Background: an optimization exercise with open tools, aiming at a short achievable clock period and few clock cycles. Do not read the settings as production practice.
Function was checked by simulation only, so behaviour that the tests miss may differ from the original.
The series may have gaps, and a smaller design here may also do less where the tests do not look.

Figure 1. Clock network drawn from the DEF (run 1).
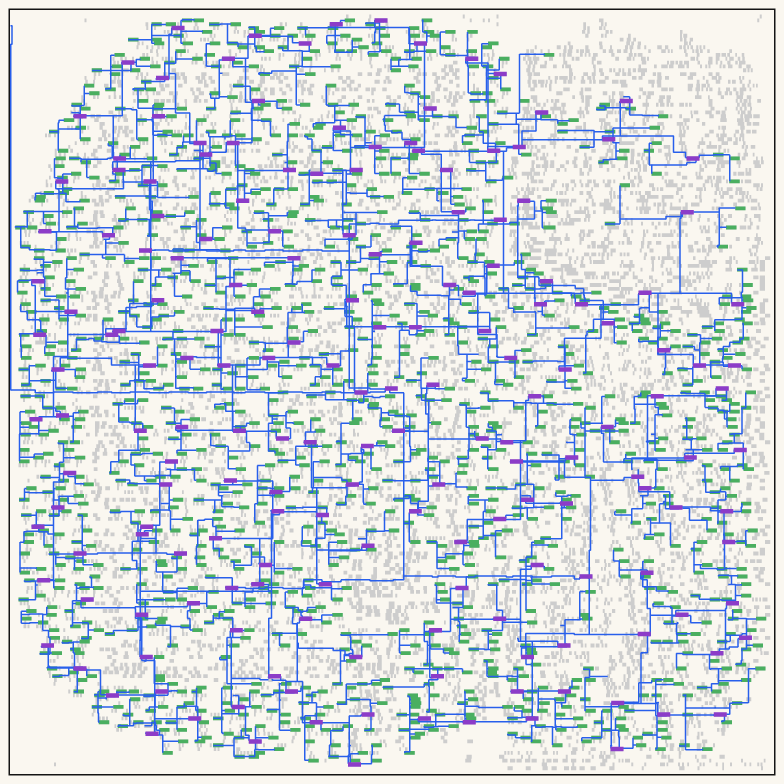
Figure 2. Placed cells, one colour a class (run 1).
Bar = 200 um.
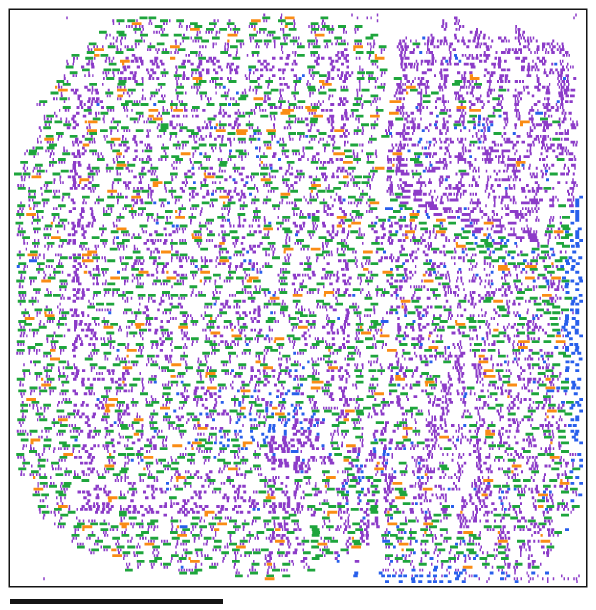
Figure 3. The routed nets (run 1).
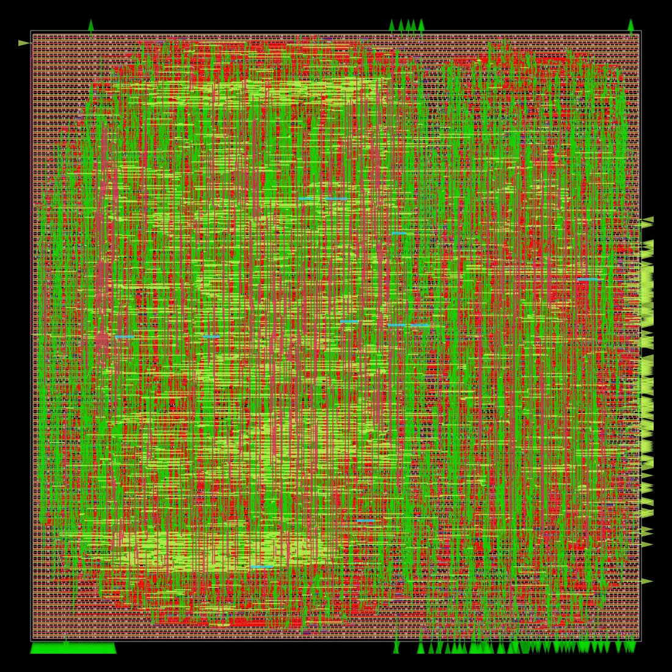
--- flow/run.sh ---
#!/bin/bash
# synth_recipe.tcl (not shown) runs the flow's synth.tcl, then flattens the netlist and writes it again
# the make line also repeats each setting of config.mk as NAME=value (left out here)
make -C /OpenROAD-flow-scripts/flow DESIGN_CONFIG=/design/flow/config.mk WORK_HOME=/design/flow/orfs CLKGATE_MAP_FILE= SYNTH_SCRIPT=/design/flow/synth_recipe.tcl finish
--- flow/design.v ---
package riscv_pkg;
    localparam  OPCODE_LEN = 7;
    localparam  FUNCT3_LEN = 3;
    typedef enum logic[6:0] {
        LUI     = 7'b0110111,
        AUIPC   = 7'b0010111,
        JAL     = 7'b1101111,
        JALR    = 7'b1100111,
        BRANCH  = 7'b1100011,
        LOAD    = 7'b0000011,
        STORE   = 7'b0100011,
        RI      = 7'b0010011,  
        RR      = 7'b0110011,  
        FENCE   = 7'b0001111,
        EXCPT   = 7'b1110011
    } opcode_e;
    typedef struct packed {
        logic   LUI;
        logic   AUIPC;
        logic   JAL;
        logic   JALR;
        logic   BRANCH;
        logic   LOAD;
        logic   STORE;
        logic   RI;
        logic   RR;
        logic   FENCE;
        logic   EXCPT;
    } opcode_1hot_struct_t;
    typedef enum logic[2:0] {
        R_type  = 3'b000,
        I_type  = 3'b001,
        S_type  = 3'b010,
        B_type  = 3'b011,
        U_type  = 3'b100,
        J_type  = 3'b101,
        NONE_t  = 3'b111
    } instr_formats_e;
    typedef struct packed {
        logic   R_fmt;
        logic   I_fmt;
        logic   S_fmt;
        logic   B_fmt;
        logic   U_fmt;
        logic   J_fmt;
    } instr_fmt_1hot_struct_t;
endpackage
package core_types_pkg;
    localparam N_BITS = 32;
    localparam N_BITS_LOG2 = $clog2(N_BITS);
    localparam RF_N_REGS = 32;
    localparam RF_IDX_WIDTH = $clog2(RF_N_REGS);
    localparam logic [31:0] PC_RESET = 32'hfffffffc;
    typedef struct packed {
        logic [2:0] funct;
        logic       aux_sel;
    } alu_op_t;
    typedef enum logic[2:0] {
        ALU_FN_AS   = 3'b000,
        ALU_FN_SLL  = 3'b001,
        ALU_FN_SLT  = 3'b010,
        ALU_FN_SLTU = 3'b011,
        ALU_FN_XOR  = 3'b100,
        ALU_FN_SR   = 3'b101,
        ALU_FN_OR   = 3'b110,
        ALU_FN_AND  = 3'b111
    } alu_funct_e;
    typedef enum logic[3:0] {
        ALU_OP_ADD  = {ALU_FN_AS, 1'b0},
        ALU_OP_SUB  = {ALU_FN_AS, 1'b1},
        ALU_OP_SLL  = {ALU_FN_SLL, 1'b0},
        ALU_OP_SLT  = {ALU_FN_SLT, 1'b0},
        ALU_OP_SLTU = {ALU_FN_SLTU, 1'b0},
        ALU_OP_XOR  = {ALU_FN_XOR, 1'b0},
        ALU_OP_SRL  = {ALU_FN_SR, 1'b0},
        ALU_OP_SRA  = {ALU_FN_SR, 1'b1},
        ALU_OP_OR   = {ALU_FN_OR, 1'b0},
        ALU_OP_AND  = {ALU_FN_AND, 1'b0}
    } alu_op_e;
    typedef struct packed {
        logic [RF_IDX_WIDTH-1:0]    rd;
        logic                       wr_en;
    } rf_ctrl_t;
    typedef struct packed {
        logic       vld;
        logic       mtype;  
        logic [1:0] len;
        logic       uns;  
    } dmem_req_ctrl_t;
    typedef struct packed {
        logic       is_jal;
        logic       is_jalr;
        logic       is_branch;
        logic [2:0] branch_fn;
    } ctrl_transfer_t;
endpackage
package memory_types_pkg;
    typedef struct packed {
        logic [2:0]  mtype;
        logic [31:0] addr;
        logic [1:0]  len;
        logic [31:0] data;
    } mem_pkt_t;
    typedef enum logic [2:0] {
        READ = 3'd0,
        WRITE = 3'd1
    } mem_pkt_type_e;
endpackage
module dl_reg_en_rst #(
    parameter   NUM_BITS = 32,
    parameter   RST_VAL = 0
)(
    input  logic                clk,
    input  logic                rst_n,
    input  logic                en,
    input  logic [NUM_BITS-1:0] d,
    output logic [NUM_BITS-1:0] q
);
    always @(posedge clk) begin
        if (!rst_n) begin
            q <= RST_VAL;
        end else begin
            if (en) begin
                q <= d;
            end
        end
    end
endmodule
module dl_mux2 #(
    parameter NUM_BITS = 32
)(
    input  logic [NUM_BITS-1:0]  in0,
    input  logic [NUM_BITS-1:0]  in1,
    input  logic [0:0]           sel,
    output logic [NUM_BITS-1:0]  out
);
    always_comb begin
        case (sel)
            1'd0:   out = in0;
            1'd1:   out = in1;
            default: out = in0;
        endcase
    end
endmodule
module dl_mux4 #(
    parameter NUM_BITS = 32
)(
    input  logic [NUM_BITS-1:0]  in0,
    input  logic [NUM_BITS-1:0]  in1,
    input  logic [NUM_BITS-1:0]  in2,
    input  logic [NUM_BITS-1:0]  in3,
    input  logic [1:0]           sel,
    output logic [NUM_BITS-1:0]  out
);
    always_comb begin
        case (sel)
            2'd0:   out = in0;
            2'd1:   out = in1;
            2'd2:   out = in2;
            2'd3:   out = in3;
            default: out = in0;
        endcase
    end
endmodule
module dl_mux8 #(
    parameter NUM_BITS = 32
)(
    input  logic [NUM_BITS-1:0]  in0,
    input  logic [NUM_BITS-1:0]  in1,
    input  logic [NUM_BITS-1:0]  in2,
    input  logic [NUM_BITS-1:0]  in3,
    input  logic [NUM_BITS-1:0]  in4,
    input  logic [NUM_BITS-1:0]  in5,
    input  logic [NUM_BITS-1:0]  in6,
    input  logic [NUM_BITS-1:0]  in7,
    input  logic [2:0]           sel,
    output logic [NUM_BITS-1:0]  out
);
    always_comb begin
        case (sel)
            3'd0:   out = in0;
            3'd1:   out = in1;
            3'd2:   out = in2;
            3'd3:   out = in3;
            3'd4:   out = in4;
            3'd5:   out = in5;
            3'd6:   out = in6;
            3'd7:   out = in7;
            default: out = in0;
        endcase
    end
endmodule
module dl_mux32 #(
    parameter NUM_BITS = 32
)(
    input  logic [NUM_BITS-1:0]  in0,
    input  logic [NUM_BITS-1:0]  in1,
    input  logic [NUM_BITS-1:0]  in2,
    input  logic [NUM_BITS-1:0]  in3,
    input  logic [NUM_BITS-1:0]  in4,
    input  logic [NUM_BITS-1:0]  in5,
    input  logic [NUM_BITS-1:0]  in6,
    input  logic [NUM_BITS-1:0]  in7,
    input  logic [NUM_BITS-1:0]  in8,
    input  logic [NUM_BITS-1:0]  in9,
    input  logic [NUM_BITS-1:0]  in10,
    input  logic [NUM_BITS-1:0]  in11,
    input  logic [NUM_BITS-1:0]  in12,
    input  logic [NUM_BITS-1:0]  in13,
    input  logic [NUM_BITS-1:0]  in14,
    input  logic [NUM_BITS-1:0]  in15,
    input  logic [NUM_BITS-1:0]  in16,
    input  logic [NUM_BITS-1:0]  in17,
    input  logic [NUM_BITS-1:0]  in18,
    input  logic [NUM_BITS-1:0]  in19,
    input  logic [NUM_BITS-1:0]  in20,
    input  logic [NUM_BITS-1:0]  in21,
    input  logic [NUM_BITS-1:0]  in22,
    input  logic [NUM_BITS-1:0]  in23,
    input  logic [NUM_BITS-1:0]  in24,
    input  logic [NUM_BITS-1:0]  in25,
    input  logic [NUM_BITS-1:0]  in26,
    input  logic [NUM_BITS-1:0]  in27,
    input  logic [NUM_BITS-1:0]  in28,
    input  logic [NUM_BITS-1:0]  in29,
    input  logic [NUM_BITS-1:0]  in30,
    input  logic [NUM_BITS-1:0]  in31,
    input  logic [4:0]           sel,
    output logic [NUM_BITS-1:0]  out
);
    always_comb begin
        case (sel)
            5'd0:   out = in0;
            5'd1:   out = in1;
            5'd2:   out = in2;
            5'd3:   out = in3;
            5'd4:   out = in4;
            5'd5:   out = in5;
            5'd6:   out = in6;
            5'd7:   out = in7;
            5'd8:   out = in8;
            5'd9:   out = in9;
            5'd10:   out = in10;
            5'd11:   out = in11;
            5'd12:   out = in12;
            5'd13:   out = in13;
            5'd14:   out = in14;
            5'd15:   out = in15;
            5'd16:   out = in16;
            5'd17:   out = in17;
            5'd18:   out = in18;
            5'd19:   out = in19;
            5'd20:   out = in20;
            5'd21:   out = in21;
            5'd22:   out = in22;
            5'd23:   out = in23;
            5'd24:   out = in24;
            5'd25:   out = in25;
            5'd26:   out = in26;
            5'd27:   out = in27;
            5'd28:   out = in28;
            5'd29:   out = in29;
            5'd30:   out = in30;
            5'd31:   out = in31;
            default: out = in0;
        endcase
    end
endmodule
module dl_pri_encoder_4p2p #(
    localparam INPUT_WIDTH = 4,
    localparam OUTPUT_WIDTH = $clog2(INPUT_WIDTH)
)(
    input  logic [INPUT_WIDTH-1:0]  in,
    output logic [OUTPUT_WIDTH-1:0] out
);
    always_comb begin
        if      (in[3]) out = 2'd3;
        else if (in[2]) out = 2'd2;
        else if (in[1]) out = 2'd1;
        else if (in[0]) out = 2'd0;
        else            out = 2'd0;
    end
endmodule
module dl_decoder_5p32p #(
    localparam OUTPUT_WIDTH = 32,
    localparam INPUT_WIDTH = $clog2(OUTPUT_WIDTH)
)(
    input  logic [INPUT_WIDTH-1:0]  in,
    output logic [OUTPUT_WIDTH-1:0] out
);
    always_comb begin
        out = 32'b0;
        case (in)
            5'd0:   out[0] = 1'b1;
            5'd1:   out[1] = 1'b1;
            5'd2:   out[2] = 1'b1;
            5'd3:   out[3] = 1'b1;
            5'd4:   out[4] = 1'b1;
            5'd5:   out[5] = 1'b1;
            5'd6:   out[6] = 1'b1;
            5'd7:   out[7] = 1'b1;
            5'd8:   out[8] = 1'b1;
            5'd9:   out[9] = 1'b1;
            5'd10:   out[10] = 1'b1;
            5'd11:   out[11] = 1'b1;
            5'd12:   out[12] = 1'b1;
            5'd13:   out[13] = 1'b1;
            5'd14:   out[14] = 1'b1;
            5'd15:   out[15] = 1'b1;
            5'd16:   out[16] = 1'b1;
            5'd17:   out[17] = 1'b1;
            5'd18:   out[18] = 1'b1;
            5'd19:   out[19] = 1'b1;
            5'd20:   out[20] = 1'b1;
            5'd21:   out[21] = 1'b1;
            5'd22:   out[22] = 1'b1;
            5'd23:   out[23] = 1'b1;
            5'd24:   out[24] = 1'b1;
            5'd25:   out[25] = 1'b1;
            5'd26:   out[26] = 1'b1;
            5'd27:   out[27] = 1'b1;
            5'd28:   out[28] = 1'b1;
            5'd29:   out[29] = 1'b1;
            5'd30:   out[30] = 1'b1;
            5'd31:   out[31] = 1'b1;
        endcase
    end
endmodule
module dl_adder #(
    parameter   NUM_BITS = 1
)(
    input  wire [NUM_BITS-1:0]  a,
    input  wire [NUM_BITS-1:0]  b,
    output wire [NUM_BITS-1:0]  sum,
    output wire                 cout
);
    wire ab_msb_and;
    wire ab_msb_or;
    assign sum = a + b;
    assign ab_msb_and = a[NUM_BITS-1] & b[NUM_BITS-1];
    assign ab_msb_or = a[NUM_BITS-1] | b[NUM_BITS-1];
    assign cout = ab_msb_and | (ab_msb_or & !sum[NUM_BITS-1]);
endmodule
module dl_lshift #(
    parameter   NUM_BITS = 32,
    localparam  NUM_SHIFT_BITS = $clog2(NUM_BITS)
)(
    input  wire [NUM_BITS-1:0]       in,
    input  wire [NUM_SHIFT_BITS-1:0] shamt,
    output wire [NUM_BITS-1:0]       out
);
    assign out = in << shamt;
endmodule
module dl_rshift #(
    parameter   NUM_BITS = 32,
    localparam  NUM_SHIFT_BITS = $clog2(NUM_BITS)
)(
    input  logic                        sh_type,  
    input  logic [NUM_BITS-1:0]         in,
    input  logic [NUM_SHIFT_BITS-1:0]   shamt,
    output logic [NUM_BITS-1:0]         out
);
    generate
        for (genvar i = 0; i < NUM_SHIFT_BITS; i++) begin : genblk_rshift
            logic [NUM_BITS-1:0] stage_in;
            logic [NUM_BITS-1:0] stage_out;
            logic                shift_in;
            assign shift_in = in[NUM_BITS-1] & sh_type;
            assign stage_out = (shamt[i]) ?
                        {{(2**i){shift_in}}, stage_in[(NUM_BITS-1):(2**i)]} :
                        stage_in;
        end
        for (genvar j = 1; j < NUM_SHIFT_BITS; j++) begin
            assign genblk_rshift[j].stage_in = genblk_rshift[j-1].stage_out;
        end
    endgenerate
    assign genblk_rshift[0].stage_in = in;
    assign out = genblk_rshift[NUM_SHIFT_BITS-1].stage_out;
endmodule
module dl_and #(
    parameter   NUM_BITS = 1
)(
input  logic [NUM_BITS-1:0]       in0,
input  logic [NUM_BITS-1:0]       in1,
output logic [NUM_BITS-1:0]       out
);
    assign out = in0 & in1;
endmodule
module dl_or #(
    parameter   NUM_BITS = 1
)(
input  logic [NUM_BITS-1:0]       in0,
input  logic [NUM_BITS-1:0]       in1,
output logic [NUM_BITS-1:0]       out
);
    assign out = in0 | in1;
endmodule
module dl_xor #(
    parameter   NUM_BITS = 1
)(
input  logic [NUM_BITS-1:0]       in0,
input  logic [NUM_BITS-1:0]       in1,
output logic [NUM_BITS-1:0]       out
);
    assign out = in0 ^ in1;
endmodule
module alu (
    input  core_types_pkg::alu_op_t             alu_op,
    input  logic [core_types_pkg::N_BITS-1:0]   in0,
    input  logic [core_types_pkg::N_BITS-1:0]   in1,
    output logic [core_types_pkg::N_BITS-1:0]   out,
    output logic                eq,      
    output logic                lt,      
    output logic                ltu      
);
    logic [core_types_pkg::N_BITS-1:0]  add_sub_mux_out;
    logic [core_types_pkg::N_BITS-1:0]  in1_neg;
    logic [core_types_pkg::N_BITS-1:0]  alu_adder_sum;
    logic               alu_adder_ovfl;
    assign in1_neg = ~in1 + 1'b1;
    dl_mux2 #(
        .NUM_BITS   (core_types_pkg::N_BITS)
    ) add_sub_mux (
        .in0    (in1),
        .in1    (in1_neg),
        .sel    (|alu_op),  
        .out    (add_sub_mux_out)
    );
    dl_adder #(
        .NUM_BITS   (core_types_pkg::N_BITS)
    ) alu_adder (
        .a      (in0),
        .b      (add_sub_mux_out),
        .sum    (alu_adder_sum),
        .cout   (alu_adder_ovfl)
    );
    logic sign0;
    logic sign1;
    assign sign0 = in0[core_types_pkg::N_BITS-1];  
    assign sign1 = in1[core_types_pkg::N_BITS-1];
    assign eq = !(|alu_adder_sum);
    assign lt = (sign0 && !sign1) ||
                (sign0 || !sign1) && alu_adder_sum[core_types_pkg::N_BITS-1];
    assign ltu = !alu_adder_ovfl && (|in1);
    logic [core_types_pkg::N_BITS-1:0]  alu_slt_out;
    logic [core_types_pkg::N_BITS-1:0]  alu_sltu_out;
    assign alu_slt_out = {{(core_types_pkg::N_BITS-1){1'b0}}, lt};
    assign alu_sltu_out = {{(core_types_pkg::N_BITS-1){1'b0}}, ltu};
    logic [core_types_pkg::N_BITS-1:0] alu_rshift_out;
    logic [core_types_pkg::N_BITS-1:0] alu_lshift_out;
    dl_lshift #(
        .NUM_BITS   (core_types_pkg::N_BITS)
    ) alu_lshift (
        .in         (in0),
        .shamt      (in1[core_types_pkg::N_BITS_LOG2-1:0]),
        .out        (alu_lshift_out)
    );
    dl_rshift #(
        .NUM_BITS   (core_types_pkg::N_BITS)
    ) alu_rshift (
        .sh_type    (alu_op.aux_sel),  
        .in         (in0),
        .shamt      (in1[core_types_pkg::N_BITS_LOG2-1:0]),
        .out        (alu_rshift_out)
    );
    logic [core_types_pkg::N_BITS-1:0]  alu_xor_out;
    logic [core_types_pkg::N_BITS-1:0]  alu_or_out;
    logic [core_types_pkg::N_BITS-1:0]  alu_and_out;
    dl_xor #(
        .NUM_BITS   (core_types_pkg::N_BITS)
    ) alu_xor (
        .in0         (in0),
        .in1         (in1),
        .out         (alu_xor_out)
    );
    dl_or #(
        .NUM_BITS   (core_types_pkg::N_BITS)
    ) alu_or (
        .in0         (in0),
        .in1         (in1),
        .out         (alu_or_out)
    );
    dl_and #(
        .NUM_BITS   (core_types_pkg::N_BITS)
    ) alu_and (
        .in0         (in0),
        .in1         (in1),
        .out         (alu_and_out)
    );
    dl_mux8 #(
        .NUM_BITS   (core_types_pkg::N_BITS)
    ) alu_output_mux (
        .in0    (alu_adder_sum),
        .in1    (alu_lshift_out),
        .in2    (alu_slt_out),
        .in3    (alu_sltu_out),
        .in4    (alu_xor_out),
        .in5    (alu_rshift_out),
        .in6    (alu_or_out),
        .in7    (alu_and_out),
        .sel    (alu_op.funct),
        .out    (out)
    );
endmodule
module lsu (
    input  logic                clk,
    input  logic                rst_n,
    input  core_types_pkg::dmem_req_ctrl_t      dmem_req_ctrl_pkt_in,
    input  logic [core_types_pkg::N_BITS-1:0]   dmem_req_addr,
    input  logic [core_types_pkg::N_BITS-1:0]   dmem_wr_data_in,
    output logic                is_dmem_rd,
    output logic                dmem_req_out_vld,
    output memory_types_pkg::mem_pkt_t            dmem_req_out,
    input  logic [core_types_pkg::N_BITS-1:0]   dmem_rsp_data_in,
    output logic [core_types_pkg::N_BITS-1:0]   dmem_rsp_data_out,
    input  logic                vld_0,
    input  logic                vld_1,
    input  logic                stall_0,
    input  logic                stall_1
);
    core_types_pkg::dmem_req_ctrl_t             dmem_req_ctrl_pkt_0;
    core_types_pkg::dmem_req_ctrl_t             dmem_req_ctrl_pkt_1;
    logic [core_types_pkg::N_BITS-1:0]          dmem_wr_data;
    dl_reg_en_rst #(
        .NUM_BITS   ($bits(dmem_req_ctrl_pkt_in))
    ) dmem_req_ctrl_pkt_reg_0 (
        .clk        (clk),
        .rst_n      (rst_n),
        .en         (!stall_0),
        .d          (dmem_req_ctrl_pkt_in),
        .q          (dmem_req_ctrl_pkt_0)
    );
    dl_reg_en_rst #(
        .NUM_BITS   ($bits(dmem_req_ctrl_pkt_0))
    ) dmem_req_ctrl_pkt_reg_1 (
        .clk        (clk),
        .rst_n      (rst_n),
        .en         (!stall_1),
        .d          (dmem_req_ctrl_pkt_0),
        .q          (dmem_req_ctrl_pkt_1)
    );
    dl_reg_en_rst #(
        .NUM_BITS   (core_types_pkg::N_BITS)
    ) dmem_wr_data_reg (
        .clk        (clk),
        .rst_n      (rst_n),
        .en         (!stall_0),
        .d          (dmem_wr_data_in),
        .q          (dmem_wr_data)
    );
    assign is_dmem_rd = vld_0 && dmem_req_ctrl_pkt_0.vld &&
                        !dmem_req_ctrl_pkt_0.mtype;
    assign dmem_req_out_vld = vld_0 && dmem_req_ctrl_pkt_0.vld;
    assign dmem_req_out.mtype = dmem_req_ctrl_pkt_0.mtype ? memory_types_pkg::WRITE : memory_types_pkg::READ;
    assign dmem_req_out.addr = dmem_req_addr;
    assign dmem_req_out.len = dmem_req_ctrl_pkt_0.len;
    assign dmem_req_out.data = dmem_wr_data;
    always_comb begin
        case (dmem_req_ctrl_pkt_1.len)
            2'd1:    dmem_rsp_data_out = {{24{!dmem_req_ctrl_pkt_1.uns && dmem_rsp_data_in[7]}}, dmem_rsp_data_in[7:0]};
            2'd2:    dmem_rsp_data_out = {{16{!dmem_req_ctrl_pkt_1.uns && dmem_rsp_data_in[15]}}, dmem_rsp_data_in[15:0]};
            default: dmem_rsp_data_out = dmem_rsp_data_in;
        endcase
    end
endmodule
module regfile #(
    parameter N_BITS = 32,
    parameter N_REGS = 32,
    localparam N_IDX = $clog2(N_REGS)
)(
    input  logic                clk,
    input  logic                rst_n,
    input  logic [N_IDX-1:0]    rd0_idx,
    input  logic [N_IDX-1:0]    rd1_idx,
    output logic [N_BITS-1:0]   rd0_data,
    output logic [N_BITS-1:0]   rd1_data,
    input  logic                wr_en,
    input  logic [N_IDX-1:0]    wr_idx,
    input  logic [N_BITS-1:0]   wr_data
);
    logic [N_BITS-1:0]  wr_sel;
    dl_decoder_5p32p wr_idx_decoder (
        .in     (wr_idx),
        .out    (wr_sel)
    );
    generate
        for (genvar i = 1; i < N_REGS; i++) begin : genblk_regfile_arr
            logic [N_BITS-1:0]  rd_data;
            dl_reg_en_rst #(
                .NUM_BITS(N_BITS)
            ) reg_inst (
                .clk    (clk),
                .rst_n  (rst_n),
                .en     (wr_en & wr_sel[i]),
                .d      (wr_data),
                .q      (rd_data)
            );
        end
        for (genvar j = 0; j < 2; j++) begin : genblk_rd_data_mux
            logic [N_IDX-1:0]   sel;
            logic [N_BITS-1:0]  out;
            dl_mux32 #(
                .NUM_BITS(N_BITS)
            ) rd0_data_mux (
                .in0    ({N_BITS{1'b0}}),
                .in1    (genblk_regfile_arr[1].rd_data),
                .in2    (genblk_regfile_arr[2].rd_data),
                .in3    (genblk_regfile_arr[3].rd_data),
                .in4    (genblk_regfile_arr[4].rd_data),
                .in5    (genblk_regfile_arr[5].rd_data),
                .in6    (genblk_regfile_arr[6].rd_data),
                .in7    (genblk_regfile_arr[7].rd_data),
                .in8    (genblk_regfile_arr[8].rd_data),
                .in9    (genblk_regfile_arr[9].rd_data),
                .in10   (genblk_regfile_arr[10].rd_data),
                .in11   (genblk_regfile_arr[11].rd_data),
                .in12   (genblk_regfile_arr[12].rd_data),
                .in13   (genblk_regfile_arr[13].rd_data),
                .in14   (genblk_regfile_arr[14].rd_data),
                .in15   (genblk_regfile_arr[15].rd_data),
                .in16   (genblk_regfile_arr[16].rd_data),
                .in17   (genblk_regfile_arr[17].rd_data),
                .in18   (genblk_regfile_arr[18].rd_data),
                .in19   (genblk_regfile_arr[19].rd_data),
                .in20   (genblk_regfile_arr[20].rd_data),
                .in21   (genblk_regfile_arr[21].rd_data),
                .in22   (genblk_regfile_arr[22].rd_data),
                .in23   (genblk_regfile_arr[23].rd_data),
                .in24   (genblk_regfile_arr[24].rd_data),
                .in25   (genblk_regfile_arr[25].rd_data),
                .in26   (genblk_regfile_arr[26].rd_data),
                .in27   (genblk_regfile_arr[27].rd_data),
                .in28   (genblk_regfile_arr[28].rd_data),
                .in29   (genblk_regfile_arr[29].rd_data),
                .in30   (genblk_regfile_arr[30].rd_data),
                .in31   (genblk_regfile_arr[31].rd_data),
                .sel    (sel),
                .out    (out)
            );
        end
    endgenerate
    assign genblk_rd_data_mux[0].sel = rd0_idx;
    assign genblk_rd_data_mux[1].sel = rd1_idx;
    assign rd0_data = genblk_rd_data_mux[0].out;
    assign rd1_data = genblk_rd_data_mux[1].out;
endmodule
module F_stage (
    input  logic            clk,
    input  logic            rst_n,
    input  [core_types_pkg::N_BITS-1:0]     pc,
    output [core_types_pkg::N_BITS-1:0]     next_pc,
    input  [core_types_pkg::N_BITS-1:0]     jal_tgt,
    input                   jal_vld,
    input  [core_types_pkg::N_BITS-1:0]     branch_tgt,
    input                   branch_vld,
    input  [core_types_pkg::N_BITS-1:0]     jalr_tgt,
    input                   jalr_vld,
    input  logic            vld_in,
    output logic            vld,
    input  logic            stall_in,
    output logic            stall,
    input  logic            squash_in,
    output logic            squash
);
    logic [core_types_pkg::N_BITS-1:0]      pc_plus4;
    logic [1:0]             next_pc_mux_sel;
    logic                   gen_stall;
    logic                   gen_squash;
    logic                   vld_raw;
    assign pc_plus4 = pc + 4;
    dl_reg_en_rst #(
        .NUM_BITS   (1)
    ) F_stage_vld_reg (
        .clk        (clk),
        .rst_n      (rst_n),
        .en         (!stall),
        .d          (vld_in),
        .q          (vld_raw)
    );
    dl_mux4 #(
        .NUM_BITS   (core_types_pkg::N_BITS)
    ) next_pc_mux (
        .in0        (pc_plus4),
        .in1        (jal_tgt),
        .in2        (branch_tgt),
        .in3        (jalr_tgt),
        .sel        (next_pc_mux_sel),  
        .out        (next_pc)
    );
    dl_pri_encoder_4p2p next_pc_mux_sel_encoder (
        .in     ({jalr_vld, branch_vld, jal_vld, 1'b1}),
        .out    (next_pc_mux_sel)
    );
    assign gen_stall = 1'b0;
    assign stall = gen_stall || stall_in;
    assign gen_squash = 1'b0;
    assign squash = squash_in || gen_squash;
    assign vld = vld_raw && !gen_stall && !squash_in;
endmodule
module D_stage (
    input  logic                    clk,
    input  logic                    rst_n,
    input  logic                    vld_in,
    output logic                    vld,
    input  logic                    stall_in,
    output logic                    stall,
    input  logic                    squash_in,
    output logic                    squash,
    input  logic [core_types_pkg::N_BITS-1:0]       instr,
    input  logic [core_types_pkg::N_BITS-1:0]       pc,
    output logic [core_types_pkg::RF_IDX_WIDTH-1:0] rs1,
    output logic [core_types_pkg::RF_IDX_WIDTH-1:0] rs2,
    input  logic [core_types_pkg::N_BITS-1:0]       rs1_data,
    input  logic [core_types_pkg::N_BITS-1:0]       rs2_data,
    input  logic [core_types_pkg::N_BITS-1:0]       X_bypass,
    input  logic [core_types_pkg::N_BITS-1:0]       M_bypass,
    input  logic [core_types_pkg::N_BITS-1:0]       W_bypass,
    input  core_types_pkg::rf_ctrl_t                X_rf_ctrl_pkt,
    input  core_types_pkg::rf_ctrl_t                M_rf_ctrl_pkt,
    input  core_types_pkg::rf_ctrl_t                W_rf_ctrl_pkt,
    input  logic                    nxt_stg_is_dmem_rd,
    output logic [core_types_pkg::N_BITS-1:0]       op1,
    output logic [core_types_pkg::N_BITS-1:0]       op2,
    output logic [core_types_pkg::N_BITS-1:0]       jal_branch_tgt,
    output logic                    jal_vld,
    output core_types_pkg::ctrl_transfer_t          ctrl_transfer_pkt,
    output core_types_pkg::alu_op_t                 alu_op,
    output core_types_pkg::rf_ctrl_t                rf_ctrl_pkt,
    output core_types_pkg::dmem_req_ctrl_t          dmem_req_ctrl_pkt,
    output logic [core_types_pkg::N_BITS-1:0]       dmem_store_data
);
    logic [riscv_pkg::OPCODE_LEN-1:0]          opcode;
    logic [riscv_pkg::FUNCT3_LEN-1:0]          funct3;
    logic [core_types_pkg::N_BITS-1:0]              imm;
    core_types_pkg::alu_op_t                        comp_inst_alu_op;
    riscv_pkg::opcode_1hot_struct_t            opcode_dec;
    riscv_pkg::instr_fmt_1hot_struct_t         instr_fmt_dec;
    logic [core_types_pkg::N_BITS-1:0]              op1_raw;
    logic [core_types_pkg::N_BITS-1:0]              op2_raw;
    logic                           rs1_vld;
    logic                           rs2_vld;
    logic                           gen_stall;
    logic                           gen_squash;
    logic                           vld_raw;
    dl_reg_en_rst #(
        .NUM_BITS   (1)
    ) D_stage_vld_reg (
        .clk        (clk),
        .rst_n      (rst_n),
        .en         (!stall),
        .d          (vld_in),
        .q          (vld_raw)
    );
    assign rf_ctrl_pkt.rd = instr[11:7];
    assign rs1 = instr[19:15];
    assign rs2 = instr[24:20];
    assign opcode = instr[6:0];
    assign funct3 = instr[14:12];
    always_comb begin
        opcode_dec = riscv_pkg::opcode_1hot_struct_t'(0);
        instr_fmt_dec = riscv_pkg::instr_fmt_1hot_struct_t'(0);
        case (opcode)
            riscv_pkg::LUI:     opcode_dec.LUI      = 1'b1;
            riscv_pkg::AUIPC:   opcode_dec.AUIPC    = 1'b1;
            riscv_pkg::JAL:     opcode_dec.JAL      = 1'b1;
            riscv_pkg::JALR:    opcode_dec.JALR     = 1'b1;
            riscv_pkg::BRANCH:  opcode_dec.BRANCH   = 1'b1;
            riscv_pkg::LOAD:    opcode_dec.LOAD     = 1'b1;
            riscv_pkg::STORE:   opcode_dec.STORE    = 1'b1;
            riscv_pkg::RI:      opcode_dec.RI       = 1'b1;
            riscv_pkg::RR:      opcode_dec.RR       = 1'b1;
            riscv_pkg::FENCE:   opcode_dec.FENCE    = 1'b1;
            riscv_pkg::EXCPT:   opcode_dec.EXCPT    = 1'b1;
        endcase
        case (opcode)
            riscv_pkg::LUI:     instr_fmt_dec.U_fmt = 1'b1;
            riscv_pkg::AUIPC:   instr_fmt_dec.U_fmt = 1'b1;
            riscv_pkg::JAL:     instr_fmt_dec.J_fmt = 1'b1;
            riscv_pkg::JALR:    instr_fmt_dec.I_fmt = 1'b1;
            riscv_pkg::BRANCH:  instr_fmt_dec.B_fmt = 1'b1;
            riscv_pkg::LOAD:    instr_fmt_dec.I_fmt = 1'b1;
            riscv_pkg::STORE:   instr_fmt_dec.S_fmt = 1'b1;
            riscv_pkg::RI:      instr_fmt_dec.I_fmt = 1'b1;
            riscv_pkg::RR:      instr_fmt_dec.R_fmt = 1'b1;
        endcase
    end
    always_comb begin
        if      (instr_fmt_dec.I_fmt) imm = {{21{instr[31]}}, instr[30:20]};
        else if (instr_fmt_dec.S_fmt) imm = {{21{instr[31]}}, instr[30:25], instr[11:7]};
        else if (instr_fmt_dec.B_fmt) imm = {{20{instr[31]}}, instr[7], instr[30:25], instr[11:8], 1'b0};
        else if (instr_fmt_dec.U_fmt) imm = {instr[31:12], 12'b0};
        else if (instr_fmt_dec.J_fmt) imm = {{12{instr[31]}}, instr[19:12], instr[20], instr[30:21], 1'b0};
        else                          imm = 32'b0;
    end
    logic [1:0] alu_op_mux_sel;
    assign alu_op_mux_sel[1] = opcode_dec.RR | opcode_dec.RI;
    assign alu_op_mux_sel[0] = opcode_dec.RI | opcode_dec.BRANCH;
    dl_mux4 #(
        .NUM_BITS   ($bits(alu_op))
    ) alu_op_mux (
        .in0    (core_types_pkg::ALU_OP_ADD),     
        .in1    (core_types_pkg::ALU_OP_SUB),     
        .in2    ({funct3, instr[30]}),            
        .in3    ({funct3, instr[30] & |funct3}),  
        .sel    (alu_op_mux_sel),
        .out    (alu_op)
    );
    assign jal_vld = vld && opcode_dec.JAL;
    assign ctrl_transfer_pkt.is_jal = opcode_dec.JAL;
    assign ctrl_transfer_pkt.is_jalr = opcode_dec.JALR;
    assign ctrl_transfer_pkt.is_branch = opcode_dec.BRANCH;
    assign ctrl_transfer_pkt.branch_fn = funct3;
    assign rf_ctrl_pkt.wr_en = instr_fmt_dec.R_fmt |
                               instr_fmt_dec.I_fmt |
                               instr_fmt_dec.U_fmt |
                               instr_fmt_dec.J_fmt;
    assign rs1_vld = instr_fmt_dec.R_fmt |
                     instr_fmt_dec.I_fmt |
                     instr_fmt_dec.S_fmt |
                     instr_fmt_dec.B_fmt;
    assign rs2_vld = instr_fmt_dec.R_fmt |
                     instr_fmt_dec.S_fmt |
                     instr_fmt_dec.B_fmt;
    assign dmem_req_ctrl_pkt.vld = (opcode_dec.LOAD | 
                                    opcode_dec.STORE);
    assign dmem_req_ctrl_pkt.mtype = opcode_dec.STORE;
    assign dmem_req_ctrl_pkt.uns = funct3[2];
    assign dmem_req_ctrl_pkt.len = (funct3[1:0] == 2'b00) ? 2'd1 :
                                   (funct3[1:0] == 2'b01) ? 2'd2 : 2'd0;
    logic [1:0] op1_bypass_mux_sel;
    always_comb begin
        if (rs1 == 5'b0) op1_bypass_mux_sel = 2'b00;
        else if (X_rf_ctrl_pkt.rd == rs1 && X_rf_ctrl_pkt.wr_en && rs1_vld) op1_bypass_mux_sel = 2'b01;
        else if (M_rf_ctrl_pkt.rd == rs1 && M_rf_ctrl_pkt.wr_en && rs1_vld) op1_bypass_mux_sel = 2'b10;
        else if (W_rf_ctrl_pkt.rd == rs1 && W_rf_ctrl_pkt.wr_en && rs1_vld) op1_bypass_mux_sel = 2'b11;
        else op1_bypass_mux_sel = 2'b00;
    end
    logic [core_types_pkg::N_BITS-1:0]  U_instr_op1;
    assign U_instr_op1 = (opcode_dec.AUIPC) ? pc : 32'b0;
    dl_mux4 #(
        .NUM_BITS   (core_types_pkg::N_BITS)
    ) op1_bypass_mux (
        .in0    (rs1_data),
        .in1    (X_bypass),
        .in2    (M_bypass),
        .in3    (W_bypass),
        .sel    (op1_bypass_mux_sel),
        .out    (op1_raw)
    );
    logic [1:0] op2_bypass_mux_sel;
    always_comb begin
        if (rs2 == 5'b0) op2_bypass_mux_sel = 2'b00;
        else if (X_rf_ctrl_pkt.rd == rs2 && X_rf_ctrl_pkt.wr_en && rs2_vld) op2_bypass_mux_sel = 2'b01;
        else if (M_rf_ctrl_pkt.rd == rs2 && M_rf_ctrl_pkt.wr_en && rs2_vld) op2_bypass_mux_sel = 2'b10;
        else if (W_rf_ctrl_pkt.rd == rs2 && W_rf_ctrl_pkt.wr_en && rs2_vld) op2_bypass_mux_sel = 2'b11;
        else op2_bypass_mux_sel = 2'b00; 
    end
    dl_mux4 #(
        .NUM_BITS   (core_types_pkg::N_BITS)
    ) op2_bypass_mux (
        .in0    (rs2_data),
        .in1    (X_bypass),
        .in2    (M_bypass),
        .in3    (W_bypass),
        .sel    (op2_bypass_mux_sel),
        .out    (op2_raw)
    );
    assign dmem_store_data = op2_raw;
    dl_mux2 #(
        .NUM_BITS   (core_types_pkg::N_BITS)
    ) op1_mux (
        .in0    (op1_raw),
        .in1    (U_instr_op1),
        .sel    (instr_fmt_dec.U_fmt),
        .out    (op1)
    );
    dl_mux2 #(
        .NUM_BITS   (core_types_pkg::N_BITS)
    ) op2_mux (
        .in0    (op2_raw),
        .in1    (imm),
        .sel    (!(opcode_dec.RR | opcode_dec.BRANCH)),
        .out    (op2)
    );
    dl_adder #(
        .NUM_BITS   (core_types_pkg::N_BITS)
    ) jal_branch_tgt_adder (
        .a      (pc),
        .b      (imm),
        .sum    (jal_branch_tgt),
        .cout   ()
    );
    assign gen_stall = vld_raw && nxt_stg_is_dmem_rd &&  X_rf_ctrl_pkt.wr_en &&
                       ((rs1_vld && rs1 == X_rf_ctrl_pkt.rd) ||
                        (rs2_vld && rs2 == X_rf_ctrl_pkt.rd));
    assign stall = stall_in || gen_stall;
    assign gen_squash = jal_vld;
    assign squash = squash_in || gen_squash;
    assign vld = vld_raw && !gen_stall && !squash_in;
endmodule
module X_stage (
    input                       clk,
    input                       rst_n,
    input  core_types_pkg::alu_op_t             alu_op_nxt,
    input  core_types_pkg::rf_ctrl_t            rf_ctrl_pkt_in,
    output core_types_pkg::rf_ctrl_t            rf_ctrl_pkt_out,
    input  logic [core_types_pkg::N_BITS-1:0]   op1_nxt,
    input  logic [core_types_pkg::N_BITS-1:0]   op2_nxt,
    input  logic [core_types_pkg::N_BITS-1:0]   pc,
    input  logic [core_types_pkg::N_BITS-1:0]   branch_tgt_in,
    output logic [core_types_pkg::N_BITS-1:0]   branch_tgt,
    output logic                branch_vld,
    input  core_types_pkg::ctrl_transfer_t      ctrl_transfer_pkt_in,
    output logic [core_types_pkg::N_BITS-1:0]   jalr_tgt,
    output logic                jalr_vld,
    output logic [core_types_pkg::N_BITS-1:0]   data_out,
    input  logic                vld_in,
    output logic                vld,
    input  logic                stall_in,
    output logic                stall,
    input  logic                squash_in,
    output logic                squash
);
    logic [core_types_pkg::N_BITS-1:0]          pc_plus4;
    logic [core_types_pkg::N_BITS-1:0]          op1;
    logic [core_types_pkg::N_BITS-1:0]          op2;
    core_types_pkg::alu_op_t                    alu_op;
    logic [core_types_pkg::N_BITS-1:0]          alu_out;
    logic                       jalr_vld_raw;
    logic                       gen_stall;
    logic                       gen_squash;
    logic                       vld_raw;
    core_types_pkg::ctrl_transfer_t             ctrl_transfer_pkt;
    logic                       eq;
    logic                       lt;
    logic                       ltu;
    logic                       branch_cmp_result;
    logic                       branch_taken;
    assign pc_plus4 = pc + 4;
    dl_reg_en_rst #(
        .NUM_BITS   (1)
    ) X_stage_vld_reg (
        .clk        (clk),
        .rst_n      (rst_n),
        .en         (!stall),
        .d          (vld_in),
        .q          (vld_raw)
    );
    dl_reg_en_rst #(
        .NUM_BITS   ($bits(ctrl_transfer_pkt_in))
    ) is_jalr_reg (
        .clk        (clk),
        .rst_n      (rst_n),
        .en         (!stall),
        .d          (ctrl_transfer_pkt_in),
        .q          (ctrl_transfer_pkt)
    );
    dl_reg_en_rst #(
        .NUM_BITS   (core_types_pkg::N_BITS)
    ) X_branch_tgt_reg (
        .clk        (clk),
        .rst_n      (rst_n),
        .en         (!stall),
        .d          (branch_tgt_in),
        .q          (branch_tgt)
    );
    dl_reg_en_rst #(
        .NUM_BITS   (core_types_pkg::N_BITS)
    ) X_op1_reg (
        .clk        (clk),
        .rst_n      (rst_n),
        .en         (!stall),
        .d          (op1_nxt),
        .q          (op1)
    );
    dl_reg_en_rst #(
        .NUM_BITS   (core_types_pkg::N_BITS)
    ) X_op2_reg (
        .clk        (clk),
        .rst_n      (rst_n),
        .en         (!stall),
        .d          (op2_nxt),
        .q          (op2)
    );
    dl_reg_en_rst #(
        .NUM_BITS   ($bits(alu_op_nxt))
    ) alu_op_reg (
        .clk        (clk),
        .rst_n      (rst_n),
        .en         (!stall),
        .d          (alu_op_nxt),
        .q          (alu_op)
    );
    dl_reg_en_rst #(
        .NUM_BITS   ($bits(rf_ctrl_pkt_in))
    ) rf_ctrl_pkt_reg (
        .clk        (clk),
        .rst_n      (rst_n),
        .en         (!stall),
        .d          (rf_ctrl_pkt_in),
        .q          (rf_ctrl_pkt_out)
    );
    alu alu_inst (
        .alu_op     (alu_op),
        .in0        (op1),
        .in1        (op2),
        .out        (alu_out),
        .eq         (eq),
        .lt         (lt),
        .ltu        (ltu)
    );
    dl_mux2 #(
        .NUM_BITS (core_types_pkg::N_BITS)
    ) alu_pc_plus_4_mux (
        .in0        (alu_out),
        .in1        (pc_plus4),
        .sel        (ctrl_transfer_pkt.is_jal || ctrl_transfer_pkt.is_jalr),
        .out        (data_out)
    );
    assign jalr_tgt = {alu_out[core_types_pkg::N_BITS-1:1], 1'b0};
    assign jalr_vld = vld && ctrl_transfer_pkt.is_jalr;
    dl_mux4 #(
        .NUM_BITS   (1)
    ) branch_funct_mux (
        .in0        (eq),
        .in1        (1'b0),  
        .in2        (lt),
        .in3        (ltu),
        .sel        (ctrl_transfer_pkt.branch_fn[2:1]),
        .out        (branch_cmp_result)
    );
    assign branch_taken = branch_cmp_result ^ ctrl_transfer_pkt.branch_fn[0];
    assign branch_vld = vld && ctrl_transfer_pkt.is_branch && branch_taken;
    assign stall = stall_in || gen_stall;
    assign gen_stall = 1'b0;
    assign gen_squash = jalr_vld || branch_vld;
    assign squash = squash_in || gen_squash;
    assign vld = vld_raw && !gen_stall && !squash_in;
endmodule
module M_stage (
    input                       clk,
    input                       rst_n,
    input  logic [core_types_pkg::N_BITS-1:0]   exe_data_in,
    input  logic [core_types_pkg::N_BITS-1:0]   mem_rsp_data,
    input  logic                is_dmem_rd,
    input  core_types_pkg::rf_ctrl_t            rf_ctrl_pkt_in,
    output core_types_pkg::rf_ctrl_t            rf_ctrl_pkt_out,
    output logic [core_types_pkg::N_BITS-1:0]   data_out,
    input  logic                vld_in,
    output logic                vld,
    input  logic                stall_in,
    output logic                stall,
    input  logic                squash_in,
    output logic                squash
);
    logic [core_types_pkg::N_BITS-1:0]          exe_data;
    core_types_pkg::dmem_req_ctrl_t             dmem_req_ctrl_pkt;
    logic                       M_out_sel;
    logic                       gen_stall;
    logic                       gen_squash;
    logic                       vld_raw;
    dl_reg_en_rst #(
        .NUM_BITS   (1)
    ) M_stage_vld_reg (
        .clk        (clk),
        .rst_n      (rst_n),
        .en         (!stall),
        .d          (vld_in),
        .q          (vld_raw)
    );
    dl_reg_en_rst #(
        .NUM_BITS   (core_types_pkg::N_BITS)
    ) exe_data_reg (
        .clk        (clk),
        .rst_n      (rst_n),
        .en         (!stall),
        .d          (exe_data_in),
        .q          (exe_data)
    );
    dl_reg_en_rst #(
        .NUM_BITS   ($bits(rf_ctrl_pkt_in))
    ) rf_ctrl_pkt_reg (
        .clk        (clk),
        .rst_n      (rst_n),
        .en         (!stall),
        .d          (rf_ctrl_pkt_in),
        .q          (rf_ctrl_pkt_out)
    );
    dl_reg_en_rst #(
        .NUM_BITS   (1)
    ) is_dmem_rd_reg (
        .clk        (clk),
        .rst_n      (rst_n),
        .en         (!stall),
        .d          (is_dmem_rd),
        .q          (M_out_sel)
    );
    dl_mux2 #(
        .NUM_BITS   (core_types_pkg::N_BITS)
    ) M_out_mux (
        .in0        (exe_data),
        .in1        (mem_rsp_data),
        .sel        (M_out_sel),
        .out        (data_out)
    );
    assign stall = stall_in || gen_stall;
    assign gen_stall = 1'b0;
    assign gen_squash = 1'b0;
    assign squash = squash_in || gen_squash;
    assign vld = vld_raw && !gen_stall && !squash_in;
endmodule
module W_stage (
    input                       clk,
    input                       rst_n,
    input  core_types_pkg::rf_ctrl_t            rf_ctrl_pkt_in,
    output core_types_pkg::rf_ctrl_t            rf_ctrl_pkt_out,
    input  logic [core_types_pkg::N_BITS-1:0]   data_in,
    output logic [core_types_pkg::N_BITS-1:0]   data_out,
    input  logic                vld_in,
    output logic                vld,
    input  logic                stall_in,
    output logic                stall,
    input  logic                squash_in,
    output logic                squash
);
    logic                       gen_stall;
    logic                       gen_squash;
    logic                       vld_raw;
    dl_reg_en_rst #(
        .NUM_BITS   (1)
    ) W_stage_vld_reg (
        .clk        (clk),
        .rst_n      (rst_n),
        .en         (!stall),
        .d          (vld_in),
        .q          (vld_raw)
    );
    dl_reg_en_rst #(
        .NUM_BITS   (core_types_pkg::N_BITS)
    ) data_in_reg (
        .clk        (clk),
        .rst_n      (rst_n),
        .en         (!stall),
        .d          (data_in),
        .q          (data_out)
    );
    dl_reg_en_rst #(
        .NUM_BITS   ($bits(rf_ctrl_pkt_in))
    ) rf_ctrl_pkt_reg (
        .clk        (clk),
        .rst_n      (rst_n),
        .en         (!stall),
        .d          (rf_ctrl_pkt_in),
        .q          (rf_ctrl_pkt_out)
    );
    assign gen_stall = 1'b0;
    assign stall = stall_in || gen_stall;
    assign gen_squash = 1'b0;
    assign squash = squash_in || gen_squash;
    assign vld = vld_raw && !gen_stall && !squash_in;
endmodule
module core (
    input  logic                clk,
    input  logic                rst_n,
    output logic                imem_req_vld,
    input  logic                imem_req_rdy,
    output logic [68:0]         imem_req,
    input  logic                imem_rsp_vld,
    output logic                imem_rsp_rdy,
    input  logic [68:0]         imem_rsp,
    output logic                dmem_req_vld,
    input  logic                dmem_req_rdy,
    output logic [68:0]         dmem_req,
    input  logic                dmem_rsp_vld,
    output logic                dmem_rsp_rdy,
    input  logic [68:0]         dmem_rsp
);
    memory_types_pkg::mem_pkt_t                   imem_req_pkt;
    memory_types_pkg::mem_pkt_t                   imem_rsp_pkt;
    memory_types_pkg::mem_pkt_t                   dmem_req_pkt;
    memory_types_pkg::mem_pkt_t                   dmem_rsp_pkt;
    logic [core_types_pkg::N_BITS-1:0]          dmem_rsp_data;
    logic                       pc_reg_en;
    core_types_pkg::rf_ctrl_t                   rf_ctrl_pkt_X_vld;
    core_types_pkg::rf_ctrl_t                   rf_ctrl_pkt_M_vld;
    core_types_pkg::rf_ctrl_t                   rf_ctrl_pkt_W_vld;
    assign imem_req = imem_req_pkt;
    assign imem_rsp_pkt = imem_rsp;
    assign dmem_req = dmem_req_pkt;
    assign dmem_rsp_pkt = dmem_rsp;
    logic [core_types_pkg::N_BITS-1:0]          pc;
    logic [core_types_pkg::N_BITS-1:0]          next_pc;
    logic [core_types_pkg::N_BITS-1:0]          instr;
    logic [core_types_pkg::N_BITS-1:0]          pc_D;
    logic [core_types_pkg::N_BITS-1:0]          pc_X;
    logic [core_types_pkg::RF_IDX_WIDTH-1:0]    rs1;
    logic [core_types_pkg::RF_IDX_WIDTH-1:0]    rs2;
    logic [core_types_pkg::N_BITS-1:0]          op1;
    logic [core_types_pkg::N_BITS-1:0]          op2;
    logic [core_types_pkg::N_BITS-1:0]          jal_branch_tgt;
    logic                       jal_vld;
    logic [core_types_pkg::N_BITS-1:0]          branch_tgt;
    logic                       branch_vld;
    logic                       jalr_vld;
    core_types_pkg::ctrl_transfer_t             ctrl_transfer_pkt;
    logic [core_types_pkg::N_BITS-1:0]          jalr_tgt;
    logic [core_types_pkg::N_BITS-1:0]          rs1_data;
    logic [core_types_pkg::N_BITS-1:0]          rs2_data;
    core_types_pkg::alu_op_t                    alu_op;
    core_types_pkg::rf_ctrl_t                   rf_ctrl_pkt_D;
    core_types_pkg::rf_ctrl_t                   rf_ctrl_pkt_X;
    core_types_pkg::rf_ctrl_t                   rf_ctrl_pkt_M;
    core_types_pkg::rf_ctrl_t                   rf_ctrl_pkt_W;
    core_types_pkg::dmem_req_ctrl_t             dmem_req_ctrl_pkt;
    logic [core_types_pkg::N_BITS-1:0]          dmem_store_data;
    logic                       is_dmem_rd;
    logic [core_types_pkg::N_BITS-1:0]          X_out;
    logic [core_types_pkg::N_BITS-1:0]          M_out;
    logic [core_types_pkg::N_BITS-1:0]          W_out;
    logic                       F_vld;
    logic                       D_vld;
    logic                       X_vld;
    logic                       M_vld;
    logic                       W_vld;
    logic                       F_stall;
    logic                       D_stall;
    logic                       X_stall;
    logic                       M_stall;
    logic                       W_stall;
    logic                       F_squash;
    logic                       D_squash;
    logic                       X_squash;
    logic                       M_squash;
    logic                       W_squash;
    assign pc_reg_en = !F_stall;
    dl_reg_en_rst #(
        .NUM_BITS   (core_types_pkg::N_BITS),
        .RST_VAL    (core_types_pkg::PC_RESET)
    ) program_cntr (
        .clk        (clk),
        .rst_n      (rst_n),
        .en         (pc_reg_en),
        .d          (next_pc),
        .q          (pc)
    );
    regfile #(    
        .N_BITS (core_types_pkg::N_BITS),
        .N_REGS (core_types_pkg::RF_N_REGS)
    ) gprf (
        .clk                    (clk),
        .rst_n                  (rst_n),
        .rd0_idx                (rs1),
        .rd1_idx                (rs2),
        .rd0_data               (rs1_data),
        .rd1_data               (rs2_data),
        .wr_en                  (W_vld && rf_ctrl_pkt_W.wr_en),
        .wr_idx                 (rf_ctrl_pkt_W.rd),
        .wr_data                (W_out)
    );
    assign rf_ctrl_pkt_X_vld = {rf_ctrl_pkt_X.rd, rf_ctrl_pkt_X.wr_en && X_vld};
    assign rf_ctrl_pkt_M_vld = {rf_ctrl_pkt_M.rd, rf_ctrl_pkt_M.wr_en && M_vld};
    assign rf_ctrl_pkt_W_vld = {rf_ctrl_pkt_W.rd, rf_ctrl_pkt_W.wr_en && W_vld};
    F_stage F_stage_inst (
        .clk                    (clk),
        .rst_n                  (rst_n),
        .vld_in                 (1'b1),  
        .vld                    (F_vld),
        .stall_in               (D_stall),
        .stall                  (F_stall),
        .squash_in              (D_squash),
        .squash                 (),
        .pc                     (pc),
        .next_pc                (next_pc),
        .jal_tgt                (jal_branch_tgt),
        .jal_vld                (jal_vld),
        .branch_tgt             (branch_tgt),
        .branch_vld             (branch_vld),
        .jalr_tgt               (jalr_tgt),
        .jalr_vld               (jalr_vld)
    );
    dl_reg_en_rst #(
        .NUM_BITS   (core_types_pkg::N_BITS)
    ) pc_reg_D (
        .clk        (clk),
        .rst_n      (rst_n),
        .en         (!F_stall),
        .d          (pc),
        .q          (pc_D)
    );
    dl_reg_en_rst #(
        .NUM_BITS   (core_types_pkg::N_BITS)
    ) imem_rsp_instr_reg (
        .clk        (clk),
        .rst_n      (rst_n),
        .en         (!F_stall),
        .d          (imem_rsp_pkt.data),
        .q          (instr)
    );
    D_stage D_stage_inst (
        .clk                    (clk),
        .rst_n                  (rst_n),
        .vld_in                 (F_vld),
        .vld                    (D_vld),
        .stall_in               (X_stall),
        .stall                  (D_stall),
        .squash_in              (X_squash),
        .squash                 (D_squash),
        .instr                  (instr),
        .pc                     (pc_D),
        .rs1                    (rs1),
        .rs2                    (rs2),
        .rs1_data               (rs1_data),
        .rs2_data               (rs2_data),
        .X_bypass               (X_out),
        .M_bypass               (M_out),
        .W_bypass               (W_out),
        .X_rf_ctrl_pkt          (rf_ctrl_pkt_X_vld),
        .M_rf_ctrl_pkt          (rf_ctrl_pkt_M_vld),
        .W_rf_ctrl_pkt          (rf_ctrl_pkt_W_vld),
        .nxt_stg_is_dmem_rd     (is_dmem_rd),
        .op1                    (op1),
        .op2                    (op2),
        .jal_branch_tgt         (jal_branch_tgt),
        .jal_vld                (jal_vld),
        .ctrl_transfer_pkt      (ctrl_transfer_pkt),
        .alu_op                 (alu_op),
        .rf_ctrl_pkt            (rf_ctrl_pkt_D),
        .dmem_req_ctrl_pkt      (dmem_req_ctrl_pkt),
        .dmem_store_data        (dmem_store_data)
    );
    dl_reg_en_rst #(
        .NUM_BITS   (core_types_pkg::N_BITS)
    ) pc_reg_X (
        .clk        (clk),
        .rst_n      (rst_n),
        .en         (!X_stall),
        .d          (pc_D),
        .q          (pc_X)
    );
    X_stage X_stage_inst (
        .clk                    (clk),
        .rst_n                  (rst_n),
        .vld_in                 (D_vld),
        .vld                    (X_vld),
        .stall_in               (M_stall),
        .stall                  (X_stall),
        .squash_in              (M_squash),
        .squash                 (X_squash),
        .alu_op_nxt             (alu_op),
        .rf_ctrl_pkt_in         (rf_ctrl_pkt_D),
        .rf_ctrl_pkt_out        (rf_ctrl_pkt_X),
        .op1_nxt                (op1),
        .op2_nxt                (op2),
        .pc                     (pc_X),
        .branch_tgt_in          (jal_branch_tgt),
        .branch_tgt             (branch_tgt),
        .branch_vld             (branch_vld),
        .ctrl_transfer_pkt_in   (ctrl_transfer_pkt),
        .jalr_tgt               (jalr_tgt),
        .jalr_vld               (jalr_vld),
        .data_out               (X_out)
    );
    M_stage M_stage_inst (
        .clk                    (clk),
        .rst_n                  (rst_n),
        .vld_in                 (X_vld),
        .vld                    (M_vld),
        .stall_in               (W_stall),
        .stall                  (M_stall),
        .squash_in              (W_squash),
        .squash                 (M_squash),
        .exe_data_in            (X_out),
        .mem_rsp_data           (dmem_rsp_data),
        .is_dmem_rd             (is_dmem_rd),
        .rf_ctrl_pkt_in         (rf_ctrl_pkt_X),
        .rf_ctrl_pkt_out        (rf_ctrl_pkt_M),
        .data_out               (M_out)
    );
    W_stage W_stage_inst (
        .clk                    (clk),
        .rst_n                  (rst_n),
        .vld_in                 (M_vld),
        .vld                    (W_vld),
        .stall_in               (1'b0),
        .stall                  (W_stall),
        .squash_in              (1'b0),
        .squash                 (W_squash),
        .rf_ctrl_pkt_in         (rf_ctrl_pkt_M),
        .rf_ctrl_pkt_out        (rf_ctrl_pkt_W),
        .data_in                (M_out),
        .data_out               (W_out)
    );
    lsu lsu_inst (
        .clk                    (clk),
        .rst_n                  (rst_n),
        .dmem_req_ctrl_pkt_in   (dmem_req_ctrl_pkt),
        .dmem_req_addr          (X_out),
        .dmem_wr_data_in        (dmem_store_data),
        .is_dmem_rd             (is_dmem_rd),
        .dmem_req_out_vld       (dmem_req_vld),
        .dmem_req_out           (dmem_req_pkt),
        .dmem_rsp_data_in       (dmem_rsp_pkt.data),
        .dmem_rsp_data_out      (dmem_rsp_data),
        .vld_0                  (X_vld),
        .vld_1                  (M_vld),
        .stall_0                (X_stall),
        .stall_1                (M_stall)
    );
    assign imem_req_vld = rst_n && !F_stall;
    assign imem_req_pkt.mtype = memory_types_pkg::READ;
    assign imem_req_pkt.addr = next_pc;
    assign imem_req_pkt.len = 2'b0;
    assign imem_req_pkt.data = 32'b0;
    assign imem_rsp_rdy = rst_n;
    assign dmem_rsp_rdy = 1'b1;
endmodule
--- flow/config.mk ---
export PLATFORM = sky130hd
export DESIGN_NAME = core
export DESIGN_NICKNAME = core
export VERILOG_FILES = /design/flow/design.v
export SDC_FILE = /design/flow/constraint.sdc
export NUM_CORES = 4
export LEC_CHECK = 0
export CAP_MARGIN = 20
export CELL_PAD_IN_SITES_DETAIL_PLACEMENT = 1
export CELL_PAD_IN_SITES_GLOBAL_PLACEMENT = 2
export CORE_MARGIN = 2
export CORE_UTILIZATION = 25
export PLACE_DENSITY = 0.5
export SLEW_MARGIN = 20
--- flow/constraint.sdc ---
create_clock -name core_clock -period 11.0 [get_ports {clk}]
set_input_delay 2.2000 -clock core_clock [delete_from_list [all_inputs] [get_ports {clk}]]
set_output_delay 2.2000 -clock core_clock [all_outputs]
set_load 0.01 [all_outputs]
==> summary.txt, run 1 <==
commonest cells after routing, fill and taps aside 2400 x nand2_1, 1368 x dfxtp_1, 1283 x a21oi_1, 377 x nor2_1, 360 x a221oi_1; worst hold path depth 2; Filler Cell Count ~34000; worst reg2reg setup slack 3.81 ns; post-DR vias/cell 6.14; Final Hold Viols 0; cells resized by post-CTS repair 4; R2R depth 29; TritonCTS clock tree built; WHS ~0.47 ns; htree depth 4; Synth Area in Simple Gates 21.4%; max-slew violation count 0; Area contributors post-synth dfxtp_1 38%, nand2_1 13%, a21oi_1 8.9%; # rows between 150 and 200; Reg area ~28000 sq um; RSZ-0062 raised after global routing false; setup TNS 0 ns; fin worst setup slack approximately 0.4 ns; main combinational cell family by area after synthesis compound AO/OA/AOI/OAI gates; Least-Margin Pin Slew 1.31 ns; Yosys Warn Count 16; HP Start gprf.genblk_regfile_arr[29].reg_inst.q[10]; post-synthesis mux area share under 10%; 1st-pass router iterations 10; Biggest register gprf.genblk_regfile_arr.reg_inst.q; layout net count around 9600; Final min period roughly 11 ns; max incr delay on CP between 0.5 and 0.6 ns; WS Path Type flop to output port; R2R Path End program_cntr.q[27]; multi-input gate area in the final layout between 40000 and 50000 sq um; Min-Delay Path Class flop to flop; Post-synth EDFFs 0; Die H roughly 540 um; Detailed Route Iter0 Violations about 10000; vias post-DR approximately 81000; synthesized cell area 72300 sq um; commonest non-fill, non-tap cell in the layout nand2_1; vias in the first global route between 70000 and 80000; Max clock buf depth 4; Worst EP arrival roughly 8.4 ns; cell area after layout around 85000 sq um; post-CTS setup buffers 3; WP data required approximately 8.8 ns; Synth async-reset ratio 0%; Synth Flop Type dfxtp_1; clock root buffer clkbuf_16; Gate Count Post-Synth 9485; average size of a mapped cell about 7.6 sq um; top-count cell post-synth nand2_1; status complete, no violations; clock-pin slew on the worst setup and hold paths 0.06 ns; die extent in x 542 um; sequential share of the synthesized area roughly two fifths; Post-synth top cells 2432 x nand2_1, 1384 x dfxtp_1, 1288 x a21oi_1; post-layout util 29.5%; initial antenna violation count 50; Post-Synth Adder-Cell Area 2.38%; hold worst-path end gprf.genblk_regfile_arr[29].reg_inst.q[10]; number of I/O port buffers between 150 and 200; number of flip-flops in the largest register a little under 1000; CP endpoint imem_req[39]; Final Non-Filler Cells about 13000
Testbench counts for the RTL of run 1, summed over its fixed seeds: cycles 133,698.
Back to the opening pictures, Figure 1:
[clock drivers] purple | count: 183
[flip-flops] green | count: 1384
[clock wires] blue | length: 25.4 mm
flops lie: spread over the die

Back to the opening pictures, Figure 2:
| class | colour | cells |
|---|---|---|
| clock drivers and dummy loads | orange | 319 |
| other buffers and delay cells | blue | 510 |
| combinational and other logic | purple | 7192 |
| flops | green | 1384 |

Back to the opening pictures, Figure 3:
highest routing layer actually used: met5
metal2 WL: 244000 um
GRT Util Overall: 36.7%
Wirelength per Cell: 42.1 um

[run 1: critical path: cells and delay by family (launching register included)]
family / cells / cell delay, ns
compound gates: 11 / 2.35
mux: 1 / 0.35
flops: 1 / 0.44
simple gates: 9 / 1.86
xor+xnor: 2 / 0.33
fa+ha+maj: 2 / 0.95
buf+inv: 5 / 1.17
[run 1: layout make-up]
type                       count  area share [%]
multi-input combinational   7062            48.9
antenna                       42           0.124
clock buffer                 256            6.20
inverter                     130           0.584
sequential                  1384            32.7
clock inverter                63           0.799
timing repair buffer         510            5.13
tap                         3781            5.57
[run 1: metal layers]
layer / vias to the layer above / GRT usage [%] / routed length [um]
met2: 4855 / 56.8 / 244000
met3: 1484 / 8.80 / 47300
met1: 41700 / 46.1 / 227000
met4: 22 / 21.9 / 38800
li1: 33200 / - / -
met5: - / 0 / 153
Figure 4. I/O nets highlighted (run 1).
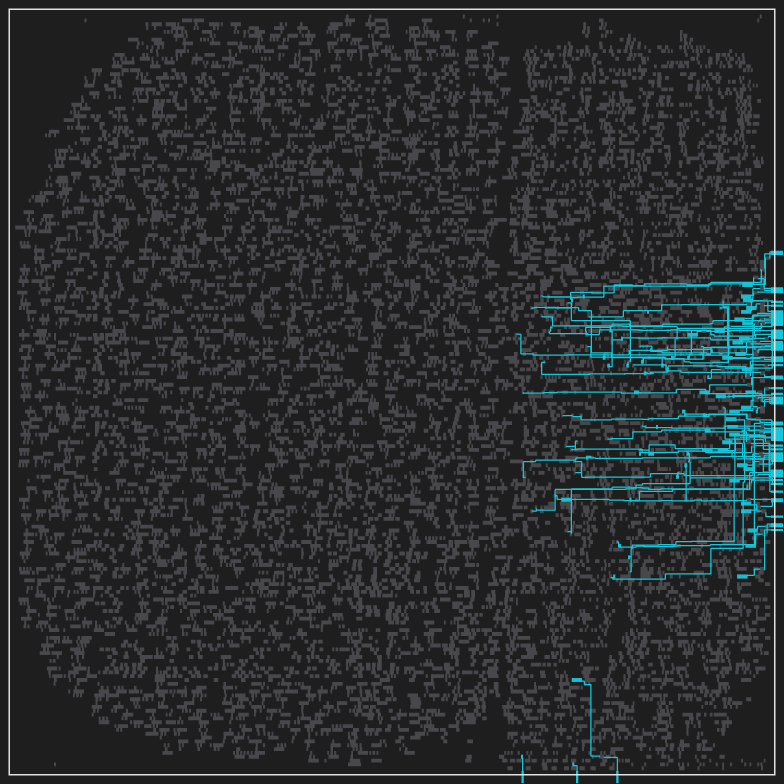

==> run 2: a larger rewrite; changed files in full <==
==> flow/design.v <==
module core (
    input  logic                clk,
    input  logic                rst_n,
    output logic                imem_req_vld,
    input  logic                imem_req_rdy,
    output logic [68:0]         imem_req,
    input  logic                imem_rsp_vld,
    output logic                imem_rsp_rdy,
    input  logic [68:0]         imem_rsp,
    output logic                dmem_req_vld,
    input  logic                dmem_req_rdy,
    output logic [68:0]         dmem_req,
    input  logic                dmem_rsp_vld,
    output logic                dmem_rsp_rdy,
    input  logic [68:0]         dmem_rsp
);
    logic [31:0] pc_d;           
    logic        d_vld;          
    logic        d_redir_q;      
    logic [31:0] d_tgt_q;
    logic        x_vld;
    logic [31:0] x_a, x_b, x_sd, x_dres, x_alt;
    logic        x_wen;
    logic [4:0]  x_rd;
    logic        x_ld, x_st, x_uns;
    logic [1:0]  x_len;
    logic        x_br, x_jalr, x_pred;
    logic [2:0]  x_fn;
    logic        x_s_add, x_s_sub, x_s_sll, x_s_slt, x_s_sltu;
    logic        x_s_xor, x_s_sr, x_s_or, x_s_and, x_s_d;
    logic        x_sra;
    logic        x_fa, x_fb, x_fsd;   
    logic        m_vld, m_wen, m_ld, m_uns;
    logic [4:0]  m_rd;
    logic [1:0]  m_len;
    logic [31:0] m_res;
    logic [31:0] rf [1:31];
    logic [31:0] ld_raw, ld_ext, m_val;
    assign ld_raw = dmem_rsp[31:0];
    always_comb begin
        case (m_len)
            2'd1:    ld_ext = {{24{!m_uns && ld_raw[7]}}, ld_raw[7:0]};
            2'd2:    ld_ext = {{16{!m_uns && ld_raw[15]}}, ld_raw[15:0]};
            default: ld_ext = ld_raw;
        endcase
    end
    assign m_val = m_ld ? ld_ext : m_res;
    logic [31:0] sum, diff, sll_v, sr_v, x_res, x_target;
    logic        eq, lt, ltu, taken;
    logic        x_stall, x_go, mispred, x_redirect;
    assign sum  = x_a + x_b;
    assign diff = x_a - x_b;
    assign eq   = (x_a == x_b);
    assign ltu  = (x_a < x_b);
    assign lt   = (x_a[31] != x_b[31]) ? x_a[31] : ltu;
    assign sll_v = x_a << x_b[4:0];
    assign sr_v  = (x_a >> x_b[4:0]) | ({32{x_sra & x_a[31]}} & ~(32'hffffffff >> x_b[4:0]));
    assign x_res = ({32{x_s_add}}  & sum)
                 | ({32{x_s_sub}}  & diff)
                 | ({32{x_s_sll}}  & sll_v)
                 | ({32{x_s_slt}}  & {31'b0, lt})
                 | ({32{x_s_sltu}} & {31'b0, ltu})
                 | ({32{x_s_xor}}  & (x_a ^ x_b))
                 | ({32{x_s_sr}}   & sr_v)
                 | ({32{x_s_or}}   & (x_a | x_b))
                 | ({32{x_s_and}}  & (x_a & x_b))
                 | ({32{x_s_d}}    & x_dres);
    always_comb begin
        case (x_fn)
            3'b000:  taken = eq;
            3'b001:  taken = !eq;
            3'b100:  taken = lt;
            3'b101:  taken = !lt;
            3'b110:  taken = ltu;
            3'b111:  taken = !ltu;
            default: taken = 1'b0;
        endcase
    end
    assign x_stall    = x_vld && (x_fa || x_fb || x_fsd);
    assign x_go       = x_vld && !x_stall;
    assign mispred    = x_go && x_br && (taken != x_pred);
    assign x_redirect = mispred || (x_go && x_jalr);
    assign x_target   = x_jalr ? {sum[31:1], 1'b0} : x_alt;
    assign dmem_req_vld = x_go && (x_ld || x_st);
    assign dmem_req     = {2'b00, x_st, sum, x_len, x_sd};
    assign dmem_rsp_rdy = 1'b1;
    logic [31:0] ins;
    logic [4:0]  opc;
    logic [2:0]  f3;
    logic [4:0]  rs1, rs2, rd;
    logic        is_lui, is_auipc, is_jal, is_jalr, is_br, is_ld, is_st, is_opi, is_opr;
    logic        use1, use2, d_ok, pred;
    logic [31:0] imm_i, imm_s, imm_b, imm_j, imm_u;
    logic [31:0] pc_plus4, tgt_b, tgt_j, auipc_v;
    logic [31:0] rf1, rf2, rs1_v, rs2_v;
    logic [31:0] fetch_addr;
    assign ins = imem_rsp[31:0];
    assign opc = ins[6:2];
    assign f3  = ins[14:12];
    assign rs1 = ins[19:15];
    assign rs2 = ins[24:20];
    assign rd  = ins[11:7];
    assign is_lui   = (opc == 5'b01101);
    assign is_auipc = (opc == 5'b00101);
    assign is_jal   = (opc == 5'b11011);
    assign is_jalr  = (opc == 5'b11001);
    assign is_br    = (opc == 5'b11000);
    assign is_ld    = (opc == 5'b00000);
    assign is_st    = (opc == 5'b01000);
    assign is_opi   = (opc == 5'b00100);
    assign is_opr   = (opc == 5'b01100);
    assign use1 = is_jalr || is_br || is_ld || is_st || is_opi || is_opr;
    assign use2 = is_br || is_st || is_opr;
    assign imm_i = {{20{ins[31]}}, ins[31:20]};
    assign imm_s = {{20{ins[31]}}, ins[31:25], ins[11:7]};
    assign imm_b = {{19{ins[31]}}, ins[31], ins[7], ins[30:25], ins[11:8], 1'b0};
    assign imm_j = {{11{ins[31]}}, ins[31], ins[19:12], ins[20], ins[30:21], 1'b0};
    assign imm_u = {ins[31:12], 12'b0};
    assign pc_plus4 = pc_d + 32'd4;
    assign tgt_b    = pc_d + imm_b;
    assign tgt_j    = pc_d + imm_j;
    assign auipc_v  = pc_d + imm_u;
    assign rf1 = (rs1 == 5'd0) ? 32'b0 : rf[rs1];
    assign rf2 = (rs2 == 5'd0) ? 32'b0 : rf[rs2];
    assign rs1_v = (x_vld && x_wen && x_rd == rs1) ? x_res :
                   (m_vld && m_wen && m_rd == rs1) ? m_val : rf1;
    assign rs2_v = (x_vld && x_wen && x_rd == rs2) ? x_res :
                   (m_vld && m_wen && m_rd == rs2) ? m_val : rf2;
    logic haz1, haz2;
    assign haz1 = x_vld && x_ld && x_wen && (x_rd == rs1) && use1;
    assign haz2 = x_vld && x_ld && x_wen && (x_rd == rs2) && use2;
    assign d_ok = d_vld && !d_redir_q && !x_redirect;
    assign pred = is_br && ins[31];
    assign fetch_addr   = x_redirect ? x_target : (d_redir_q ? d_tgt_q : pc_plus4);
    assign imem_req_vld = rst_n && !x_stall;
    assign imem_req     = {3'b000, fetch_addr, 2'b00, 32'b0};
    assign imem_rsp_rdy = rst_n;
    always_ff @(posedge clk) begin
        if (!rst_n) begin
            pc_d      <= 32'hfffffffc;
            d_vld     <= 1'b0;
            d_redir_q <= 1'b0;
            x_vld     <= 1'b0;
            m_vld     <= 1'b0;
        end else begin
            if (!x_stall) begin
                pc_d      <= fetch_addr;
                d_vld     <= 1'b1;
                d_redir_q <= d_ok && (is_jal || pred);
                x_vld     <= d_ok;
            end
            m_vld <= x_go;
        end
    end
    always_ff @(posedge clk) begin
        if (!x_stall) begin
            d_tgt_q  <= is_jal ? tgt_j : tgt_b;
            x_a      <= rs1_v;
            x_b      <= (is_br || is_opr) ? rs2_v : (is_st ? imm_s : imm_i);
            x_sd     <= rs2_v;
            x_dres   <= is_lui ? imm_u : (is_auipc ? auipc_v : pc_plus4);
            x_alt    <= pred ? pc_plus4 : tgt_b;
            x_wen    <= (is_lui || is_auipc || is_jal || is_jalr || is_ld || is_opi || is_opr) && (rd != 5'd0);
            x_rd     <= rd;
            x_ld     <= is_ld;
            x_st     <= is_st;
            x_uns    <= f3[2];
            x_len    <= (f3[1:0] == 2'b00) ? 2'd1 : (f3[1:0] == 2'b01) ? 2'd2 : 2'd0;
            x_br     <= is_br;
            x_jalr   <= is_jalr;
            x_pred   <= pred;
            x_fn     <= f3;
            x_s_add  <= (is_opi || is_opr) && f3 == 3'b000 && !(is_opr && ins[30]);
            x_s_sub  <= is_opr && f3 == 3'b000 && ins[30];
            x_s_sll  <= (is_opi || is_opr) && f3 == 3'b001;
            x_s_slt  <= (is_opi || is_opr) && f3 == 3'b010;
            x_s_sltu <= (is_opi || is_opr) && f3 == 3'b011;
            x_s_xor  <= (is_opi || is_opr) && f3 == 3'b100;
            x_s_sr   <= (is_opi || is_opr) && f3 == 3'b101;
            x_s_or   <= (is_opi || is_opr) && f3 == 3'b110;
            x_s_and  <= (is_opi || is_opr) && f3 == 3'b111;
            x_s_d    <= is_lui || is_auipc || is_jal || is_jalr;
            x_sra    <= ins[30];
            x_fa     <= haz1;
            x_fb     <= haz2 && (is_br || is_opr);
            x_fsd    <= haz2 && is_st;
        end else begin
            if (x_fa)  x_a  <= ld_ext;
            if (x_fb)  x_b  <= ld_ext;
            if (x_fsd) x_sd <= ld_ext;
            x_fa  <= 1'b0;
            x_fb  <= 1'b0;
            x_fsd <= 1'b0;
        end
        m_wen <= x_wen;
        m_rd  <= x_rd;
        m_ld  <= x_ld;
        m_uns <= x_uns;
        m_len <= x_len;
        m_res <= x_res;
        if (m_vld && m_wen)
            rf[m_rd] <= m_val;
    end
endmodule
==> flow/config.mk <==
export PLATFORM = sky130hd
export DESIGN_NAME = core
export DESIGN_NICKNAME = core
export VERILOG_FILES = /design/flow/design.v
export SDC_FILE = /design/flow/constraint.sdc
export NUM_CORES = 4
export LEC_CHECK = 0
export ABC_CLOCK_PERIOD_IN_PS = 4000
export CAP_MARGIN = 20
export CELL_PAD_IN_SITES_DETAIL_PLACEMENT = 1
export CELL_PAD_IN_SITES_GLOBAL_PLACEMENT = 2
export CORE_MARGIN = 2
export CORE_UTILIZATION = 35
export PLACE_DENSITY = 0.55
export SETUP_SLACK_MARGIN = 5
export SLEW_MARGIN = 20
Figure 5. I/O nets highlighted (run 2).
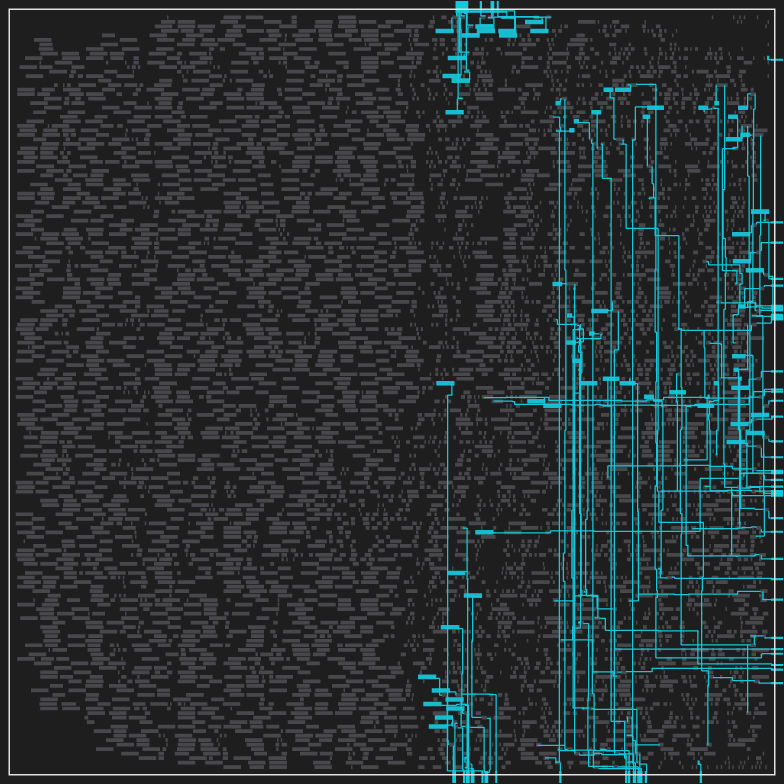
| port | colour | direction | end cells | wire |
|---|---|---|---|---|
| dmem_req | cyan | output | 69 | 11100 um |

Figure 6. Clock network drawn from the DEF (run 2).
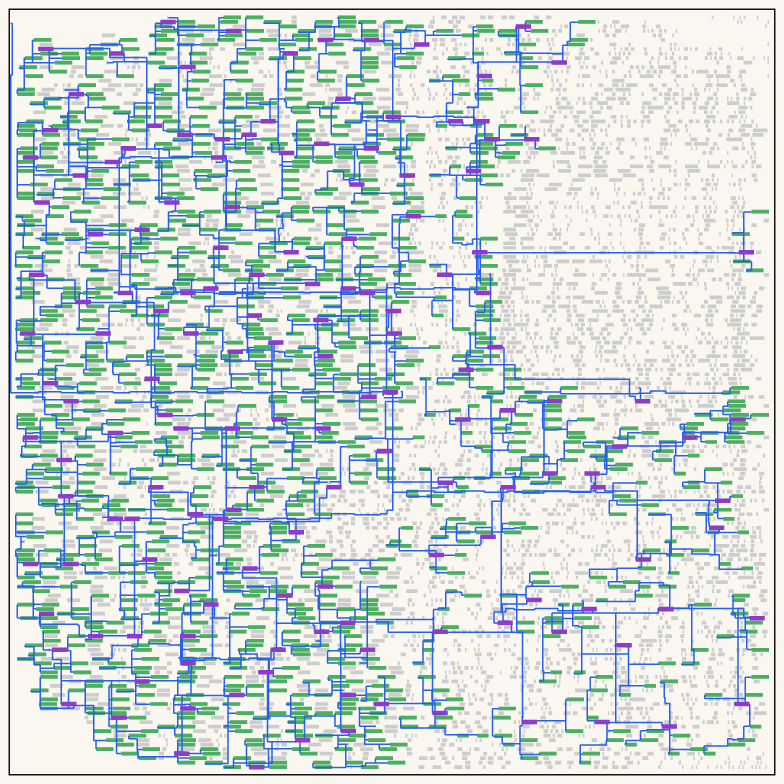
[clock drivers] purple | count: 155
[clock wires] blue | length: 20000 um
[flip-flops] green | count: 1291
flops lie: spread over the die
routed clock nets: 156

==> summary.txt, run 2 <==
status complete, no violations; post-CTS setup buffers between 100 and 150; Biggest register rf; DR WL met3 15300 um; top-count cell post-synth edfxtp_1; Least-Margin Pin Slew ~1.2 ns; cell area after layout around 86000 sq um; initial antenna violation count 22; number of I/O port buffers between 150 and 200; multi-input gate area in the final layout about 34000 sq um; metal2 WL approximately 150000 um; setup TNS 0 ns; Detailed Route Iter0 Violations approximately 4500; ANT cells 6; share of cell area taken by multi-input logic gates approximately two fifths; Synth async-reset ratio 0%; GR Layer Usage met3 roughly 3.6%; RSZ-0062 raised after global routing true; number of flip-flops in the largest register between 900 and 1000; WL met1 around 130000 um; CP Buf/Inv Count 5; cells resized by post-CTS repair around 510; HP Start x_ld; Wirelength per Cell approximately 37 um; highest routing layer actually used met5; htree depth 4; WS Path Type flop to output port; gr busiest metal met2; Synth Flop Type edfxtp_1; sequential share of cell area 44.0%; Reg area approximately 38000 sq um; synthesized cell area 72800 sq um; Die H between 400 and 500 um; clock root buffer clkbuf_16; invs w/o clock approximately 150; max incr delay on CP about 0.56 ns; GRT Util Overall between 20% and 30%; Post-synth top cells 1210 x edfxtp_1, 553 x mux4_2, 462 x nor2_1; layout net count ~6000; Filler Cell Count around 21000; TritonCTS clock tree built; 1st-pass router iterations 5; Gate Count Post-Synth about 5500; die extent in x between 400 and 500 um; Min-Delay Path Class flop to flop; Non-clk bufs between 500 and 600; met2 Track Usage GR 48.8%; CP delay by family, top simple AND/OR/NAND/NOR gates; Yosys Warn Count 1; Final Hold Viols 0; met1 usage around 39%; Post-synth EDFFs approximately 1200; clock-pin slew on the worst setup and hold paths roughly 0.06 ns; Final clock-cell share a little under 6%; tap cells roughly 2700; sequential share of the synthesized area between 50% and 60%; post-DR vias/cell 6.07; non-clk buf share 5.62%; CLK BUF a little under 200; Multi-input comb cells ~3600; Area contributors post-synth edfxtp_1 50%, mux4_2 17%, mux2i_1 4.2%; max-slew violation count 0
Testbench counts for the RTL of run 2, summed over its fixed seeds: cycles 122,173.
Figure 7. Critical path on the layout (run 2).
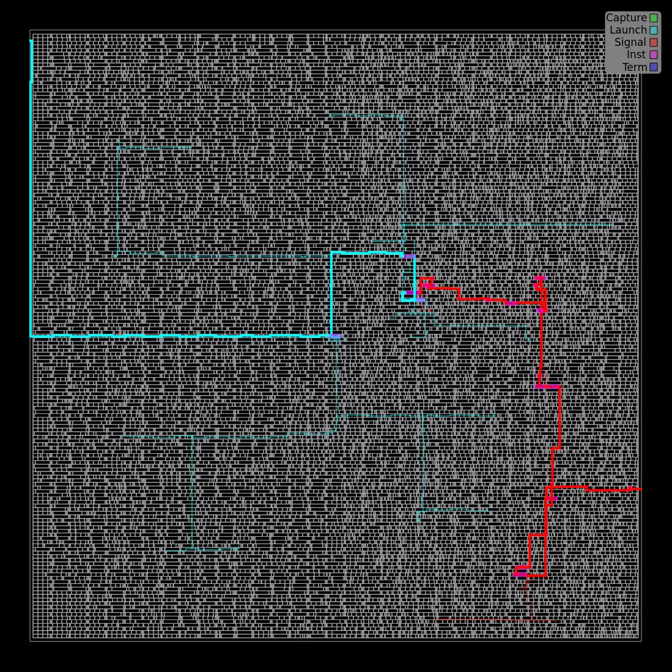
Final Non-Filler Cells: 8553
Final min period: 6.84 ns

run 2: cell types whose count changed in the layout (fill, tap and decap cells not counted), sizes merged, moves of 292 or more:
| cell | previous run | this run |
|---|---|---|
| a21oi | 1289 | 380 |
| a221oi | 360 | 68 |
| a22o | 355 | 2 |
| dfxtp | 1384 | 81 |
| edfxtp | 0 | 1210 |
| mux4 | 61 | 553 |
| nand2 | 2433 | 283 |
run 2: cell families after synthesis:
| family | share of synthesized area (%) |
|---|---|
| flops | 52.1 |
| xor+xnor | 1.89 |
| simple gates | 6.72 |
| compound gates | 11.3 |
| buf+inv | 3.44 |
| fa+ha+maj | 2.78 |
| other cells | 0.0103 |
| mux | 21.7 |
run 2: stage by stage:
stage,hold slack [ns],utilization [%],setup slack [ns]
after floorplan,0.364,-,5.05
after global routing,0.423,41.7,4.04
after CTS,0.421,41.4,4.19
after detailed placement,0.393,37.6,2.99
after global placement,0.406,37.6,3.05
final,0.431,41.7,4.16
run 2: final timing paths:
kind,to,slack [ns],depth (start not counted)
setup reg to reg,x_sd[21],5.40,14
hold reg to reg,m_ld,0.43,0
setup / recovery,imem_req[42],4.16,14
hold / removal,m_ld,0.43,0
Figure 8. Placed cells, one colour a class (run 2).
Bar = 100 um.
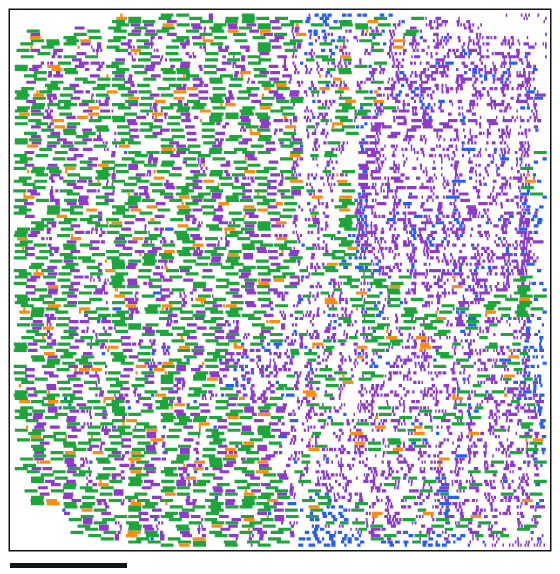

--- run 3 (changed files replaced; the others as in run 2) ---
==> flow/design.v <==
module core (
    input  logic                clk,
    input  logic                rst_n,
    output logic                imem_req_vld,
    input  logic                imem_req_rdy,
    output logic [68:0]         imem_req,
    input  logic                imem_rsp_vld,
    output logic                imem_rsp_rdy,
    input  logic [68:0]         imem_rsp,
    output logic                dmem_req_vld,
    input  logic                dmem_req_rdy,
    output logic [68:0]         dmem_req,
    input  logic                dmem_rsp_vld,
    output logic                dmem_rsp_rdy,
    input  logic [68:0]         dmem_rsp
);
    localparam int NB = 16;      
    logic [31:0] pc_d;           
    logic        d_vld;          
    logic        d_redir_q;      
    logic [31:0] d_tgt_q;
    logic        x_vld;
    logic [31:0] x_a, x_b, x_sd, x_dres, x_tgt, x_pc4;
    logic [31:2] x_pc, x_ptgt;
    logic        x_wen;
    logic [4:0]  x_rd;
    logic        x_ld, x_st, x_uns;
    logic [1:0]  x_len;
    logic        x_br, x_jal, x_jalr, x_pt, x_pbtb;
    logic [NB-1:0] x_hitv;
    logic [2:0]  x_fn;
    logic        x_s_add, x_s_sub, x_s_sll, x_s_slt, x_s_sltu;
    logic        x_s_xor, x_s_sr, x_s_or, x_s_and, x_s_d;
    logic        x_sra;
    logic        x_fa, x_fb, x_fsd;   
    logic        m_vld, m_wen, m_ld, m_uns;
    logic [4:0]  m_rd;
    logic [1:0]  m_len;
    logic [31:0] m_res;
    logic [31:0] rf [1:31];
    logic [NB-1:0] bt_v;
    logic [31:2]   bt_tag [NB];
    logic [31:2]   bt_tgt [NB];
    logic [3:0]    bt_ptr;
    logic [31:0] ld_raw, ld_ext, m_val;
    assign ld_raw = dmem_rsp[31:0];
    always_comb begin
        case (m_len)
            2'd1:    ld_ext = {{24{!m_uns && ld_raw[7]}}, ld_raw[7:0]};
            2'd2:    ld_ext = {{16{!m_uns && ld_raw[15]}}, ld_raw[15:0]};
            default: ld_ext = ld_raw;
        endcase
    end
    assign m_val = m_ld ? ld_ext : m_res;
    logic [31:0] sum, diff, sll_v, sr_v, x_res, jr_tgt;
    logic        eq, lt, ltu, taken;
    logic        x_stall, x_go;
    assign sum  = x_a + x_b;
    assign diff = x_a - x_b;
    assign eq   = (x_a == x_b);
    assign ltu  = (x_a < x_b);
    assign lt   = (x_a[31] != x_b[31]) ? x_a[31] : ltu;
    assign sll_v = x_a << x_b[4:0];
    assign sr_v  = (x_a >> x_b[4:0]) | ({32{x_sra & x_a[31]}} & ~(32'hffffffff >> x_b[4:0]));
    assign x_res = ({32{x_s_add}}  & sum)
                 | ({32{x_s_sub}}  & diff)
                 | ({32{x_s_sll}}  & sll_v)
                 | ({32{x_s_slt}}  & {31'b0, lt})
                 | ({32{x_s_sltu}} & {31'b0, ltu})
                 | ({32{x_s_xor}}  & (x_a ^ x_b))
                 | ({32{x_s_sr}}   & sr_v)
                 | ({32{x_s_or}}   & (x_a | x_b))
                 | ({32{x_s_and}}  & (x_a & x_b))
                 | ({32{x_s_d}}    & x_dres);
    always_comb begin
        case (x_fn)
            3'b000:  taken = eq;
            3'b001:  taken = !eq;
            3'b100:  taken = lt;
            3'b101:  taken = !lt;
            3'b110:  taken = ltu;
            3'b111:  taken = !ltu;
            default: taken = 1'b0;
        endcase
    end
    assign x_stall = x_vld && (x_fa || x_fb || x_fsd);
    assign x_go    = x_vld && !x_stall;
    logic tgt_ok;
    assign tgt_ok = !x_pbtb || (x_ptgt == x_tgt[31:2]);
    logic [31:0] jk, jc;
    logic        jr_ok;
    assign jk = {x_ptgt, 2'b00};
    assign jc = x_a ^ x_b ^ jk;                      
    always_comb begin
        jr_ok = x_pbtb && (jc[1] == (x_a[0] & x_b[0]));
        for (int i = 1; i < 31; i++)
            jr_ok = jr_ok && (jc[i+1] == ((x_a[i] & x_b[i]) | (x_a[i] & jc[i]) | (x_b[i] & jc[i])));
    end
    assign jr_tgt = {sum[31:1], 1'b0};
    logic sel_tgt, sel_pc4, sel_jr, x_redirect;
    assign sel_tgt = x_go && ((x_br && taken) || x_jal) && !(x_pt && tgt_ok);
    assign sel_pc4 = x_go && x_br && !taken && x_pt;
    assign sel_jr  = x_go && x_jalr && !jr_ok;
    assign x_redirect = sel_tgt || sel_pc4 || sel_jr;
    assign dmem_req_vld = x_go && (x_ld || x_st);
    assign dmem_req     = {2'b00, x_st, sum, x_len, x_sd};
    assign dmem_rsp_rdy = 1'b1;
    logic [31:0] ins;
    logic [4:0]  opc;
    logic [2:0]  f3;
    logic [4:0]  rs1, rs2, rd;
    logic        is_lui, is_auipc, is_jal, is_jalr, is_br, is_ld, is_st, is_opi, is_opr;
    logic        use1, use2, d_ok, back;
    logic [31:0] imm_i, imm_s, imm_b, imm_j, imm_u;
    logic [31:0] pc_plus4, tgt_b, tgt_j, auipc_v;
    logic [31:0] rf1, rf2, rs1_v, rs2_v;
    logic [31:0] fetch_addr;
    assign ins = imem_rsp[31:0];
    assign opc = ins[6:2];
    assign f3  = ins[14:12];
    assign rs1 = ins[19:15];
    assign rs2 = ins[24:20];
    assign rd  = ins[11:7];
    assign is_lui   = (opc == 5'b01101);
    assign is_auipc = (opc == 5'b00101);
    assign is_jal   = (opc == 5'b11011);
    assign is_jalr  = (opc == 5'b11001);
    assign is_br    = (opc == 5'b11000);
    assign is_ld    = (opc == 5'b00000);
    assign is_st    = (opc == 5'b01000);
    assign is_opi   = (opc == 5'b00100);
    assign is_opr   = (opc == 5'b01100);
    assign use1 = is_jalr || is_br || is_ld || is_st || is_opi || is_opr;
    assign use2 = is_br || is_st || is_opr;
    assign imm_i = {{20{ins[31]}}, ins[31:20]};
    assign imm_s = {{20{ins[31]}}, ins[31:25], ins[11:7]};
    assign imm_b = {{19{ins[31]}}, ins[31], ins[7], ins[30:25], ins[11:8], 1'b0};
    assign imm_j = {{11{ins[31]}}, ins[31], ins[19:12], ins[20], ins[30:21], 1'b0};
    assign imm_u = {ins[31:12], 12'b0};
    assign pc_plus4 = pc_d + 32'd4;
    assign tgt_b    = pc_d + imm_b;
    assign tgt_j    = pc_d + imm_j;
    assign auipc_v  = pc_d + imm_u;
    assign rf1 = (rs1 == 5'd0) ? 32'b0 : rf[rs1];
    assign rf2 = (rs2 == 5'd0) ? 32'b0 : rf[rs2];
    assign rs1_v = (x_vld && x_wen && x_rd == rs1) ? x_res :
                   (m_vld && m_wen && m_rd == rs1) ? m_val : rf1;
    assign rs2_v = (x_vld && x_wen && x_rd == rs2) ? x_res :
                   (m_vld && m_wen && m_rd == rs2) ? m_val : rf2;
    logic haz1, haz2;
    assign haz1 = x_vld && x_ld && x_wen && (x_rd == rs1) && use1;
    assign haz2 = x_vld && x_ld && x_wen && (x_rd == rs2) && use2;
    assign d_ok = d_vld && !d_redir_q && !x_redirect;
    assign back = ins[31];
    logic [NB-1:0] hitv;
    logic          hit;
    logic [31:2]   btb_tgt;
    always_comb begin
        btb_tgt = '0;
        for (int i = 0; i < NB; i++) begin
            hitv[i] = bt_v[i] && (bt_tag[i] == pc_d[31:2]);
            btb_tgt = btb_tgt | ({30{hitv[i]}} & bt_tgt[i]);
        end
    end
    assign hit = |hitv;
    logic d_redir, d_pt;
    assign d_redir = hit ? !(is_jal || is_jalr || is_br) : (is_jal || (is_br && back));
    assign d_pt    = hit ? (is_jal || is_jalr || is_br) : (is_jal || (is_br && back));
    always_comb begin
        if (sel_tgt)        fetch_addr = x_tgt;
        else if (sel_pc4)   fetch_addr = x_pc4;
        else if (sel_jr)    fetch_addr = jr_tgt;
        else if (d_redir_q) fetch_addr = d_tgt_q;
        else if (hit)       fetch_addr = {btb_tgt, 2'b00};
        else                fetch_addr = pc_plus4;
    end
    assign imem_req_vld = rst_n && !x_stall;
    assign imem_req     = {3'b000, fetch_addr, 2'b00, 32'b0};
    assign imem_rsp_rdy = rst_n;
    logic          bt_wr, bt_rm;
    logic [31:2]   bt_wdata;
    assign bt_wr    = x_go && ((((x_br && taken) || x_jal) && !(x_pbtb && tgt_ok)) ||
                               (x_jalr && !jr_ok));
    assign bt_rm    = sel_pc4 && x_pbtb;
    assign bt_wdata = x_jalr ? jr_tgt[31:2] : x_tgt[31:2];
    always_ff @(posedge clk) begin
        if (!rst_n) begin
            pc_d      <= 32'hfffffffc;
            d_vld     <= 1'b0;
            d_redir_q <= 1'b0;
            x_vld     <= 1'b0;
            m_vld     <= 1'b0;
            bt_v      <= '0;
            bt_ptr    <= '0;
        end else begin
            if (!x_stall) begin
                pc_d      <= fetch_addr;
                d_vld     <= 1'b1;
                d_redir_q <= d_ok && d_redir;
                x_vld     <= d_ok;
            end
            m_vld <= x_go;
            if (bt_wr) begin
                if (x_pbtb) begin
                    bt_v <= bt_v | x_hitv;
                end else begin
                    bt_v[bt_ptr] <= 1'b1;
                    bt_ptr       <= bt_ptr + 4'd1;
                end
            end else if (bt_rm) begin
                bt_v <= bt_v & ~x_hitv;
            end
        end
    end
    always_ff @(posedge clk) begin
        if (bt_wr) begin
            for (int i = 0; i < NB; i++) begin
                if (x_pbtb ? x_hitv[i] : (bt_ptr == 4'(i))) begin
                    bt_tag[i] <= x_pc;
                    bt_tgt[i] <= bt_wdata;
                end
            end
        end
    end
    always_ff @(posedge clk) begin
        if (!x_stall) begin
            d_tgt_q  <= ({32{hit}} & pc_plus4) | ({32{!hit && is_jal}} & tgt_j) | ({32{!hit && !is_jal}} & tgt_b);
            x_a      <= rs1_v;
            x_b      <= (is_br || is_opr) ? rs2_v : (is_st ? imm_s : imm_i);
            x_sd     <= rs2_v;
            x_dres   <= is_lui ? imm_u : (is_auipc ? auipc_v : pc_plus4);
            x_tgt    <= ({32{is_jal}} & tgt_j) | ({32{!is_jal}} & tgt_b);
            x_pc4    <= pc_plus4;
            x_pc     <= pc_d[31:2];
            x_ptgt   <= btb_tgt;
            x_pt     <= d_pt;
            x_pbtb   <= hit;
            x_hitv   <= hitv;
            x_wen    <= (is_lui || is_auipc || is_jal || is_jalr || is_ld || is_opi || is_opr) && (rd != 5'd0);
            x_rd     <= rd;
            x_ld     <= is_ld;
            x_st     <= is_st;
            x_uns    <= f3[2];
            x_len    <= (f3[1:0] == 2'b00) ? 2'd1 : (f3[1:0] == 2'b01) ? 2'd2 : 2'd0;
            x_br     <= is_br;
            x_jal    <= is_jal;
            x_jalr   <= is_jalr;
            x_fn     <= f3;
            x_s_add  <= (is_opi || is_opr) && f3 == 3'b000 && !(is_opr && ins[30]);
            x_s_sub  <= is_opr && f3 == 3'b000 && ins[30];
            x_s_sll  <= (is_opi || is_opr) && f3 == 3'b001;
            x_s_slt  <= (is_opi || is_opr) && f3 == 3'b010;
            x_s_sltu <= (is_opi || is_opr) && f3 == 3'b011;
            x_s_xor  <= (is_opi || is_opr) && f3 == 3'b100;
            x_s_sr   <= (is_opi || is_opr) && f3 == 3'b101;
            x_s_or   <= (is_opi || is_opr) && f3 == 3'b110;
            x_s_and  <= (is_opi || is_opr) && f3 == 3'b111;
            x_s_d    <= is_lui || is_auipc || is_jal || is_jalr;
            x_sra    <= ins[30];
            x_fa     <= haz1;
            x_fb     <= haz2 && (is_br || is_opr);
            x_fsd    <= haz2 && is_st;
        end else begin
            if (x_fa)  x_a  <= ld_ext;
            if (x_fb)  x_b  <= ld_ext;
            if (x_fsd) x_sd <= ld_ext;
            x_fa  <= 1'b0;
            x_fb  <= 1'b0;
            x_fsd <= 1'b0;
        end
        m_wen <= x_wen;
        m_rd  <= x_rd;
        m_ld  <= x_ld;
        m_uns <= x_uns;
        m_len <= x_len;
        m_res <= x_res;
        if (m_vld && m_wen)
            rf[m_rd] <= m_val;
    end
endmodule
Figure 9. Placed cells, one colour a class (run 3).
Bar = 200 um.
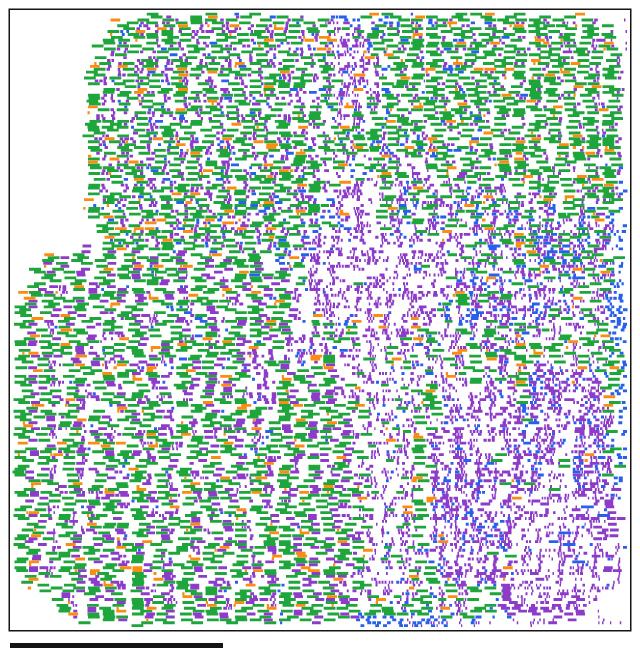
| class | colour | cells |
|---|---|---|
| flops | green | 2382 |
| other buffers and delay cells | blue | 918 |
| combinational and other logic | purple | 5159 |
| clock drivers and dummy loads | orange | 506 |

Figure 10. Critical path on the layout (run 3).
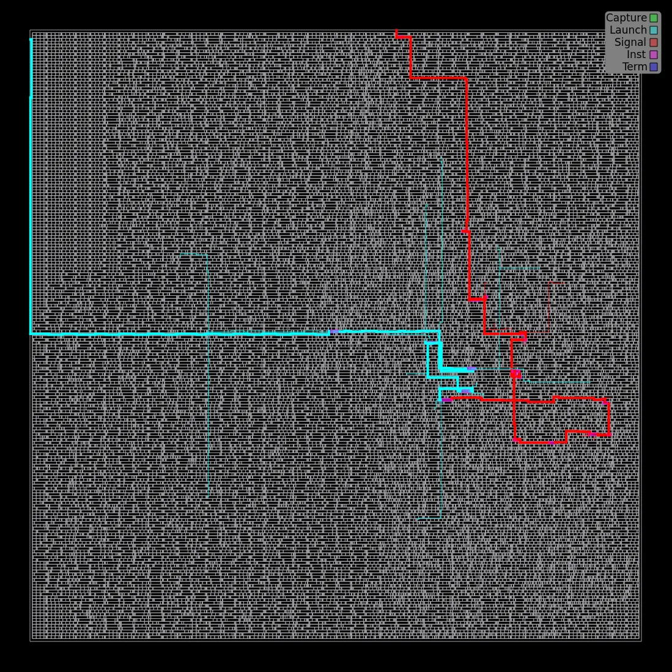
post-layout util: 42.3%
setup TNS: 0 ns

Figure 11. The routed nets (run 3).
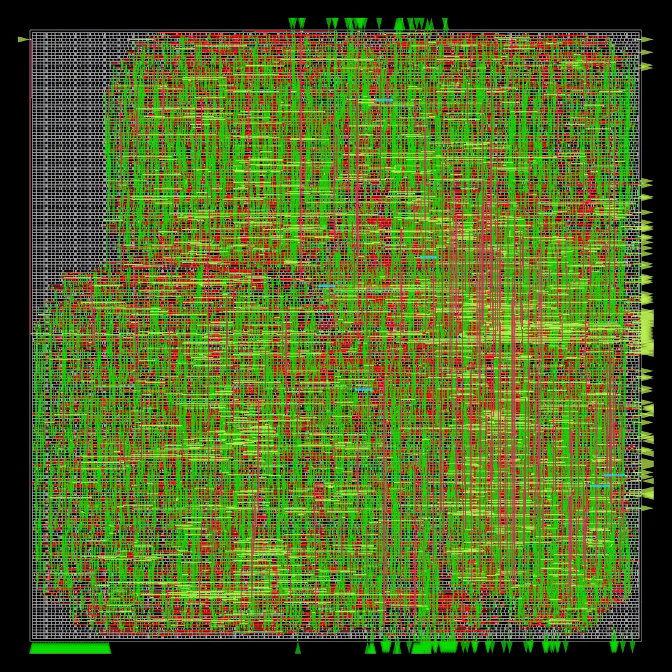
DR WL met3: 32300 um
Wirelength per Cell: 38.9 um

==> summary.txt, run 3 <==
Final clock-cell share under 10%; CLK BUF roughly 360; commonest non-fill, non-tap cell in the layout edfxtp_1; Post-synth EDFFs 2281; Final Hold Viols 0; Least-Margin Pin Slew 1.30 ns; layout net count 9084; post-DR vias/cell around 6; GRT Util Overall 30.1%; non-clk buf share 6.55%; worst hold path depth 0; Worst EP arrival a little over 5 ns; max-slew violation count 0; Biggest register rf; Synth cell types 100; R2R depth 16; TritonCTS clock tree built; Max clock buf depth 4; 1st-pass router iterations 5; Synth async-reset ratio 0%; max incr delay on CP about 0.54 ns; area leader, netlist edfxtp_1; Final Cycle Share around 66%; Yosys Warn Count 3; fraction of layout cells with a size suffix above 1 between 20% and 30%; clock-pin slew on the worst setup and hold paths approximately 0.05 ns; Max Cap Viol 0; clock root buffer clkbuf_16; status complete, no violations; Multi-input comb cells a little under 5000; sequential share of cell area between 50% and 60%; Detailed Route Iter0 Violations around 8500; R2R Path End bt_tgt[9][27]; Final min period about 7.2 ns; hold worst-path end m_len[1]; ANT cells 18; Reg area 70600 sq um; htree depth 5; cells resized by post-CTS repair roughly 740; post-CTS setup buffers 330; commonest cells after routing, fill and taps aside 2281 x edfxtp_1, 557 x mux4_2, 528 x buf_4, 446 x xnor2_1, 429 x nor2_1; WS Path Type flop to output port; die extent in x between 500 and 600 um; invs w/o clock 211; Post-synth top cells 2281 x edfxtp_1, 557 x mux4_2, 476 x nor2_1; CP endpoint imem_req[62]; Final Non-Filler Cells approximately 13000; number of flip-flops in the largest register roughly 1000; WHS about 0.37 ns; multi-input gate area in the final layout roughly 46000 sq um; initial antenna violation count 65; Min-Delay Path Class flop to flop; Synth Flop Type edfxtp_1; WP data required approximately 8.8 ns; Filler Cell Count ~33000; Worst path depth 15; synthesized cell area around 120000 sq um; Non-clk bufs 918; CP Buf/Inv Count 5; Initial Util a little over a third; worst reg2reg setup slack 5.29 ns; Die H between 500 and 600 um; share of cell area taken by multi-input logic gates between 30% and 40%; vias post-DR a little over 80000; Largest area class, layout registers; # rows 212; CP delay by family, top compound AO/OA/AOI/OAI gates; tap cells between 4000 and 5000; HP Start x_len[1]; cell area after layout 141000 sq um; vias in the first global route between 80000 and 90000; average size of a mapped cell ~14 sq um; Gate Count Post-Synth 8094; number of I/O port buffers 165; Area contributors post-synth edfxtp_1 59%, mux4_2 11%, xnor2_1 3.5%; sequential share of the synthesized area roughly 60%; top-count cell post-synth edfxtp_1
Testbench counts for the RTL of run 3, summed over its fixed seeds: cycles 109,269.
run 3: cell types whose count changed in the layout (fill, tap and decap cells not counted), moves of 94 or more:
cell,before,now
clkbuf_16,158,289
xnor2_1,86,446
nand4_1,17,156
xor2_1,56,212
buf_4,271,528
edfxtp_1,1210,2281
nand2_1,277,371
run 3: through the flow:
| stage | worst slack [ns] |
|---|---|
| final | 3.76 |
| after global routing | 3.73 |
| after CTS | 3.73 |
| after detailed placement | 2.18 |
| after global placement | 2.24 |
| after floorplan | 4.13 |
run 3: metal layers:
metal	global-route usage (%)	vias up	routed length [um]
met3	3.78	726	32300
li1	-	33100	-
met2	47.4	3138	240000
met4	11.5	12	22200
met1	42.5	43500	226000
met5	0	-	90
run 3: logic make-up (layout without fill, tap and decap cells):
group                      count (synthesis)  after routing  synth area share, %
adders and majority gates                194            194                 2.29
AOI/OAI and AO/OA                       1649           1650                 9.63
and+or+nand+nor                         1529           1534                 6.33
buffers and inverters                    808           1635                 3.00
DFF                                     2382           2382                 60.3
xor gates and xnor gates                 683            683                 5.12
muxes                                    847            847                 13.3
other                                      2             58              0.00642
Figure 12. The metal 2 layer (run 3).
Bar = 200 um.
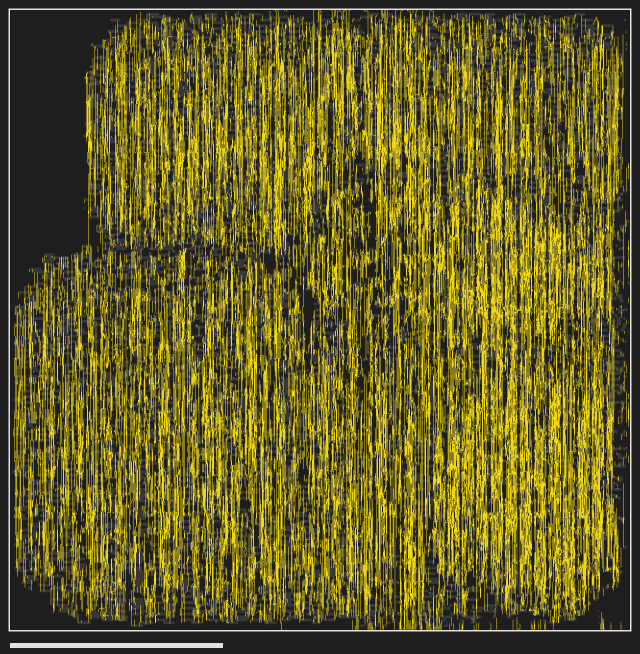

## Run 4: what changed since run 3
--- a/flow/design.v
+++ b/flow/design.v
@@ -19,6 +19,12 @@
     logic        d_vld;          
     logic        d_redir_q;      
     logic [31:0] d_tgt_q;
+    logic [31:0] pc4_d;          
+    logic          hit_q;        
+    logic [NB-1:0] hitv_q;
+    logic [31:2]   btb_tgt_q;
+    logic        x_redir_q;      
+    logic [31:0] x_rtgt_q;
     logic        x_vld;
     logic [31:0] x_a, x_b, x_sd, x_dres, x_tgt, x_pc4;
     logic [31:2] x_pc, x_ptgt;
@@ -137,7 +143,7 @@
     assign imm_b = {{19{ins[31]}}, ins[31], ins[7], ins[30:25], ins[11:8], 1'b0};
     assign imm_j = {{11{ins[31]}}, ins[31], ins[19:12], ins[20], ins[30:21], 1'b0};
     assign imm_u = {ins[31:12], 12'b0};
-    assign pc_plus4 = pc_d + 32'd4;
+    assign pc_plus4 = pc4_d;
     assign tgt_b    = pc_d + imm_b;
     assign tgt_j    = pc_d + imm_j;
     assign auipc_v  = pc_d + imm_u;
@@ -150,29 +156,31 @@
     logic haz1, haz2;
     assign haz1 = x_vld && x_ld && x_wen && (x_rd == rs1) && use1;
     assign haz2 = x_vld && x_ld && x_wen && (x_rd == rs2) && use2;
-    assign d_ok = d_vld && !d_redir_q && !x_redirect;
+    assign d_ok = d_vld && !d_redir_q && !x_redir_q && !x_redirect;
     assign back = ins[31];
     logic [NB-1:0] hitv;
     logic          hit;
     logic [31:2]   btb_tgt;
-    always_comb begin
-        btb_tgt = '0;
-        for (int i = 0; i < NB; i++) begin
-            hitv[i] = bt_v[i] && (bt_tag[i] == pc_d[31:2]);
-            btb_tgt = btb_tgt | ({30{hitv[i]}} & bt_tgt[i]);
-        end
-    end
-    assign hit = |hitv;
+    assign hitv    = hitv_q;
+    assign hit     = hit_q;
+    assign btb_tgt = btb_tgt_q;
     logic d_redir, d_pt;
     assign d_redir = hit ? !(is_jal || is_jalr || is_br) : (is_jal || (is_br && back));
     assign d_pt    = hit ? (is_jal || is_jalr || is_br) : (is_jal || (is_br && back));
     always_comb begin
-        if (sel_tgt)        fetch_addr = x_tgt;
-        else if (sel_pc4)   fetch_addr = x_pc4;
-        else if (sel_jr)    fetch_addr = jr_tgt;
+        if (x_redir_q)      fetch_addr = x_rtgt_q;
         else if (d_redir_q) fetch_addr = d_tgt_q;
         else if (hit)       fetch_addr = {btb_tgt, 2'b00};
         else                fetch_addr = pc_plus4;
+    end
+    logic [NB-1:0] f_hitv;
+    logic [31:2]   f_btb_tgt;
+    always_comb begin
+        f_btb_tgt = '0;
+        for (int i = 0; i < NB; i++) begin
+            f_hitv[i] = bt_v[i] && (bt_tag[i] == fetch_addr[31:2]);
+            f_btb_tgt = f_btb_tgt | ({30{f_hitv[i]}} & bt_tgt[i]);
+        end
     end
     assign imem_req_vld = rst_n && !x_stall;
     assign imem_req     = {3'b000, fetch_addr, 2'b00, 32'b0};
@@ -186,8 +194,11 @@
     always_ff @(posedge clk) begin
         if (!rst_n) begin
             pc_d      <= 32'hfffffffc;
+            pc4_d     <= 32'h0;
+            hit_q     <= 1'b0;
             d_vld     <= 1'b0;
             d_redir_q <= 1'b0;
+            x_redir_q <= 1'b0;
             x_vld     <= 1'b0;
             m_vld     <= 1'b0;
             bt_v      <= '0;
@@ -195,11 +206,14 @@
         end else begin
             if (!x_stall) begin
                 pc_d      <= fetch_addr;
+                pc4_d     <= fetch_addr + 32'd4;
+                hit_q     <= |f_hitv;
                 d_vld     <= 1'b1;
                 d_redir_q <= d_ok && d_redir;
                 x_vld     <= d_ok;
             end
             m_vld <= x_go;
+            x_redir_q <= x_redirect;
             if (bt_wr) begin
                 if (x_pbtb) begin
                     bt_v <= bt_v | x_hitv;
@@ -223,7 +237,10 @@
         end
     end
     always_ff @(posedge clk) begin
+        x_rtgt_q <= ({32{sel_tgt}} & x_tgt) | ({32{sel_pc4}} & x_pc4) | ({32{sel_jr}} & jr_tgt);
         if (!x_stall) begin
+            hitv_q    <= f_hitv;
+            btb_tgt_q <= f_btb_tgt;
             d_tgt_q  <= ({32{hit}} & pc_plus4) | ({32{!hit && is_jal}} & tgt_j) | ({32{!hit && !is_jal}} & tgt_b);
             x_a      <= rs1_v;
             x_b      <= (is_br || is_opr) ? rs2_v : (is_st ? imm_s : imm_i);
==> flow/flow/run.sh (new file) <==
#!/bin/bash
set -euo pipefail
bash standard.sh synth > synth.log 2>&1
bash standard.sh SETUP_SLACK_MARGIN=6.5 finish > layout.log 2>&1
==> flow/standard.sh (new file) <==
#!/bin/bash
# synth_recipe.tcl (not shown) runs the flow's synth.tcl, then flattens the netlist and writes it again
# the make line also repeats each setting of config.mk as NAME=value (left out here)
make -C /OpenROAD-flow-scripts/flow DESIGN_CONFIG=/design/flow/config.mk WORK_HOME=/design/flow/orfs CLKGATE_MAP_FILE= SYNTH_SCRIPT=/design/flow/synth_recipe.tcl "${@:-finish}"
--- a/flow/config.mk
+++ b/flow/config.mk
@@ -12,5 +12,4 @@
 export CORE_MARGIN = 2
 export CORE_UTILIZATION = 35
 export PLACE_DENSITY = 0.55
-export SETUP_SLACK_MARGIN = 5
 export SLEW_MARGIN = 20
removed: flow/run.sh
Figure 13. The metal 2 layer (run 4).
Bar = 200 um.
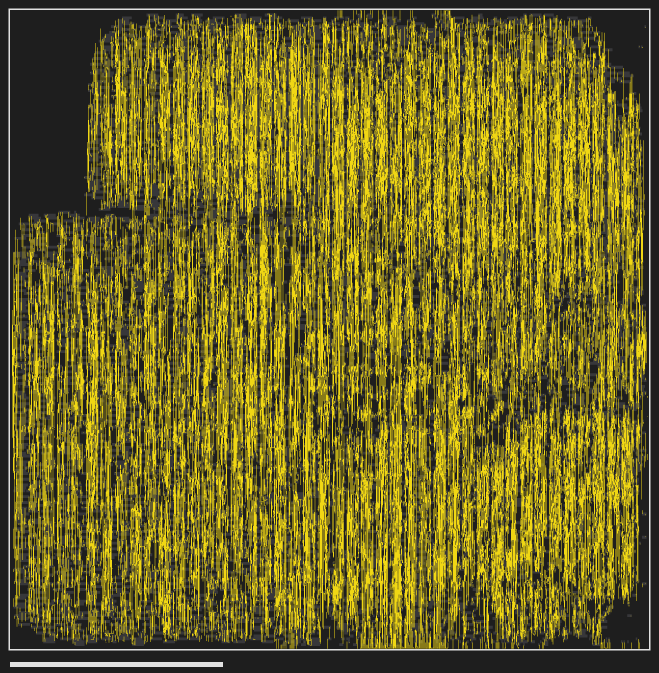
share of all routed wire: 45%
main direction: vertical

Figure 14. Clock network drawn from the DEF (run 4).
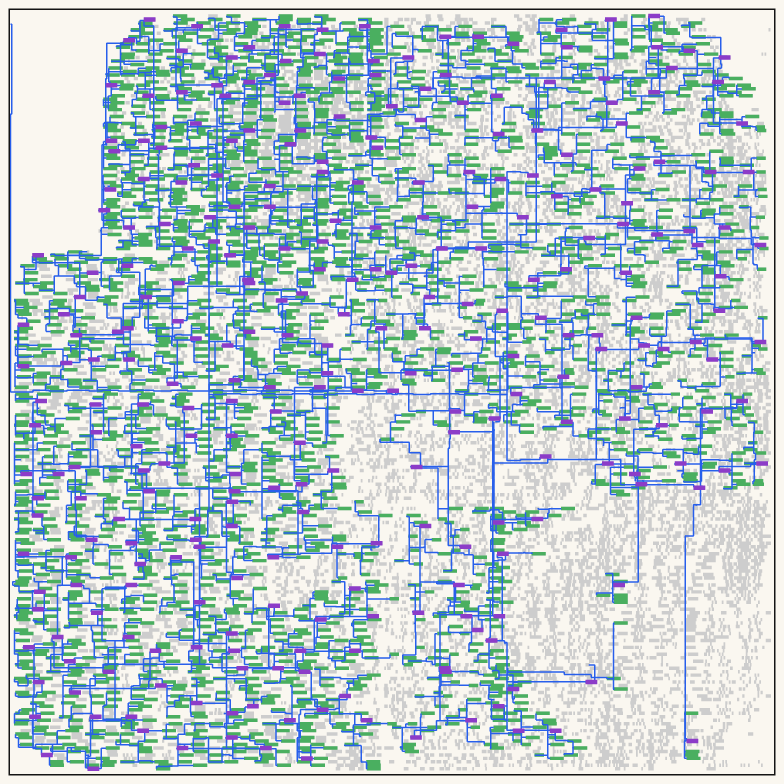
[flip-flops] green | count: 2492
[clock wires] blue | length: 37.4 mm
[clock drivers] purple | count: 301
flops lie: spread over the die

==> summary.txt, run 4 <==
TritonCTS clock tree built; # rows approximately 220; fraction of layout cells with a size suffix above 1 between 30% and 40%; top-count cell post-synth edfxtp_1; sequential share of cell area 44.4%; number of I/O port buffers 165; vias post-DR 95700; CP endpoint dmem_req[58]; average size of a mapped cell approximately 14 sq um; R2R depth 36; area leader, netlist edfxtp_1; GR Layer Usage met3 7.22%; max incr delay on CP just over 0.5 ns; DR WL met3 63100 um; Post-synth EDFFs 2327; Wirelength per Cell between 40 and 50 um; status complete, no violations; Reg area approximately 73000 sq um; Final Cycle Share 58.3%; sequential share of the synthesized area between 50% and 60%; commonest cells after routing, fill and taps aside 2327 x edfxtp_1, 691 x buf_4, 541 x mux4_2, 452 x xnor2_1, 438 x nand2_1; Initial Util a little over a third; Final Hold Viols 0; cell area after layout roughly 160000 sq um; Yosys Warn Count 3; Non-clk bufs 1695; GRT Util Overall a little over a third; CP delay by family, top compound AO/OA/AOI/OAI gates; post-CTS setup buffers 715; Synth Flop Type edfxtp_1; number of flip-flops in the largest register slightly below 1000; WS Path Type flop to output port; worst hold path depth 0; invs w/o clock roughly 210; Max Cap Viol 0; final sequential cell count approximately 2500; 1st-pass router iterations 6; gr busiest metal met2; WP data required 8.80 ns; worst reg2reg setup slack between 4 and 5 ns; Detailed Route Iter0 Violations between 10000 and 15000; post-layout util 46.8%; Filler Cell Count roughly 34000; met1 usage between 40% and 50%; WHS about 0.37 ns; WL met1 approximately 270000 um; Least-Margin Pin Slew roughly 1.3 ns; vias in the first global route between 90000 and 100k; Synth cell types 98; R2R Path End bt_tgt[9][13]; tap cells ~4700; Min-Delay Path Class flop to flop; cells resized by post-CTS repair 1937; Largest area class, layout registers; Final min period 6.42 ns; max-slew violation count 0; CLK BUF between 300 and 400; HP Start x_len[1]; highest routing layer actually used met5; hold worst-path end m_len[1]; ANT cells 18; multi-input gate area in the final layout approximately 53000 sq um; Post-synth top cells 2327 x edfxtp_1, 541 x mux4_2, 488 x xnor2_1; metal2 WL roughly 300000 um; Multi-input comb cells 5574; RSZ-0062 raised after global routing true; commonest non-fill, non-tap cell in the layout edfxtp_1; clock-pin slew on the worst setup and hold paths 0.05 ns; non-clk buf share about 13%; Gate Count Post-Synth approximately 9000; Area contributors post-synth edfxtp_1 56%, mux4_2 9.8%, xnor2_1 3.4%; Biggest register rf; post-DR vias/cell about 6.3; setup TNS 0 ns; initial antenna violation count 76; htree depth 5; dpl ws 3.50 ns
Testbench counts for the RTL of run 4, summed over its fixed seeds: cycles 112,222.
Figure 15. I/O nets highlighted (run 4).
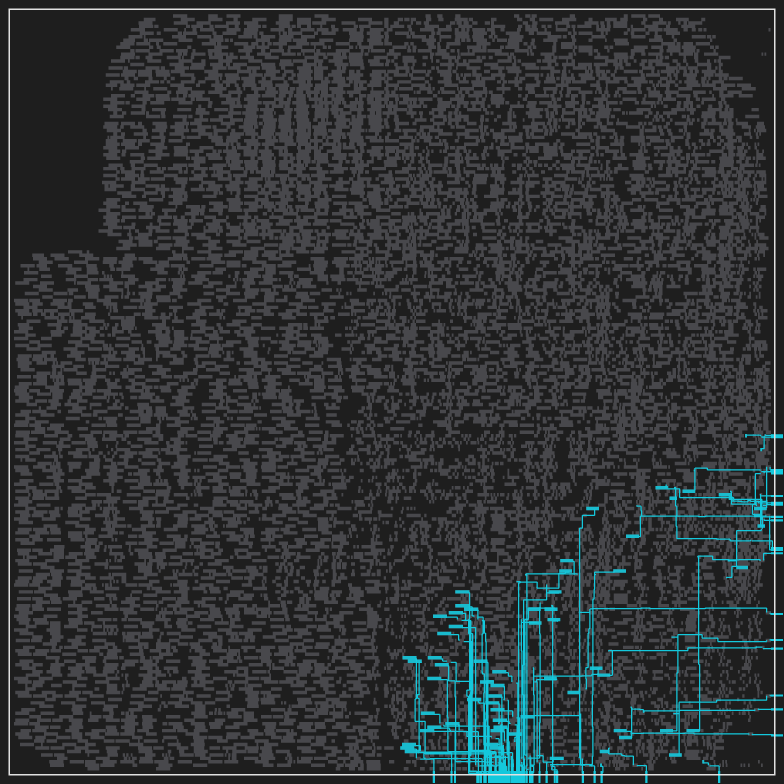
| port | colour | direction | end cells | wire |
|---|---|---|---|---|
| dmem_req | cyan | output | 69 | 6870 um |

run 4: cell types whose count changed after synthesis, moves of 30 or more:
cell | previous run | this run
o21ai_0 | 288 | 469
xor2_1 | 222 | 384
nand2_1 | 386 | 473
clkbuf_1 | 310 | 379
a221oi_1 | 139 | 207
dfxtp_1 | 101 | 165
edfxtp_1 | 2281 | 2327
buf_2 | 116 | 79
a22o_1 | 96 | 131
nand3_1 | 89 | 124
mux2i_1 | 220 | 251
mux2_2 | 70 | 100
run 4: cell families after synthesis:
| family | count (synthesis) | synth area share, % |
|---|---|---|
| flip-flops | 2492 | 59.1 |
| AO/OA/AOI/OAI | 1944 | 10.6 |
| AND/OR/NAND/NOR | 1605 | 6.17 |
| multiplexers | 911 | 13.0 |
| XOR/XNOR | 872 | 6.16 |
| buffers and inverters | 842 | 2.85 |
| adder cells (fa/ha/maj) | 194 | 2.16 |
| other | 2 | 0.00606 |
Figure 16. Placed cells, one colour a class (run 4).
Bar = 200 um.
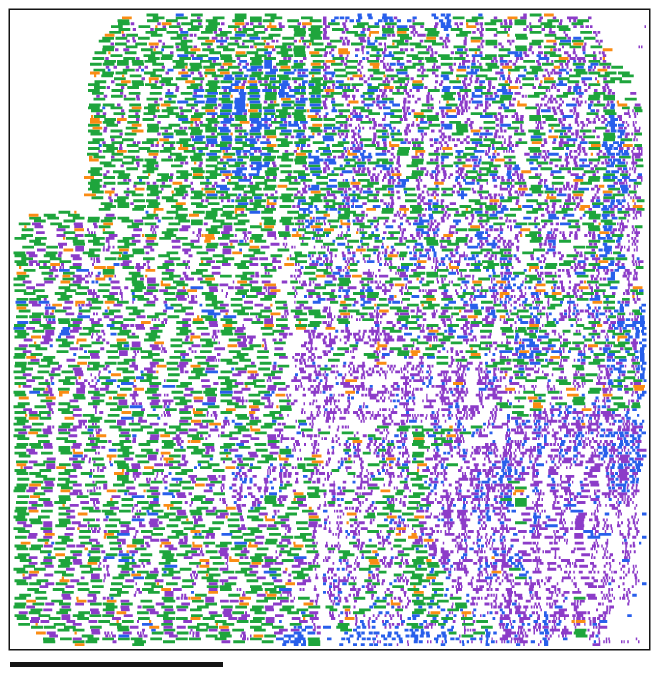

## Run 5: what changed since run 4
--- a/flow/design.v
+++ b/flow/design.v
@@ -27,6 +27,7 @@
     logic [31:0] x_rtgt_q;
     logic        x_vld;
     logic [31:0] x_a, x_b, x_sd, x_dres, x_tgt, x_pc4;
+    logic [31:0] x_ma, x_mb;     
     logic [31:2] x_pc, x_ptgt;
     logic        x_wen;
     logic [4:0]  x_rd;
@@ -48,6 +49,9 @@
     logic [31:2]   bt_tag [NB];
     logic [31:2]   bt_tgt [NB];
     logic [3:0]    bt_ptr;
+    logic          u_wr, u_rm;   
+    logic [NB-1:0] u_sel;
+    logic [31:2]   u_tag, u_data;
     logic [31:0] ld_raw, ld_ext, m_val;
     assign ld_raw = dmem_rsp[31:0];
     always_comb begin
@@ -109,7 +113,9 @@
     assign sel_jr  = x_go && x_jalr && !jr_ok;
     assign x_redirect = sel_tgt || sel_pc4 || sel_jr;
     assign dmem_req_vld = x_go && (x_ld || x_st);
-    assign dmem_req     = {2'b00, x_st, sum, x_len, x_sd};
+    logic [31:0] maddr;
+    assign maddr        = x_ma + x_mb;
+    assign dmem_req     = {2'b00, x_st, maddr, x_len, x_sd};
     assign dmem_rsp_rdy = 1'b1;
     logic [31:0] ins;
     logic [4:0]  opc;
@@ -203,6 +209,8 @@
             m_vld     <= 1'b0;
             bt_v      <= '0;
             bt_ptr    <= '0;
+            u_wr      <= 1'b0;
+            u_rm      <= 1'b0;
         end else begin
             if (!x_stall) begin
                 pc_d      <= fetch_addr;
@@ -214,24 +222,26 @@
             end
             m_vld <= x_go;
             x_redir_q <= x_redirect;
-            if (bt_wr) begin
-                if (x_pbtb) begin
-                    bt_v <= bt_v | x_hitv;
-                end else begin
-                    bt_v[bt_ptr] <= 1'b1;
-                    bt_ptr       <= bt_ptr + 4'd1;
-                end
-            end else if (bt_rm) begin
-                bt_v <= bt_v & ~x_hitv;
-            end
+            u_wr <= bt_wr;
+            u_rm <= bt_rm && !bt_wr;
+            if (bt_wr && !x_pbtb)
+                bt_ptr <= bt_ptr + 4'd1;
+            if (u_wr)
+                bt_v <= bt_v | u_sel;
+            else if (u_rm)
+                bt_v <= bt_v & ~u_sel;
         end
     end
     always_ff @(posedge clk) begin
-        if (bt_wr) begin
+        for (int i = 0; i < NB; i++)
+            u_sel[i] <= x_pbtb ? x_hitv[i] : (bt_ptr == 4'(i));
+        u_tag  <= x_pc;
+        u_data <= bt_wdata;
+        if (u_wr) begin
             for (int i = 0; i < NB; i++) begin
-                if (x_pbtb ? x_hitv[i] : (bt_ptr == 4'(i))) begin
-                    bt_tag[i] <= x_pc;
-                    bt_tgt[i] <= bt_wdata;
+                if (u_sel[i]) begin
+                    bt_tag[i] <= u_tag;
+                    bt_tgt[i] <= u_data;
                 end
             end
         end
@@ -277,7 +287,12 @@
             x_fa     <= haz1;
             x_fb     <= haz2 && (is_br || is_opr);
             x_fsd    <= haz2 && is_st;
+            if (is_ld || is_st) begin
+                x_ma <= rs1_v;
+                x_mb <= is_st ? imm_s : imm_i;
+            end
         end else begin
+            if (x_fa && (x_ld || x_st)) x_ma <= ld_ext;
             if (x_fa)  x_a  <= ld_ext;
             if (x_fb)  x_b  <= ld_ext;
             if (x_fsd) x_sd <= ld_ext;
==> flow/run.sh (new file) <==
#!/bin/bash
# synth_recipe.tcl (not shown) runs the flow's synth.tcl, then flattens the netlist and writes it again
# the make line also repeats each setting of config.mk as NAME=value (left out here)
make -C /OpenROAD-flow-scripts/flow DESIGN_CONFIG=/design/flow/config.mk WORK_HOME=/design/flow/orfs CLKGATE_MAP_FILE= SYNTH_SCRIPT=/design/flow/synth_recipe.tcl finish
--- a/flow/config.mk
+++ b/flow/config.mk
@@ -12,4 +12,5 @@
 export CORE_MARGIN = 2
 export CORE_UTILIZATION = 35
 export PLACE_DENSITY = 0.55
+export SETUP_SLACK_MARGIN = 5
 export SLEW_MARGIN = 20
removed: flow/flow/run.sh
removed: flow/standard.sh
Figure 17. Placed cells, one colour a class (run 5).
Bar = 200 um.
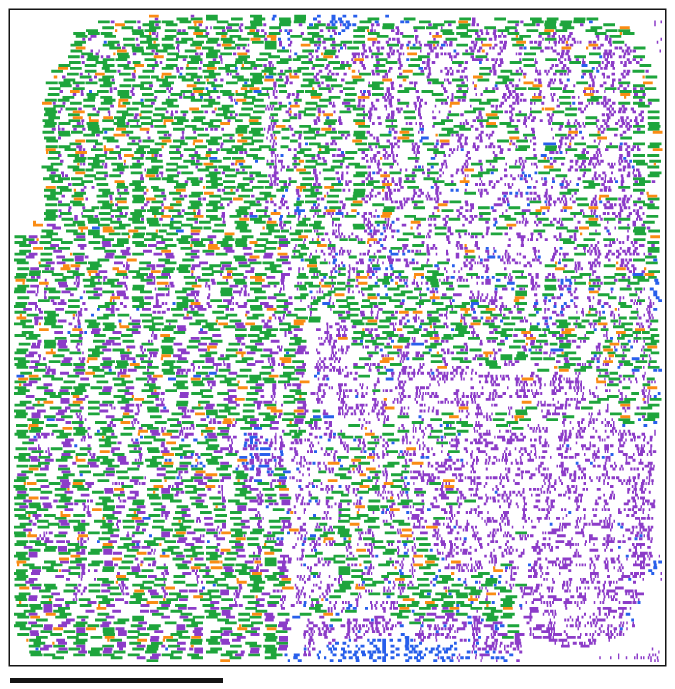
cell area after layout: 151000 sq um
sequential share of cell area: 50.6%
Core Area: 369000 sq um
post-layout util: 40.8%
# rows: 223

Figure 18. The metal 2 layer (run 5).
Bar = 200 um.
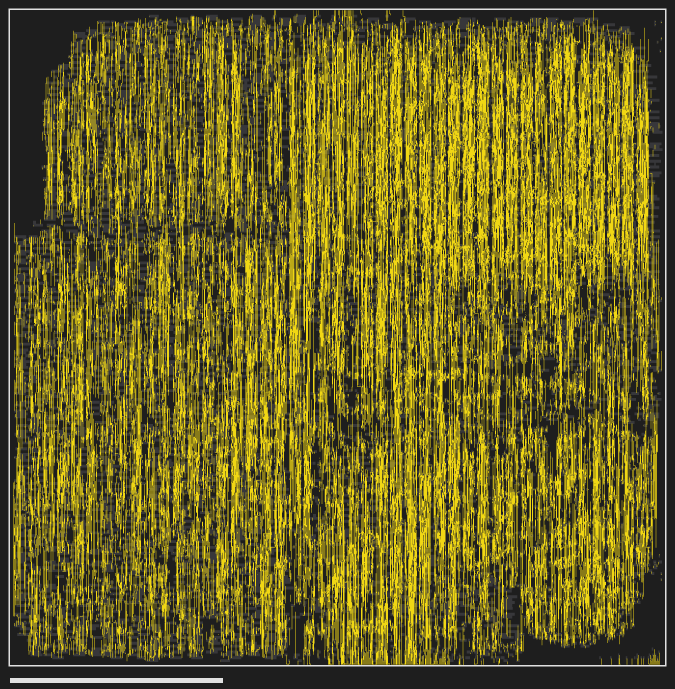
met2 Track Usage GR: 52.8%
WL final: 671000 um
vias post-DR: 96600

==> summary.txt, run 5 <==
status complete, no violations; initial antenna violation count slightly above 100; first-pass GRT wire length a little under 900000 um; largest registers rf: 992 flops, bt_tag: 480 flops, bt_tgt: 480 flops; hold buffer count at CTS 0; top-count cell post-synth edfxtp_1; Final Non-Filler Cells 15100; die extent in x 614 um; CLK BUF about 400; Least-Margin Pin Slew about 1.4 ns; Reg area ~76000 sq um; final setup violation count 0; layout net count ~10000; Clk Latency, worst-skew pair between 0.9 and 1 ns; Yosys top cell area share between 50% and 60%; CP Buf/Inv Count 2; Synth async-reset ratio 0%; Max clock buf depth 4; die area roughly 380000 sq um; Post-synth EDFFs between 2000 and 2500; Final clock-cell share 6.67%; Filler Cell Count approximately 38000; WS Path Type flop to output port; fraction of layout cells with a size suffix above 1 a little under a fifth; Final Hold Viols 0; Final Cycle Share 56.1%; number of I/O port buffers approximately 170; Max Cap Viol 0; clock buffer count from CTS 311; htree depth 5; Worst EP arrival 3.97 ns; clock-pin slew on the worst setup and hold paths roughly 0.05 ns; Ports ~290; synthesized cell area between 100000 and 150000 sq um; fmax approximately 160 MHz; cells resized by post-CTS repair roughly 170; Gate Count Post-Synth 9568; commonest non-fill, non-tap cell in the layout edfxtp_1; Yosys Warn Count 3; max-slew violation count 0; Detailed Route Iter0 Violations 13800; 1st-pass router iterations 8; post-CTS setup buffers 56; Wirelength per Cell around 44 um; average size of a mapped cell 13.6 sq um; critical-path cell list buf_6, ha_4, a21o_1, a21o_1, a21o_1, a221oi_4, a21oi_4, or4_4, nand2_4, o21ai_1, a21oi_1, o21bai_1, xnor2_1, buf_2; invs w/o clock approximately 290; Initial Util approximately a third; area leader, netlist edfxtp_1; multi-input gate area in the final layout 51400 sq um; max incr delay on CP roughly 0.48 ns; Min-Delay Path Class flop to flop; TritonCTS clock tree built; Synth cell types 99; global placer's final weighted congestion roughly 1; Final min period between 6 and 7 ns; commonest cells after routing, fill and taps aside 2371 x edfxtp_1, 547 x nand2_1, 532 x mux4_2, 450 x nor2_1, 443 x xnor2_1; non-clk buf share 3.71%; CP delay by family, top compound AO/OA/AOI/OAI gates; share of cell area taken by multi-input logic gates roughly a third; Largest area class, layout registers; remaining global-route overflow 0; Non-clk bufs about 610; fin worst setup slack 4.83 ns; dpl cell area about 140000 sq um; dpl ws ~3.5 ns; number of flip-flops in the largest register ~1000; Synth Register Bits about 2600; setup TNS 0 ns; ANT cells 38; clock root buffer clkbuf_16; Multi-input comb cells ~6000; GRT Util Overall approximately a third; post-DR vias/cell between 6 and 7; Die H about 600 um; critical path launch point type flop; Biggest register rf; sequential share of the synthesized area between 50% and 60%; crit path max-delay cell type or4_4; Synth Flop Type edfxtp_1; final sequential cell count between 2000 and 3000; tap cells 4950; vias in the first global route 94200; WHS about 0.29 ns; Post-synth top cells 2371 x edfxtp_1, 549 x nand2_1, 532 x mux4_2; Area contributors post-synth edfxtp_1 55%, mux4_2 9.2%, dfxtp_1 3.7%; RSZ-0062 raised after global routing true; WP data required roughly 8.8 ns
Testbench counts for the RTL of run 5, summed over its fixed seeds: cycles 112,224.
Figure 19. I/O nets highlighted (run 5).
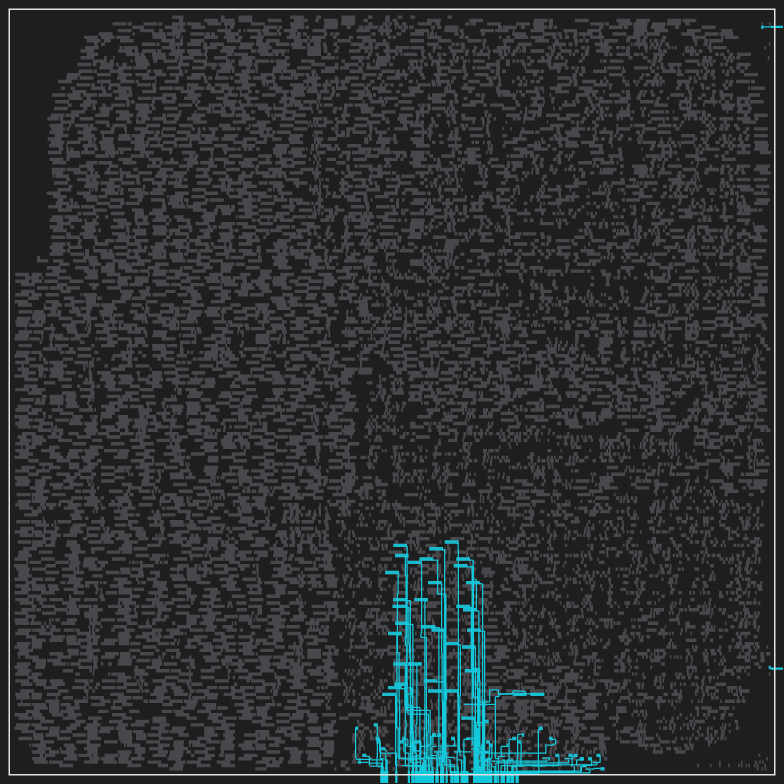
| port | colour | direction | end cells | wire |
|---|---|---|---|---|
| dmem_req | cyan | output | 69 | 6300 um |

-- run 5: cell types whose count changed after synthesis, moves of 49 or more --
cell	before	now
a22o_1	131	71
o21ai_0	469	404
a21oi_1	406	467
dfxtp_1	165	243
a221oi_1	207	116
nand2_1	473	549
o22ai_1	18	94
a22oi_1	138	198
nor4_1	67	116
inv_1	202	276
-- run 5: layer usage --
layer,global-route usage (%),part of all wire (%),wire length [um],up-vias
met1,48.5,42,280000,52100
li1,-,-,-,38000
met4,14.4,4.7,31300,30
met2,52.8,44,296000,5311
met5,0,0.030,202,-
met3,8.01,9.5,63800,1172
-- run 5: cell families after synthesis --
logic type / share of synthesized area (%)
other: 0.00577
xor gates and xnor gates: 5.41
AOI/OAI and AO/OA: 11.4
and+or+nand+nor: 7.07
DFF: 58.5
buffers and inverters: 3.03
adders and majority gates: 2.36
muxes: 12.2
-- run 5: final timing paths --
check | slack, ns | cells after the start | to | start
min | 0.29 | 0 | u_tag[3] | x_pc[3]
min reg2reg | 0.29 | 0 | u_tag[3] | x_pc[3]
max reg2reg | 4.98 | 12 | btb_tgt_q[7] | d_redir_q
max | 4.83 | 14 | dmem_req[65] | x_mb[11]
Figure 20. Critical path on the layout (run 5).
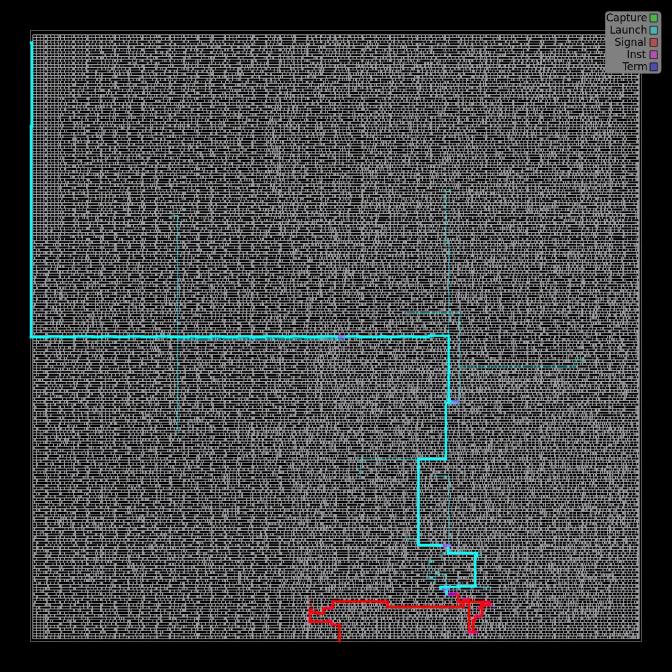

## Run 6: what changed since run 5
--- a/flow/design.v
+++ b/flow/design.v
@@ -28,6 +28,9 @@
     logic        x_vld;
     logic [31:0] x_a, x_b, x_sd, x_dres, x_tgt, x_pc4;
     logic [31:0] x_ma, x_mb;     
+    logic [31:0] x_ca, x_cb;     
+    logic [31:0] x_sa;           
+    logic [4:0]  x_sb;
     logic [31:2] x_pc, x_ptgt;
     logic        x_wen;
     logic [4:0]  x_rd;
@@ -39,11 +42,15 @@
     logic        x_s_add, x_s_sub, x_s_sll, x_s_slt, x_s_sltu;
     logic        x_s_xor, x_s_sr, x_s_or, x_s_and, x_s_d;
     logic        x_sra;
-    logic        x_fa, x_fb, x_fsd;   
-    logic        m_vld, m_wen, m_ld, m_uns;
+    logic [1:0]  x_fa, x_fb, x_fsd;
+    logic        m_vld, m_wen, m_ld, m_st, m_uns;
     logic [4:0]  m_rd;
     logic [1:0]  m_len;
-    logic [31:0] m_res;
+    logic [31:0] m_res, m_addr, m_sd;
+    logic        w_vld, w_wen, w_ld, w_uns;
+    logic [4:0]  w_rd;
+    logic [1:0]  w_len;
+    logic [31:0] w_res;
     logic [31:0] rf [1:31];
     logic [NB-1:0] bt_v;
     logic [31:2]   bt_tag [NB];
@@ -52,26 +59,29 @@
     logic          u_wr, u_rm;   
     logic [NB-1:0] u_sel;
     logic [31:2]   u_tag, u_data;
-    logic [31:0] ld_raw, ld_ext, m_val;
+    assign dmem_req_vld = m_vld && (m_ld || m_st);
+    assign dmem_req     = {2'b00, m_st, m_addr, m_len, m_sd};
+    assign dmem_rsp_rdy = 1'b1;
+    logic [31:0] ld_raw, ld_ext, w_val;
     assign ld_raw = dmem_rsp[31:0];
     always_comb begin
-        case (m_len)
-            2'd1:    ld_ext = {{24{!m_uns && ld_raw[7]}}, ld_raw[7:0]};
-            2'd2:    ld_ext = {{16{!m_uns && ld_raw[15]}}, ld_raw[15:0]};
+        case (w_len)
+            2'd1:    ld_ext = {{24{!w_uns && ld_raw[7]}}, ld_raw[7:0]};
+            2'd2:    ld_ext = {{16{!w_uns && ld_raw[15]}}, ld_raw[15:0]};
             default: ld_ext = ld_raw;
         endcase
     end
-    assign m_val = m_ld ? ld_ext : m_res;
+    assign w_val = w_ld ? ld_ext : w_res;
     logic [31:0] sum, diff, sll_v, sr_v, x_res, jr_tgt;
     logic        eq, lt, ltu, taken;
     logic        x_stall, x_go;
     assign sum  = x_a + x_b;
     assign diff = x_a - x_b;
-    assign eq   = (x_a == x_b);
-    assign ltu  = (x_a < x_b);
-    assign lt   = (x_a[31] != x_b[31]) ? x_a[31] : ltu;
-    assign sll_v = x_a << x_b[4:0];
-    assign sr_v  = (x_a >> x_b[4:0]) | ({32{x_sra & x_a[31]}} & ~(32'hffffffff >> x_b[4:0]));
+    assign eq   = (x_ca == x_cb);
+    assign ltu  = (x_ca < x_cb);
+    assign lt   = (x_ca[31] != x_cb[31]) ? x_ca[31] : ltu;
+    assign sll_v = x_sa << x_sb;
+    assign sr_v  = (x_sa >> x_sb) | ({32{x_sra & x_sa[31]}} & ~(32'hffffffff >> x_sb));
     assign x_res = ({32{x_s_add}}  & sum)
                  | ({32{x_s_sub}}  & diff)
                  | ({32{x_s_sll}}  & sll_v)
@@ -93,7 +103,7 @@
             default: taken = 1'b0;
         endcase
     end
-    assign x_stall = x_vld && (x_fa || x_fb || x_fsd);
+    assign x_stall = x_vld && ((x_fa != 2'd0) || (x_fb != 2'd0) || (x_fsd != 2'd0));
     assign x_go    = x_vld && !x_stall;
     logic tgt_ok;
     assign tgt_ok = !x_pbtb || (x_ptgt == x_tgt[31:2]);
@@ -112,11 +122,8 @@
     assign sel_pc4 = x_go && x_br && !taken && x_pt;
     assign sel_jr  = x_go && x_jalr && !jr_ok;
     assign x_redirect = sel_tgt || sel_pc4 || sel_jr;
-    assign dmem_req_vld = x_go && (x_ld || x_st);
     logic [31:0] maddr;
     assign maddr        = x_ma + x_mb;
-    assign dmem_req     = {2'b00, x_st, maddr, x_len, x_sd};
-    assign dmem_rsp_rdy = 1'b1;
     logic [31:0] ins;
     logic [4:0]  opc;
     logic [2:0]  f3;
@@ -156,12 +163,18 @@
     assign rf1 = (rs1 == 5'd0) ? 32'b0 : rf[rs1];
     assign rf2 = (rs2 == 5'd0) ? 32'b0 : rf[rs2];
     assign rs1_v = (x_vld && x_wen && x_rd == rs1) ? x_res :
-                   (m_vld && m_wen && m_rd == rs1) ? m_val : rf1;
+                   (m_vld && m_wen && m_rd == rs1) ? m_res :
+                   (w_vld && w_wen && w_rd == rs1) ? w_val : rf1;
     assign rs2_v = (x_vld && x_wen && x_rd == rs2) ? x_res :
-                   (m_vld && m_wen && m_rd == rs2) ? m_val : rf2;
-    logic haz1, haz2;
-    assign haz1 = x_vld && x_ld && x_wen && (x_rd == rs1) && use1;
-    assign haz2 = x_vld && x_ld && x_wen && (x_rd == rs2) && use2;
+                   (m_vld && m_wen && m_rd == rs2) ? m_res :
+                   (w_vld && w_wen && w_rd == rs2) ? w_val : rf2;
+    logic [1:0] haz1, haz2;
+    assign haz1 = !use1 ? 2'd0 :
+                  (x_vld && x_wen && x_rd == rs1) ? (x_ld ? 2'd2 : 2'd0) :
+                  (m_vld && m_wen && m_rd == rs1 && m_ld) ? 2'd1 : 2'd0;
+    assign haz2 = !use2 ? 2'd0 :
+                  (x_vld && x_wen && x_rd == rs2) ? (x_ld ? 2'd2 : 2'd0) :
+                  (m_vld && m_wen && m_rd == rs2 && m_ld) ? 2'd1 : 2'd0;
     assign d_ok = d_vld && !d_redir_q && !x_redir_q && !x_redirect;
     assign back = ins[31];
     logic [NB-1:0] hitv;
@@ -188,7 +201,7 @@
             f_btb_tgt = f_btb_tgt | ({30{f_hitv[i]}} & bt_tgt[i]);
         end
     end
-    assign imem_req_vld = rst_n && !x_stall;
+    assign imem_req_vld = !x_stall;     
     assign imem_req     = {3'b000, fetch_addr, 2'b00, 32'b0};
     assign imem_rsp_rdy = rst_n;
     logic          bt_wr, bt_rm;
@@ -207,6 +220,7 @@
             x_redir_q <= 1'b0;
             x_vld     <= 1'b0;
             m_vld     <= 1'b0;
+            w_vld     <= 1'b0;
             bt_v      <= '0;
             bt_ptr    <= '0;
             u_wr      <= 1'b0;
@@ -221,6 +235,7 @@
                 x_vld     <= d_ok;
             end
             m_vld <= x_go;
+            w_vld <= m_vld;
             x_redir_q <= x_redirect;
             u_wr <= bt_wr;
             u_rm <= bt_rm && !bt_wr;
@@ -285,28 +300,49 @@
             x_s_d    <= is_lui || is_auipc || is_jal || is_jalr;
             x_sra    <= ins[30];
             x_fa     <= haz1;
-            x_fb     <= haz2 && (is_br || is_opr);
-            x_fsd    <= haz2 && is_st;
+            x_fb     <= (is_br || is_opr) ? haz2 : 2'd0;
+            x_fsd    <= is_st ? haz2 : 2'd0;
             if (is_ld || is_st) begin
                 x_ma <= rs1_v;
                 x_mb <= is_st ? imm_s : imm_i;
             end
+            if (is_br || ((is_opi || is_opr) && f3[2:1] == 2'b01)) begin
+                x_ca <= rs1_v;
+                x_cb <= (is_br || is_opr) ? rs2_v : imm_i;
+            end
+            if ((is_opi || is_opr) && f3[1:0] == 2'b01) begin
+                x_sa <= rs1_v;
+                x_sb <= is_opr ? rs2_v[4:0] : ins[24:20];
+            end
         end else begin
-            if (x_fa && (x_ld || x_st)) x_ma <= ld_ext;
-            if (x_fa)  x_a  <= ld_ext;
-            if (x_fb)  x_b  <= ld_ext;
-            if (x_fsd) x_sd <= ld_ext;
-            x_fa  <= 1'b0;
-            x_fb  <= 1'b0;
-            x_fsd <= 1'b0;
+            if (x_fa == 2'd1 && (x_ld || x_st)) x_ma <= ld_ext;
+            if (x_fa == 2'd1 && (x_br || x_s_slt || x_s_sltu)) x_ca <= ld_ext;
+            if (x_fb == 2'd1 && (x_br || x_s_slt || x_s_sltu)) x_cb <= ld_ext;
+            if (x_fa == 2'd1 && (x_s_sll || x_s_sr)) x_sa <= ld_ext;
+            if (x_fb == 2'd1 && (x_s_sll || x_s_sr)) x_sb <= ld_ext[4:0];
+            if (x_fa == 2'd1)  x_a  <= ld_ext;
+            if (x_fb == 2'd1)  x_b  <= ld_ext;
+            if (x_fsd == 2'd1) x_sd <= ld_ext;
+            if (x_fa != 2'd0)  x_fa  <= x_fa - 2'd1;
+            if (x_fb != 2'd0)  x_fb  <= x_fb - 2'd1;
+            if (x_fsd != 2'd0) x_fsd <= x_fsd - 2'd1;
         end
-        m_wen <= x_wen;
-        m_rd  <= x_rd;
-        m_ld  <= x_ld;
-        m_uns <= x_uns;
-        m_len <= x_len;
-        m_res <= x_res;
-        if (m_vld && m_wen)
-            rf[m_rd] <= m_val;
+        m_wen  <= x_wen;
+        m_rd   <= x_rd;
+        m_ld   <= x_ld;
+        m_st   <= x_st;
+        m_uns  <= x_uns;
+        m_len  <= x_len;
+        m_res  <= x_res;
+        m_addr <= maddr;
+        m_sd   <= x_sd;
+        w_wen <= m_wen;
+        w_rd  <= m_rd;
+        w_ld  <= m_ld;
+        w_uns <= m_uns;
+        w_len <= m_len;
+        w_res <= m_res;
+        if (w_vld && w_wen)
+            rf[w_rd] <= w_val;
     end
 endmodule
==> flow/flow/run.sh (new file) <==
#!/bin/bash
set -euo pipefail
bash standard.sh synth > synth.log 2>&1
bash standard.sh SETUP_SLACK_MARGIN=6.5 finish > layout.log 2>&1
==> flow/standard.sh (new file) <==
#!/bin/bash
# synth_recipe.tcl (not shown) runs the flow's synth.tcl, then flattens the netlist and writes it again
# the make line also repeats each setting of config.mk as NAME=value (left out here)
make -C /OpenROAD-flow-scripts/flow DESIGN_CONFIG=/design/flow/config.mk WORK_HOME=/design/flow/orfs CLKGATE_MAP_FILE= SYNTH_SCRIPT=/design/flow/synth_recipe.tcl "${@:-finish}"
--- a/flow/config.mk
+++ b/flow/config.mk
@@ -12,5 +12,5 @@
 export CORE_MARGIN = 2
 export CORE_UTILIZATION = 35
 export PLACE_DENSITY = 0.55
-export SETUP_SLACK_MARGIN = 5
 export SLEW_MARGIN = 20
+export TNS_END_PERCENT = 10
removed: flow/run.sh
Figure 21. Critical path on the layout (run 6).
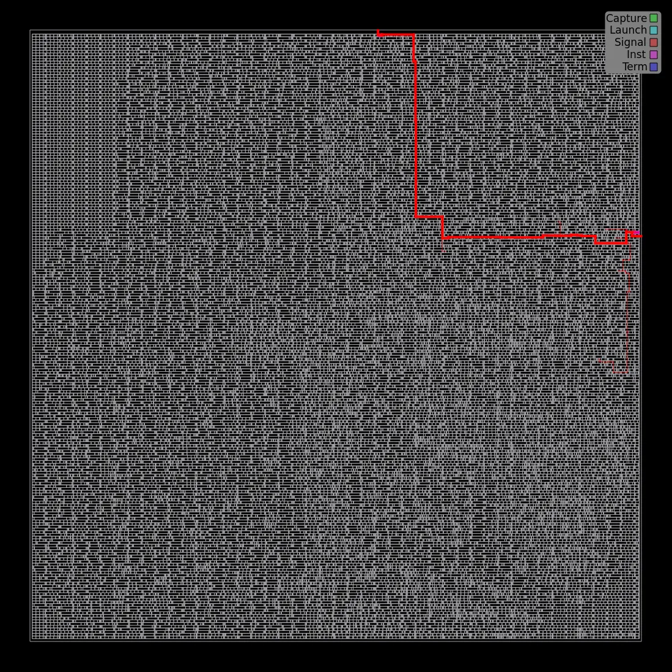
post-layout util: 42.7%
Final Non-Filler Cells: 14900

Figure 22. Clock network drawn from the DEF (run 6).
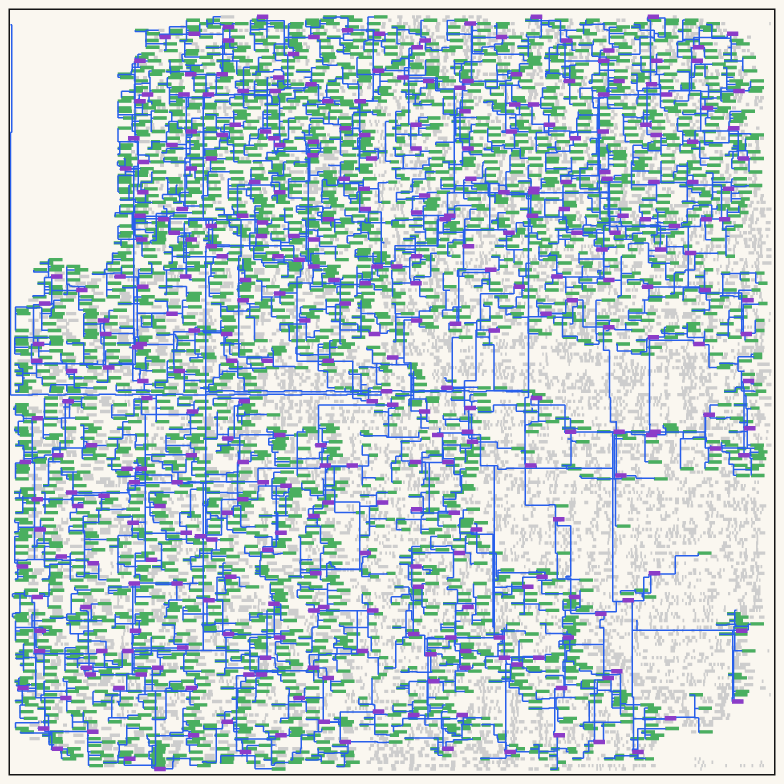
[flip-flops] green | count: 2826
[clock wires] blue | length: 40.5 mm
[clock drivers] purple | count: 333
routed clock nets: 334
flops lie: spread over the die

Figure 23. The routed nets (run 6).
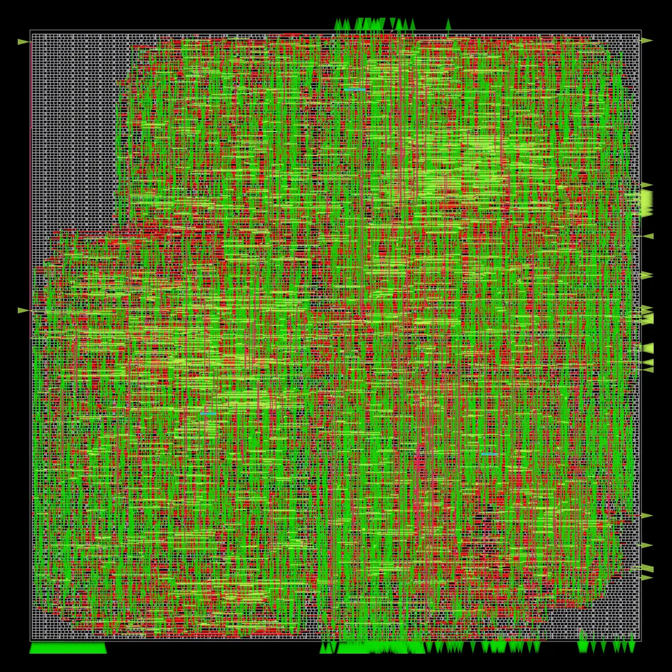
WL met1: 258000 um
metal2 WL: 266000 um
DR WL met3: 36800 um

==> summary.txt, run 6 <==
status complete, no violations; Final min period 4.89 ns; Worst EP arrival 2.69 ns; Initial Util between 30% and 40%; Final Cycle Share 44.4%; sequential share of the synthesized area between 60% and 70%; critical-path cell list buf_12, clkdlybuf4s15_1; Core Area about 370000 sq um; WS Path Type input port to output port; WL final 578000 um; cell area after layout 159000 sq um; Post-synth top cells 2478 x edfxtp_1, 528 x nand2_1, 505 x mux4_2; Area contributors post-synth edfxtp_1 57%, mux4_2 8.7%, dfxtp_1 5.3%; Biggest register rf; Synth async-reset ratio 0%; clock-pin slew on the worst setup and hold paths 0.06 ns; area leader, netlist edfxtp_1; dpl ws about 3.8 ns; highest routing layer actually used met5; share of cell area taken by multi-input logic gates 30.7%; Synth Register Bits ~2800; Final clock-cell share 6.90%; commonest non-fill, non-tap cell in the layout edfxtp_1; Largest area class, layout registers; Multi-input comb cells approximately 5400; post-DR vias/cell 5.92; die extent in x 616 um; sequential share of cell area roughly half; 1st-pass router iterations 8; CLK BUF roughly 450; ANT cells 20; clock buffer count from CTS between 300 and 400; Min-Delay Path Class flop to flop; TritonCTS clock tree built; GR Layer Usage met3 roughly 3.4%; WP data required 8.80 ns; Synth Flop Type edfxtp_1; layout net count 10100; fraction of layout cells with a size suffix above 1 23.3%; Max Cap Viol 0; vias in the first global route just under 90000; invs w/o clock 311; setup TNS 0 ns; gr busiest metal met2; synthesized cell area around 130000 sq um; Filler Cell Count ~37000; remaining global-route overflow 0; multi-input gate area in the final layout 48800 sq um; die area approximately 380000 sq um; hold buffer count at CTS 0; top-count cell post-synth edfxtp_1; max incr delay on CP 0.27 ns; Gate Count Post-Synth about 9000; Detailed Route Iter0 Violations 10100; CP delay by family, top buffers and inverters; Ports ~290; global placer's final weighted congestion between 0.8 and 0.9; final setup violation count 0; Post-synth EDFFs 2478; number of I/O port buffers 165; fin worst setup slack roughly 6 ns; Clk Latency, worst-skew pair around 0.96 ns; CP Buf/Inv Count 2; met1 usage between 40% and 50%; WHS 0.336 ns; Yosys top cell area share approximately 57%; # rows ~220; average size of a mapped cell approximately 15 sq um; dpl cell area 140000 sq um; tap cells 4972; crit path max-delay cell type clkdlybuf4s15_1; largest registers rf: 992 flops, bt_tag: 480 flops, bt_tgt: 480 flops; vias post-DR 88400
Testbench counts for the RTL of run 6, summed over its fixed seeds: cycles 115,167.
[run 6: cell types whose count changed in the layout (fill, tap and decap cells not counted), sizes merged, moves of 105 or more]
cell    delta
a21oi    -130
buf      +207
dfxtp    +105
edfxtp   +107
a22oi    -133
xor2     +144
xnor2    -227
[run 6: timing repair]
action,in CTS,in global routing
pin swaps,83,82
buffers inserted,206,112
cloned,46,25
gates resized for setup,682,324
endpoints found under the setup margin,412,380
[run 6: cell families after synthesis]
family | Yosys count | synth area share (%)
flip-flops | 2826 | 62.0
AO/OA/AOI/OAI | 1754 | 9.11
AND/OR/NAND/NOR | 1607 | 5.95
multiplexers | 970 | 12.4
buffers and inverters | 904 | 2.99
XOR/XNOR | 721 | 4.81
adder cells (fa/ha/maj) | 260 | 2.68
other | 2 | 0.00573
[run 6: path summary, 6_finish.rpt]
| kind | from | end | slack [ns] | cells past startpoint |
|---|---|---|---|---|
| worst min register to register | x_pc[26] | u_tag[26] | 0.34 | 0 |
| worst max-delay path | rst_n | imem_rsp_rdy | 6.11 | 2 |
| worst min-delay path | x_pc[26] | u_tag[26] | 0.34 | 0 |
| worst max register to register | hit_q | btb_tgt_q[26] | 6.25 | 17 |
Figure 24. Placed cells, one colour a class (run 6).
Bar = 200 um.
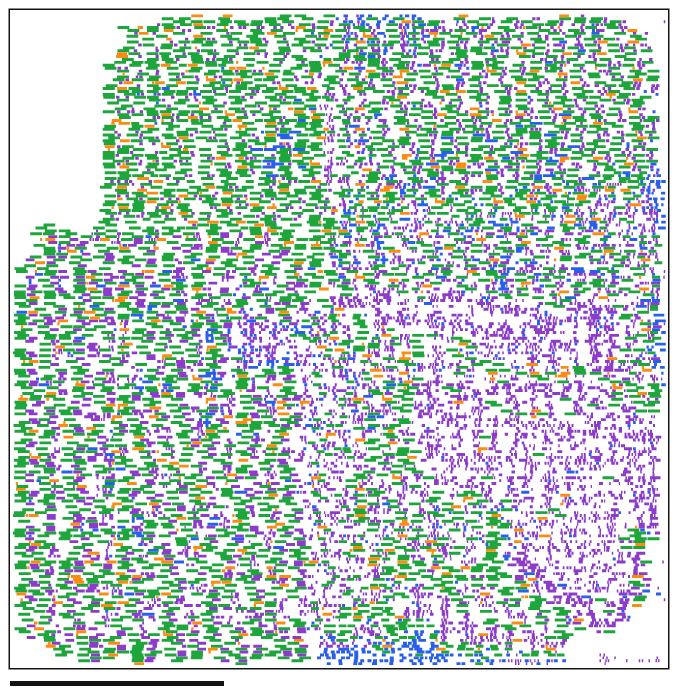

## Run 7: what changed since run 6
--- a/flow/design.v
+++ b/flow/design.v
@@ -18,13 +18,12 @@
     logic [31:0] pc_d;           
     logic        d_vld;          
     logic        d_redir_q;      
-    logic [31:0] d_tgt_q;
+    logic [31:0] fetch_q;        
     logic [31:0] pc4_d;          
     logic          hit_q;        
     logic [NB-1:0] hitv_q;
     logic [31:2]   btb_tgt_q;
     logic        x_redir_q;      
-    logic [31:0] x_rtgt_q;
     logic        x_vld;
     logic [31:0] x_a, x_b, x_sd, x_dres, x_tgt, x_pc4;
     logic [31:0] x_ma, x_mb;     
@@ -186,14 +185,19 @@
     logic d_redir, d_pt;
     assign d_redir = hit ? !(is_jal || is_jalr || is_br) : (is_jal || (is_br && back));
     assign d_pt    = hit ? (is_jal || is_jalr || is_br) : (is_jal || (is_br && back));
-    always_comb begin
-        if (x_redir_q)      fetch_addr = x_rtgt_q;
-        else if (d_redir_q) fetch_addr = d_tgt_q;
-        else if (hit)       fetch_addr = {btb_tgt, 2'b00};
-        else                fetch_addr = pc_plus4;
-    end
     logic [NB-1:0] f_hitv;
     logic [31:2]   f_btb_tgt;
+    logic [31:0] x_rtgt, d_tgt, f_plus4, next_fetch;
+    assign fetch_addr = fetch_q;
+    assign f_plus4    = fetch_q + 32'd4;
+    assign x_rtgt = ({32{sel_tgt}} & x_tgt) | ({32{sel_pc4}} & x_pc4) | ({32{sel_jr}} & jr_tgt);
+    assign d_tgt  = ({32{hit}} & pc_plus4) | ({32{!hit && is_jal}} & tgt_j) | ({32{!hit && !is_jal}} & tgt_b);
+    always_comb begin
+        if (x_redirect)            next_fetch = x_rtgt;
+        else if (d_ok && d_redir)  next_fetch = d_tgt;
+        else if (|f_hitv)          next_fetch = {f_btb_tgt, 2'b00};
+        else                       next_fetch = f_plus4;
+    end
     always_comb begin
         f_btb_tgt = '0;
         for (int i = 0; i < NB; i++) begin
@@ -214,6 +218,7 @@
         if (!rst_n) begin
             pc_d      <= 32'hfffffffc;
             pc4_d     <= 32'h0;
+            fetch_q   <= 32'h0;
             hit_q     <= 1'b0;
             d_vld     <= 1'b0;
             d_redir_q <= 1'b0;
@@ -227,8 +232,9 @@
             u_rm      <= 1'b0;
         end else begin
             if (!x_stall) begin
-                pc_d      <= fetch_addr;
-                pc4_d     <= fetch_addr + 32'd4;
+                pc_d      <= fetch_q;
+                pc4_d     <= f_plus4;
+                fetch_q   <= next_fetch;
                 hit_q     <= |f_hitv;
                 d_vld     <= 1'b1;
                 d_redir_q <= d_ok && d_redir;
@@ -262,11 +268,9 @@
         end
     end
     always_ff @(posedge clk) begin
-        x_rtgt_q <= ({32{sel_tgt}} & x_tgt) | ({32{sel_pc4}} & x_pc4) | ({32{sel_jr}} & jr_tgt);
         if (!x_stall) begin
             hitv_q    <= f_hitv;
             btb_tgt_q <= f_btb_tgt;
-            d_tgt_q  <= ({32{hit}} & pc_plus4) | ({32{!hit && is_jal}} & tgt_j) | ({32{!hit && !is_jal}} & tgt_b);
             x_a      <= rs1_v;
             x_b      <= (is_br || is_opr) ? rs2_v : (is_st ? imm_s : imm_i);
             x_sd     <= rs2_v;
Figure 25. Placed cells, one colour a class (run 7).
Bar = 200 um.
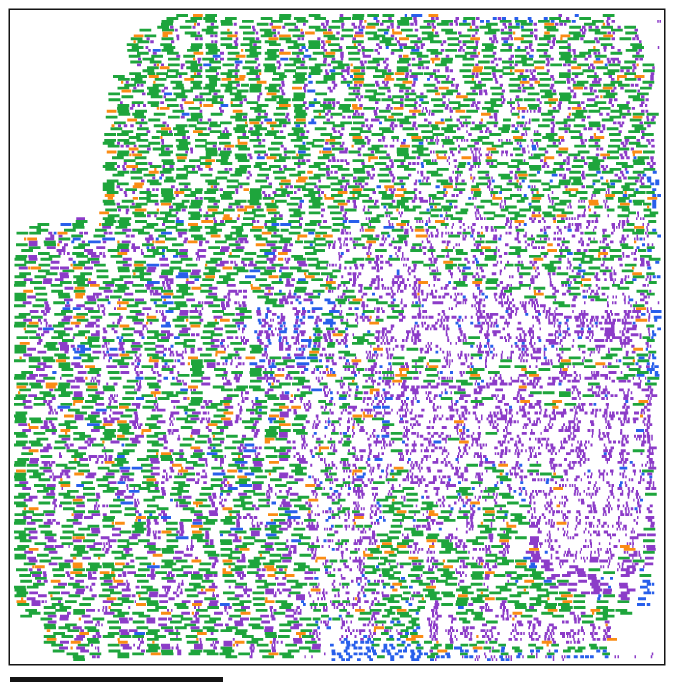
| class | colour | cells |
|---|---|---|
| clock drivers and dummy loads | orange | 593 |
| combinational and other logic | purple | 5729 |
| flops | green | 2794 |
| other buffers and delay cells | blue | 649 |

Figure 26. I/O nets highlighted (run 7).
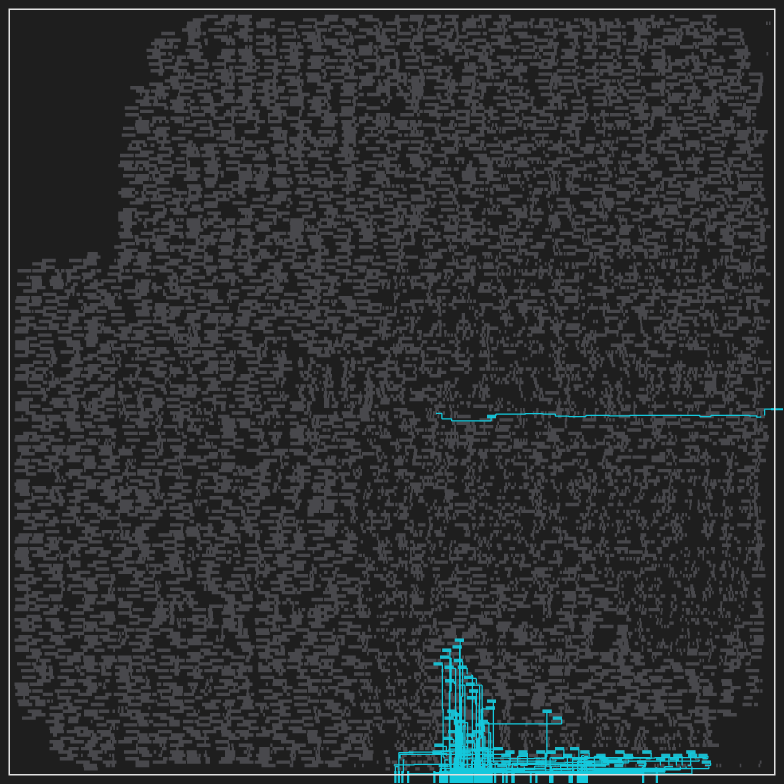
| port | colour | direction | end cells | wire |
|---|---|---|---|---|
| dmem_req | cyan | output | 69 | 5240 um |

Figure 27. The metal 2 layer (run 7).
Bar = 200 um.
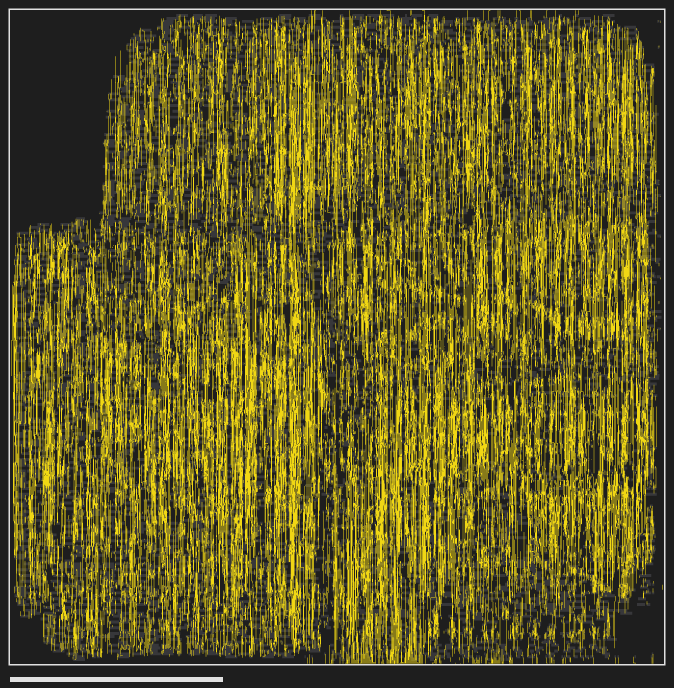
longest straight run: 260 um
wire length on this layer: 259 mm
main direction: vertical

==> summary.txt, run 7 <==
vias in the first global route between 80000 and 90000; Synth Flop Type edfxtp_1; Post-synth top cells 2446 x edfxtp_1, 549 x xnor2_1, 538 x nor2_1; GRT Util Overall slightly below 30%; number of I/O port buffers 165; DR WL met3 between 30000 and 40000 um; Synth cell types 94; post-synthesis mux area share around 11%; multi-input gate area in the final layout roughly 48000 sq um; Yosys Warn Count 3; commonest non-fill, non-tap cell in the layout edfxtp_1; complex-gate fraction of the synthesized area under 10%; RSZ-0062 raised after global routing true; fraction of layout cells with a size suffix above 1 between 10% and 20%; TritonCTS clock tree built; metal2 WL 259000 um; WP data required 11.60 ns; vias post-DR 88600; Critical Path Start imem_rsp[22]; 1st-pass router iterations 8; Core Area roughly 370000 sq um; Max clock buf depth 4; sequential share of the synthesized area between 60% and 70%; global placer's final weighted congestion 0.875; Synth async-reset ratio 0%; Final Hold Viols 0; main combinational cell family by area after synthesis multiplexers; Clk Latency, worst-skew pair roughly 0.95 ns; R2R Path End x_cb[2]; dpl ws roughly 3.9 ns; post-DR vias/cell about 6; Largest area class, layout registers; die extent in x 613 um; clock buffer count from CTS 328; fin worst setup slack 6.16 ns; commonest cells after routing, fill and taps aside 2446 x edfxtp_1, 543 x xnor2_1, 494 x nand2_1, 493 x nor2_1, 462 x mux4_2; synthesized cell area 130000 sq um; R2R depth 11; cell area after layout 153000 sq um; Synth Area in Simple Gates 6.46%; critical-path cell list buf_6, buf_8, nor2_4, buf_4, a221oi_1, nor2_1, o211ai_1, a32oi_1, a211oi_1, a21oi_2, a21oi_1; setup TNS 0 ns; clock root buffer clkbuf_16; status complete, no violations; ANT cells 20; Area contributors post-synth edfxtp_1 57%, mux4_2 8.0%, dfxtp_1 5.4%; Final min period between 4 and 5 ns; Post-synth EDFFs ~2400; gr busiest metal met2; Final Cycle Share approximately 44%; area leader, netlist edfxtp_1; crit path max-delay cell type a21oi_1; met1 usage between 40% and 50%; max-slew violation count 0; first-pass GRT wire length 763000 um; XOR/XNOR Fraction of Synth Area approximately 4.9%; fmax ~210 MHz; hold worst-path end w_res[28]; Final Non-Filler Cells roughly 15000; sequential share of cell area between 50% and 60%; non-clk buf share 4.87%; Synth Register Bits 2794; number of flip-flops in the largest register ~1000; Die H between 600 and 700 um; critical path launch point type input port; die area 376000 sq um; Ports around 290; WL final about 570000 um; hold buffer count at CTS 0; htree depth 5; Final clock-cell share under 10%; Multi-input comb cells around 5500; clock-pin slew on the worst setup and hold paths roughly 0.06 ns; Initial Util roughly a third; Worst EP arrival 5.44 ns; layout net count about 10000; worst hold path depth 0; largest registers rf: 992 flops, bt_tag: 480 flops, bt_tgt: 480 flops; final setup violation count 0; highest routing layer actually used met5; Detailed Route Iter0 Violations 10500; Min-Delay Path Class flop to flop; share of cell area taken by multi-input logic gates a little under a third; tap cells a little under 5000; GR Layer Usage met3 3.11%; average size of a mapped cell ~14 sq um; Post-Synth Adder-Cell Area between 2 and 3%; # rows about 220; WL met1 ~250000 um; remaining global-route overflow 0; met2 Track Usage GR around 46%
Testbench counts for the RTL of run 7, summed over its fixed seeds: cycles 115,167.
run 7: cell types whose count changed in the layout (fill, tap and decap cells not counted), moves of 44 or more:
cell      previous run  this run
xnor2_1            210       543
xor2_1             502       173
a21oi_1            276       389
buf_4              426       315
a22oi_1             64       173
nor2_1             388       493
a22o_1             126        35
o21ai_0            333       260
a222oi_1             1        63
mux2_2             113        63
o211ai_1            70       116
inv_1              265       220
mux2i_1            290       334
run 7: metrics by stage:
step	utilization [%]	hold slack [ns]
global placement	37.3	0.322
global route	41.5	0.316
floorplan	-	0.310
finish	41.6	0.321
CTS	41.1	0.309
detailed placement	37.3	0.316
run 7: critical path: cells and delay by family:
family | cells | cell delay (ns)
AND/OR/NAND/NOR | 2 | 0.17
AO/OA/AOI/OAI | 6 | 2.26
buffers and inverters | 3 | 0.73
run 7: timing repair:
action / 4_1_cts / 5_1_grt
setup endpoints to repair: 366 / 301
gates resized for setup: 417 / 208
endpoints found under the hold margin: 0 / 0
pin swaps: 63 / 69
setup buffers: 94 / 65
gates cloned: 27 / 11
Figure 28. The routed nets (run 7).
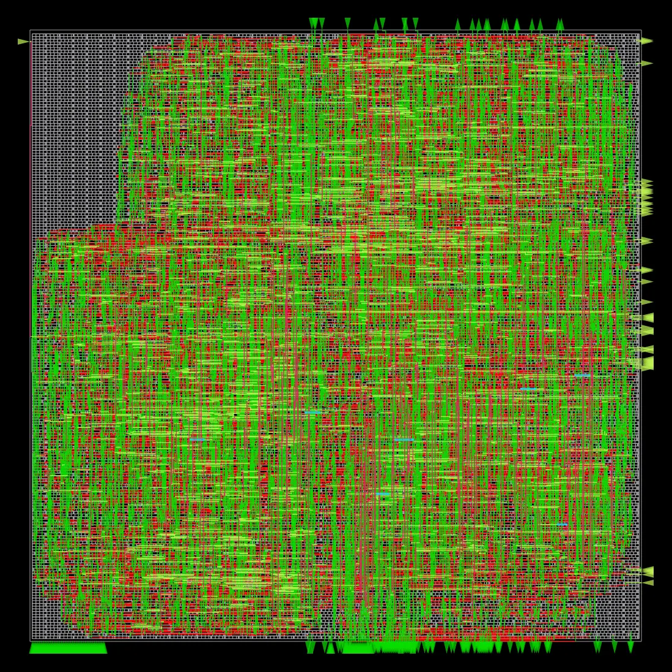

## Run 8: what changed since run 7
==> flow/flow/run.sh (replaced) <==
#!/bin/bash
set -euo pipefail
bash standard.sh synth > synth.log 2>&1
bash standard.sh SETUP_SLACK_MARGIN=6.5 "BUFFER_PORTS_ARGS=-buffer_cell sky130_fd_sc_hd__buf_4" finish > layout.log 2>&1
Figure 29. The routed nets (run 8).
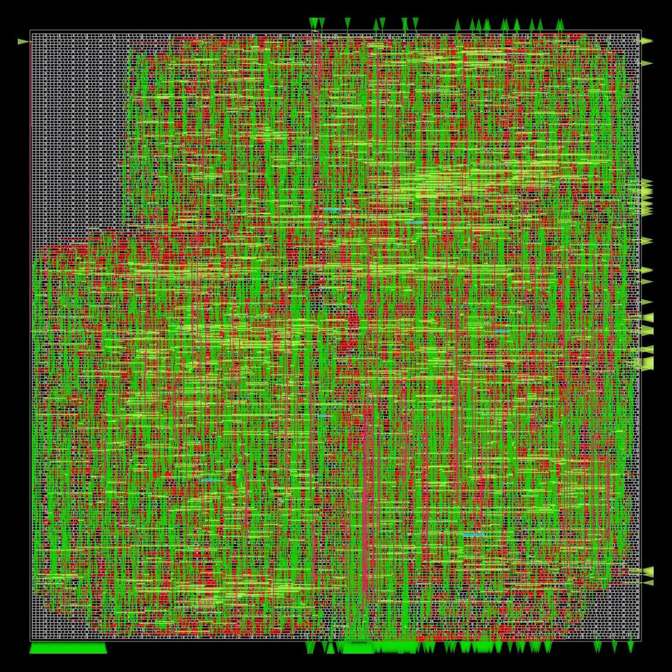
metal2 WL: 257000 um
vias post-DR: 87600
WL met1: 249000 um
Wirelength per Cell: 38.0 um
DR WL met3: 35200 um

Figure 30. Clock network drawn from the DEF (run 8).
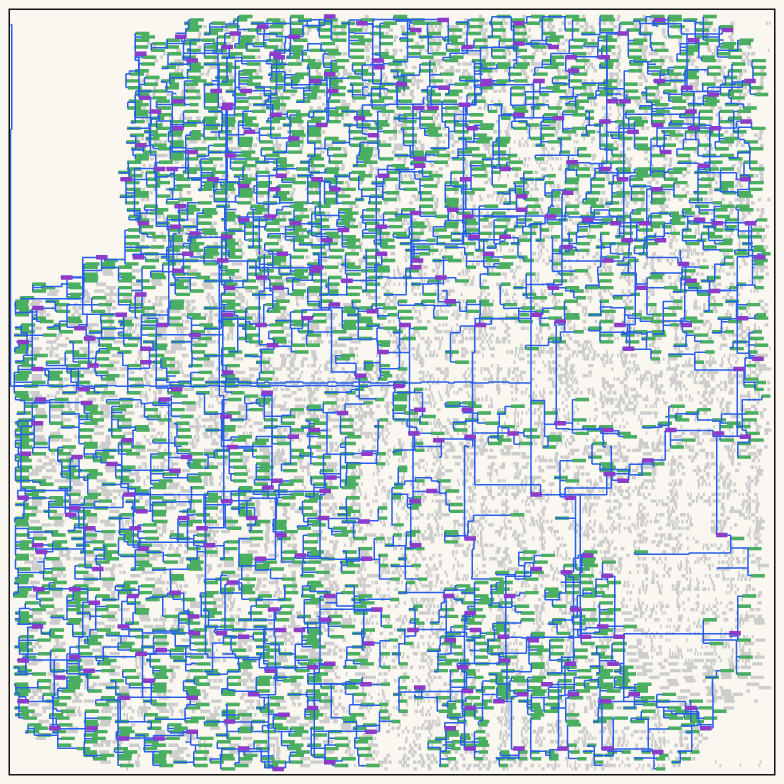
Final Skew: 0.0891 ns

==> summary.txt, run 8 <==
Final Hold Viols 0; Post-synth EDFFs about 2400; Synth async-reset ratio 0%; average size of a mapped cell 14.3 sq um; commonest cells after routing, fill and taps aside 2446 x edfxtp_1, 542 x xnor2_1, 496 x nor2_1, 495 x nand2_1, 467 x buf_4; Synth Area in Simple Gates under 10%; setup TNS 0 ns; remaining global-route overflow 0; number of I/O port buffers 165; Post-Synth Adder-Cell Area roughly 2.7%; WS Path Type input port to output port; clock buffer count from CTS approximately 330; # rows 223; Clk Latency, worst-skew pair around 0.97 ns; commonest non-fill, non-tap cell in the layout edfxtp_1; WL final between 500000 and 600000 um; Filler Cell Count between 30000 and 40000; largest net degree at the start of global routing just under 200; max-slew violation count 0; htree depth 5; clock-pin slew on the worst setup and hold paths roughly 0.05 ns; placed cell count 13900; vias in the first global route 87600; die extent in x between 600 and 700 um; status complete, no violations; final setup violation count 0; Biggest register rf; Final HPWL DP 353000 um; critical path launch point type input port; clock root buffer clkbuf_16; Die H between 600 and 700 um; RSZ-0062 raised after global routing true; post-DR vias/cell slightly below 6; Post-synth top cells 2446 x edfxtp_1, 549 x xnor2_1, 538 x nor2_1; dpl cell area around 140000 sq um; R2R depth 13; largest registers rf: 992 flops, bt_tag: 480 flops, bt_tgt: 480 flops; Least-Margin Pin Slew 1.18 ns; Yosys Warn Count 3; crit path max-delay cell type buf_12; highest routing layer actually used met5; post-CTS setup buffers 63; die area about 380000 sq um; complex-gate fraction of the synthesized area under 10%; Core Area 369000 sq um; number of flip-flops in the largest register roughly 990; top-count cell post-synth edfxtp_1; Detailed Route Iter0 Violations roughly 11000; Synth Register Bits 2794; 1st-pass router iterations 8; Final Cycle Share 42.8%; Synth Flop Type edfxtp_1; Sink Count ~2800; sequential share of the synthesized area 61.9%; max incr delay on CP 0.15 ns; Slew headroom 20.8%; Yosys top cell area share between 50% and 60%; WHS between 0.3 and 0.4 ns; Gate Count Post-Synth slightly above 9000; area leader, netlist edfxtp_1; layout net count 9884; first-pass GRT wire length 754000 um; P&R area growth vs syn 17.9%; CP Buf/Inv Count 2; TritonCTS clock tree built; Synth cell types between 90 and 100; Post-route DRC 0; CP Max Fanout 22; GRT Util Overall 29.1%; fmax 213 MHz; Initial Util a little over a third; hold buffer count at CTS 0; fraction of layout cells with a size suffix above 1 20.8%; worst hold path depth 0; multi-input gate area in the final layout approximately 48000 sq um; global placer's final weighted congestion 0.879; CP delay by family, top buffers and inverters; post-route ant nets 0; Worst EP arrival around 2.5 ns; Reg area between 80000 and 90000 sq um; Final min period between 4 and 5 ns; Max clock buf depth 4; cells resized by post-CTS repair ~260; cell area after layout about 150000 sq um; initial antenna violation count a little over 70; synthesized cell area between 100000 and 150000 sq um; dpl ws between 3 and 4 ns; Area contributors post-synth edfxtp_1 57%, mux4_2 8.0%, dfxtp_1 5.4%; Ports roughly 290; post-synthesis mux area share about 11%; Max Cap Viol 0; WP data required between 8 and 9 ns; Min-Delay Path Class flop to flop; main combinational cell family by area after synthesis multiplexers; critical-path cell list buf_12, buf_4; Worst path depth 2; XOR/XNOR Fraction of Synth Area 4.88%
Figure 31. Critical path on the layout (run 8).
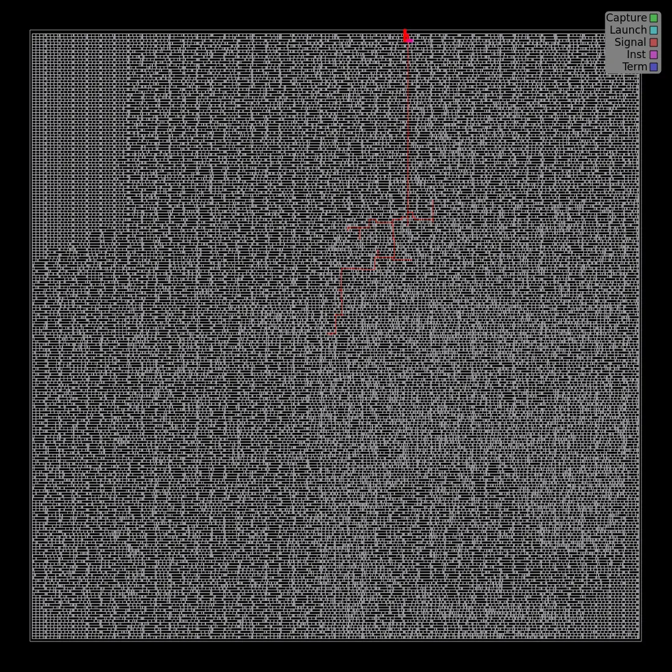
post-layout util: 41.5%
Final Non-Filler Cells: 14700
fin worst setup slack: 6.30 ns

run 8: cell counts after synthesis:
No cell type changed its count.
run 8: logic make-up (layout without fill, tap and decap cells):
logic type / count (synthesis) / in the layout
other: 2 / 60
xor gates and xnor gates: 723 / 723
buffers and inverters: 860 / 1464
AOI/OAI and AO/OA: 1854 / 1855
adders and majority gates: 260 / 260
DFF: 2794 / 2794
muxes: 872 / 872
and+or+nand+nor: 1744 / 1744
run 8: final cells by class:
class,instances,area share (%)
timing repair inverter,2,0.0106
clock inverter,164,1.18
tap,4950,4.05
clock buffer,438,5.83
multi-input combinational,5494,31.2
timing repair buffer,628,4.50
sequential,2794,52.6
inverter,232,0.610
antenna,20,0.0327
run 8: path summary, 6_finish.rpt:
kind                            slack [ns]      endpoint  startpoint
worst min register to register        0.33         w_uns       m_uns
worst min-delay path                  0.33         w_uns       m_uns
worst max-delay path                  6.30  imem_rsp_rdy       rst_n
worst max register to register        6.42      x_ma[23]      x_b[1]
run 8: per-layer routing:
layer | up-vias | GRT usage [%]
met4 | 12 | 8.49
met3 | 691 | 3.46
met1 | 47400 | 41.9
li1 | 36300 | -
met5 | - | 0
met2 | 3239 | 46.0
Figure 32. Placed cells, one colour a class (run 8).
Bar = 200 um.
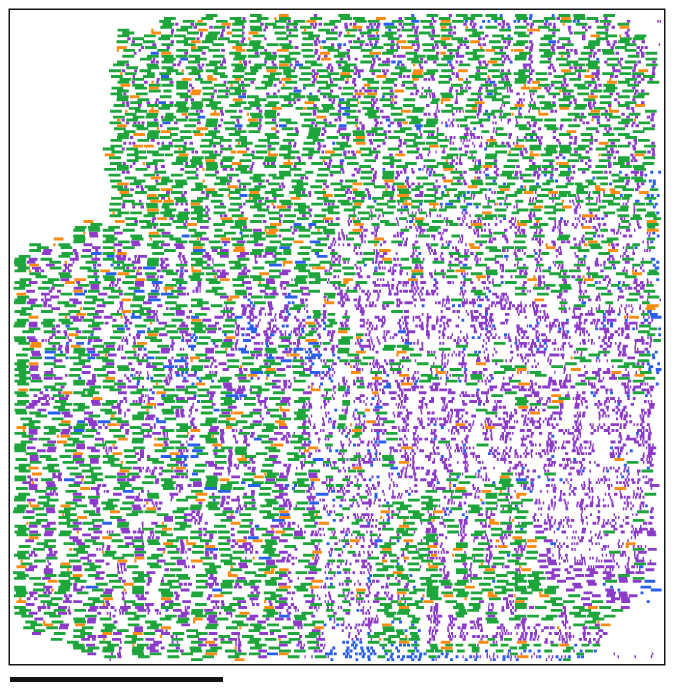

## Run 9: what changed since run 8
--- a/flow/config.mk
+++ b/flow/config.mk
@@ -13,4 +13,3 @@
 export CORE_UTILIZATION = 35
 export PLACE_DENSITY = 0.55
 export SLEW_MARGIN = 20
-export TNS_END_PERCENT = 10
Figure 33. Placed cells, one colour a class (run 9).
Bar = 200 um.
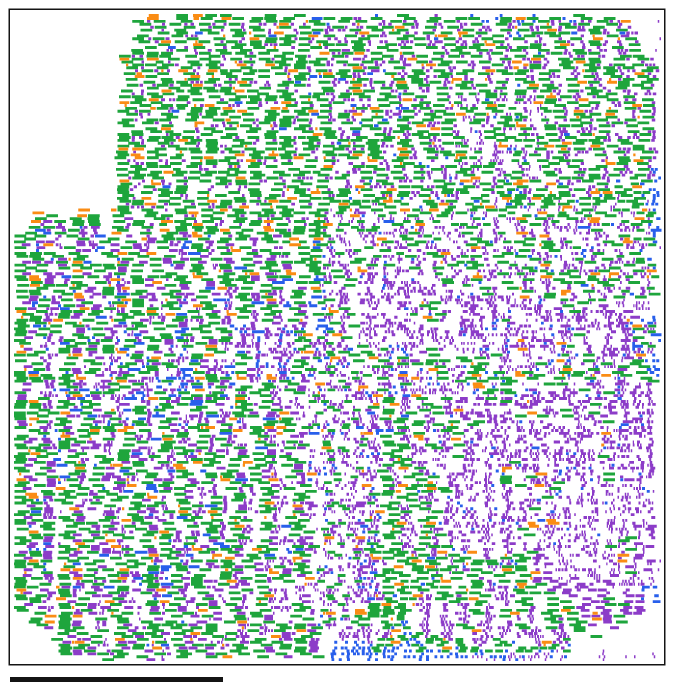
Core Area: 369000 sq um
sequential share of cell area: 52.0%
post-layout util: 42.0%
cell area after layout: 155000 sq um

Figure 34. I/O nets highlighted (run 9).
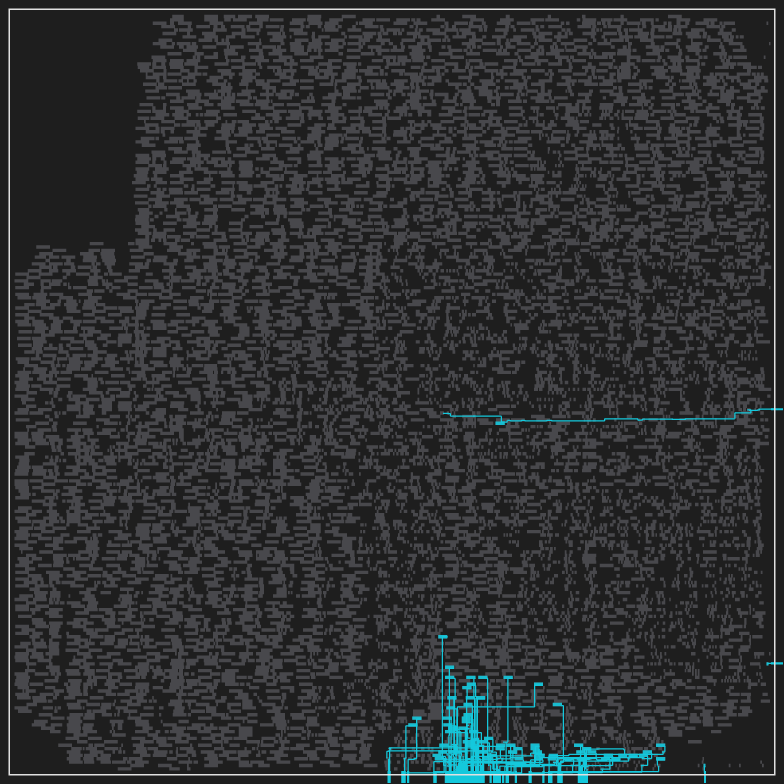
Ports: 286
number of I/O port buffers: 165

==> summary.txt, run 9 <==
CP delay by family, top simple AND/OR/NAND/NOR gates; post-synthesis mux area share 11.2%; vias in the first global route 88000; first-pass GRT wire length 769000 um; die area 376000 sq um; HP Start x_pc[20]; Post-route DRC 0; Synth Area in Simple Gates 6.46%; highest routing layer actually used met5; hold buffer count at CTS 0; status complete, no violations; commonest cells after routing, fill and taps aside 2446 x edfxtp_1, 539 x xnor2_1, 516 x buf_4, 493 x nor2_1, 493 x nand2_1; Detailed Route Iter0 Violations roughly 10000; Max clock buf depth 4; post-route ant nets 0; Final Hold Viols 0; critical path endpoint category flop; complex-gate fraction of the synthesized area under 10%; gr busiest metal met2; setup TNS 0 ns; R2R Path End fetch_q[27]; layout net count 9989; CP endpoint fetch_q[27]; Final Skew between 0.07 and 0.08 ns; main combinational cell family by area after synthesis multiplexers; WP data required ~12 ns; Final Cycle Share 42.7%; global placer's final weighted congestion about 0.9; Yosys top cell area share 56.6%; RSZ-0062 raised after global routing true; WS Path Type flop to flop; clock root buffer clkbuf_16; WL final 577000 um; Worst EP arrival between 5 and 6 ns; top-count cell post-synth edfxtp_1; fraction of layout cells with a size suffix above 1 22.4%; DR WL met3 ~38000 um; Area contributors post-synth edfxtp_1 57%, mux4_2 8.0%, dfxtp_1 5.4%; Worst path depth 14; vias post-DR slightly below 90000; WHS between 0.3 and 0.4 ns; worst hold path depth 0; r2r startpoint fetch_q[17]; die extent in x ~610 um; Critical Path Start fetch_q[17]; Synth Register Bits between 2000 and 3000; worst reg2reg setup slack around 6.3 ns; Synth cell types 94; final setup violation count 0; XOR/XNOR Fraction of Synth Area approximately 4.9%; Post-Synth Adder-Cell Area roughly 2.7%; Clk Latency, worst-skew pair around 0.94 ns; WL met1 about 260000 um; sequential share of the synthesized area between 60 and 70%; Die H 613 um; dpl ws 3.78 ns; post-DR vias/cell roughly 6.0; max incr delay on CP between 0.7 and 0.8 ns; Biggest register rf; clock buffer count from CTS 329; Least-Margin Pin Slew 1.34 ns; Min-Delay Path Class flop to flop; Gate Count Post-Synth 9109; Post-synth top cells 2446 x edfxtp_1, 549 x xnor2_1, 538 x nor2_1; commonest non-fill, non-tap cell in the layout edfxtp_1; Yosys Warn Count 3; Initial Util a little over a third; # rows 223; largest net degree at the start of global routing 81; Post-synth EDFFs about 2400; Wirelength per Cell approximately 39 um; number of flip-flops in the largest register ~990; fmax 213 MHz; Synth async-reset ratio 0%; largest registers rf: 992 flops, bt_tag: 480 flops, bt_tgt: 480 flops; average size of a mapped cell 14.3 sq um; GRT Util Overall roughly 30%; Final HPWL DP approximately 350000 um; Sink Count 2794; TritonCTS clock tree built; area leader, netlist edfxtp_1; CP Max Fanout 32; initial antenna violation count 85; Filler Cell Count roughly 37000; 1st-pass router iterations 7; met2 Track Usage GR 47.0%; Synth Flop Type edfxtp_1; critical-path cell list buf_6, xnor2_1, nand4_1, or4_4, nor4_4, buf_6, or4_4, nor2_4, nand3_2, buf_4, nor2_1, o31ai_1, or4_4, a31oi_4; synthesized cell area 130000 sq um; GR Layer Usage met3 roughly 3.8%; metal2 WL about 260000 um; Max Cap Viol 0; P&R area growth vs syn 19.3%; remaining global-route overflow 0; clock-pin slew on the worst setup and hold paths 0.06 ns; crit-path most repeated cell or4_4; Slew headroom 10.7%; CP Buf/Inv Count 3; met1 usage approximately 43%; placed cell count approximately 14000; critical path launch point type flop; crit path max-delay cell type dfxtp_2; htree depth 5; max-slew violation count 0; hold worst-path end u_tag[20]; dpl cell area around 140000 sq um; R2R depth 14
Figure 35. Critical path on the layout (run 9).
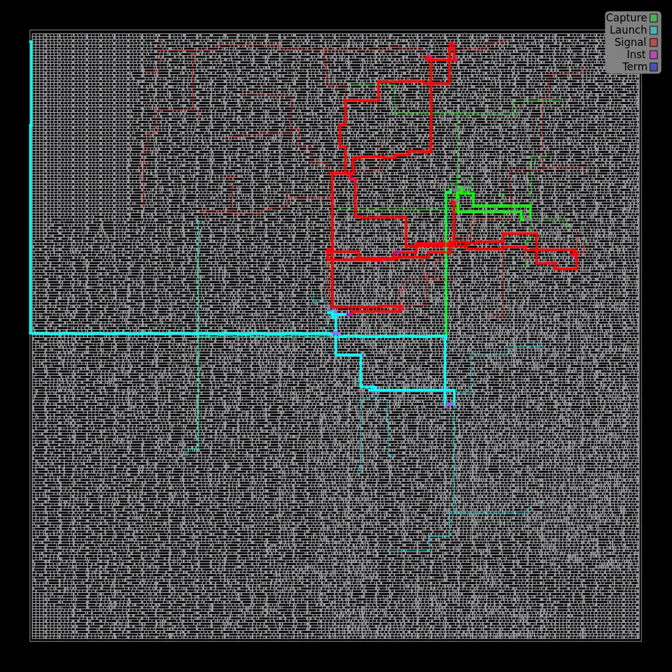
Final min period: 4.70 ns
fin worst setup slack: 6.30 ns
Final Non-Filler Cells: 14800

run 9: layout make-up:
| type | instances | area, sq um | share of cell area [%] |
|---|---|---|---|
| Tap cell | 4950 | 6190 | 4.00 |
| Antenna cell | 18 | 45.0 | 0.0291 |
| Clock buffer | 470 | 9150 | 5.91 |
| Timing Repair inverter | 3 | 22.5 | 0.0145 |
| Sequential cell | 2794 | 80500 | 52.0 |
| Timing Repair Buffer | 726 | 8140 | 5.25 |
| Clock inverter | 128 | 1290 | 0.835 |
| Inverter | 232 | 921 | 0.595 |
| Multi-Input combinational cell | 5499 | 48600 | 31.4 |
run 9: worst reg2reg max path: cells and delay by family (launching register included):
family	cells	cell delay (ns)
xor gates and xnor gates	1	0.21
and+or+nand+nor	8	1.79
buffers and inverters	3	1.26
DFF	1	0.71
AOI/OAI and AO/OA	2	0.59
run 9: what timing repair did:
| item | in CTS | in global routing |
|---|---|---|
| buffers inserted | 133 | 107 |
| endpoints found under the setup margin | 347 | 230 |
| gates resized for setup | 435 | 204 |
| pin swaps | 87 | 74 |
| gates cloned | 38 | 18 |
Figure 36. Clock network drawn from the DEF (run 9).
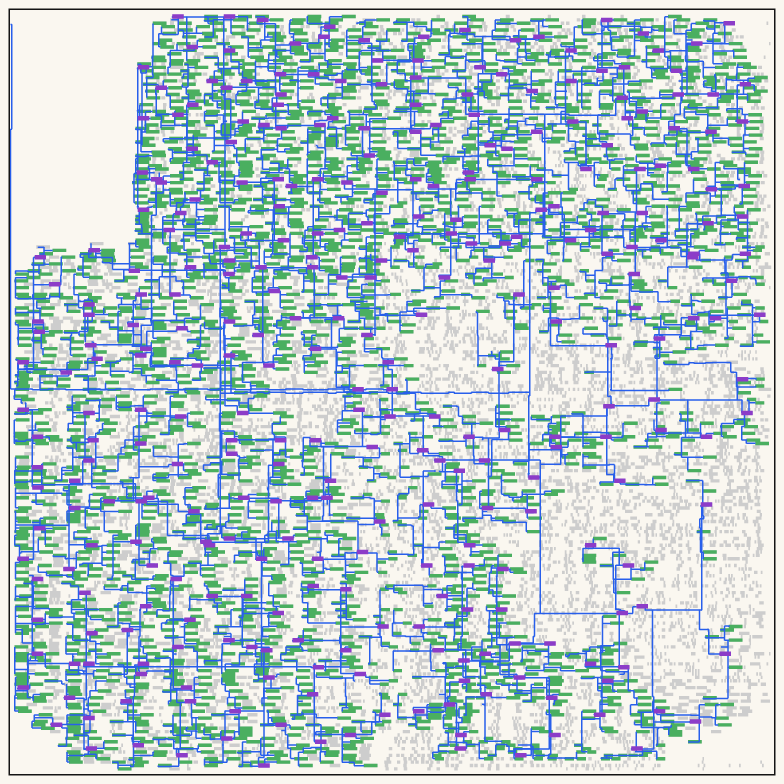

## Run 10: what changed since run 9
--- a/flow/config.mk
+++ b/flow/config.mk
@@ -11,5 +11,6 @@
 export CELL_PAD_IN_SITES_GLOBAL_PLACEMENT = 2
 export CORE_MARGIN = 2
 export CORE_UTILIZATION = 35
-export PLACE_DENSITY = 0.55
+export PLACE_DENSITY = 0.65
 export SLEW_MARGIN = 20
+export TNS_END_PERCENT = 10
Figure 37. Clock network drawn from the DEF (run 10).
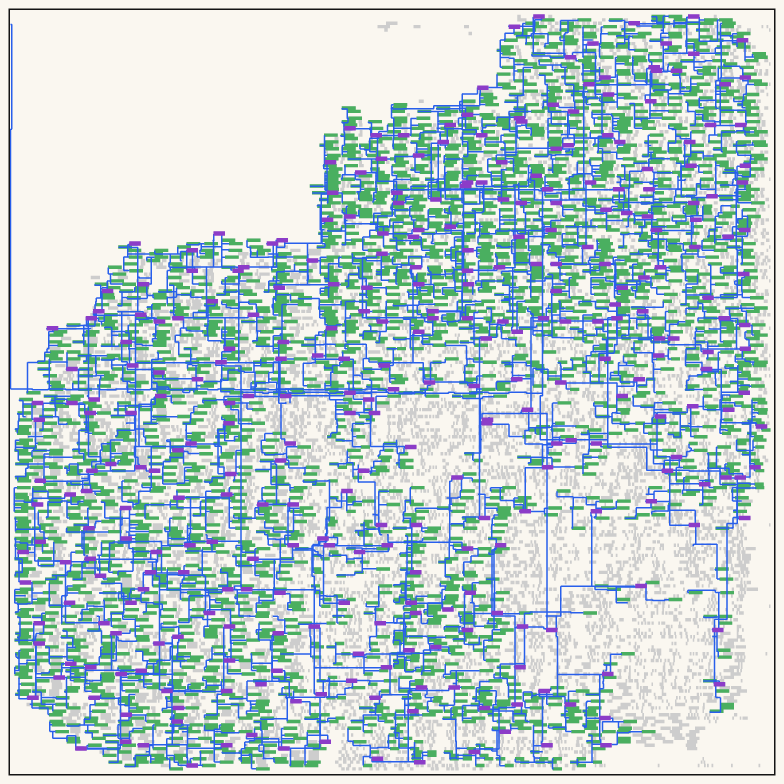
[clock drivers] purple | count: 323
[flip-flops] green | count: 2794
[clock wires] blue | length: 38.2 mm
routed clock nets: 324
flops lie: spread over the die

Figure 38. I/O nets highlighted (run 10).
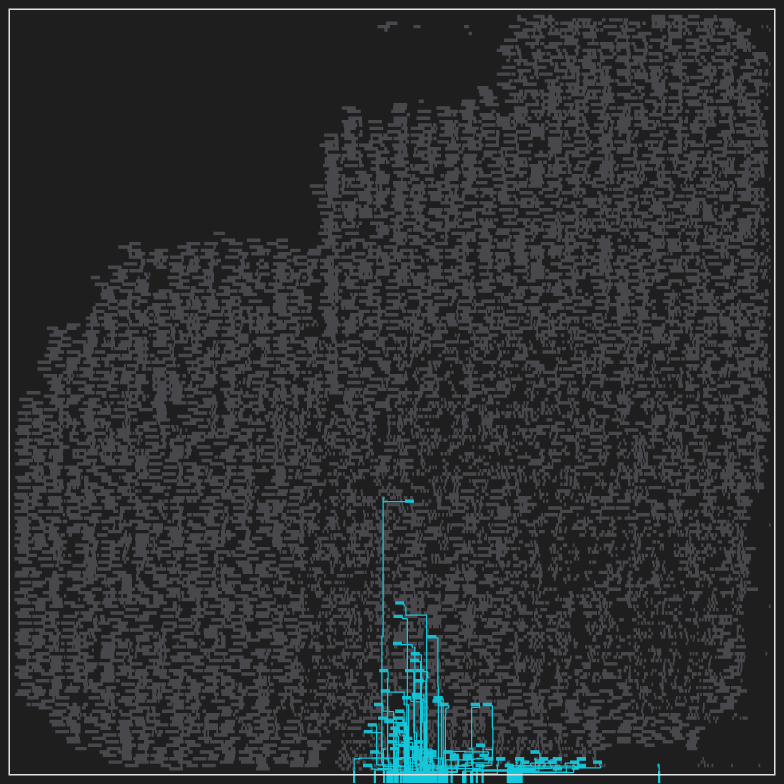
| port | colour | direction | end cells | wire |
|---|---|---|---|---|
| dmem_req | cyan | output | 69 | 4100 um |

==> summary.txt, run 10 <==
critical path endpoint category flop; Final HPWL DP roughly 330000 um; Wirelength per Cell ~36 um; P&R area growth vs syn 16.8%; GR Layer Usage met3 ~4%; ANT cells 22; Synth cell types 94; Max clock buf depth 4; invs w/o clock between 200 and 250; Gate Count Post-Synth around 9100; dpl cell area 137000 sq um; Critical Path Start imem_rsp[22]; clock buffer count from CTS between 300 and 400; Slew headroom 21.1%; clock-pin slew on the worst setup and hold paths 0.06 ns; die area roughly 380000 sq um; Multi-input comb cells approximately 5500; CP Max Fanout 29; r2r startpoint x_b[7]; share of cell area taken by multi-input logic gates 31.3%; Least-Margin Pin Slew around 1.2 ns; commonest non-fill, non-tap cell in the layout edfxtp_1; Final Skew ~0.11 ns; HP Start x_pc[23]; fmax between 200 and 250 MHz; placed cell count around 14000; vias post-DR 87900; largest registers rf: 992 flops, bt_tag: 480 flops, bt_tgt: 480 flops; htree depth 5; number of I/O port buffers ~170; Synth Register Bits about 2800; sequential share of cell area a little over half; metal2 WL 252000 um; commonest cells after routing, fill and taps aside 2446 x edfxtp_1, 541 x xnor2_1, 499 x nor2_1, 495 x nand2_1, 462 x mux4_2; Filler Cell Count between 30000 and 40000; Post-synth EDFFs roughly 2400; Clk Latency, worst-skew pair approximately 0.98 ns; Area contributors post-synth edfxtp_1 57%, mux4_2 8.0%, dfxtp_1 5.4%; post-route ant nets 0; Max Cap Viol 0; Worst EP arrival 5.50 ns; dpl ws 3.78 ns; CLK BUF approximately 430; Core Area about 370000 sq um; Post-synth top cells 2446 x edfxtp_1, 549 x xnor2_1, 538 x nor2_1; Initial Util a little over a third; TritonCTS clock tree built; fraction of layout cells with a size suffix above 1 slightly below 20%; max-slew violation count 0; GRT Util Overall about 28%; RSZ-0062 raised after global routing true; status complete, no violations; Reg area around 80000 sq um; Yosys Warn Count 3; Sink Count between 2000 and 3000; die extent in x roughly 610 um; cells resized by post-CTS repair 278; synthesized cell area 130000 sq um; vias in the first global route ~90000; critical path launch point type input port; WHS approximately 0.28 ns; tap cells 4950; highest routing layer actually used met5; hold worst-path end u_tag[23]; non-clk buf share 3.97%; post-CTS setup buffers 68; CP endpoint x_sd[3]; worst hold path depth 0; 1st-pass router iterations 6; WL met1 approximately 220000 um; WP data required roughly 12 ns; cell area after layout ~150000 sq um; initial antenna violation count 54; DR WL met3 38700 um; sequential share of the synthesized area between 60% and 70%; global placer's final weighted congestion between 0.9 and 1; WL final ~530000 um; largest net degree at the start of global routing roughly 160; area leader, netlist edfxtp_1; Non-clk bufs slightly below 600; Detailed Route Iter0 Violations between 10000 and 15000; setup TNS 0 ns; met1 usage a little under two fifths; gr busiest metal met2; Final Hold Viols 0; Synth Flop Type edfxtp_1
Figure 39. Critical path on the layout (run 10).
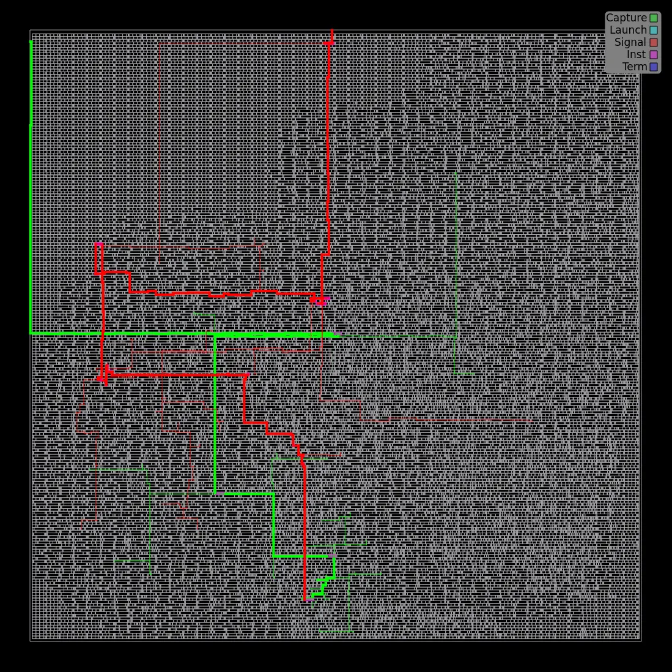
Final Non-Filler Cells: 14700
Final min period: 4.81 ns
fin worst setup slack: 6.19 ns

## run 10: cell types whose count changed in the layout (fill, tap and decap cells not counted), sizes merged
cell      change
clkinv       +31
inv           -9
clkbuf       -47
bufinv        +6
bufbuf        -7
a21oi         -4
diode         +4
buf         -123
clkinvlp      +3
## run 10: cell families after synthesis
family,after synthesis,synth area share [%]
adders and majority gates,260,2.71
buffers and inverters,860,2.98
muxes,872,11.2
xor gates and xnor gates,723,4.88
DFF,2794,61.9
AOI/OAI and AO/OA,1854,9.81
and+or+nand+nor,1744,6.46
other,2,0.00578
## run 10: worst max-delay path, stage by stage
cell      delay [ns]
buf_16          0.14
buf_16          0.17
buf_12          0.13
buf_4           0.21
nor2b_4         0.07
buf_12          0.19
a22o_1          0.24
nor2_1          0.15
a21oi_1         0.06
o21ai_0         0.20
a21oi_2         0.12
o211ai_1        0.49
o21ai_0         0.19
o21ai_1         0.34
nor2_1          0.08
nor2_1          0.39
Figure 40. The metal 2 layer (run 10).
Bar = 200 um.
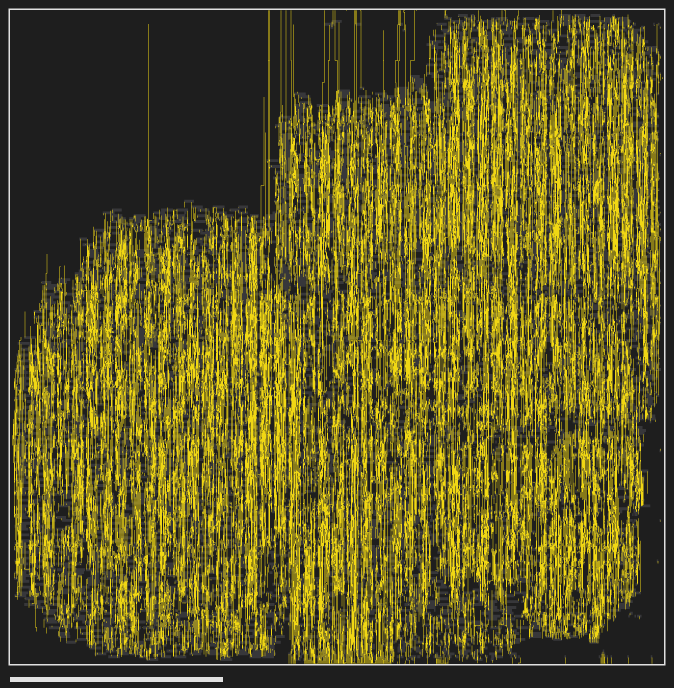

## Run 11: what changed since run 10
--- a/flow/config.mk
+++ b/flow/config.mk
@@ -7,10 +7,10 @@
 export LEC_CHECK = 0
 export ABC_CLOCK_PERIOD_IN_PS = 4000
 export CAP_MARGIN = 20
-export CELL_PAD_IN_SITES_DETAIL_PLACEMENT = 1
-export CELL_PAD_IN_SITES_GLOBAL_PLACEMENT = 2
+export CELL_PAD_IN_SITES_DETAIL_PLACEMENT = 0
+export CELL_PAD_IN_SITES_GLOBAL_PLACEMENT = 0
 export CORE_MARGIN = 2
 export CORE_UTILIZATION = 35
-export PLACE_DENSITY = 0.65
+export PLACE_DENSITY = 0.55
 export SLEW_MARGIN = 20
 export TNS_END_PERCENT = 10
Figure 41. The metal 2 layer (run 11).
Bar = 200 um.
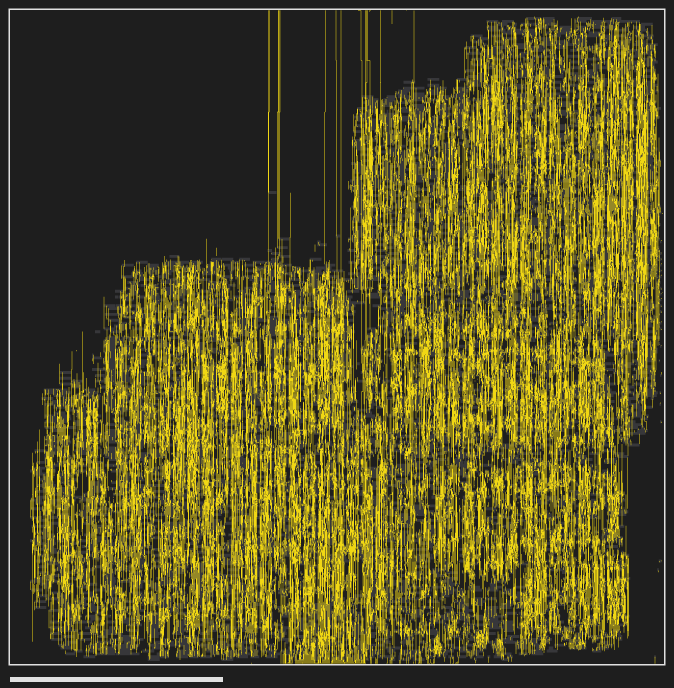
wire length on this layer: 229 mm
main direction: vertical
share of all routed wire: 47%
nets with wire on the layer: 8223

Figure 42. I/O nets highlighted (run 11).
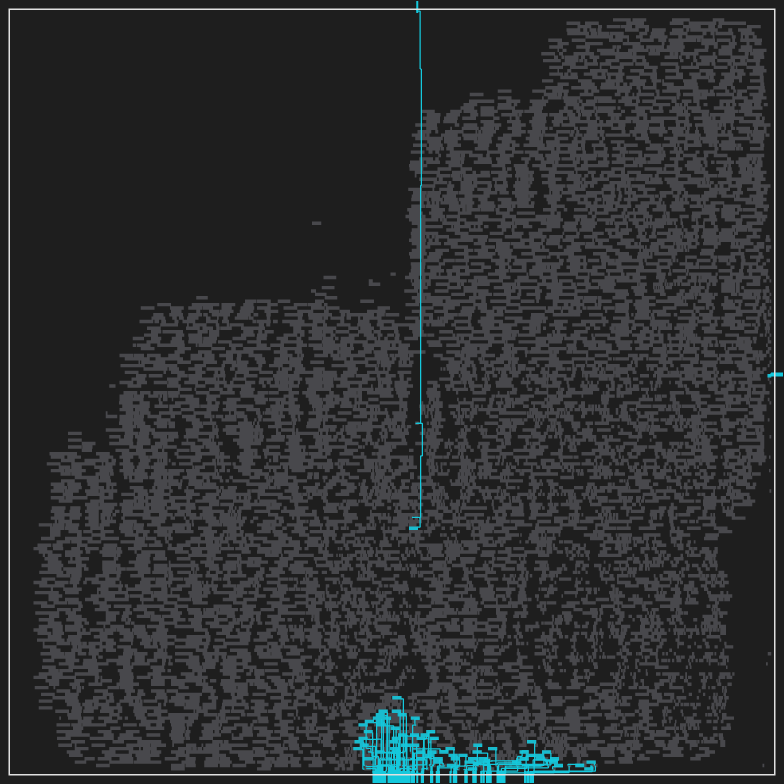

==> summary.txt, run 11 <==
status complete, no violations; Post-route DRC 0; post-DR vias/cell 5.96; Final Skew 0.0944 ns; critical path endpoint category flop; WS Path Type input port to flop; TritonCTS clock tree built; HP Start x_pc[18]; WP data required about 12 ns; synthesized cell area between 100000 and 150000 sq um; ANT cells 33; Largest area class, layout registers; number of flip-flops in the largest register just under 1000; multi-input gate area in the final layout 47700 sq um; Non-clk bufs between 500 and 600; critical path launch point type input port; dpl ws around 4 ns; Post-synth EDFFs roughly 2400; Filler Cell Count 33500; commonest cells after routing, fill and taps aside 2446 x edfxtp_1, 545 x xnor2_1, 498 x nor2_1, 494 x nand2_1, 462 x mux4_2; R2R depth 15; Synth Area in Simple Gates ~6.5%; highest routing layer actually used met5; Die H ~600 um; largest net degree at the start of global routing 76; Yosys top cell area share between 50% and 60%; Max clock buf depth 4; Final clock-cell share about 6.7%; average size of a mapped cell ~14 sq um; fmax 213 MHz; WL met1 192000 um; Synth Flop Type edfxtp_1; Synth async-reset ratio 0%; sequential share of the synthesized area between 60% and 70%; placed cell count about 14000; Yosys Warn Count 3; final setup violation count 0; worst hold path depth 0; die extent in x ~600 um; CP Max Fanout 6; vias post-DR around 87000; Final HPWL DP 305000 um; global placer's final weighted congestion roughly 0.95; cell area after layout around 150000 sq um; Final Cycle Share a little over two fifths; Area contributors post-synth edfxtp_1 57%, mux4_2 8.0%, dfxtp_1 5.4%; Synth Register Bits roughly 2800; Ports approximately 290; htree depth 5; first-pass GRT wire length 666000 um; DR WL met3 between 40000 and 50000 um; GRT Util Overall between 20% and 30%; Wirelength per Cell ~34 um; non-clk buf share approximately 3.8%; commonest non-fill, non-tap cell in the layout edfxtp_1; clock buffer count from CTS slightly above 300; Initial Util 35.2%; Post-synth top cells 2446 x edfxtp_1, 549 x xnor2_1, 538 x nor2_1
Figure 43. Critical path on the layout (run 11).
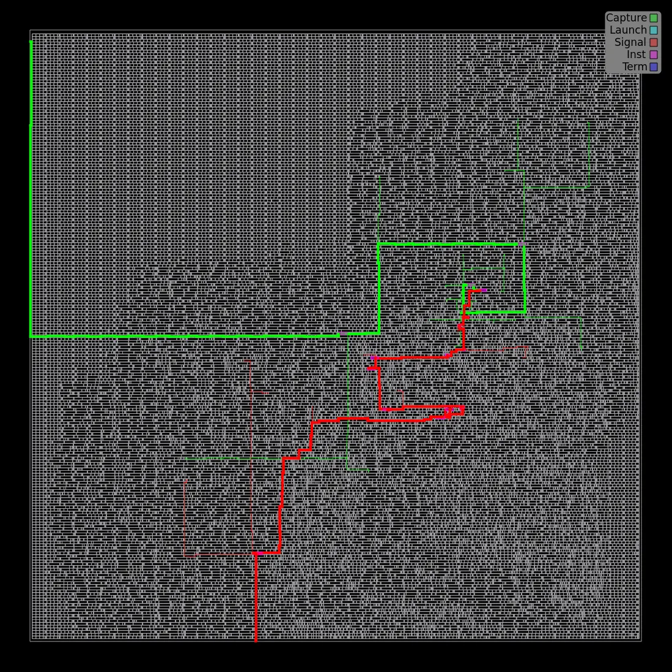
fin worst setup slack: 6.29 ns
post-layout util: 40.9%

-- run 11: cell counts after synthesis --
No cell type changed its count.
-- run 11: what timing repair did --
item | 4_1_cts | 5_1_grt
setup endpoints to repair | 319 | 268
resized for setup | 292 | 151
hold buffers | 0 | 0
cloned | 18 | 11
setup buffers | 55 | 40
pin swaps | 50 | 48
-- run 11: worst max path at each step --
stage	cells after the start	end	from	slack [ns]
final	14	fetch_q[21]	imem_rsp[21]	6.29
after global routing	14	fetch_q[27]	imem_rsp[21]	6.28
after CTS	9	x_sa[23]	imem_rsp[16]	6.34
after detailed placement	12	x_sa[13]	imem_rsp[16]	4.11
after global placement	13	x_sa[25]	imem_rsp[16]	4.12
after floorplan	13	fetch_q[27]	imem_rsp[21]	5.84
-- run 11: worst max-delay path: stages --
cell and delay, ns:
buf_16 0.15, ha_4 0.19, fa_2 0.35, a21o_1 0.19, o21a_1 0.21, o21a_4 0.23, a311oi_4 0.33, a31oi_4 0.16
o31ai_4 0.28, a221o_2 0.34, xnor2_1 0.19, nand2_1 0.09, a221o_1 0.34, a31oi_1 0.23
Figure 44. Placed cells, one colour a class (run 11).
Bar = 200 um.
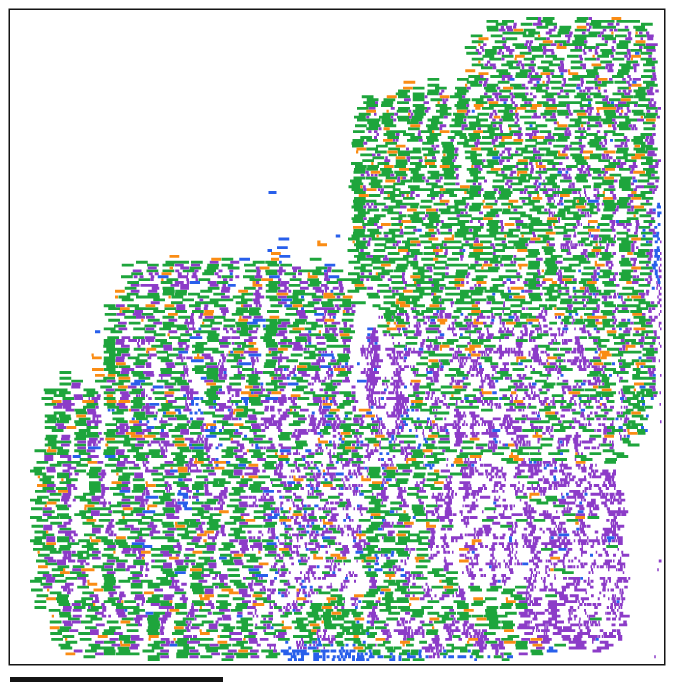

## Run 12: what changed since run 11
--- a/flow/config.mk
+++ b/flow/config.mk
@@ -13,4 +13,3 @@
 export CORE_UTILIZATION = 35
 export PLACE_DENSITY = 0.55
 export SLEW_MARGIN = 20
-export TNS_END_PERCENT = 10
Figure 45. Placed cells, one colour a class (run 12).
Bar = 200 um.
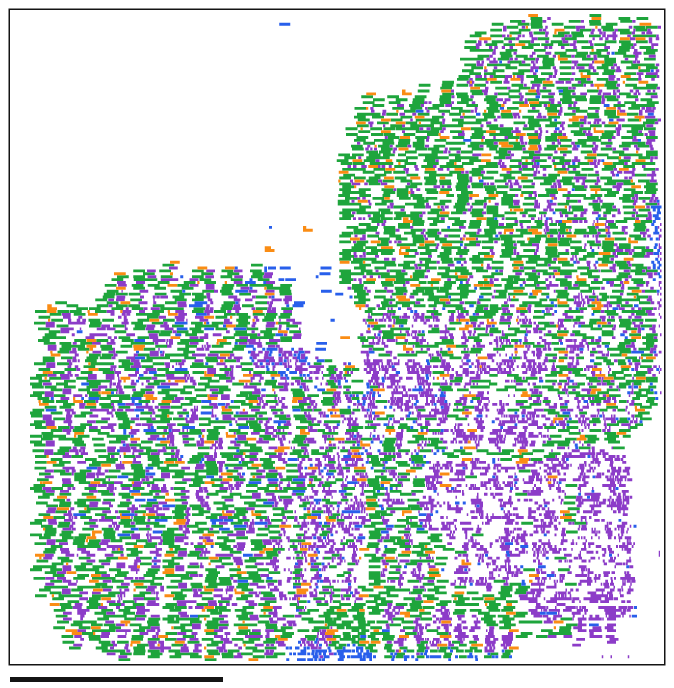
post-layout util: 41.4%
sequential share of cell area: 52.7%
cell area after layout: 153000 sq um

Figure 46. I/O nets highlighted (run 12).
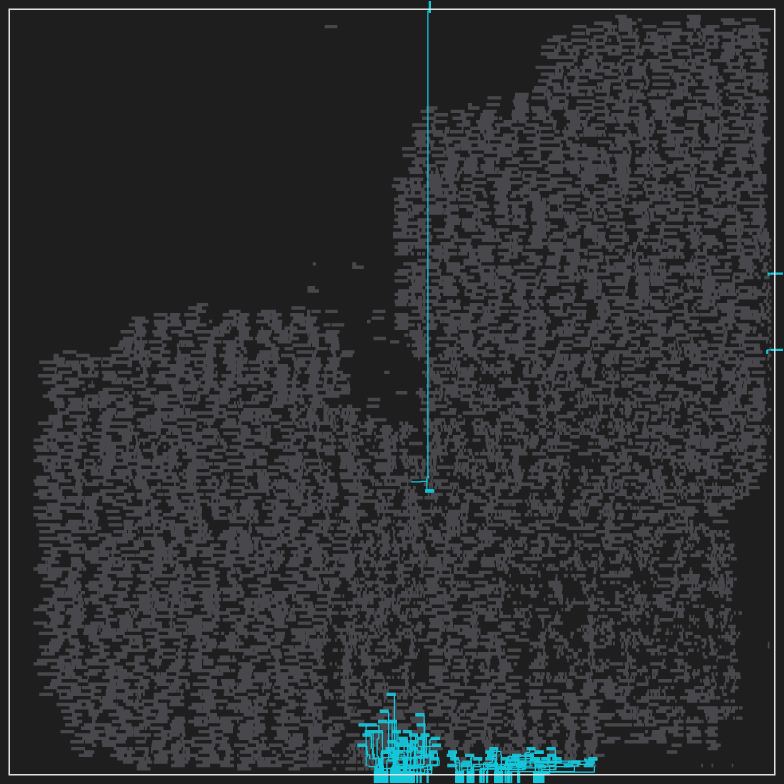

==> summary.txt, run 12 <==
post-DR vias/cell between 6 and 7; main combinational cell family by area after synthesis multiplexers; placed cell count 13900; post-route ant nets 0; Synth cell types 94; largest registers rf: 992 flops, bt_tag: 480 flops, bt_tgt: 480 flops; commonest cells after routing, fill and taps aside 2446 x edfxtp_1, 541 x xnor2_1, 496 x nor2_1, 493 x nand2_1, 471 x buf_4; die area approximately 380000 sq um; Area contributors post-synth edfxtp_1 57%, mux4_2 8.0%, dfxtp_1 5.4%; die extent in x roughly 610 um; non-clk buf share between 4 and 5%; Wirelength per Cell roughly 35 um; Min-Delay Path Class flop to flop; tap cells 4950; post-synthesis mux area share roughly 11%; Ports between 200 and 300; Synth async-reset ratio 0%; Final HPWL DP 305000 um; final setup violation count 0; htree depth 5; critical path launch point type input port; Initial Util between 30% and 40%; max-slew violation count 0; Final clock-cell share under 10%; Final Skew between 0.1 and 0.15 ns; P&R area growth vs syn 17.6%; clock-pin slew on the worst setup and hold paths around 0.060 ns; fmax 214 MHz; remaining global-route overflow 0; CP Max Fanout 24; Worst EP arrival around 5.4 ns; WP data required between 10 and 15 ns; hold buffer count at CTS 0; CLK BUF between 300 and 400; Die H a little over 600 um; Max clock buf depth 4; invs w/o clock ~240; critical path endpoint category flop; 1st-pass router iterations 9; Yosys top cell area share a little under three fifths; Post-synth top cells 2446 x edfxtp_1, 549 x xnor2_1, 538 x nor2_1; Clk Latency, worst-skew pair 0.94 ns; Core Area 369000 sq um; largest net degree at the start of global routing 73; vias post-DR around 89000; Detailed Route Iter0 Violations ~12000; clock buffer count from CTS slightly above 300; Sink Count 2794; Final Cycle Share 42.4%; Post-Synth Adder-Cell Area 2.71%; Largest area class, layout registers; Filler Cell Count 33500; Reg area 80400 sq um; RSZ-0062 raised after global routing true; Biggest register rf; Synth Flop Type edfxtp_1; number of flip-flops in the largest register 992; Post-synth EDFFs ~2400; TritonCTS clock tree built; Final Hold Viols 0; synthesized cell area roughly 130000 sq um; gr busiest metal met2; area leader, netlist edfxtp_1; highest routing layer actually used met5; status complete, no violations; ANT cells 25; global placer's final weighted congestion approximately 0.95; # rows ~220; initial antenna violation count 60; Synth Area in Simple Gates 6.46%; sequential share of the synthesized area around three fifths; average size of a mapped cell roughly 14 sq um; metal2 WL 233000 um; Synth Register Bits around 2800; layout net count between 9000 and 10000; Max Cap Viol 0; vias in the first global route roughly 84000; commonest non-fill, non-tap cell in the layout edfxtp_1; DR WL met3 48400 um; Final Non-Filler Cells 14700; fraction of layout cells with a size suffix above 1 between 20% and 30%; WL met1 between 150000 and 200000 um; Final min period between 4 and 5 ns; Gate Count Post-Synth 9109; Least-Margin Pin Slew about 1.3 ns; met2 Track Usage GR between 40% and 50%; Multi-input comb cells 5500; met1 usage roughly 34%; GR Layer Usage met3 around 4.6%; clock root buffer clkbuf_16; Yosys Warn Count 3; Non-clk bufs 619; top-count cell post-synth edfxtp_1; Slew headroom 15.5%; complex-gate fraction of the synthesized area 9.81%; final sequential cell count around 2800; setup TNS 0 ns; first-pass GRT wire length about 700000 um; WL final around 510000 um; share of cell area taken by multi-input logic gates 31.7%; Post-route DRC 0; XOR/XNOR Fraction of Synth Area around 5%; number of I/O port buffers approximately 170; WS Path Type input port to flop; multi-input gate area in the final layout ~48000 sq um; GRT Util Overall 25.9%
Figure 47. Clock network drawn from the DEF (run 12).
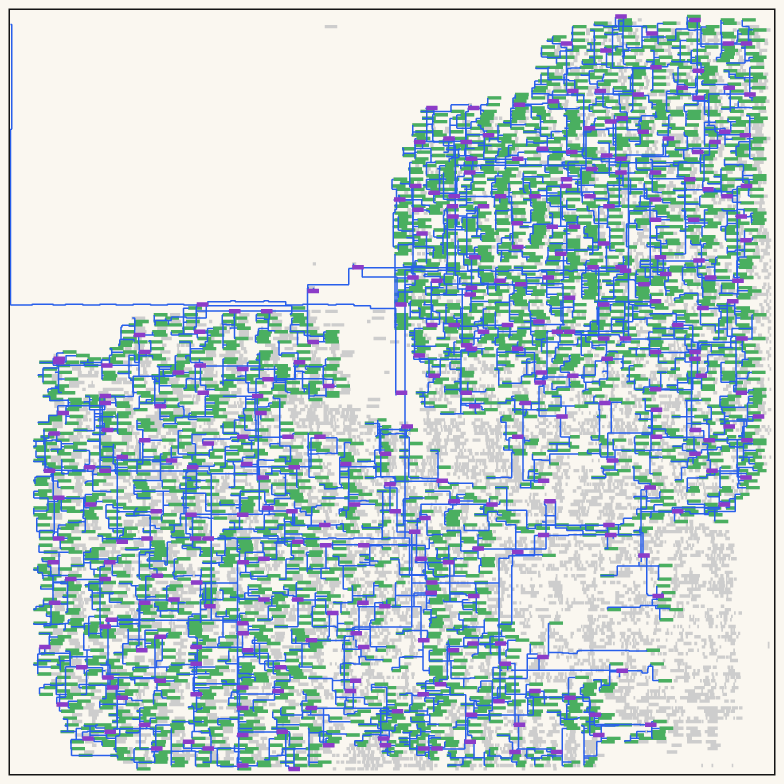
[clock wires] blue | length: 35.7 mm
[clock drivers] purple | count: 305
[flip-flops] green | count: 2794
routed clock nets: 306

run 12: what timing repair did:
item,in CTS,in global routing
cloned,34,19
resized for setup,319,193
setup endpoints to repair,317,253
buffers inserted,92,68
pin swaps,75,64
run 12: per-stage QoR:
step / hold slack (ns) / cell area, sq um / util [%] / setup slack, ns
4_1_cts: 0.276 / 151000 / 40.9 / 6.39
2_1_floorplan: 0.310 / 131000 / - / 5.84
3_3_place_gp: 0.324 / 137000 / 37.2 / 4.04
3_5_place_dp: 0.327 / 137000 / 37.2 / 4.08
6_report: 0.270 / 153000 / 41.4 / 6.34
5_1_grt: 0.300 / 153000 / 41.4 / 6.34
run 12: worst paths after layout:
| check | start | end | slack, ns | depth (start not counted) |
|---|---|---|---|---|
| setup / recovery | imem_rsp[24] | x_sd[19] | 6.34 | 9 |
| hold reg to reg | x_pc[16] | u_tag[16] | 0.27 | 0 |
| setup reg to reg | w_len[0] | x_b[17] | 6.40 | 10 |
| hold / removal | x_pc[16] | u_tag[16] | 0.27 | 0 |
run 12: critical path: stages:
cell      delay [ns]
buf_16          0.19
buf_4           0.56
nor3_1          0.24
a21oi_4         0.19
buf_4           0.37
nand4_1         0.62
nand3_1         0.34
o211ai_1        0.19
a31oi_2         0.36
Figure 48. The metal 2 layer (run 12).
Bar = 200 um.
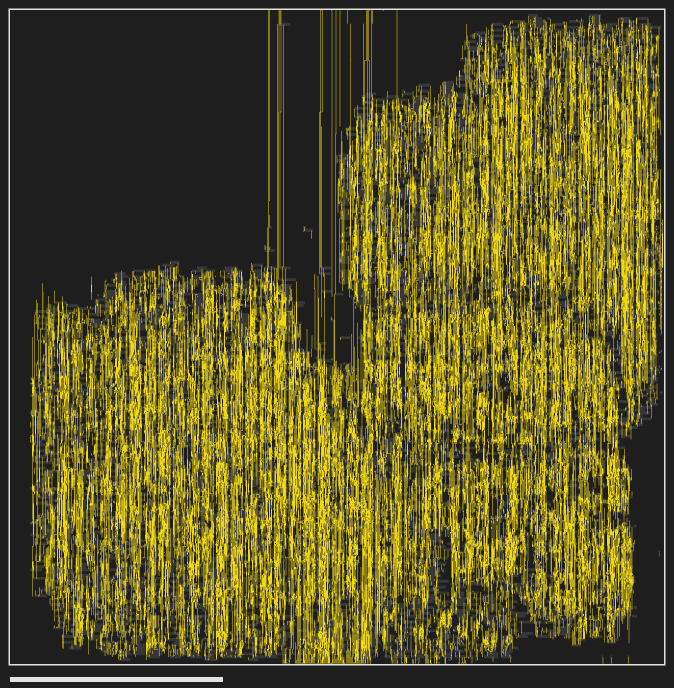

## Run 13: what changed since run 12
==> flow/flow/run.sh (replaced) <==
#!/bin/bash
set -euo pipefail
bash standard.sh synth > synth.log 2>&1
bash standard.sh SETUP_SLACK_MARGIN=7 "BUFFER_PORTS_ARGS=-buffer_cell sky130_fd_sc_hd__buf_4" finish > layout.log 2>&1
Figure 49. The metal 2 layer (run 13).
Bar = 200 um.
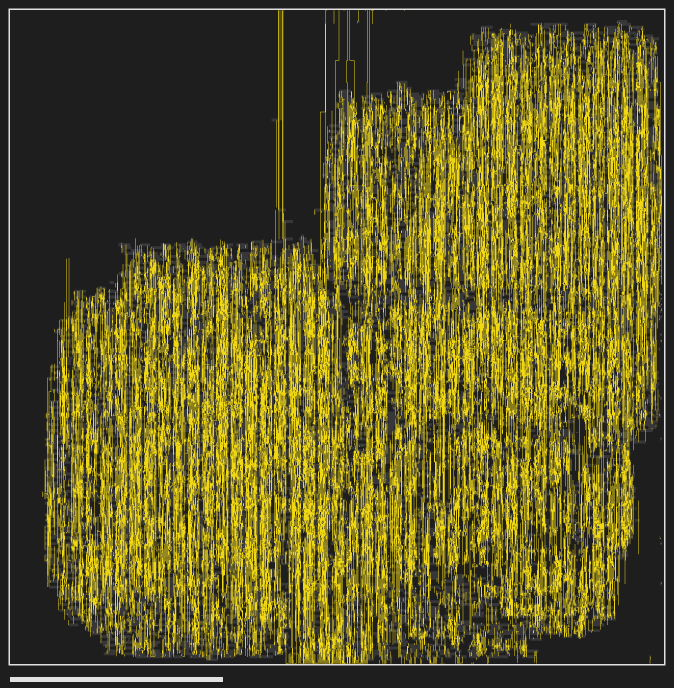
main direction: vertical
nets with wire on the layer: 8883
wire length on this layer: 246 mm

Figure 50. The routed nets (run 13).
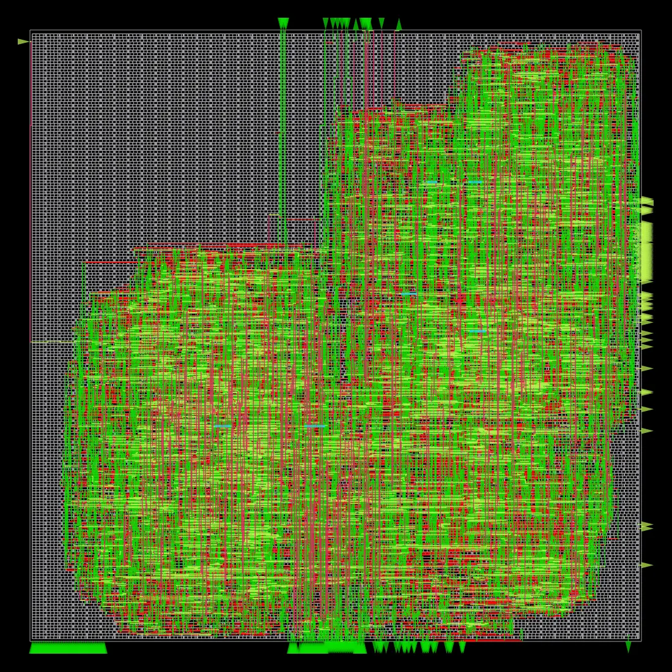
GRT Util Overall: 27.4%
WL final: 534000 um
metal2 WL: 246000 um
Wirelength per Cell: 35.3 um
vias post-DR: 91200

Figure 51. Placed cells, one colour a class (run 13).
Bar = 200 um.
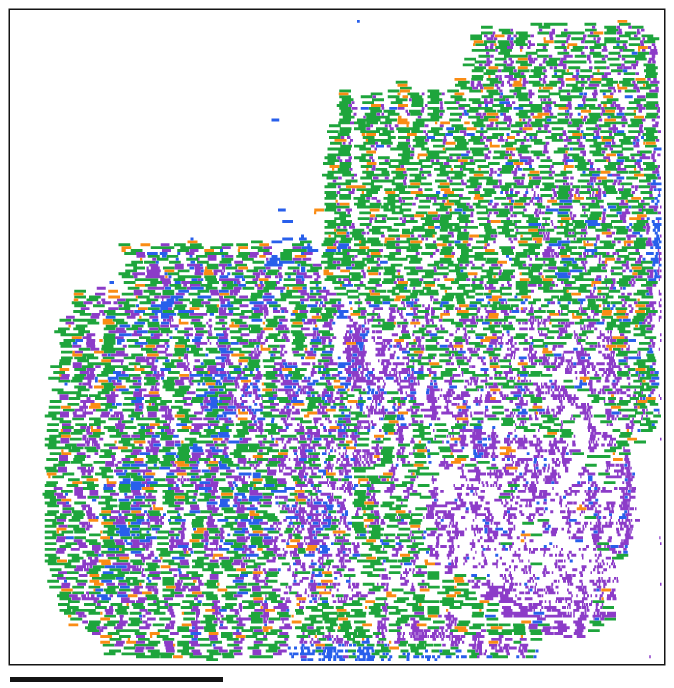
| class | colour | cells |
|---|---|---|
| combinational and other logic | purple | 5734 |
| clock drivers and dummy loads | orange | 564 |
| other buffers and delay cells | blue | 1081 |
| flops | green | 2794 |

==> summary.txt, run 13 <==
Final min period roughly 4.8 ns; Synth cell types 94; max-slew violation count 0; Initial Util 35.2%; Post-Synth Adder-Cell Area 2.71%; fin worst setup slack roughly 6.2 ns; Gate Count Post-Synth approximately 9100; Synth Flop Type edfxtp_1; clock buffer count from CTS between 300 and 400; remaining global-route overflow 0; largest registers rf: 992 flops, bt_tag: 480 flops, bt_tgt: 480 flops; Yosys Warn Count 3; first-pass GRT wire length approximately 720000 um; Final Cycle Share 43.3%; die extent in x ~610 um; 1st-pass router iterations 8; Post-synth EDFFs roughly 2400; placed cell count about 14000; CP endpoint fetch_q[21]; # rows 223; tap cells ~5000; main combinational cell family by area after synthesis multiplexers; complex-gate fraction of the synthesized area about a tenth; invs w/o clock 235; number of I/O port buffers 165; critical path endpoint category flop; post-route ant nets 0; dpl cell area 138000 sq um; Area contributors post-synth edfxtp_1 57%, mux4_2 8.0%, dfxtp_1 5.4%; fraction of layout cells with a size suffix above 1 around 28%; Multi-input comb cells between 5000 and 6000; dpl ws just over 4 ns; cell area after layout roughly 160000 sq um; Min-Delay Path Class flop to flop; R2R Path End x_b[28]; RSZ-0062 raised after global routing true; final setup violation count 0; gr busiest metal met2; ANT cells 25; share of cell area taken by multi-input logic gates a little under a third; Largest area class, layout registers; initial antenna violation count 53; Non-clk bufs between 1000 and 1500; average size of a mapped cell between 10 and 15 sq um; fmax 210 MHz; XOR/XNOR Fraction of Synth Area ~4.9%; area leader, netlist edfxtp_1; critical path launch point type input port; commonest non-fill, non-tap cell in the layout edfxtp_1; Final clock-cell share 6.26%; Synth async-reset ratio 0%; WHS ~0.32 ns; Detailed Route Iter0 Violations about 12000; worst hold path depth 0; CP Max Fanout 4; post-DR vias/cell ~6.0; Final Hold Viols 0; Max clock buf depth 4; Synth Register Bits around 2800; r2r startpoint x_b[1]; CLK BUF 416; Core Area approximately 370000 sq um; Yosys top cell area share between 50% and 60%; number of flip-flops in the largest register about 990; Critical Path Start imem_rsp[21]; layout net count between 10000 and 15000; met2 Track Usage GR a little over two fifths; WS Path Type input port to flop; htree depth 5; Final Non-Filler Cells roughly 15000; WP data required about 12 ns; Post-route DRC 0; worst reg2reg setup slack 6.52 ns; status complete, no violations; multi-input gate area in the final layout 51100 sq um; Biggest register rf; largest net degree at the start of global routing 179; Ports between 200 and 300; sequential share of the synthesized area 61.9%; R2R depth 18; Worst EP arrival 5.63 ns; clock root buffer clkbuf_16; Least-Margin Pin Slew 1.20 ns; commonest cells after routing, fill and taps aside 2446 x edfxtp_1, 634 x buf_4, 534 x xnor2_1, 478 x nor2_1, 473 x nand2_1; Clk Latency, worst-skew pair between 0.9 and 1 ns; Max Cap Viol 0; final sequential cell count 2794; Synth Area in Simple Gates 6.46%; die area between 300000 and 400000 sq um; Die H just over 600 um; clock-pin slew on the worst setup and hold paths 0.06 ns; Final HPWL DP roughly 310000 um; TritonCTS clock tree built; post-synthesis mux area share between 10% and 20%; met1 usage between 30% and 40%; vias in the first global route ~87000; P&R area growth vs syn 25.3%
## run 13: cell counts after synthesis
No cell type changed its count.
## run 13: worst min-delay path by stage
stage                      to     start  slack (ns)
finish               m_sd[12]  x_sd[12]        0.32
global route          m_sd[7]   x_sd[7]        0.33
CTS                  m_sd[12]  x_sd[12]        0.31
detailed placement  u_tag[21]  x_pc[21]        0.33
global placement    u_tag[24]  x_pc[24]        0.32
floorplan               w_uns     m_uns        0.31
## run 13: repair_timing
item / 4_1_cts / 5_1_grt
buffers inserted: 366 / 183
gates resized for setup: 920 / 408
hold buffers: 0 / 0
setup endpoints to repair: 412 / 420
pin swaps: 232 / 255
gates cloned: 100 / 18
## run 13: layer usage
layer	up-vias	wire, um
met5	-	78
met4	12	34000
met3	1174	51200
met2	5265	246000
met1	47500	203000
li1	37300	-
## run 13: worst max-delay path, cell delays in order
cell      delay, ns
buf_16         0.13
ha_4           0.16
fa_2           0.34
a21o_1         0.20
o21a_1         0.19
o21a_2         0.24
a311oi_4       0.38
a31oi_4        0.15
o31ai_4        0.40
a221o_2        0.37
buf_4          0.16
xnor2_2        0.13
nand2_1        0.09
a221o_1        0.31
a31oi_1        0.17
Figure 52. Critical path on the layout (run 13).
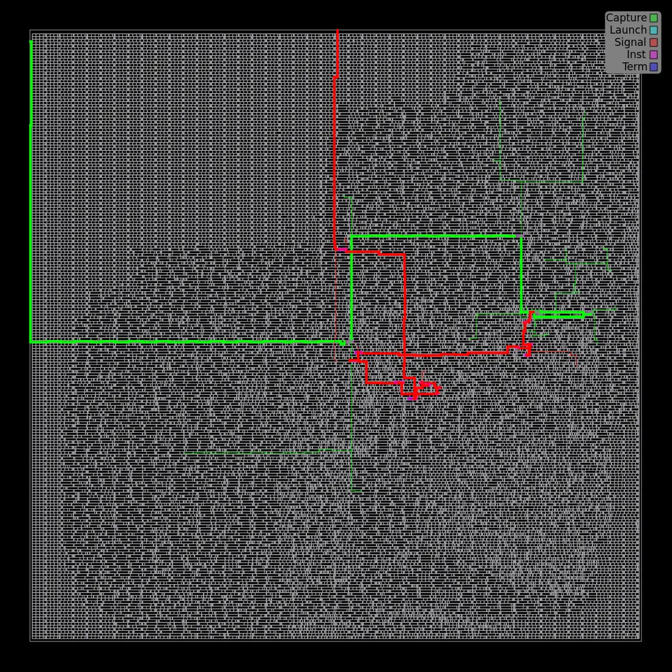

## Run 14: what changed since run 13
--- a/flow/config.mk
+++ b/flow/config.mk
@@ -7,9 +7,10 @@
 export LEC_CHECK = 0
 export ABC_CLOCK_PERIOD_IN_PS = 4000
 export CAP_MARGIN = 20
-export CELL_PAD_IN_SITES_DETAIL_PLACEMENT = 0
-export CELL_PAD_IN_SITES_GLOBAL_PLACEMENT = 0
+export CELL_PAD_IN_SITES_DETAIL_PLACEMENT = 1
+export CELL_PAD_IN_SITES_GLOBAL_PLACEMENT = 2
 export CORE_MARGIN = 2
 export CORE_UTILIZATION = 35
 export PLACE_DENSITY = 0.55
 export SLEW_MARGIN = 20
+export TNS_END_PERCENT = 10
Figure 53. Critical path on the layout (run 14).
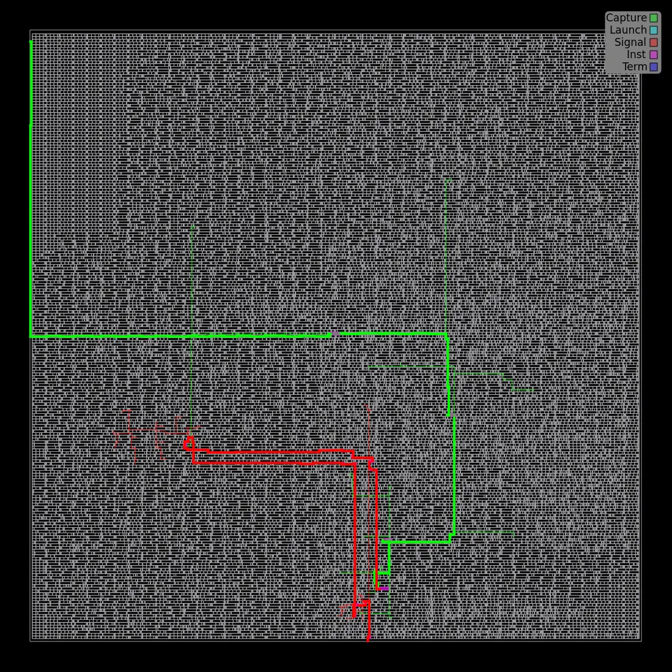
Final min period: 4.82 ns
post-layout util: 42.3%
Final Non-Filler Cells: 14900

Figure 54. The routed nets (run 14).
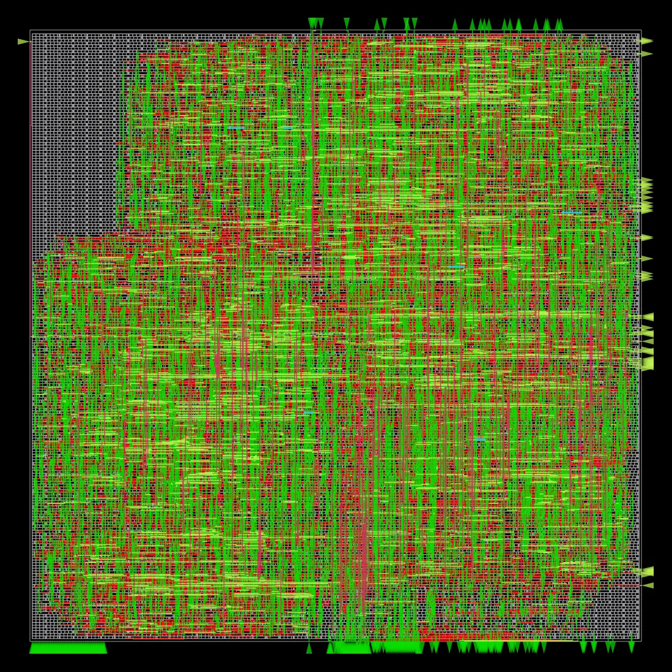
Wirelength per Cell: 38.8 um
vias post-DR: 89300
DR WL met3: 39800 um
WL met1: 254000 um

==> summary.txt, run 14 <==
placed cell count around 14000; Synth Area in Simple Gates under 10%; Least-Margin Pin Slew 1.24 ns; hold buffer count at CTS 0; dpl ws 3.98 ns; final setup violation count 0; TritonCTS clock tree built; CP Buf/Inv Count 2; crit-path most repeated cell buf_4; synthesized cell area roughly 130000 sq um; Synth cell types between 90 and 100; post-synthesis mux area share between 10% and 20%; GRT Util Overall 30.0%; largest registers rf: 992 flops, bt_tag: 480 flops, bt_tgt: 480 flops; post-route ant nets 0; largest net degree at the start of global routing roughly 190; fin worst setup slack 6.18 ns; dpl cell area roughly 140000 sq um; Final HPWL DP about 350000 um; P&R area growth vs syn 20.1%; Max clock buf depth 4; Reg area 80500 sq um; setup TNS 0 ns; 1st-pass router iterations 8; worst hold path depth 0; commonest cells after routing, fill and taps aside 2446 x edfxtp_1, 534 x xnor2_1, 511 x buf_4, 491 x nand2_1, 489 x nor2_1; critical path launch point type input port; WL final slightly below 600000 um; invs w/o clock 234; # rows between 200 and 250; RSZ-0062 raised after global routing true; Ports ~290; Critical Path Start dmem_rsp[7]; Die H roughly 610 um; Slew headroom approximately 17%; Synth Register Bits roughly 2800; clock root buffer clkbuf_16; Area contributors post-synth edfxtp_1 57%, mux4_2 8.0%, dfxtp_1 5.4%; max-slew violation count 0; Post-route DRC 0; CP endpoint x_sd[22]; layout net count around 10000; initial antenna violation count 80; tap cells around 5000; post-DR vias/cell ~6; Multi-input comb cells around 5500; Core Area approximately 370000 sq um; Yosys top cell area share ~57%; critical-path cell list buf_4, and3_1, a31o_2, a21oi_1, a21oi_2, buf_4, a32oi_1, nand2_1, o21ai_0, mux2_2, o21ai_1; Final Hold Viols 0; global placer's final weighted congestion about 0.9; Sink Count about 2800; cell area after layout 156000 sq um; Worst EP arrival about 5.4 ns; non-clk buf share under 10%; sequential share of the synthesized area approximately 62%; Gate Count Post-Synth about 9000; multi-input gate area in the final layout approximately 49000 sq um; Initial Util 35.2%; Synth Flop Type edfxtp_1; CP Max Fanout 33; Post-synth top cells 2446 x edfxtp_1, 549 x xnor2_1, 538 x nor2_1; Final clock-cell share about 6.6%; CP delay by family, top compound AO/OA/AOI/OAI gates; Post-synth EDFFs between 2000 and 2500; Synth async-reset ratio 0%; WS Path Type input port to flop; htree depth 5; vias in the first global route slightly below 90000; Max Cap Viol 0; average size of a mapped cell 14.3 sq um; hold worst-path end w_res[23]; Detailed Route Iter0 Violations 10600; WP data required between 10 and 15 ns; top-count cell post-synth edfxtp_1; Filler Cell Count approximately 37000; critical path endpoint category flop; crit path max-delay cell type a32oi_1; area leader, netlist edfxtp_1; Worst path depth 11; fraction of layout cells with a size suffix above 1 a little under a quarter; Yosys Warn Count 3; CLK BUF between 400 and 500; number of flip-flops in the largest register 992; clock buffer count from CTS 326; clock-pin slew on the worst setup and hold paths 0.06 ns; first-pass GRT wire length just under 800000 um; complex-gate fraction of the synthesized area around a tenth; remaining global-route overflow 0; r2r startpoint w_len[0]; status complete, no violations; Non-clk bufs about 780; worst reg2reg setup slack approximately 6.4 ns; Final Cycle Share roughly 44%; Largest area class, layout registers; main combinational cell family by area after synthesis multiplexers; fmax 208 MHz; commonest non-fill, non-tap cell in the layout edfxtp_1; ANT cells 28; share of cell area taken by multi-input logic gates about 31%; R2R Path End x_sd[22]; number of I/O port buffers roughly 170; Min-Delay Path Class flop to flop; die area 376000 sq um; sequential share of cell area between 50% and 60%; WHS about 0.33 ns; final sequential cell count about 2800; R2R depth 13; XOR/XNOR Fraction of Synth Area roughly 4.9%; max incr delay on CP between 0.7 and 0.8 ns; HP Start m_res[23]; die extent in x slightly above 600 um; Post-Synth Adder-Cell Area 2.71%; Biggest register rf
Figure 55. Clock network drawn from the DEF (run 14).
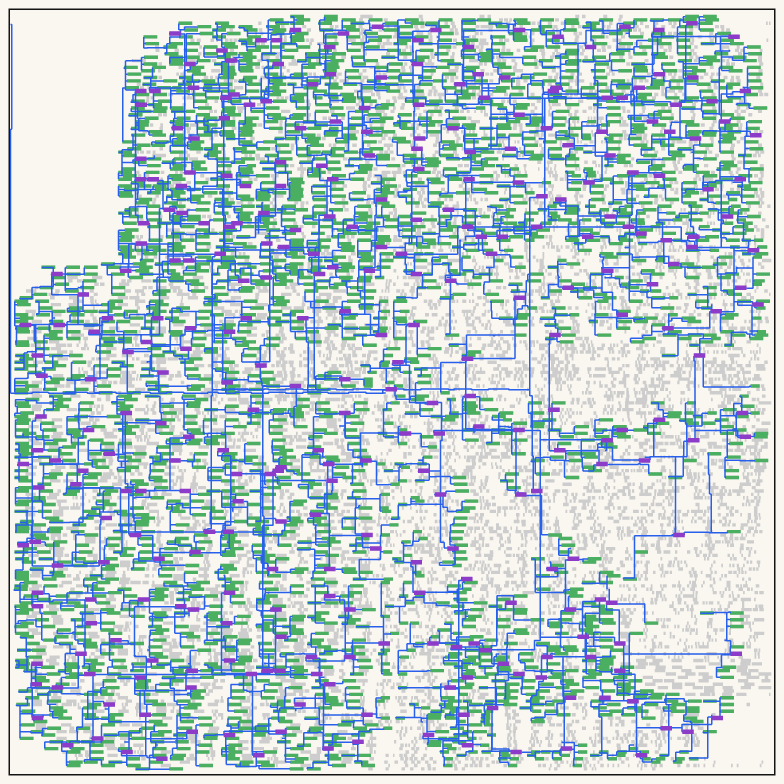
Clk Latency, worst-skew pair: 0.95 ns
Final Skew: 0.0777 ns

run 14: changes by cell type in the layout (fill, tap and decap cells not counted), sizes merged:
cell / change
a21oi: -4
buf: -287
bufbuf: -7
bufinv: -12
clkbuf: +8
clkinv: +22
clkinvlp: -7
diode: +3
nor2: -1
run 14: metal layers:
layer	GRT usage (%)	part of all wire, %
met1	43.0	44
met2	46.5	45
met3	4.26	6.9
met4	10.1	3.8
met5	0	0.012
run 14: worst reg2reg max path: stages (launching register included):
cell	delay, ns
dfxtp_1	0.38
inv_1	0.06
ha_1	0.60
nor2_1	0.15
and3_1	0.32
a31o_2	0.35
a21oi_1	0.56
a21oi_2	0.13
buf_4	0.28
a32oi_1	0.76
nand2_1	0.15
o21ai_0	0.14
mux2_2	0.21
o21ai_1	0.17
run 14: timing repair:
item                       4_1_cts  5_1_grt
setup endpoints to repair      576      525
cloned                          49        9
pin swaps                       86      106
buffers inserted               146      137
resized for setup              488      374
Figure 56. Placed cells, one colour a class (run 14).
Bar = 200 um.
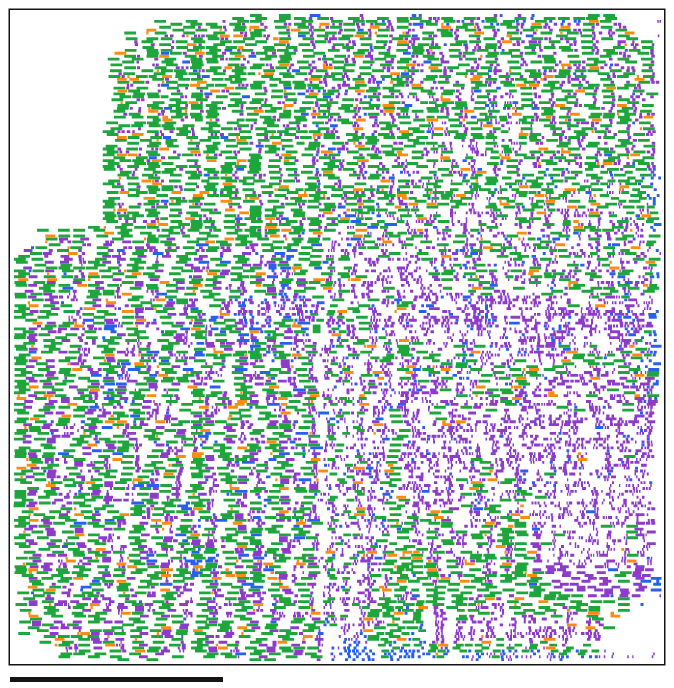

## Run 15: what changed since run 14
--- a/flow/config.mk
+++ b/flow/config.mk
@@ -13,4 +13,3 @@
 export CORE_UTILIZATION = 35
 export PLACE_DENSITY = 0.55
 export SLEW_MARGIN = 20
-export TNS_END_PERCENT = 10
Figure 57. Placed cells, one colour a class (run 15).
Bar = 200 um.
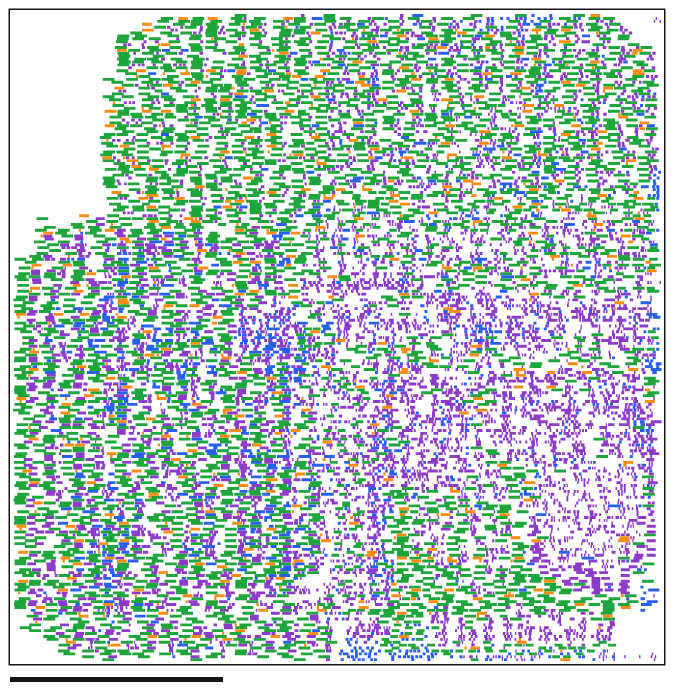
| class | colour | cells |
|---|---|---|
| combinational and other logic | purple | 5735 |
| flops | green | 2794 |
| clock drivers and dummy loads | orange | 596 |
| other buffers and delay cells | blue | 1183 |

Figure 58. Clock network drawn from the DEF (run 15).
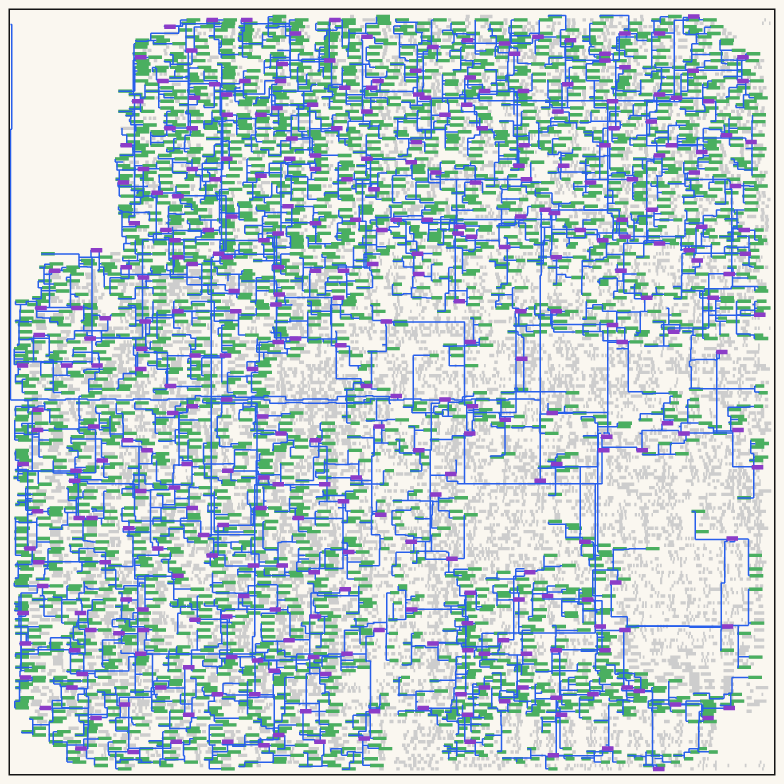
Clk Latency, worst-skew pair: 0.96 ns
Final Skew: 0.0844 ns

==> summary.txt, run 15 <==
status complete, no violations; dpl ws 3.69 ns; multi-input gate area in the final layout slightly above 50000 sq um; Post-synth top cells 2446 x edfxtp_1, 549 x xnor2_1, 538 x nor2_1; Yosys top cell area share a little under three fifths; Post-route DRC 0; post-layout util between 40% and 50%; R2R Path End x_ma[29]; dpl cell area ~140000 sq um; clock buffer count from CTS around 330; average size of a mapped cell roughly 14 sq um; largest registers rf: 992 flops, bt_tag: 480 flops, bt_tgt: 480 flops; sequential share of the synthesized area 61.9%; RSZ-0062 raised after global routing true; max-slew violation count 0; vias in the first global route 91500; global placer's final weighted congestion 0.900; Core Area 369000 sq um; setup TNS 0 ns; placed cell count about 14000; crit path max-delay cell type mux4_2; commonest non-fill, non-tap cell in the layout edfxtp_1; Filler Cell Count about 36000; max incr delay on CP 0.52 ns; # rows 223; die extent in x 613 um; hold worst-path end w_res[28]; CP endpoint x_sd[29]; Worst path depth 16; WL met1 around 260000 um; Area contributors post-synth edfxtp_1 57%, mux4_2 8.0%, dfxtp_1 5.4%; Max Cap Viol 0; P&R area growth vs syn 27.4%; WS Path Type input port to flop; Worst EP arrival 5.27 ns; Synth Flop Type edfxtp_1; TritonCTS clock tree built; critical path launch point type input port; initial antenna violation count 83; layout net count 10400; number of flip-flops in the largest register between 900 and 1000; fmax between 200 and 250 MHz; GRT Util Overall around a third; area leader, netlist edfxtp_1; post-route ant nets 0; remaining global-route overflow 0; Ports between 200 and 300; clock root buffer clkbuf_16; DR WL met3 approximately 44000 um; worst hold path depth 0; Synth Register Bits approximately 2800; Min-Delay Path Class flop to flop; CP delay by family, top multiplexers; HP Start m_res[28]; WL final 604000 um; number of I/O port buffers 165; critical path endpoint category flop; Final Cycle Share between 40% and 50%; CP Buf/Inv Count 8; Final min period approximately 4.6 ns; vias post-DR 91900; Post-synth EDFFs between 2000 and 2500; gr busiest metal met2; Final Hold Viols 0; fin worst setup slack 6.36 ns; r2r startpoint x_b[2]; Synth async-reset ratio 0%; highest routing layer actually used met5; WP data required around 12 ns; Yosys Warn Count 3; GR Layer Usage met3 between 4 and 5%; first-pass GRT wire length approximately 800000 um; R2R depth 18; Critical Path Start imem_rsp[20]; Final HPWL DP ~350000 um; metal2 WL about 280000 um; commonest cells after routing, fill and taps aside 2446 x edfxtp_1, 665 x buf_4, 528 x xnor2_1, 479 x nor2_1, 472 x nand2_1; hold buffer count at CTS 0; Gate Count Post-Synth 9109; final setup violation count 0; synthesized cell area 130000 sq um; cell area after layout 165000 sq um; largest net degree at the start of global routing between 90 and 100; die area between 300000 and 400000 sq um; worst reg2reg setup slack 6.59 ns; clock-pin slew on the worst setup and hold paths 0.06 ns; post-DR vias/cell ~6.0; met2 Track Usage GR around 49%; 1st-pass router iterations 6
Figure 59. I/O nets highlighted (run 15).
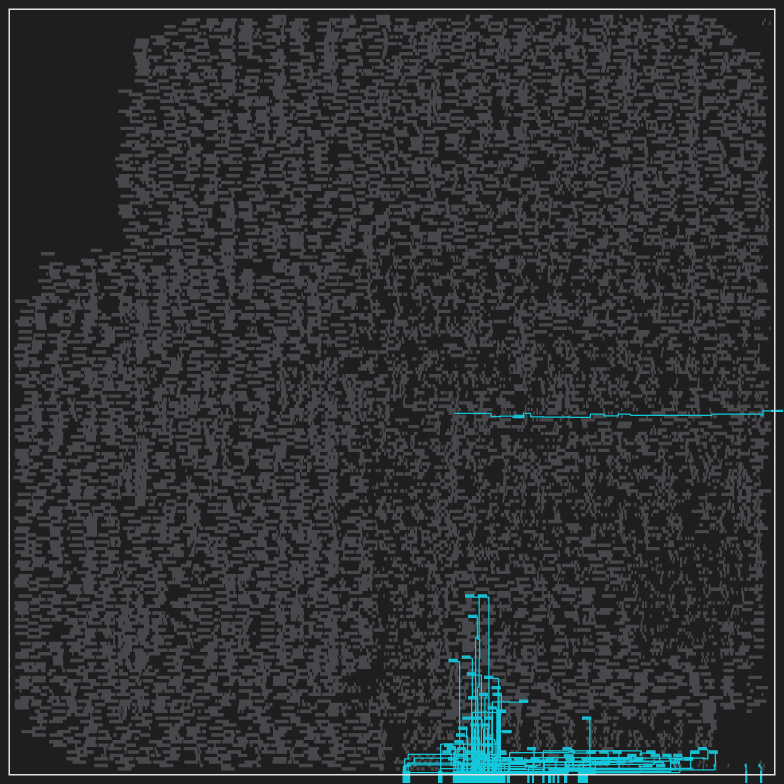
| port | colour | direction | end cells | wire |
|---|---|---|---|---|
| dmem_req | cyan | output | 69 | 5460 um |

## run 15: cell counts after synthesis
Identical to the previous run, type by type.
## run 15: kinds of logic after synthesis
family / Yosys count / synth area share [%]
buf+inv: 860 / 2.98
flops: 2794 / 61.9
mux: 872 / 11.2
fa+ha+maj: 260 / 2.71
simple gates: 1744 / 6.46
compound gates: 1854 / 9.81
xor+xnor: 723 / 4.88
other cells: 2 / 0.00578
## run 15: layout make-up
cell class	count	share of cell area, %
inverters	232	0.566
clock buffers	452	5.49
clock inverters	144	0.851
diodes	22	0.0333
flip-flops and latches	2794	48.7
repair inverters	4	0.0189
multi-input cells	5499	31.4
well taps	4950	3.74
repair buffers	1183	9.23
## run 15: repair_timing
| action | 4_1_cts | 5_1_grt |
|---|---|---|
| gates resized for setup | 1190 | 378 |
| endpoints found under the setup margin | 566 | 405 |
| setup buffers | 482 | 168 |
| pin swaps | 316 | 297 |
| gates cloned | 105 | 10 |

==> screenshots <==
Clock network drawn from the DEF.
image #1
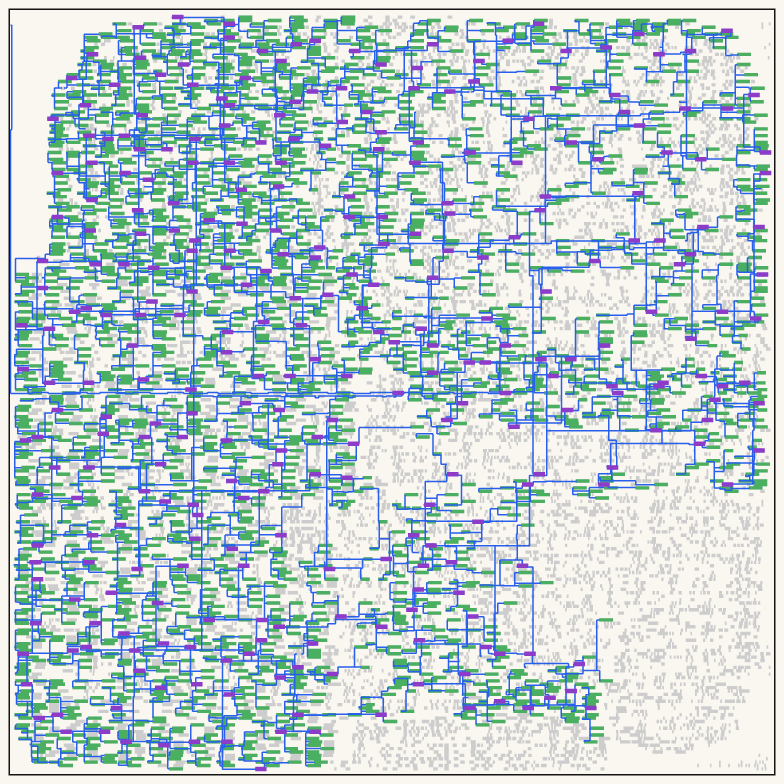
image #2
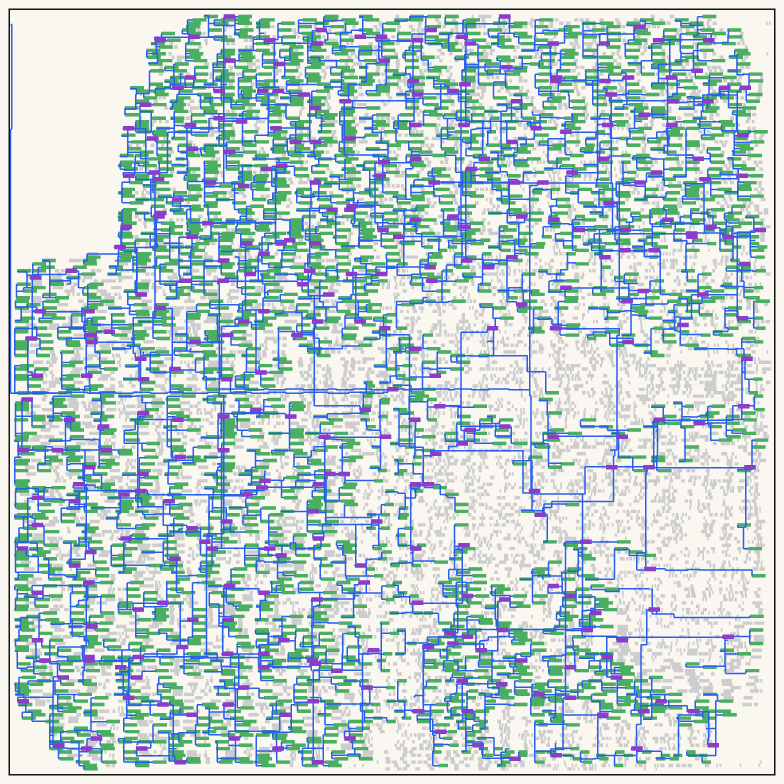
image #3
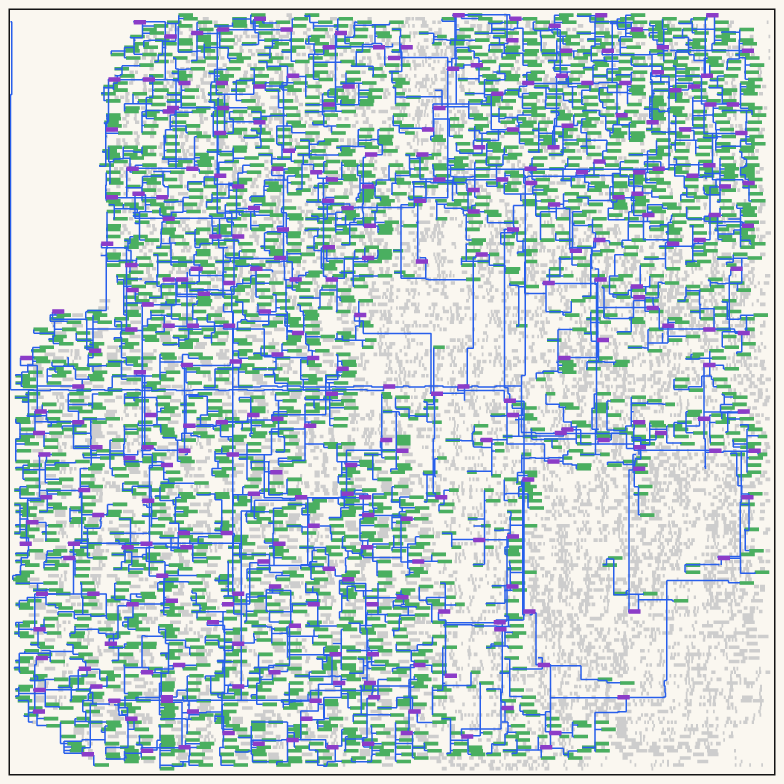
image #4
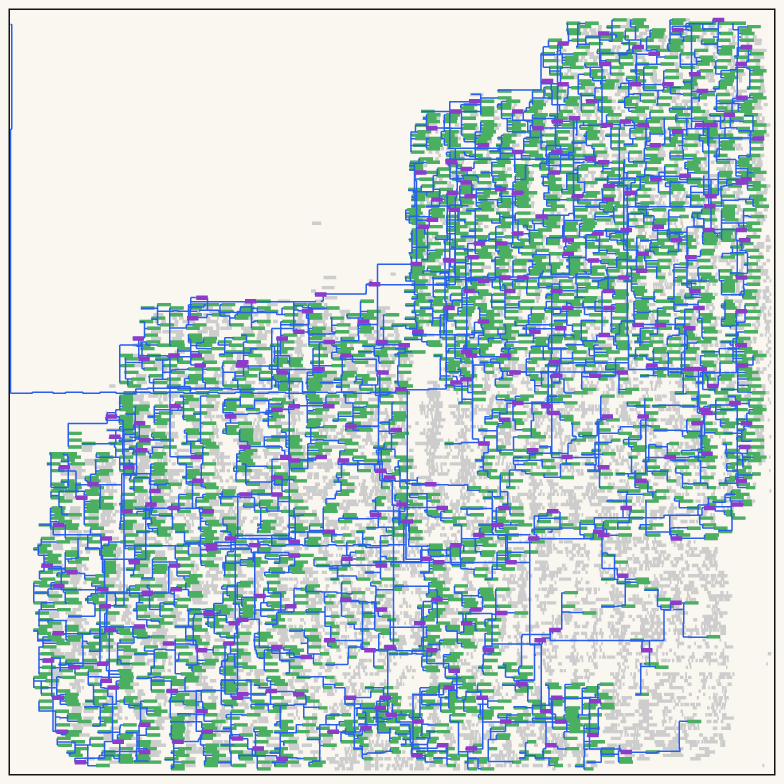
- run 5 = image #1
- run 11 = image #4
- run 3 = image #3
- run 7 = image #2

afterwards: timing with drivers on the ports:
In the flow no input, the clock included, has a driving cell. The finished layouts below were timed again as built, in two steps. Step 1 assumes that a clkbuf_16 drives the clock port and a buf_2 every other input. Step 2 times the ports against the registers' clock, not the clock port: input delays grow and output delays shrink by t, the midpoint of the rising clock arrivals with the driver on. Three values: no drivers, after step 1, after step 2; two values: the first two.
run	t (ns)	slack for setup (ns)	hold slack, ns	worst setup path at the end	worst data-port slew with drivers (ns)
run 1	0.994	0.401 / 0.298 / 1.292	0.473 / 0.473 / 0.473	register to output	0.07
run 2	0.905	4.161 / 4.069 / 4.305	0.431 / 0.431 / 0.431	input to register	0.15
run 3	0.995	3.759 / 3.661 / 3.952	0.367 / 0.367 / 0.367	input to register	0.27
run 4	1.040	4.584 / 4.480 / 4.607	0.375 / 0.375 / 0.375	register to register	0.40
run 5	1.020	4.826 / 4.722 / 4.086	0.291 / 0.291 / 0.291	input to register	0.18
run 6	1.028	6.111 / 5.770 / 4.742	0.336 / 0.336 / 0.336	input to register	0.57
run 7	1.019	6.156 / 5.980 / 4.961	0.321 / 0.321 / 0.321	input to register	0.52
run 8	1.035	6.297 / 5.993 / 4.958	0.329 / 0.329 / 0.329	input to register	0.54
run 9	1.010	6.304 / 6.119 / 5.109	0.336 / 0.336 / 0.336	input to register	0.51
run 10	1.022	6.185 / 5.994 / 4.973	0.282 / 0.282 / 0.282	input to register	0.42
run 11	0.996	6.294 / 6.042 / 5.046	0.277 / 0.277 / 0.277	input to register	0.42
run 12	0.979	6.336 / 6.037 / 5.058	0.270 / 0.270 / 0.270	input to register	0.47
run 13	1.010	6.232 / 6.172 / 5.161	0.317 / 0.317 / 0.317	input to register	0.52
run 14	1.013	6.184 / 5.977 / 4.964	0.329 / 0.329 / 0.329	input to register	0.55
run 15	1.030	6.363 / 5.986 / 4.956	0.325 / 0.325 / 0.325	input to register	0.62
After both steps setup and hold are still met in every run listed. For run 15, which loses most, drivers alone change the setup slack by -0.377 ns; drivers and shift together by -1.407 ns.
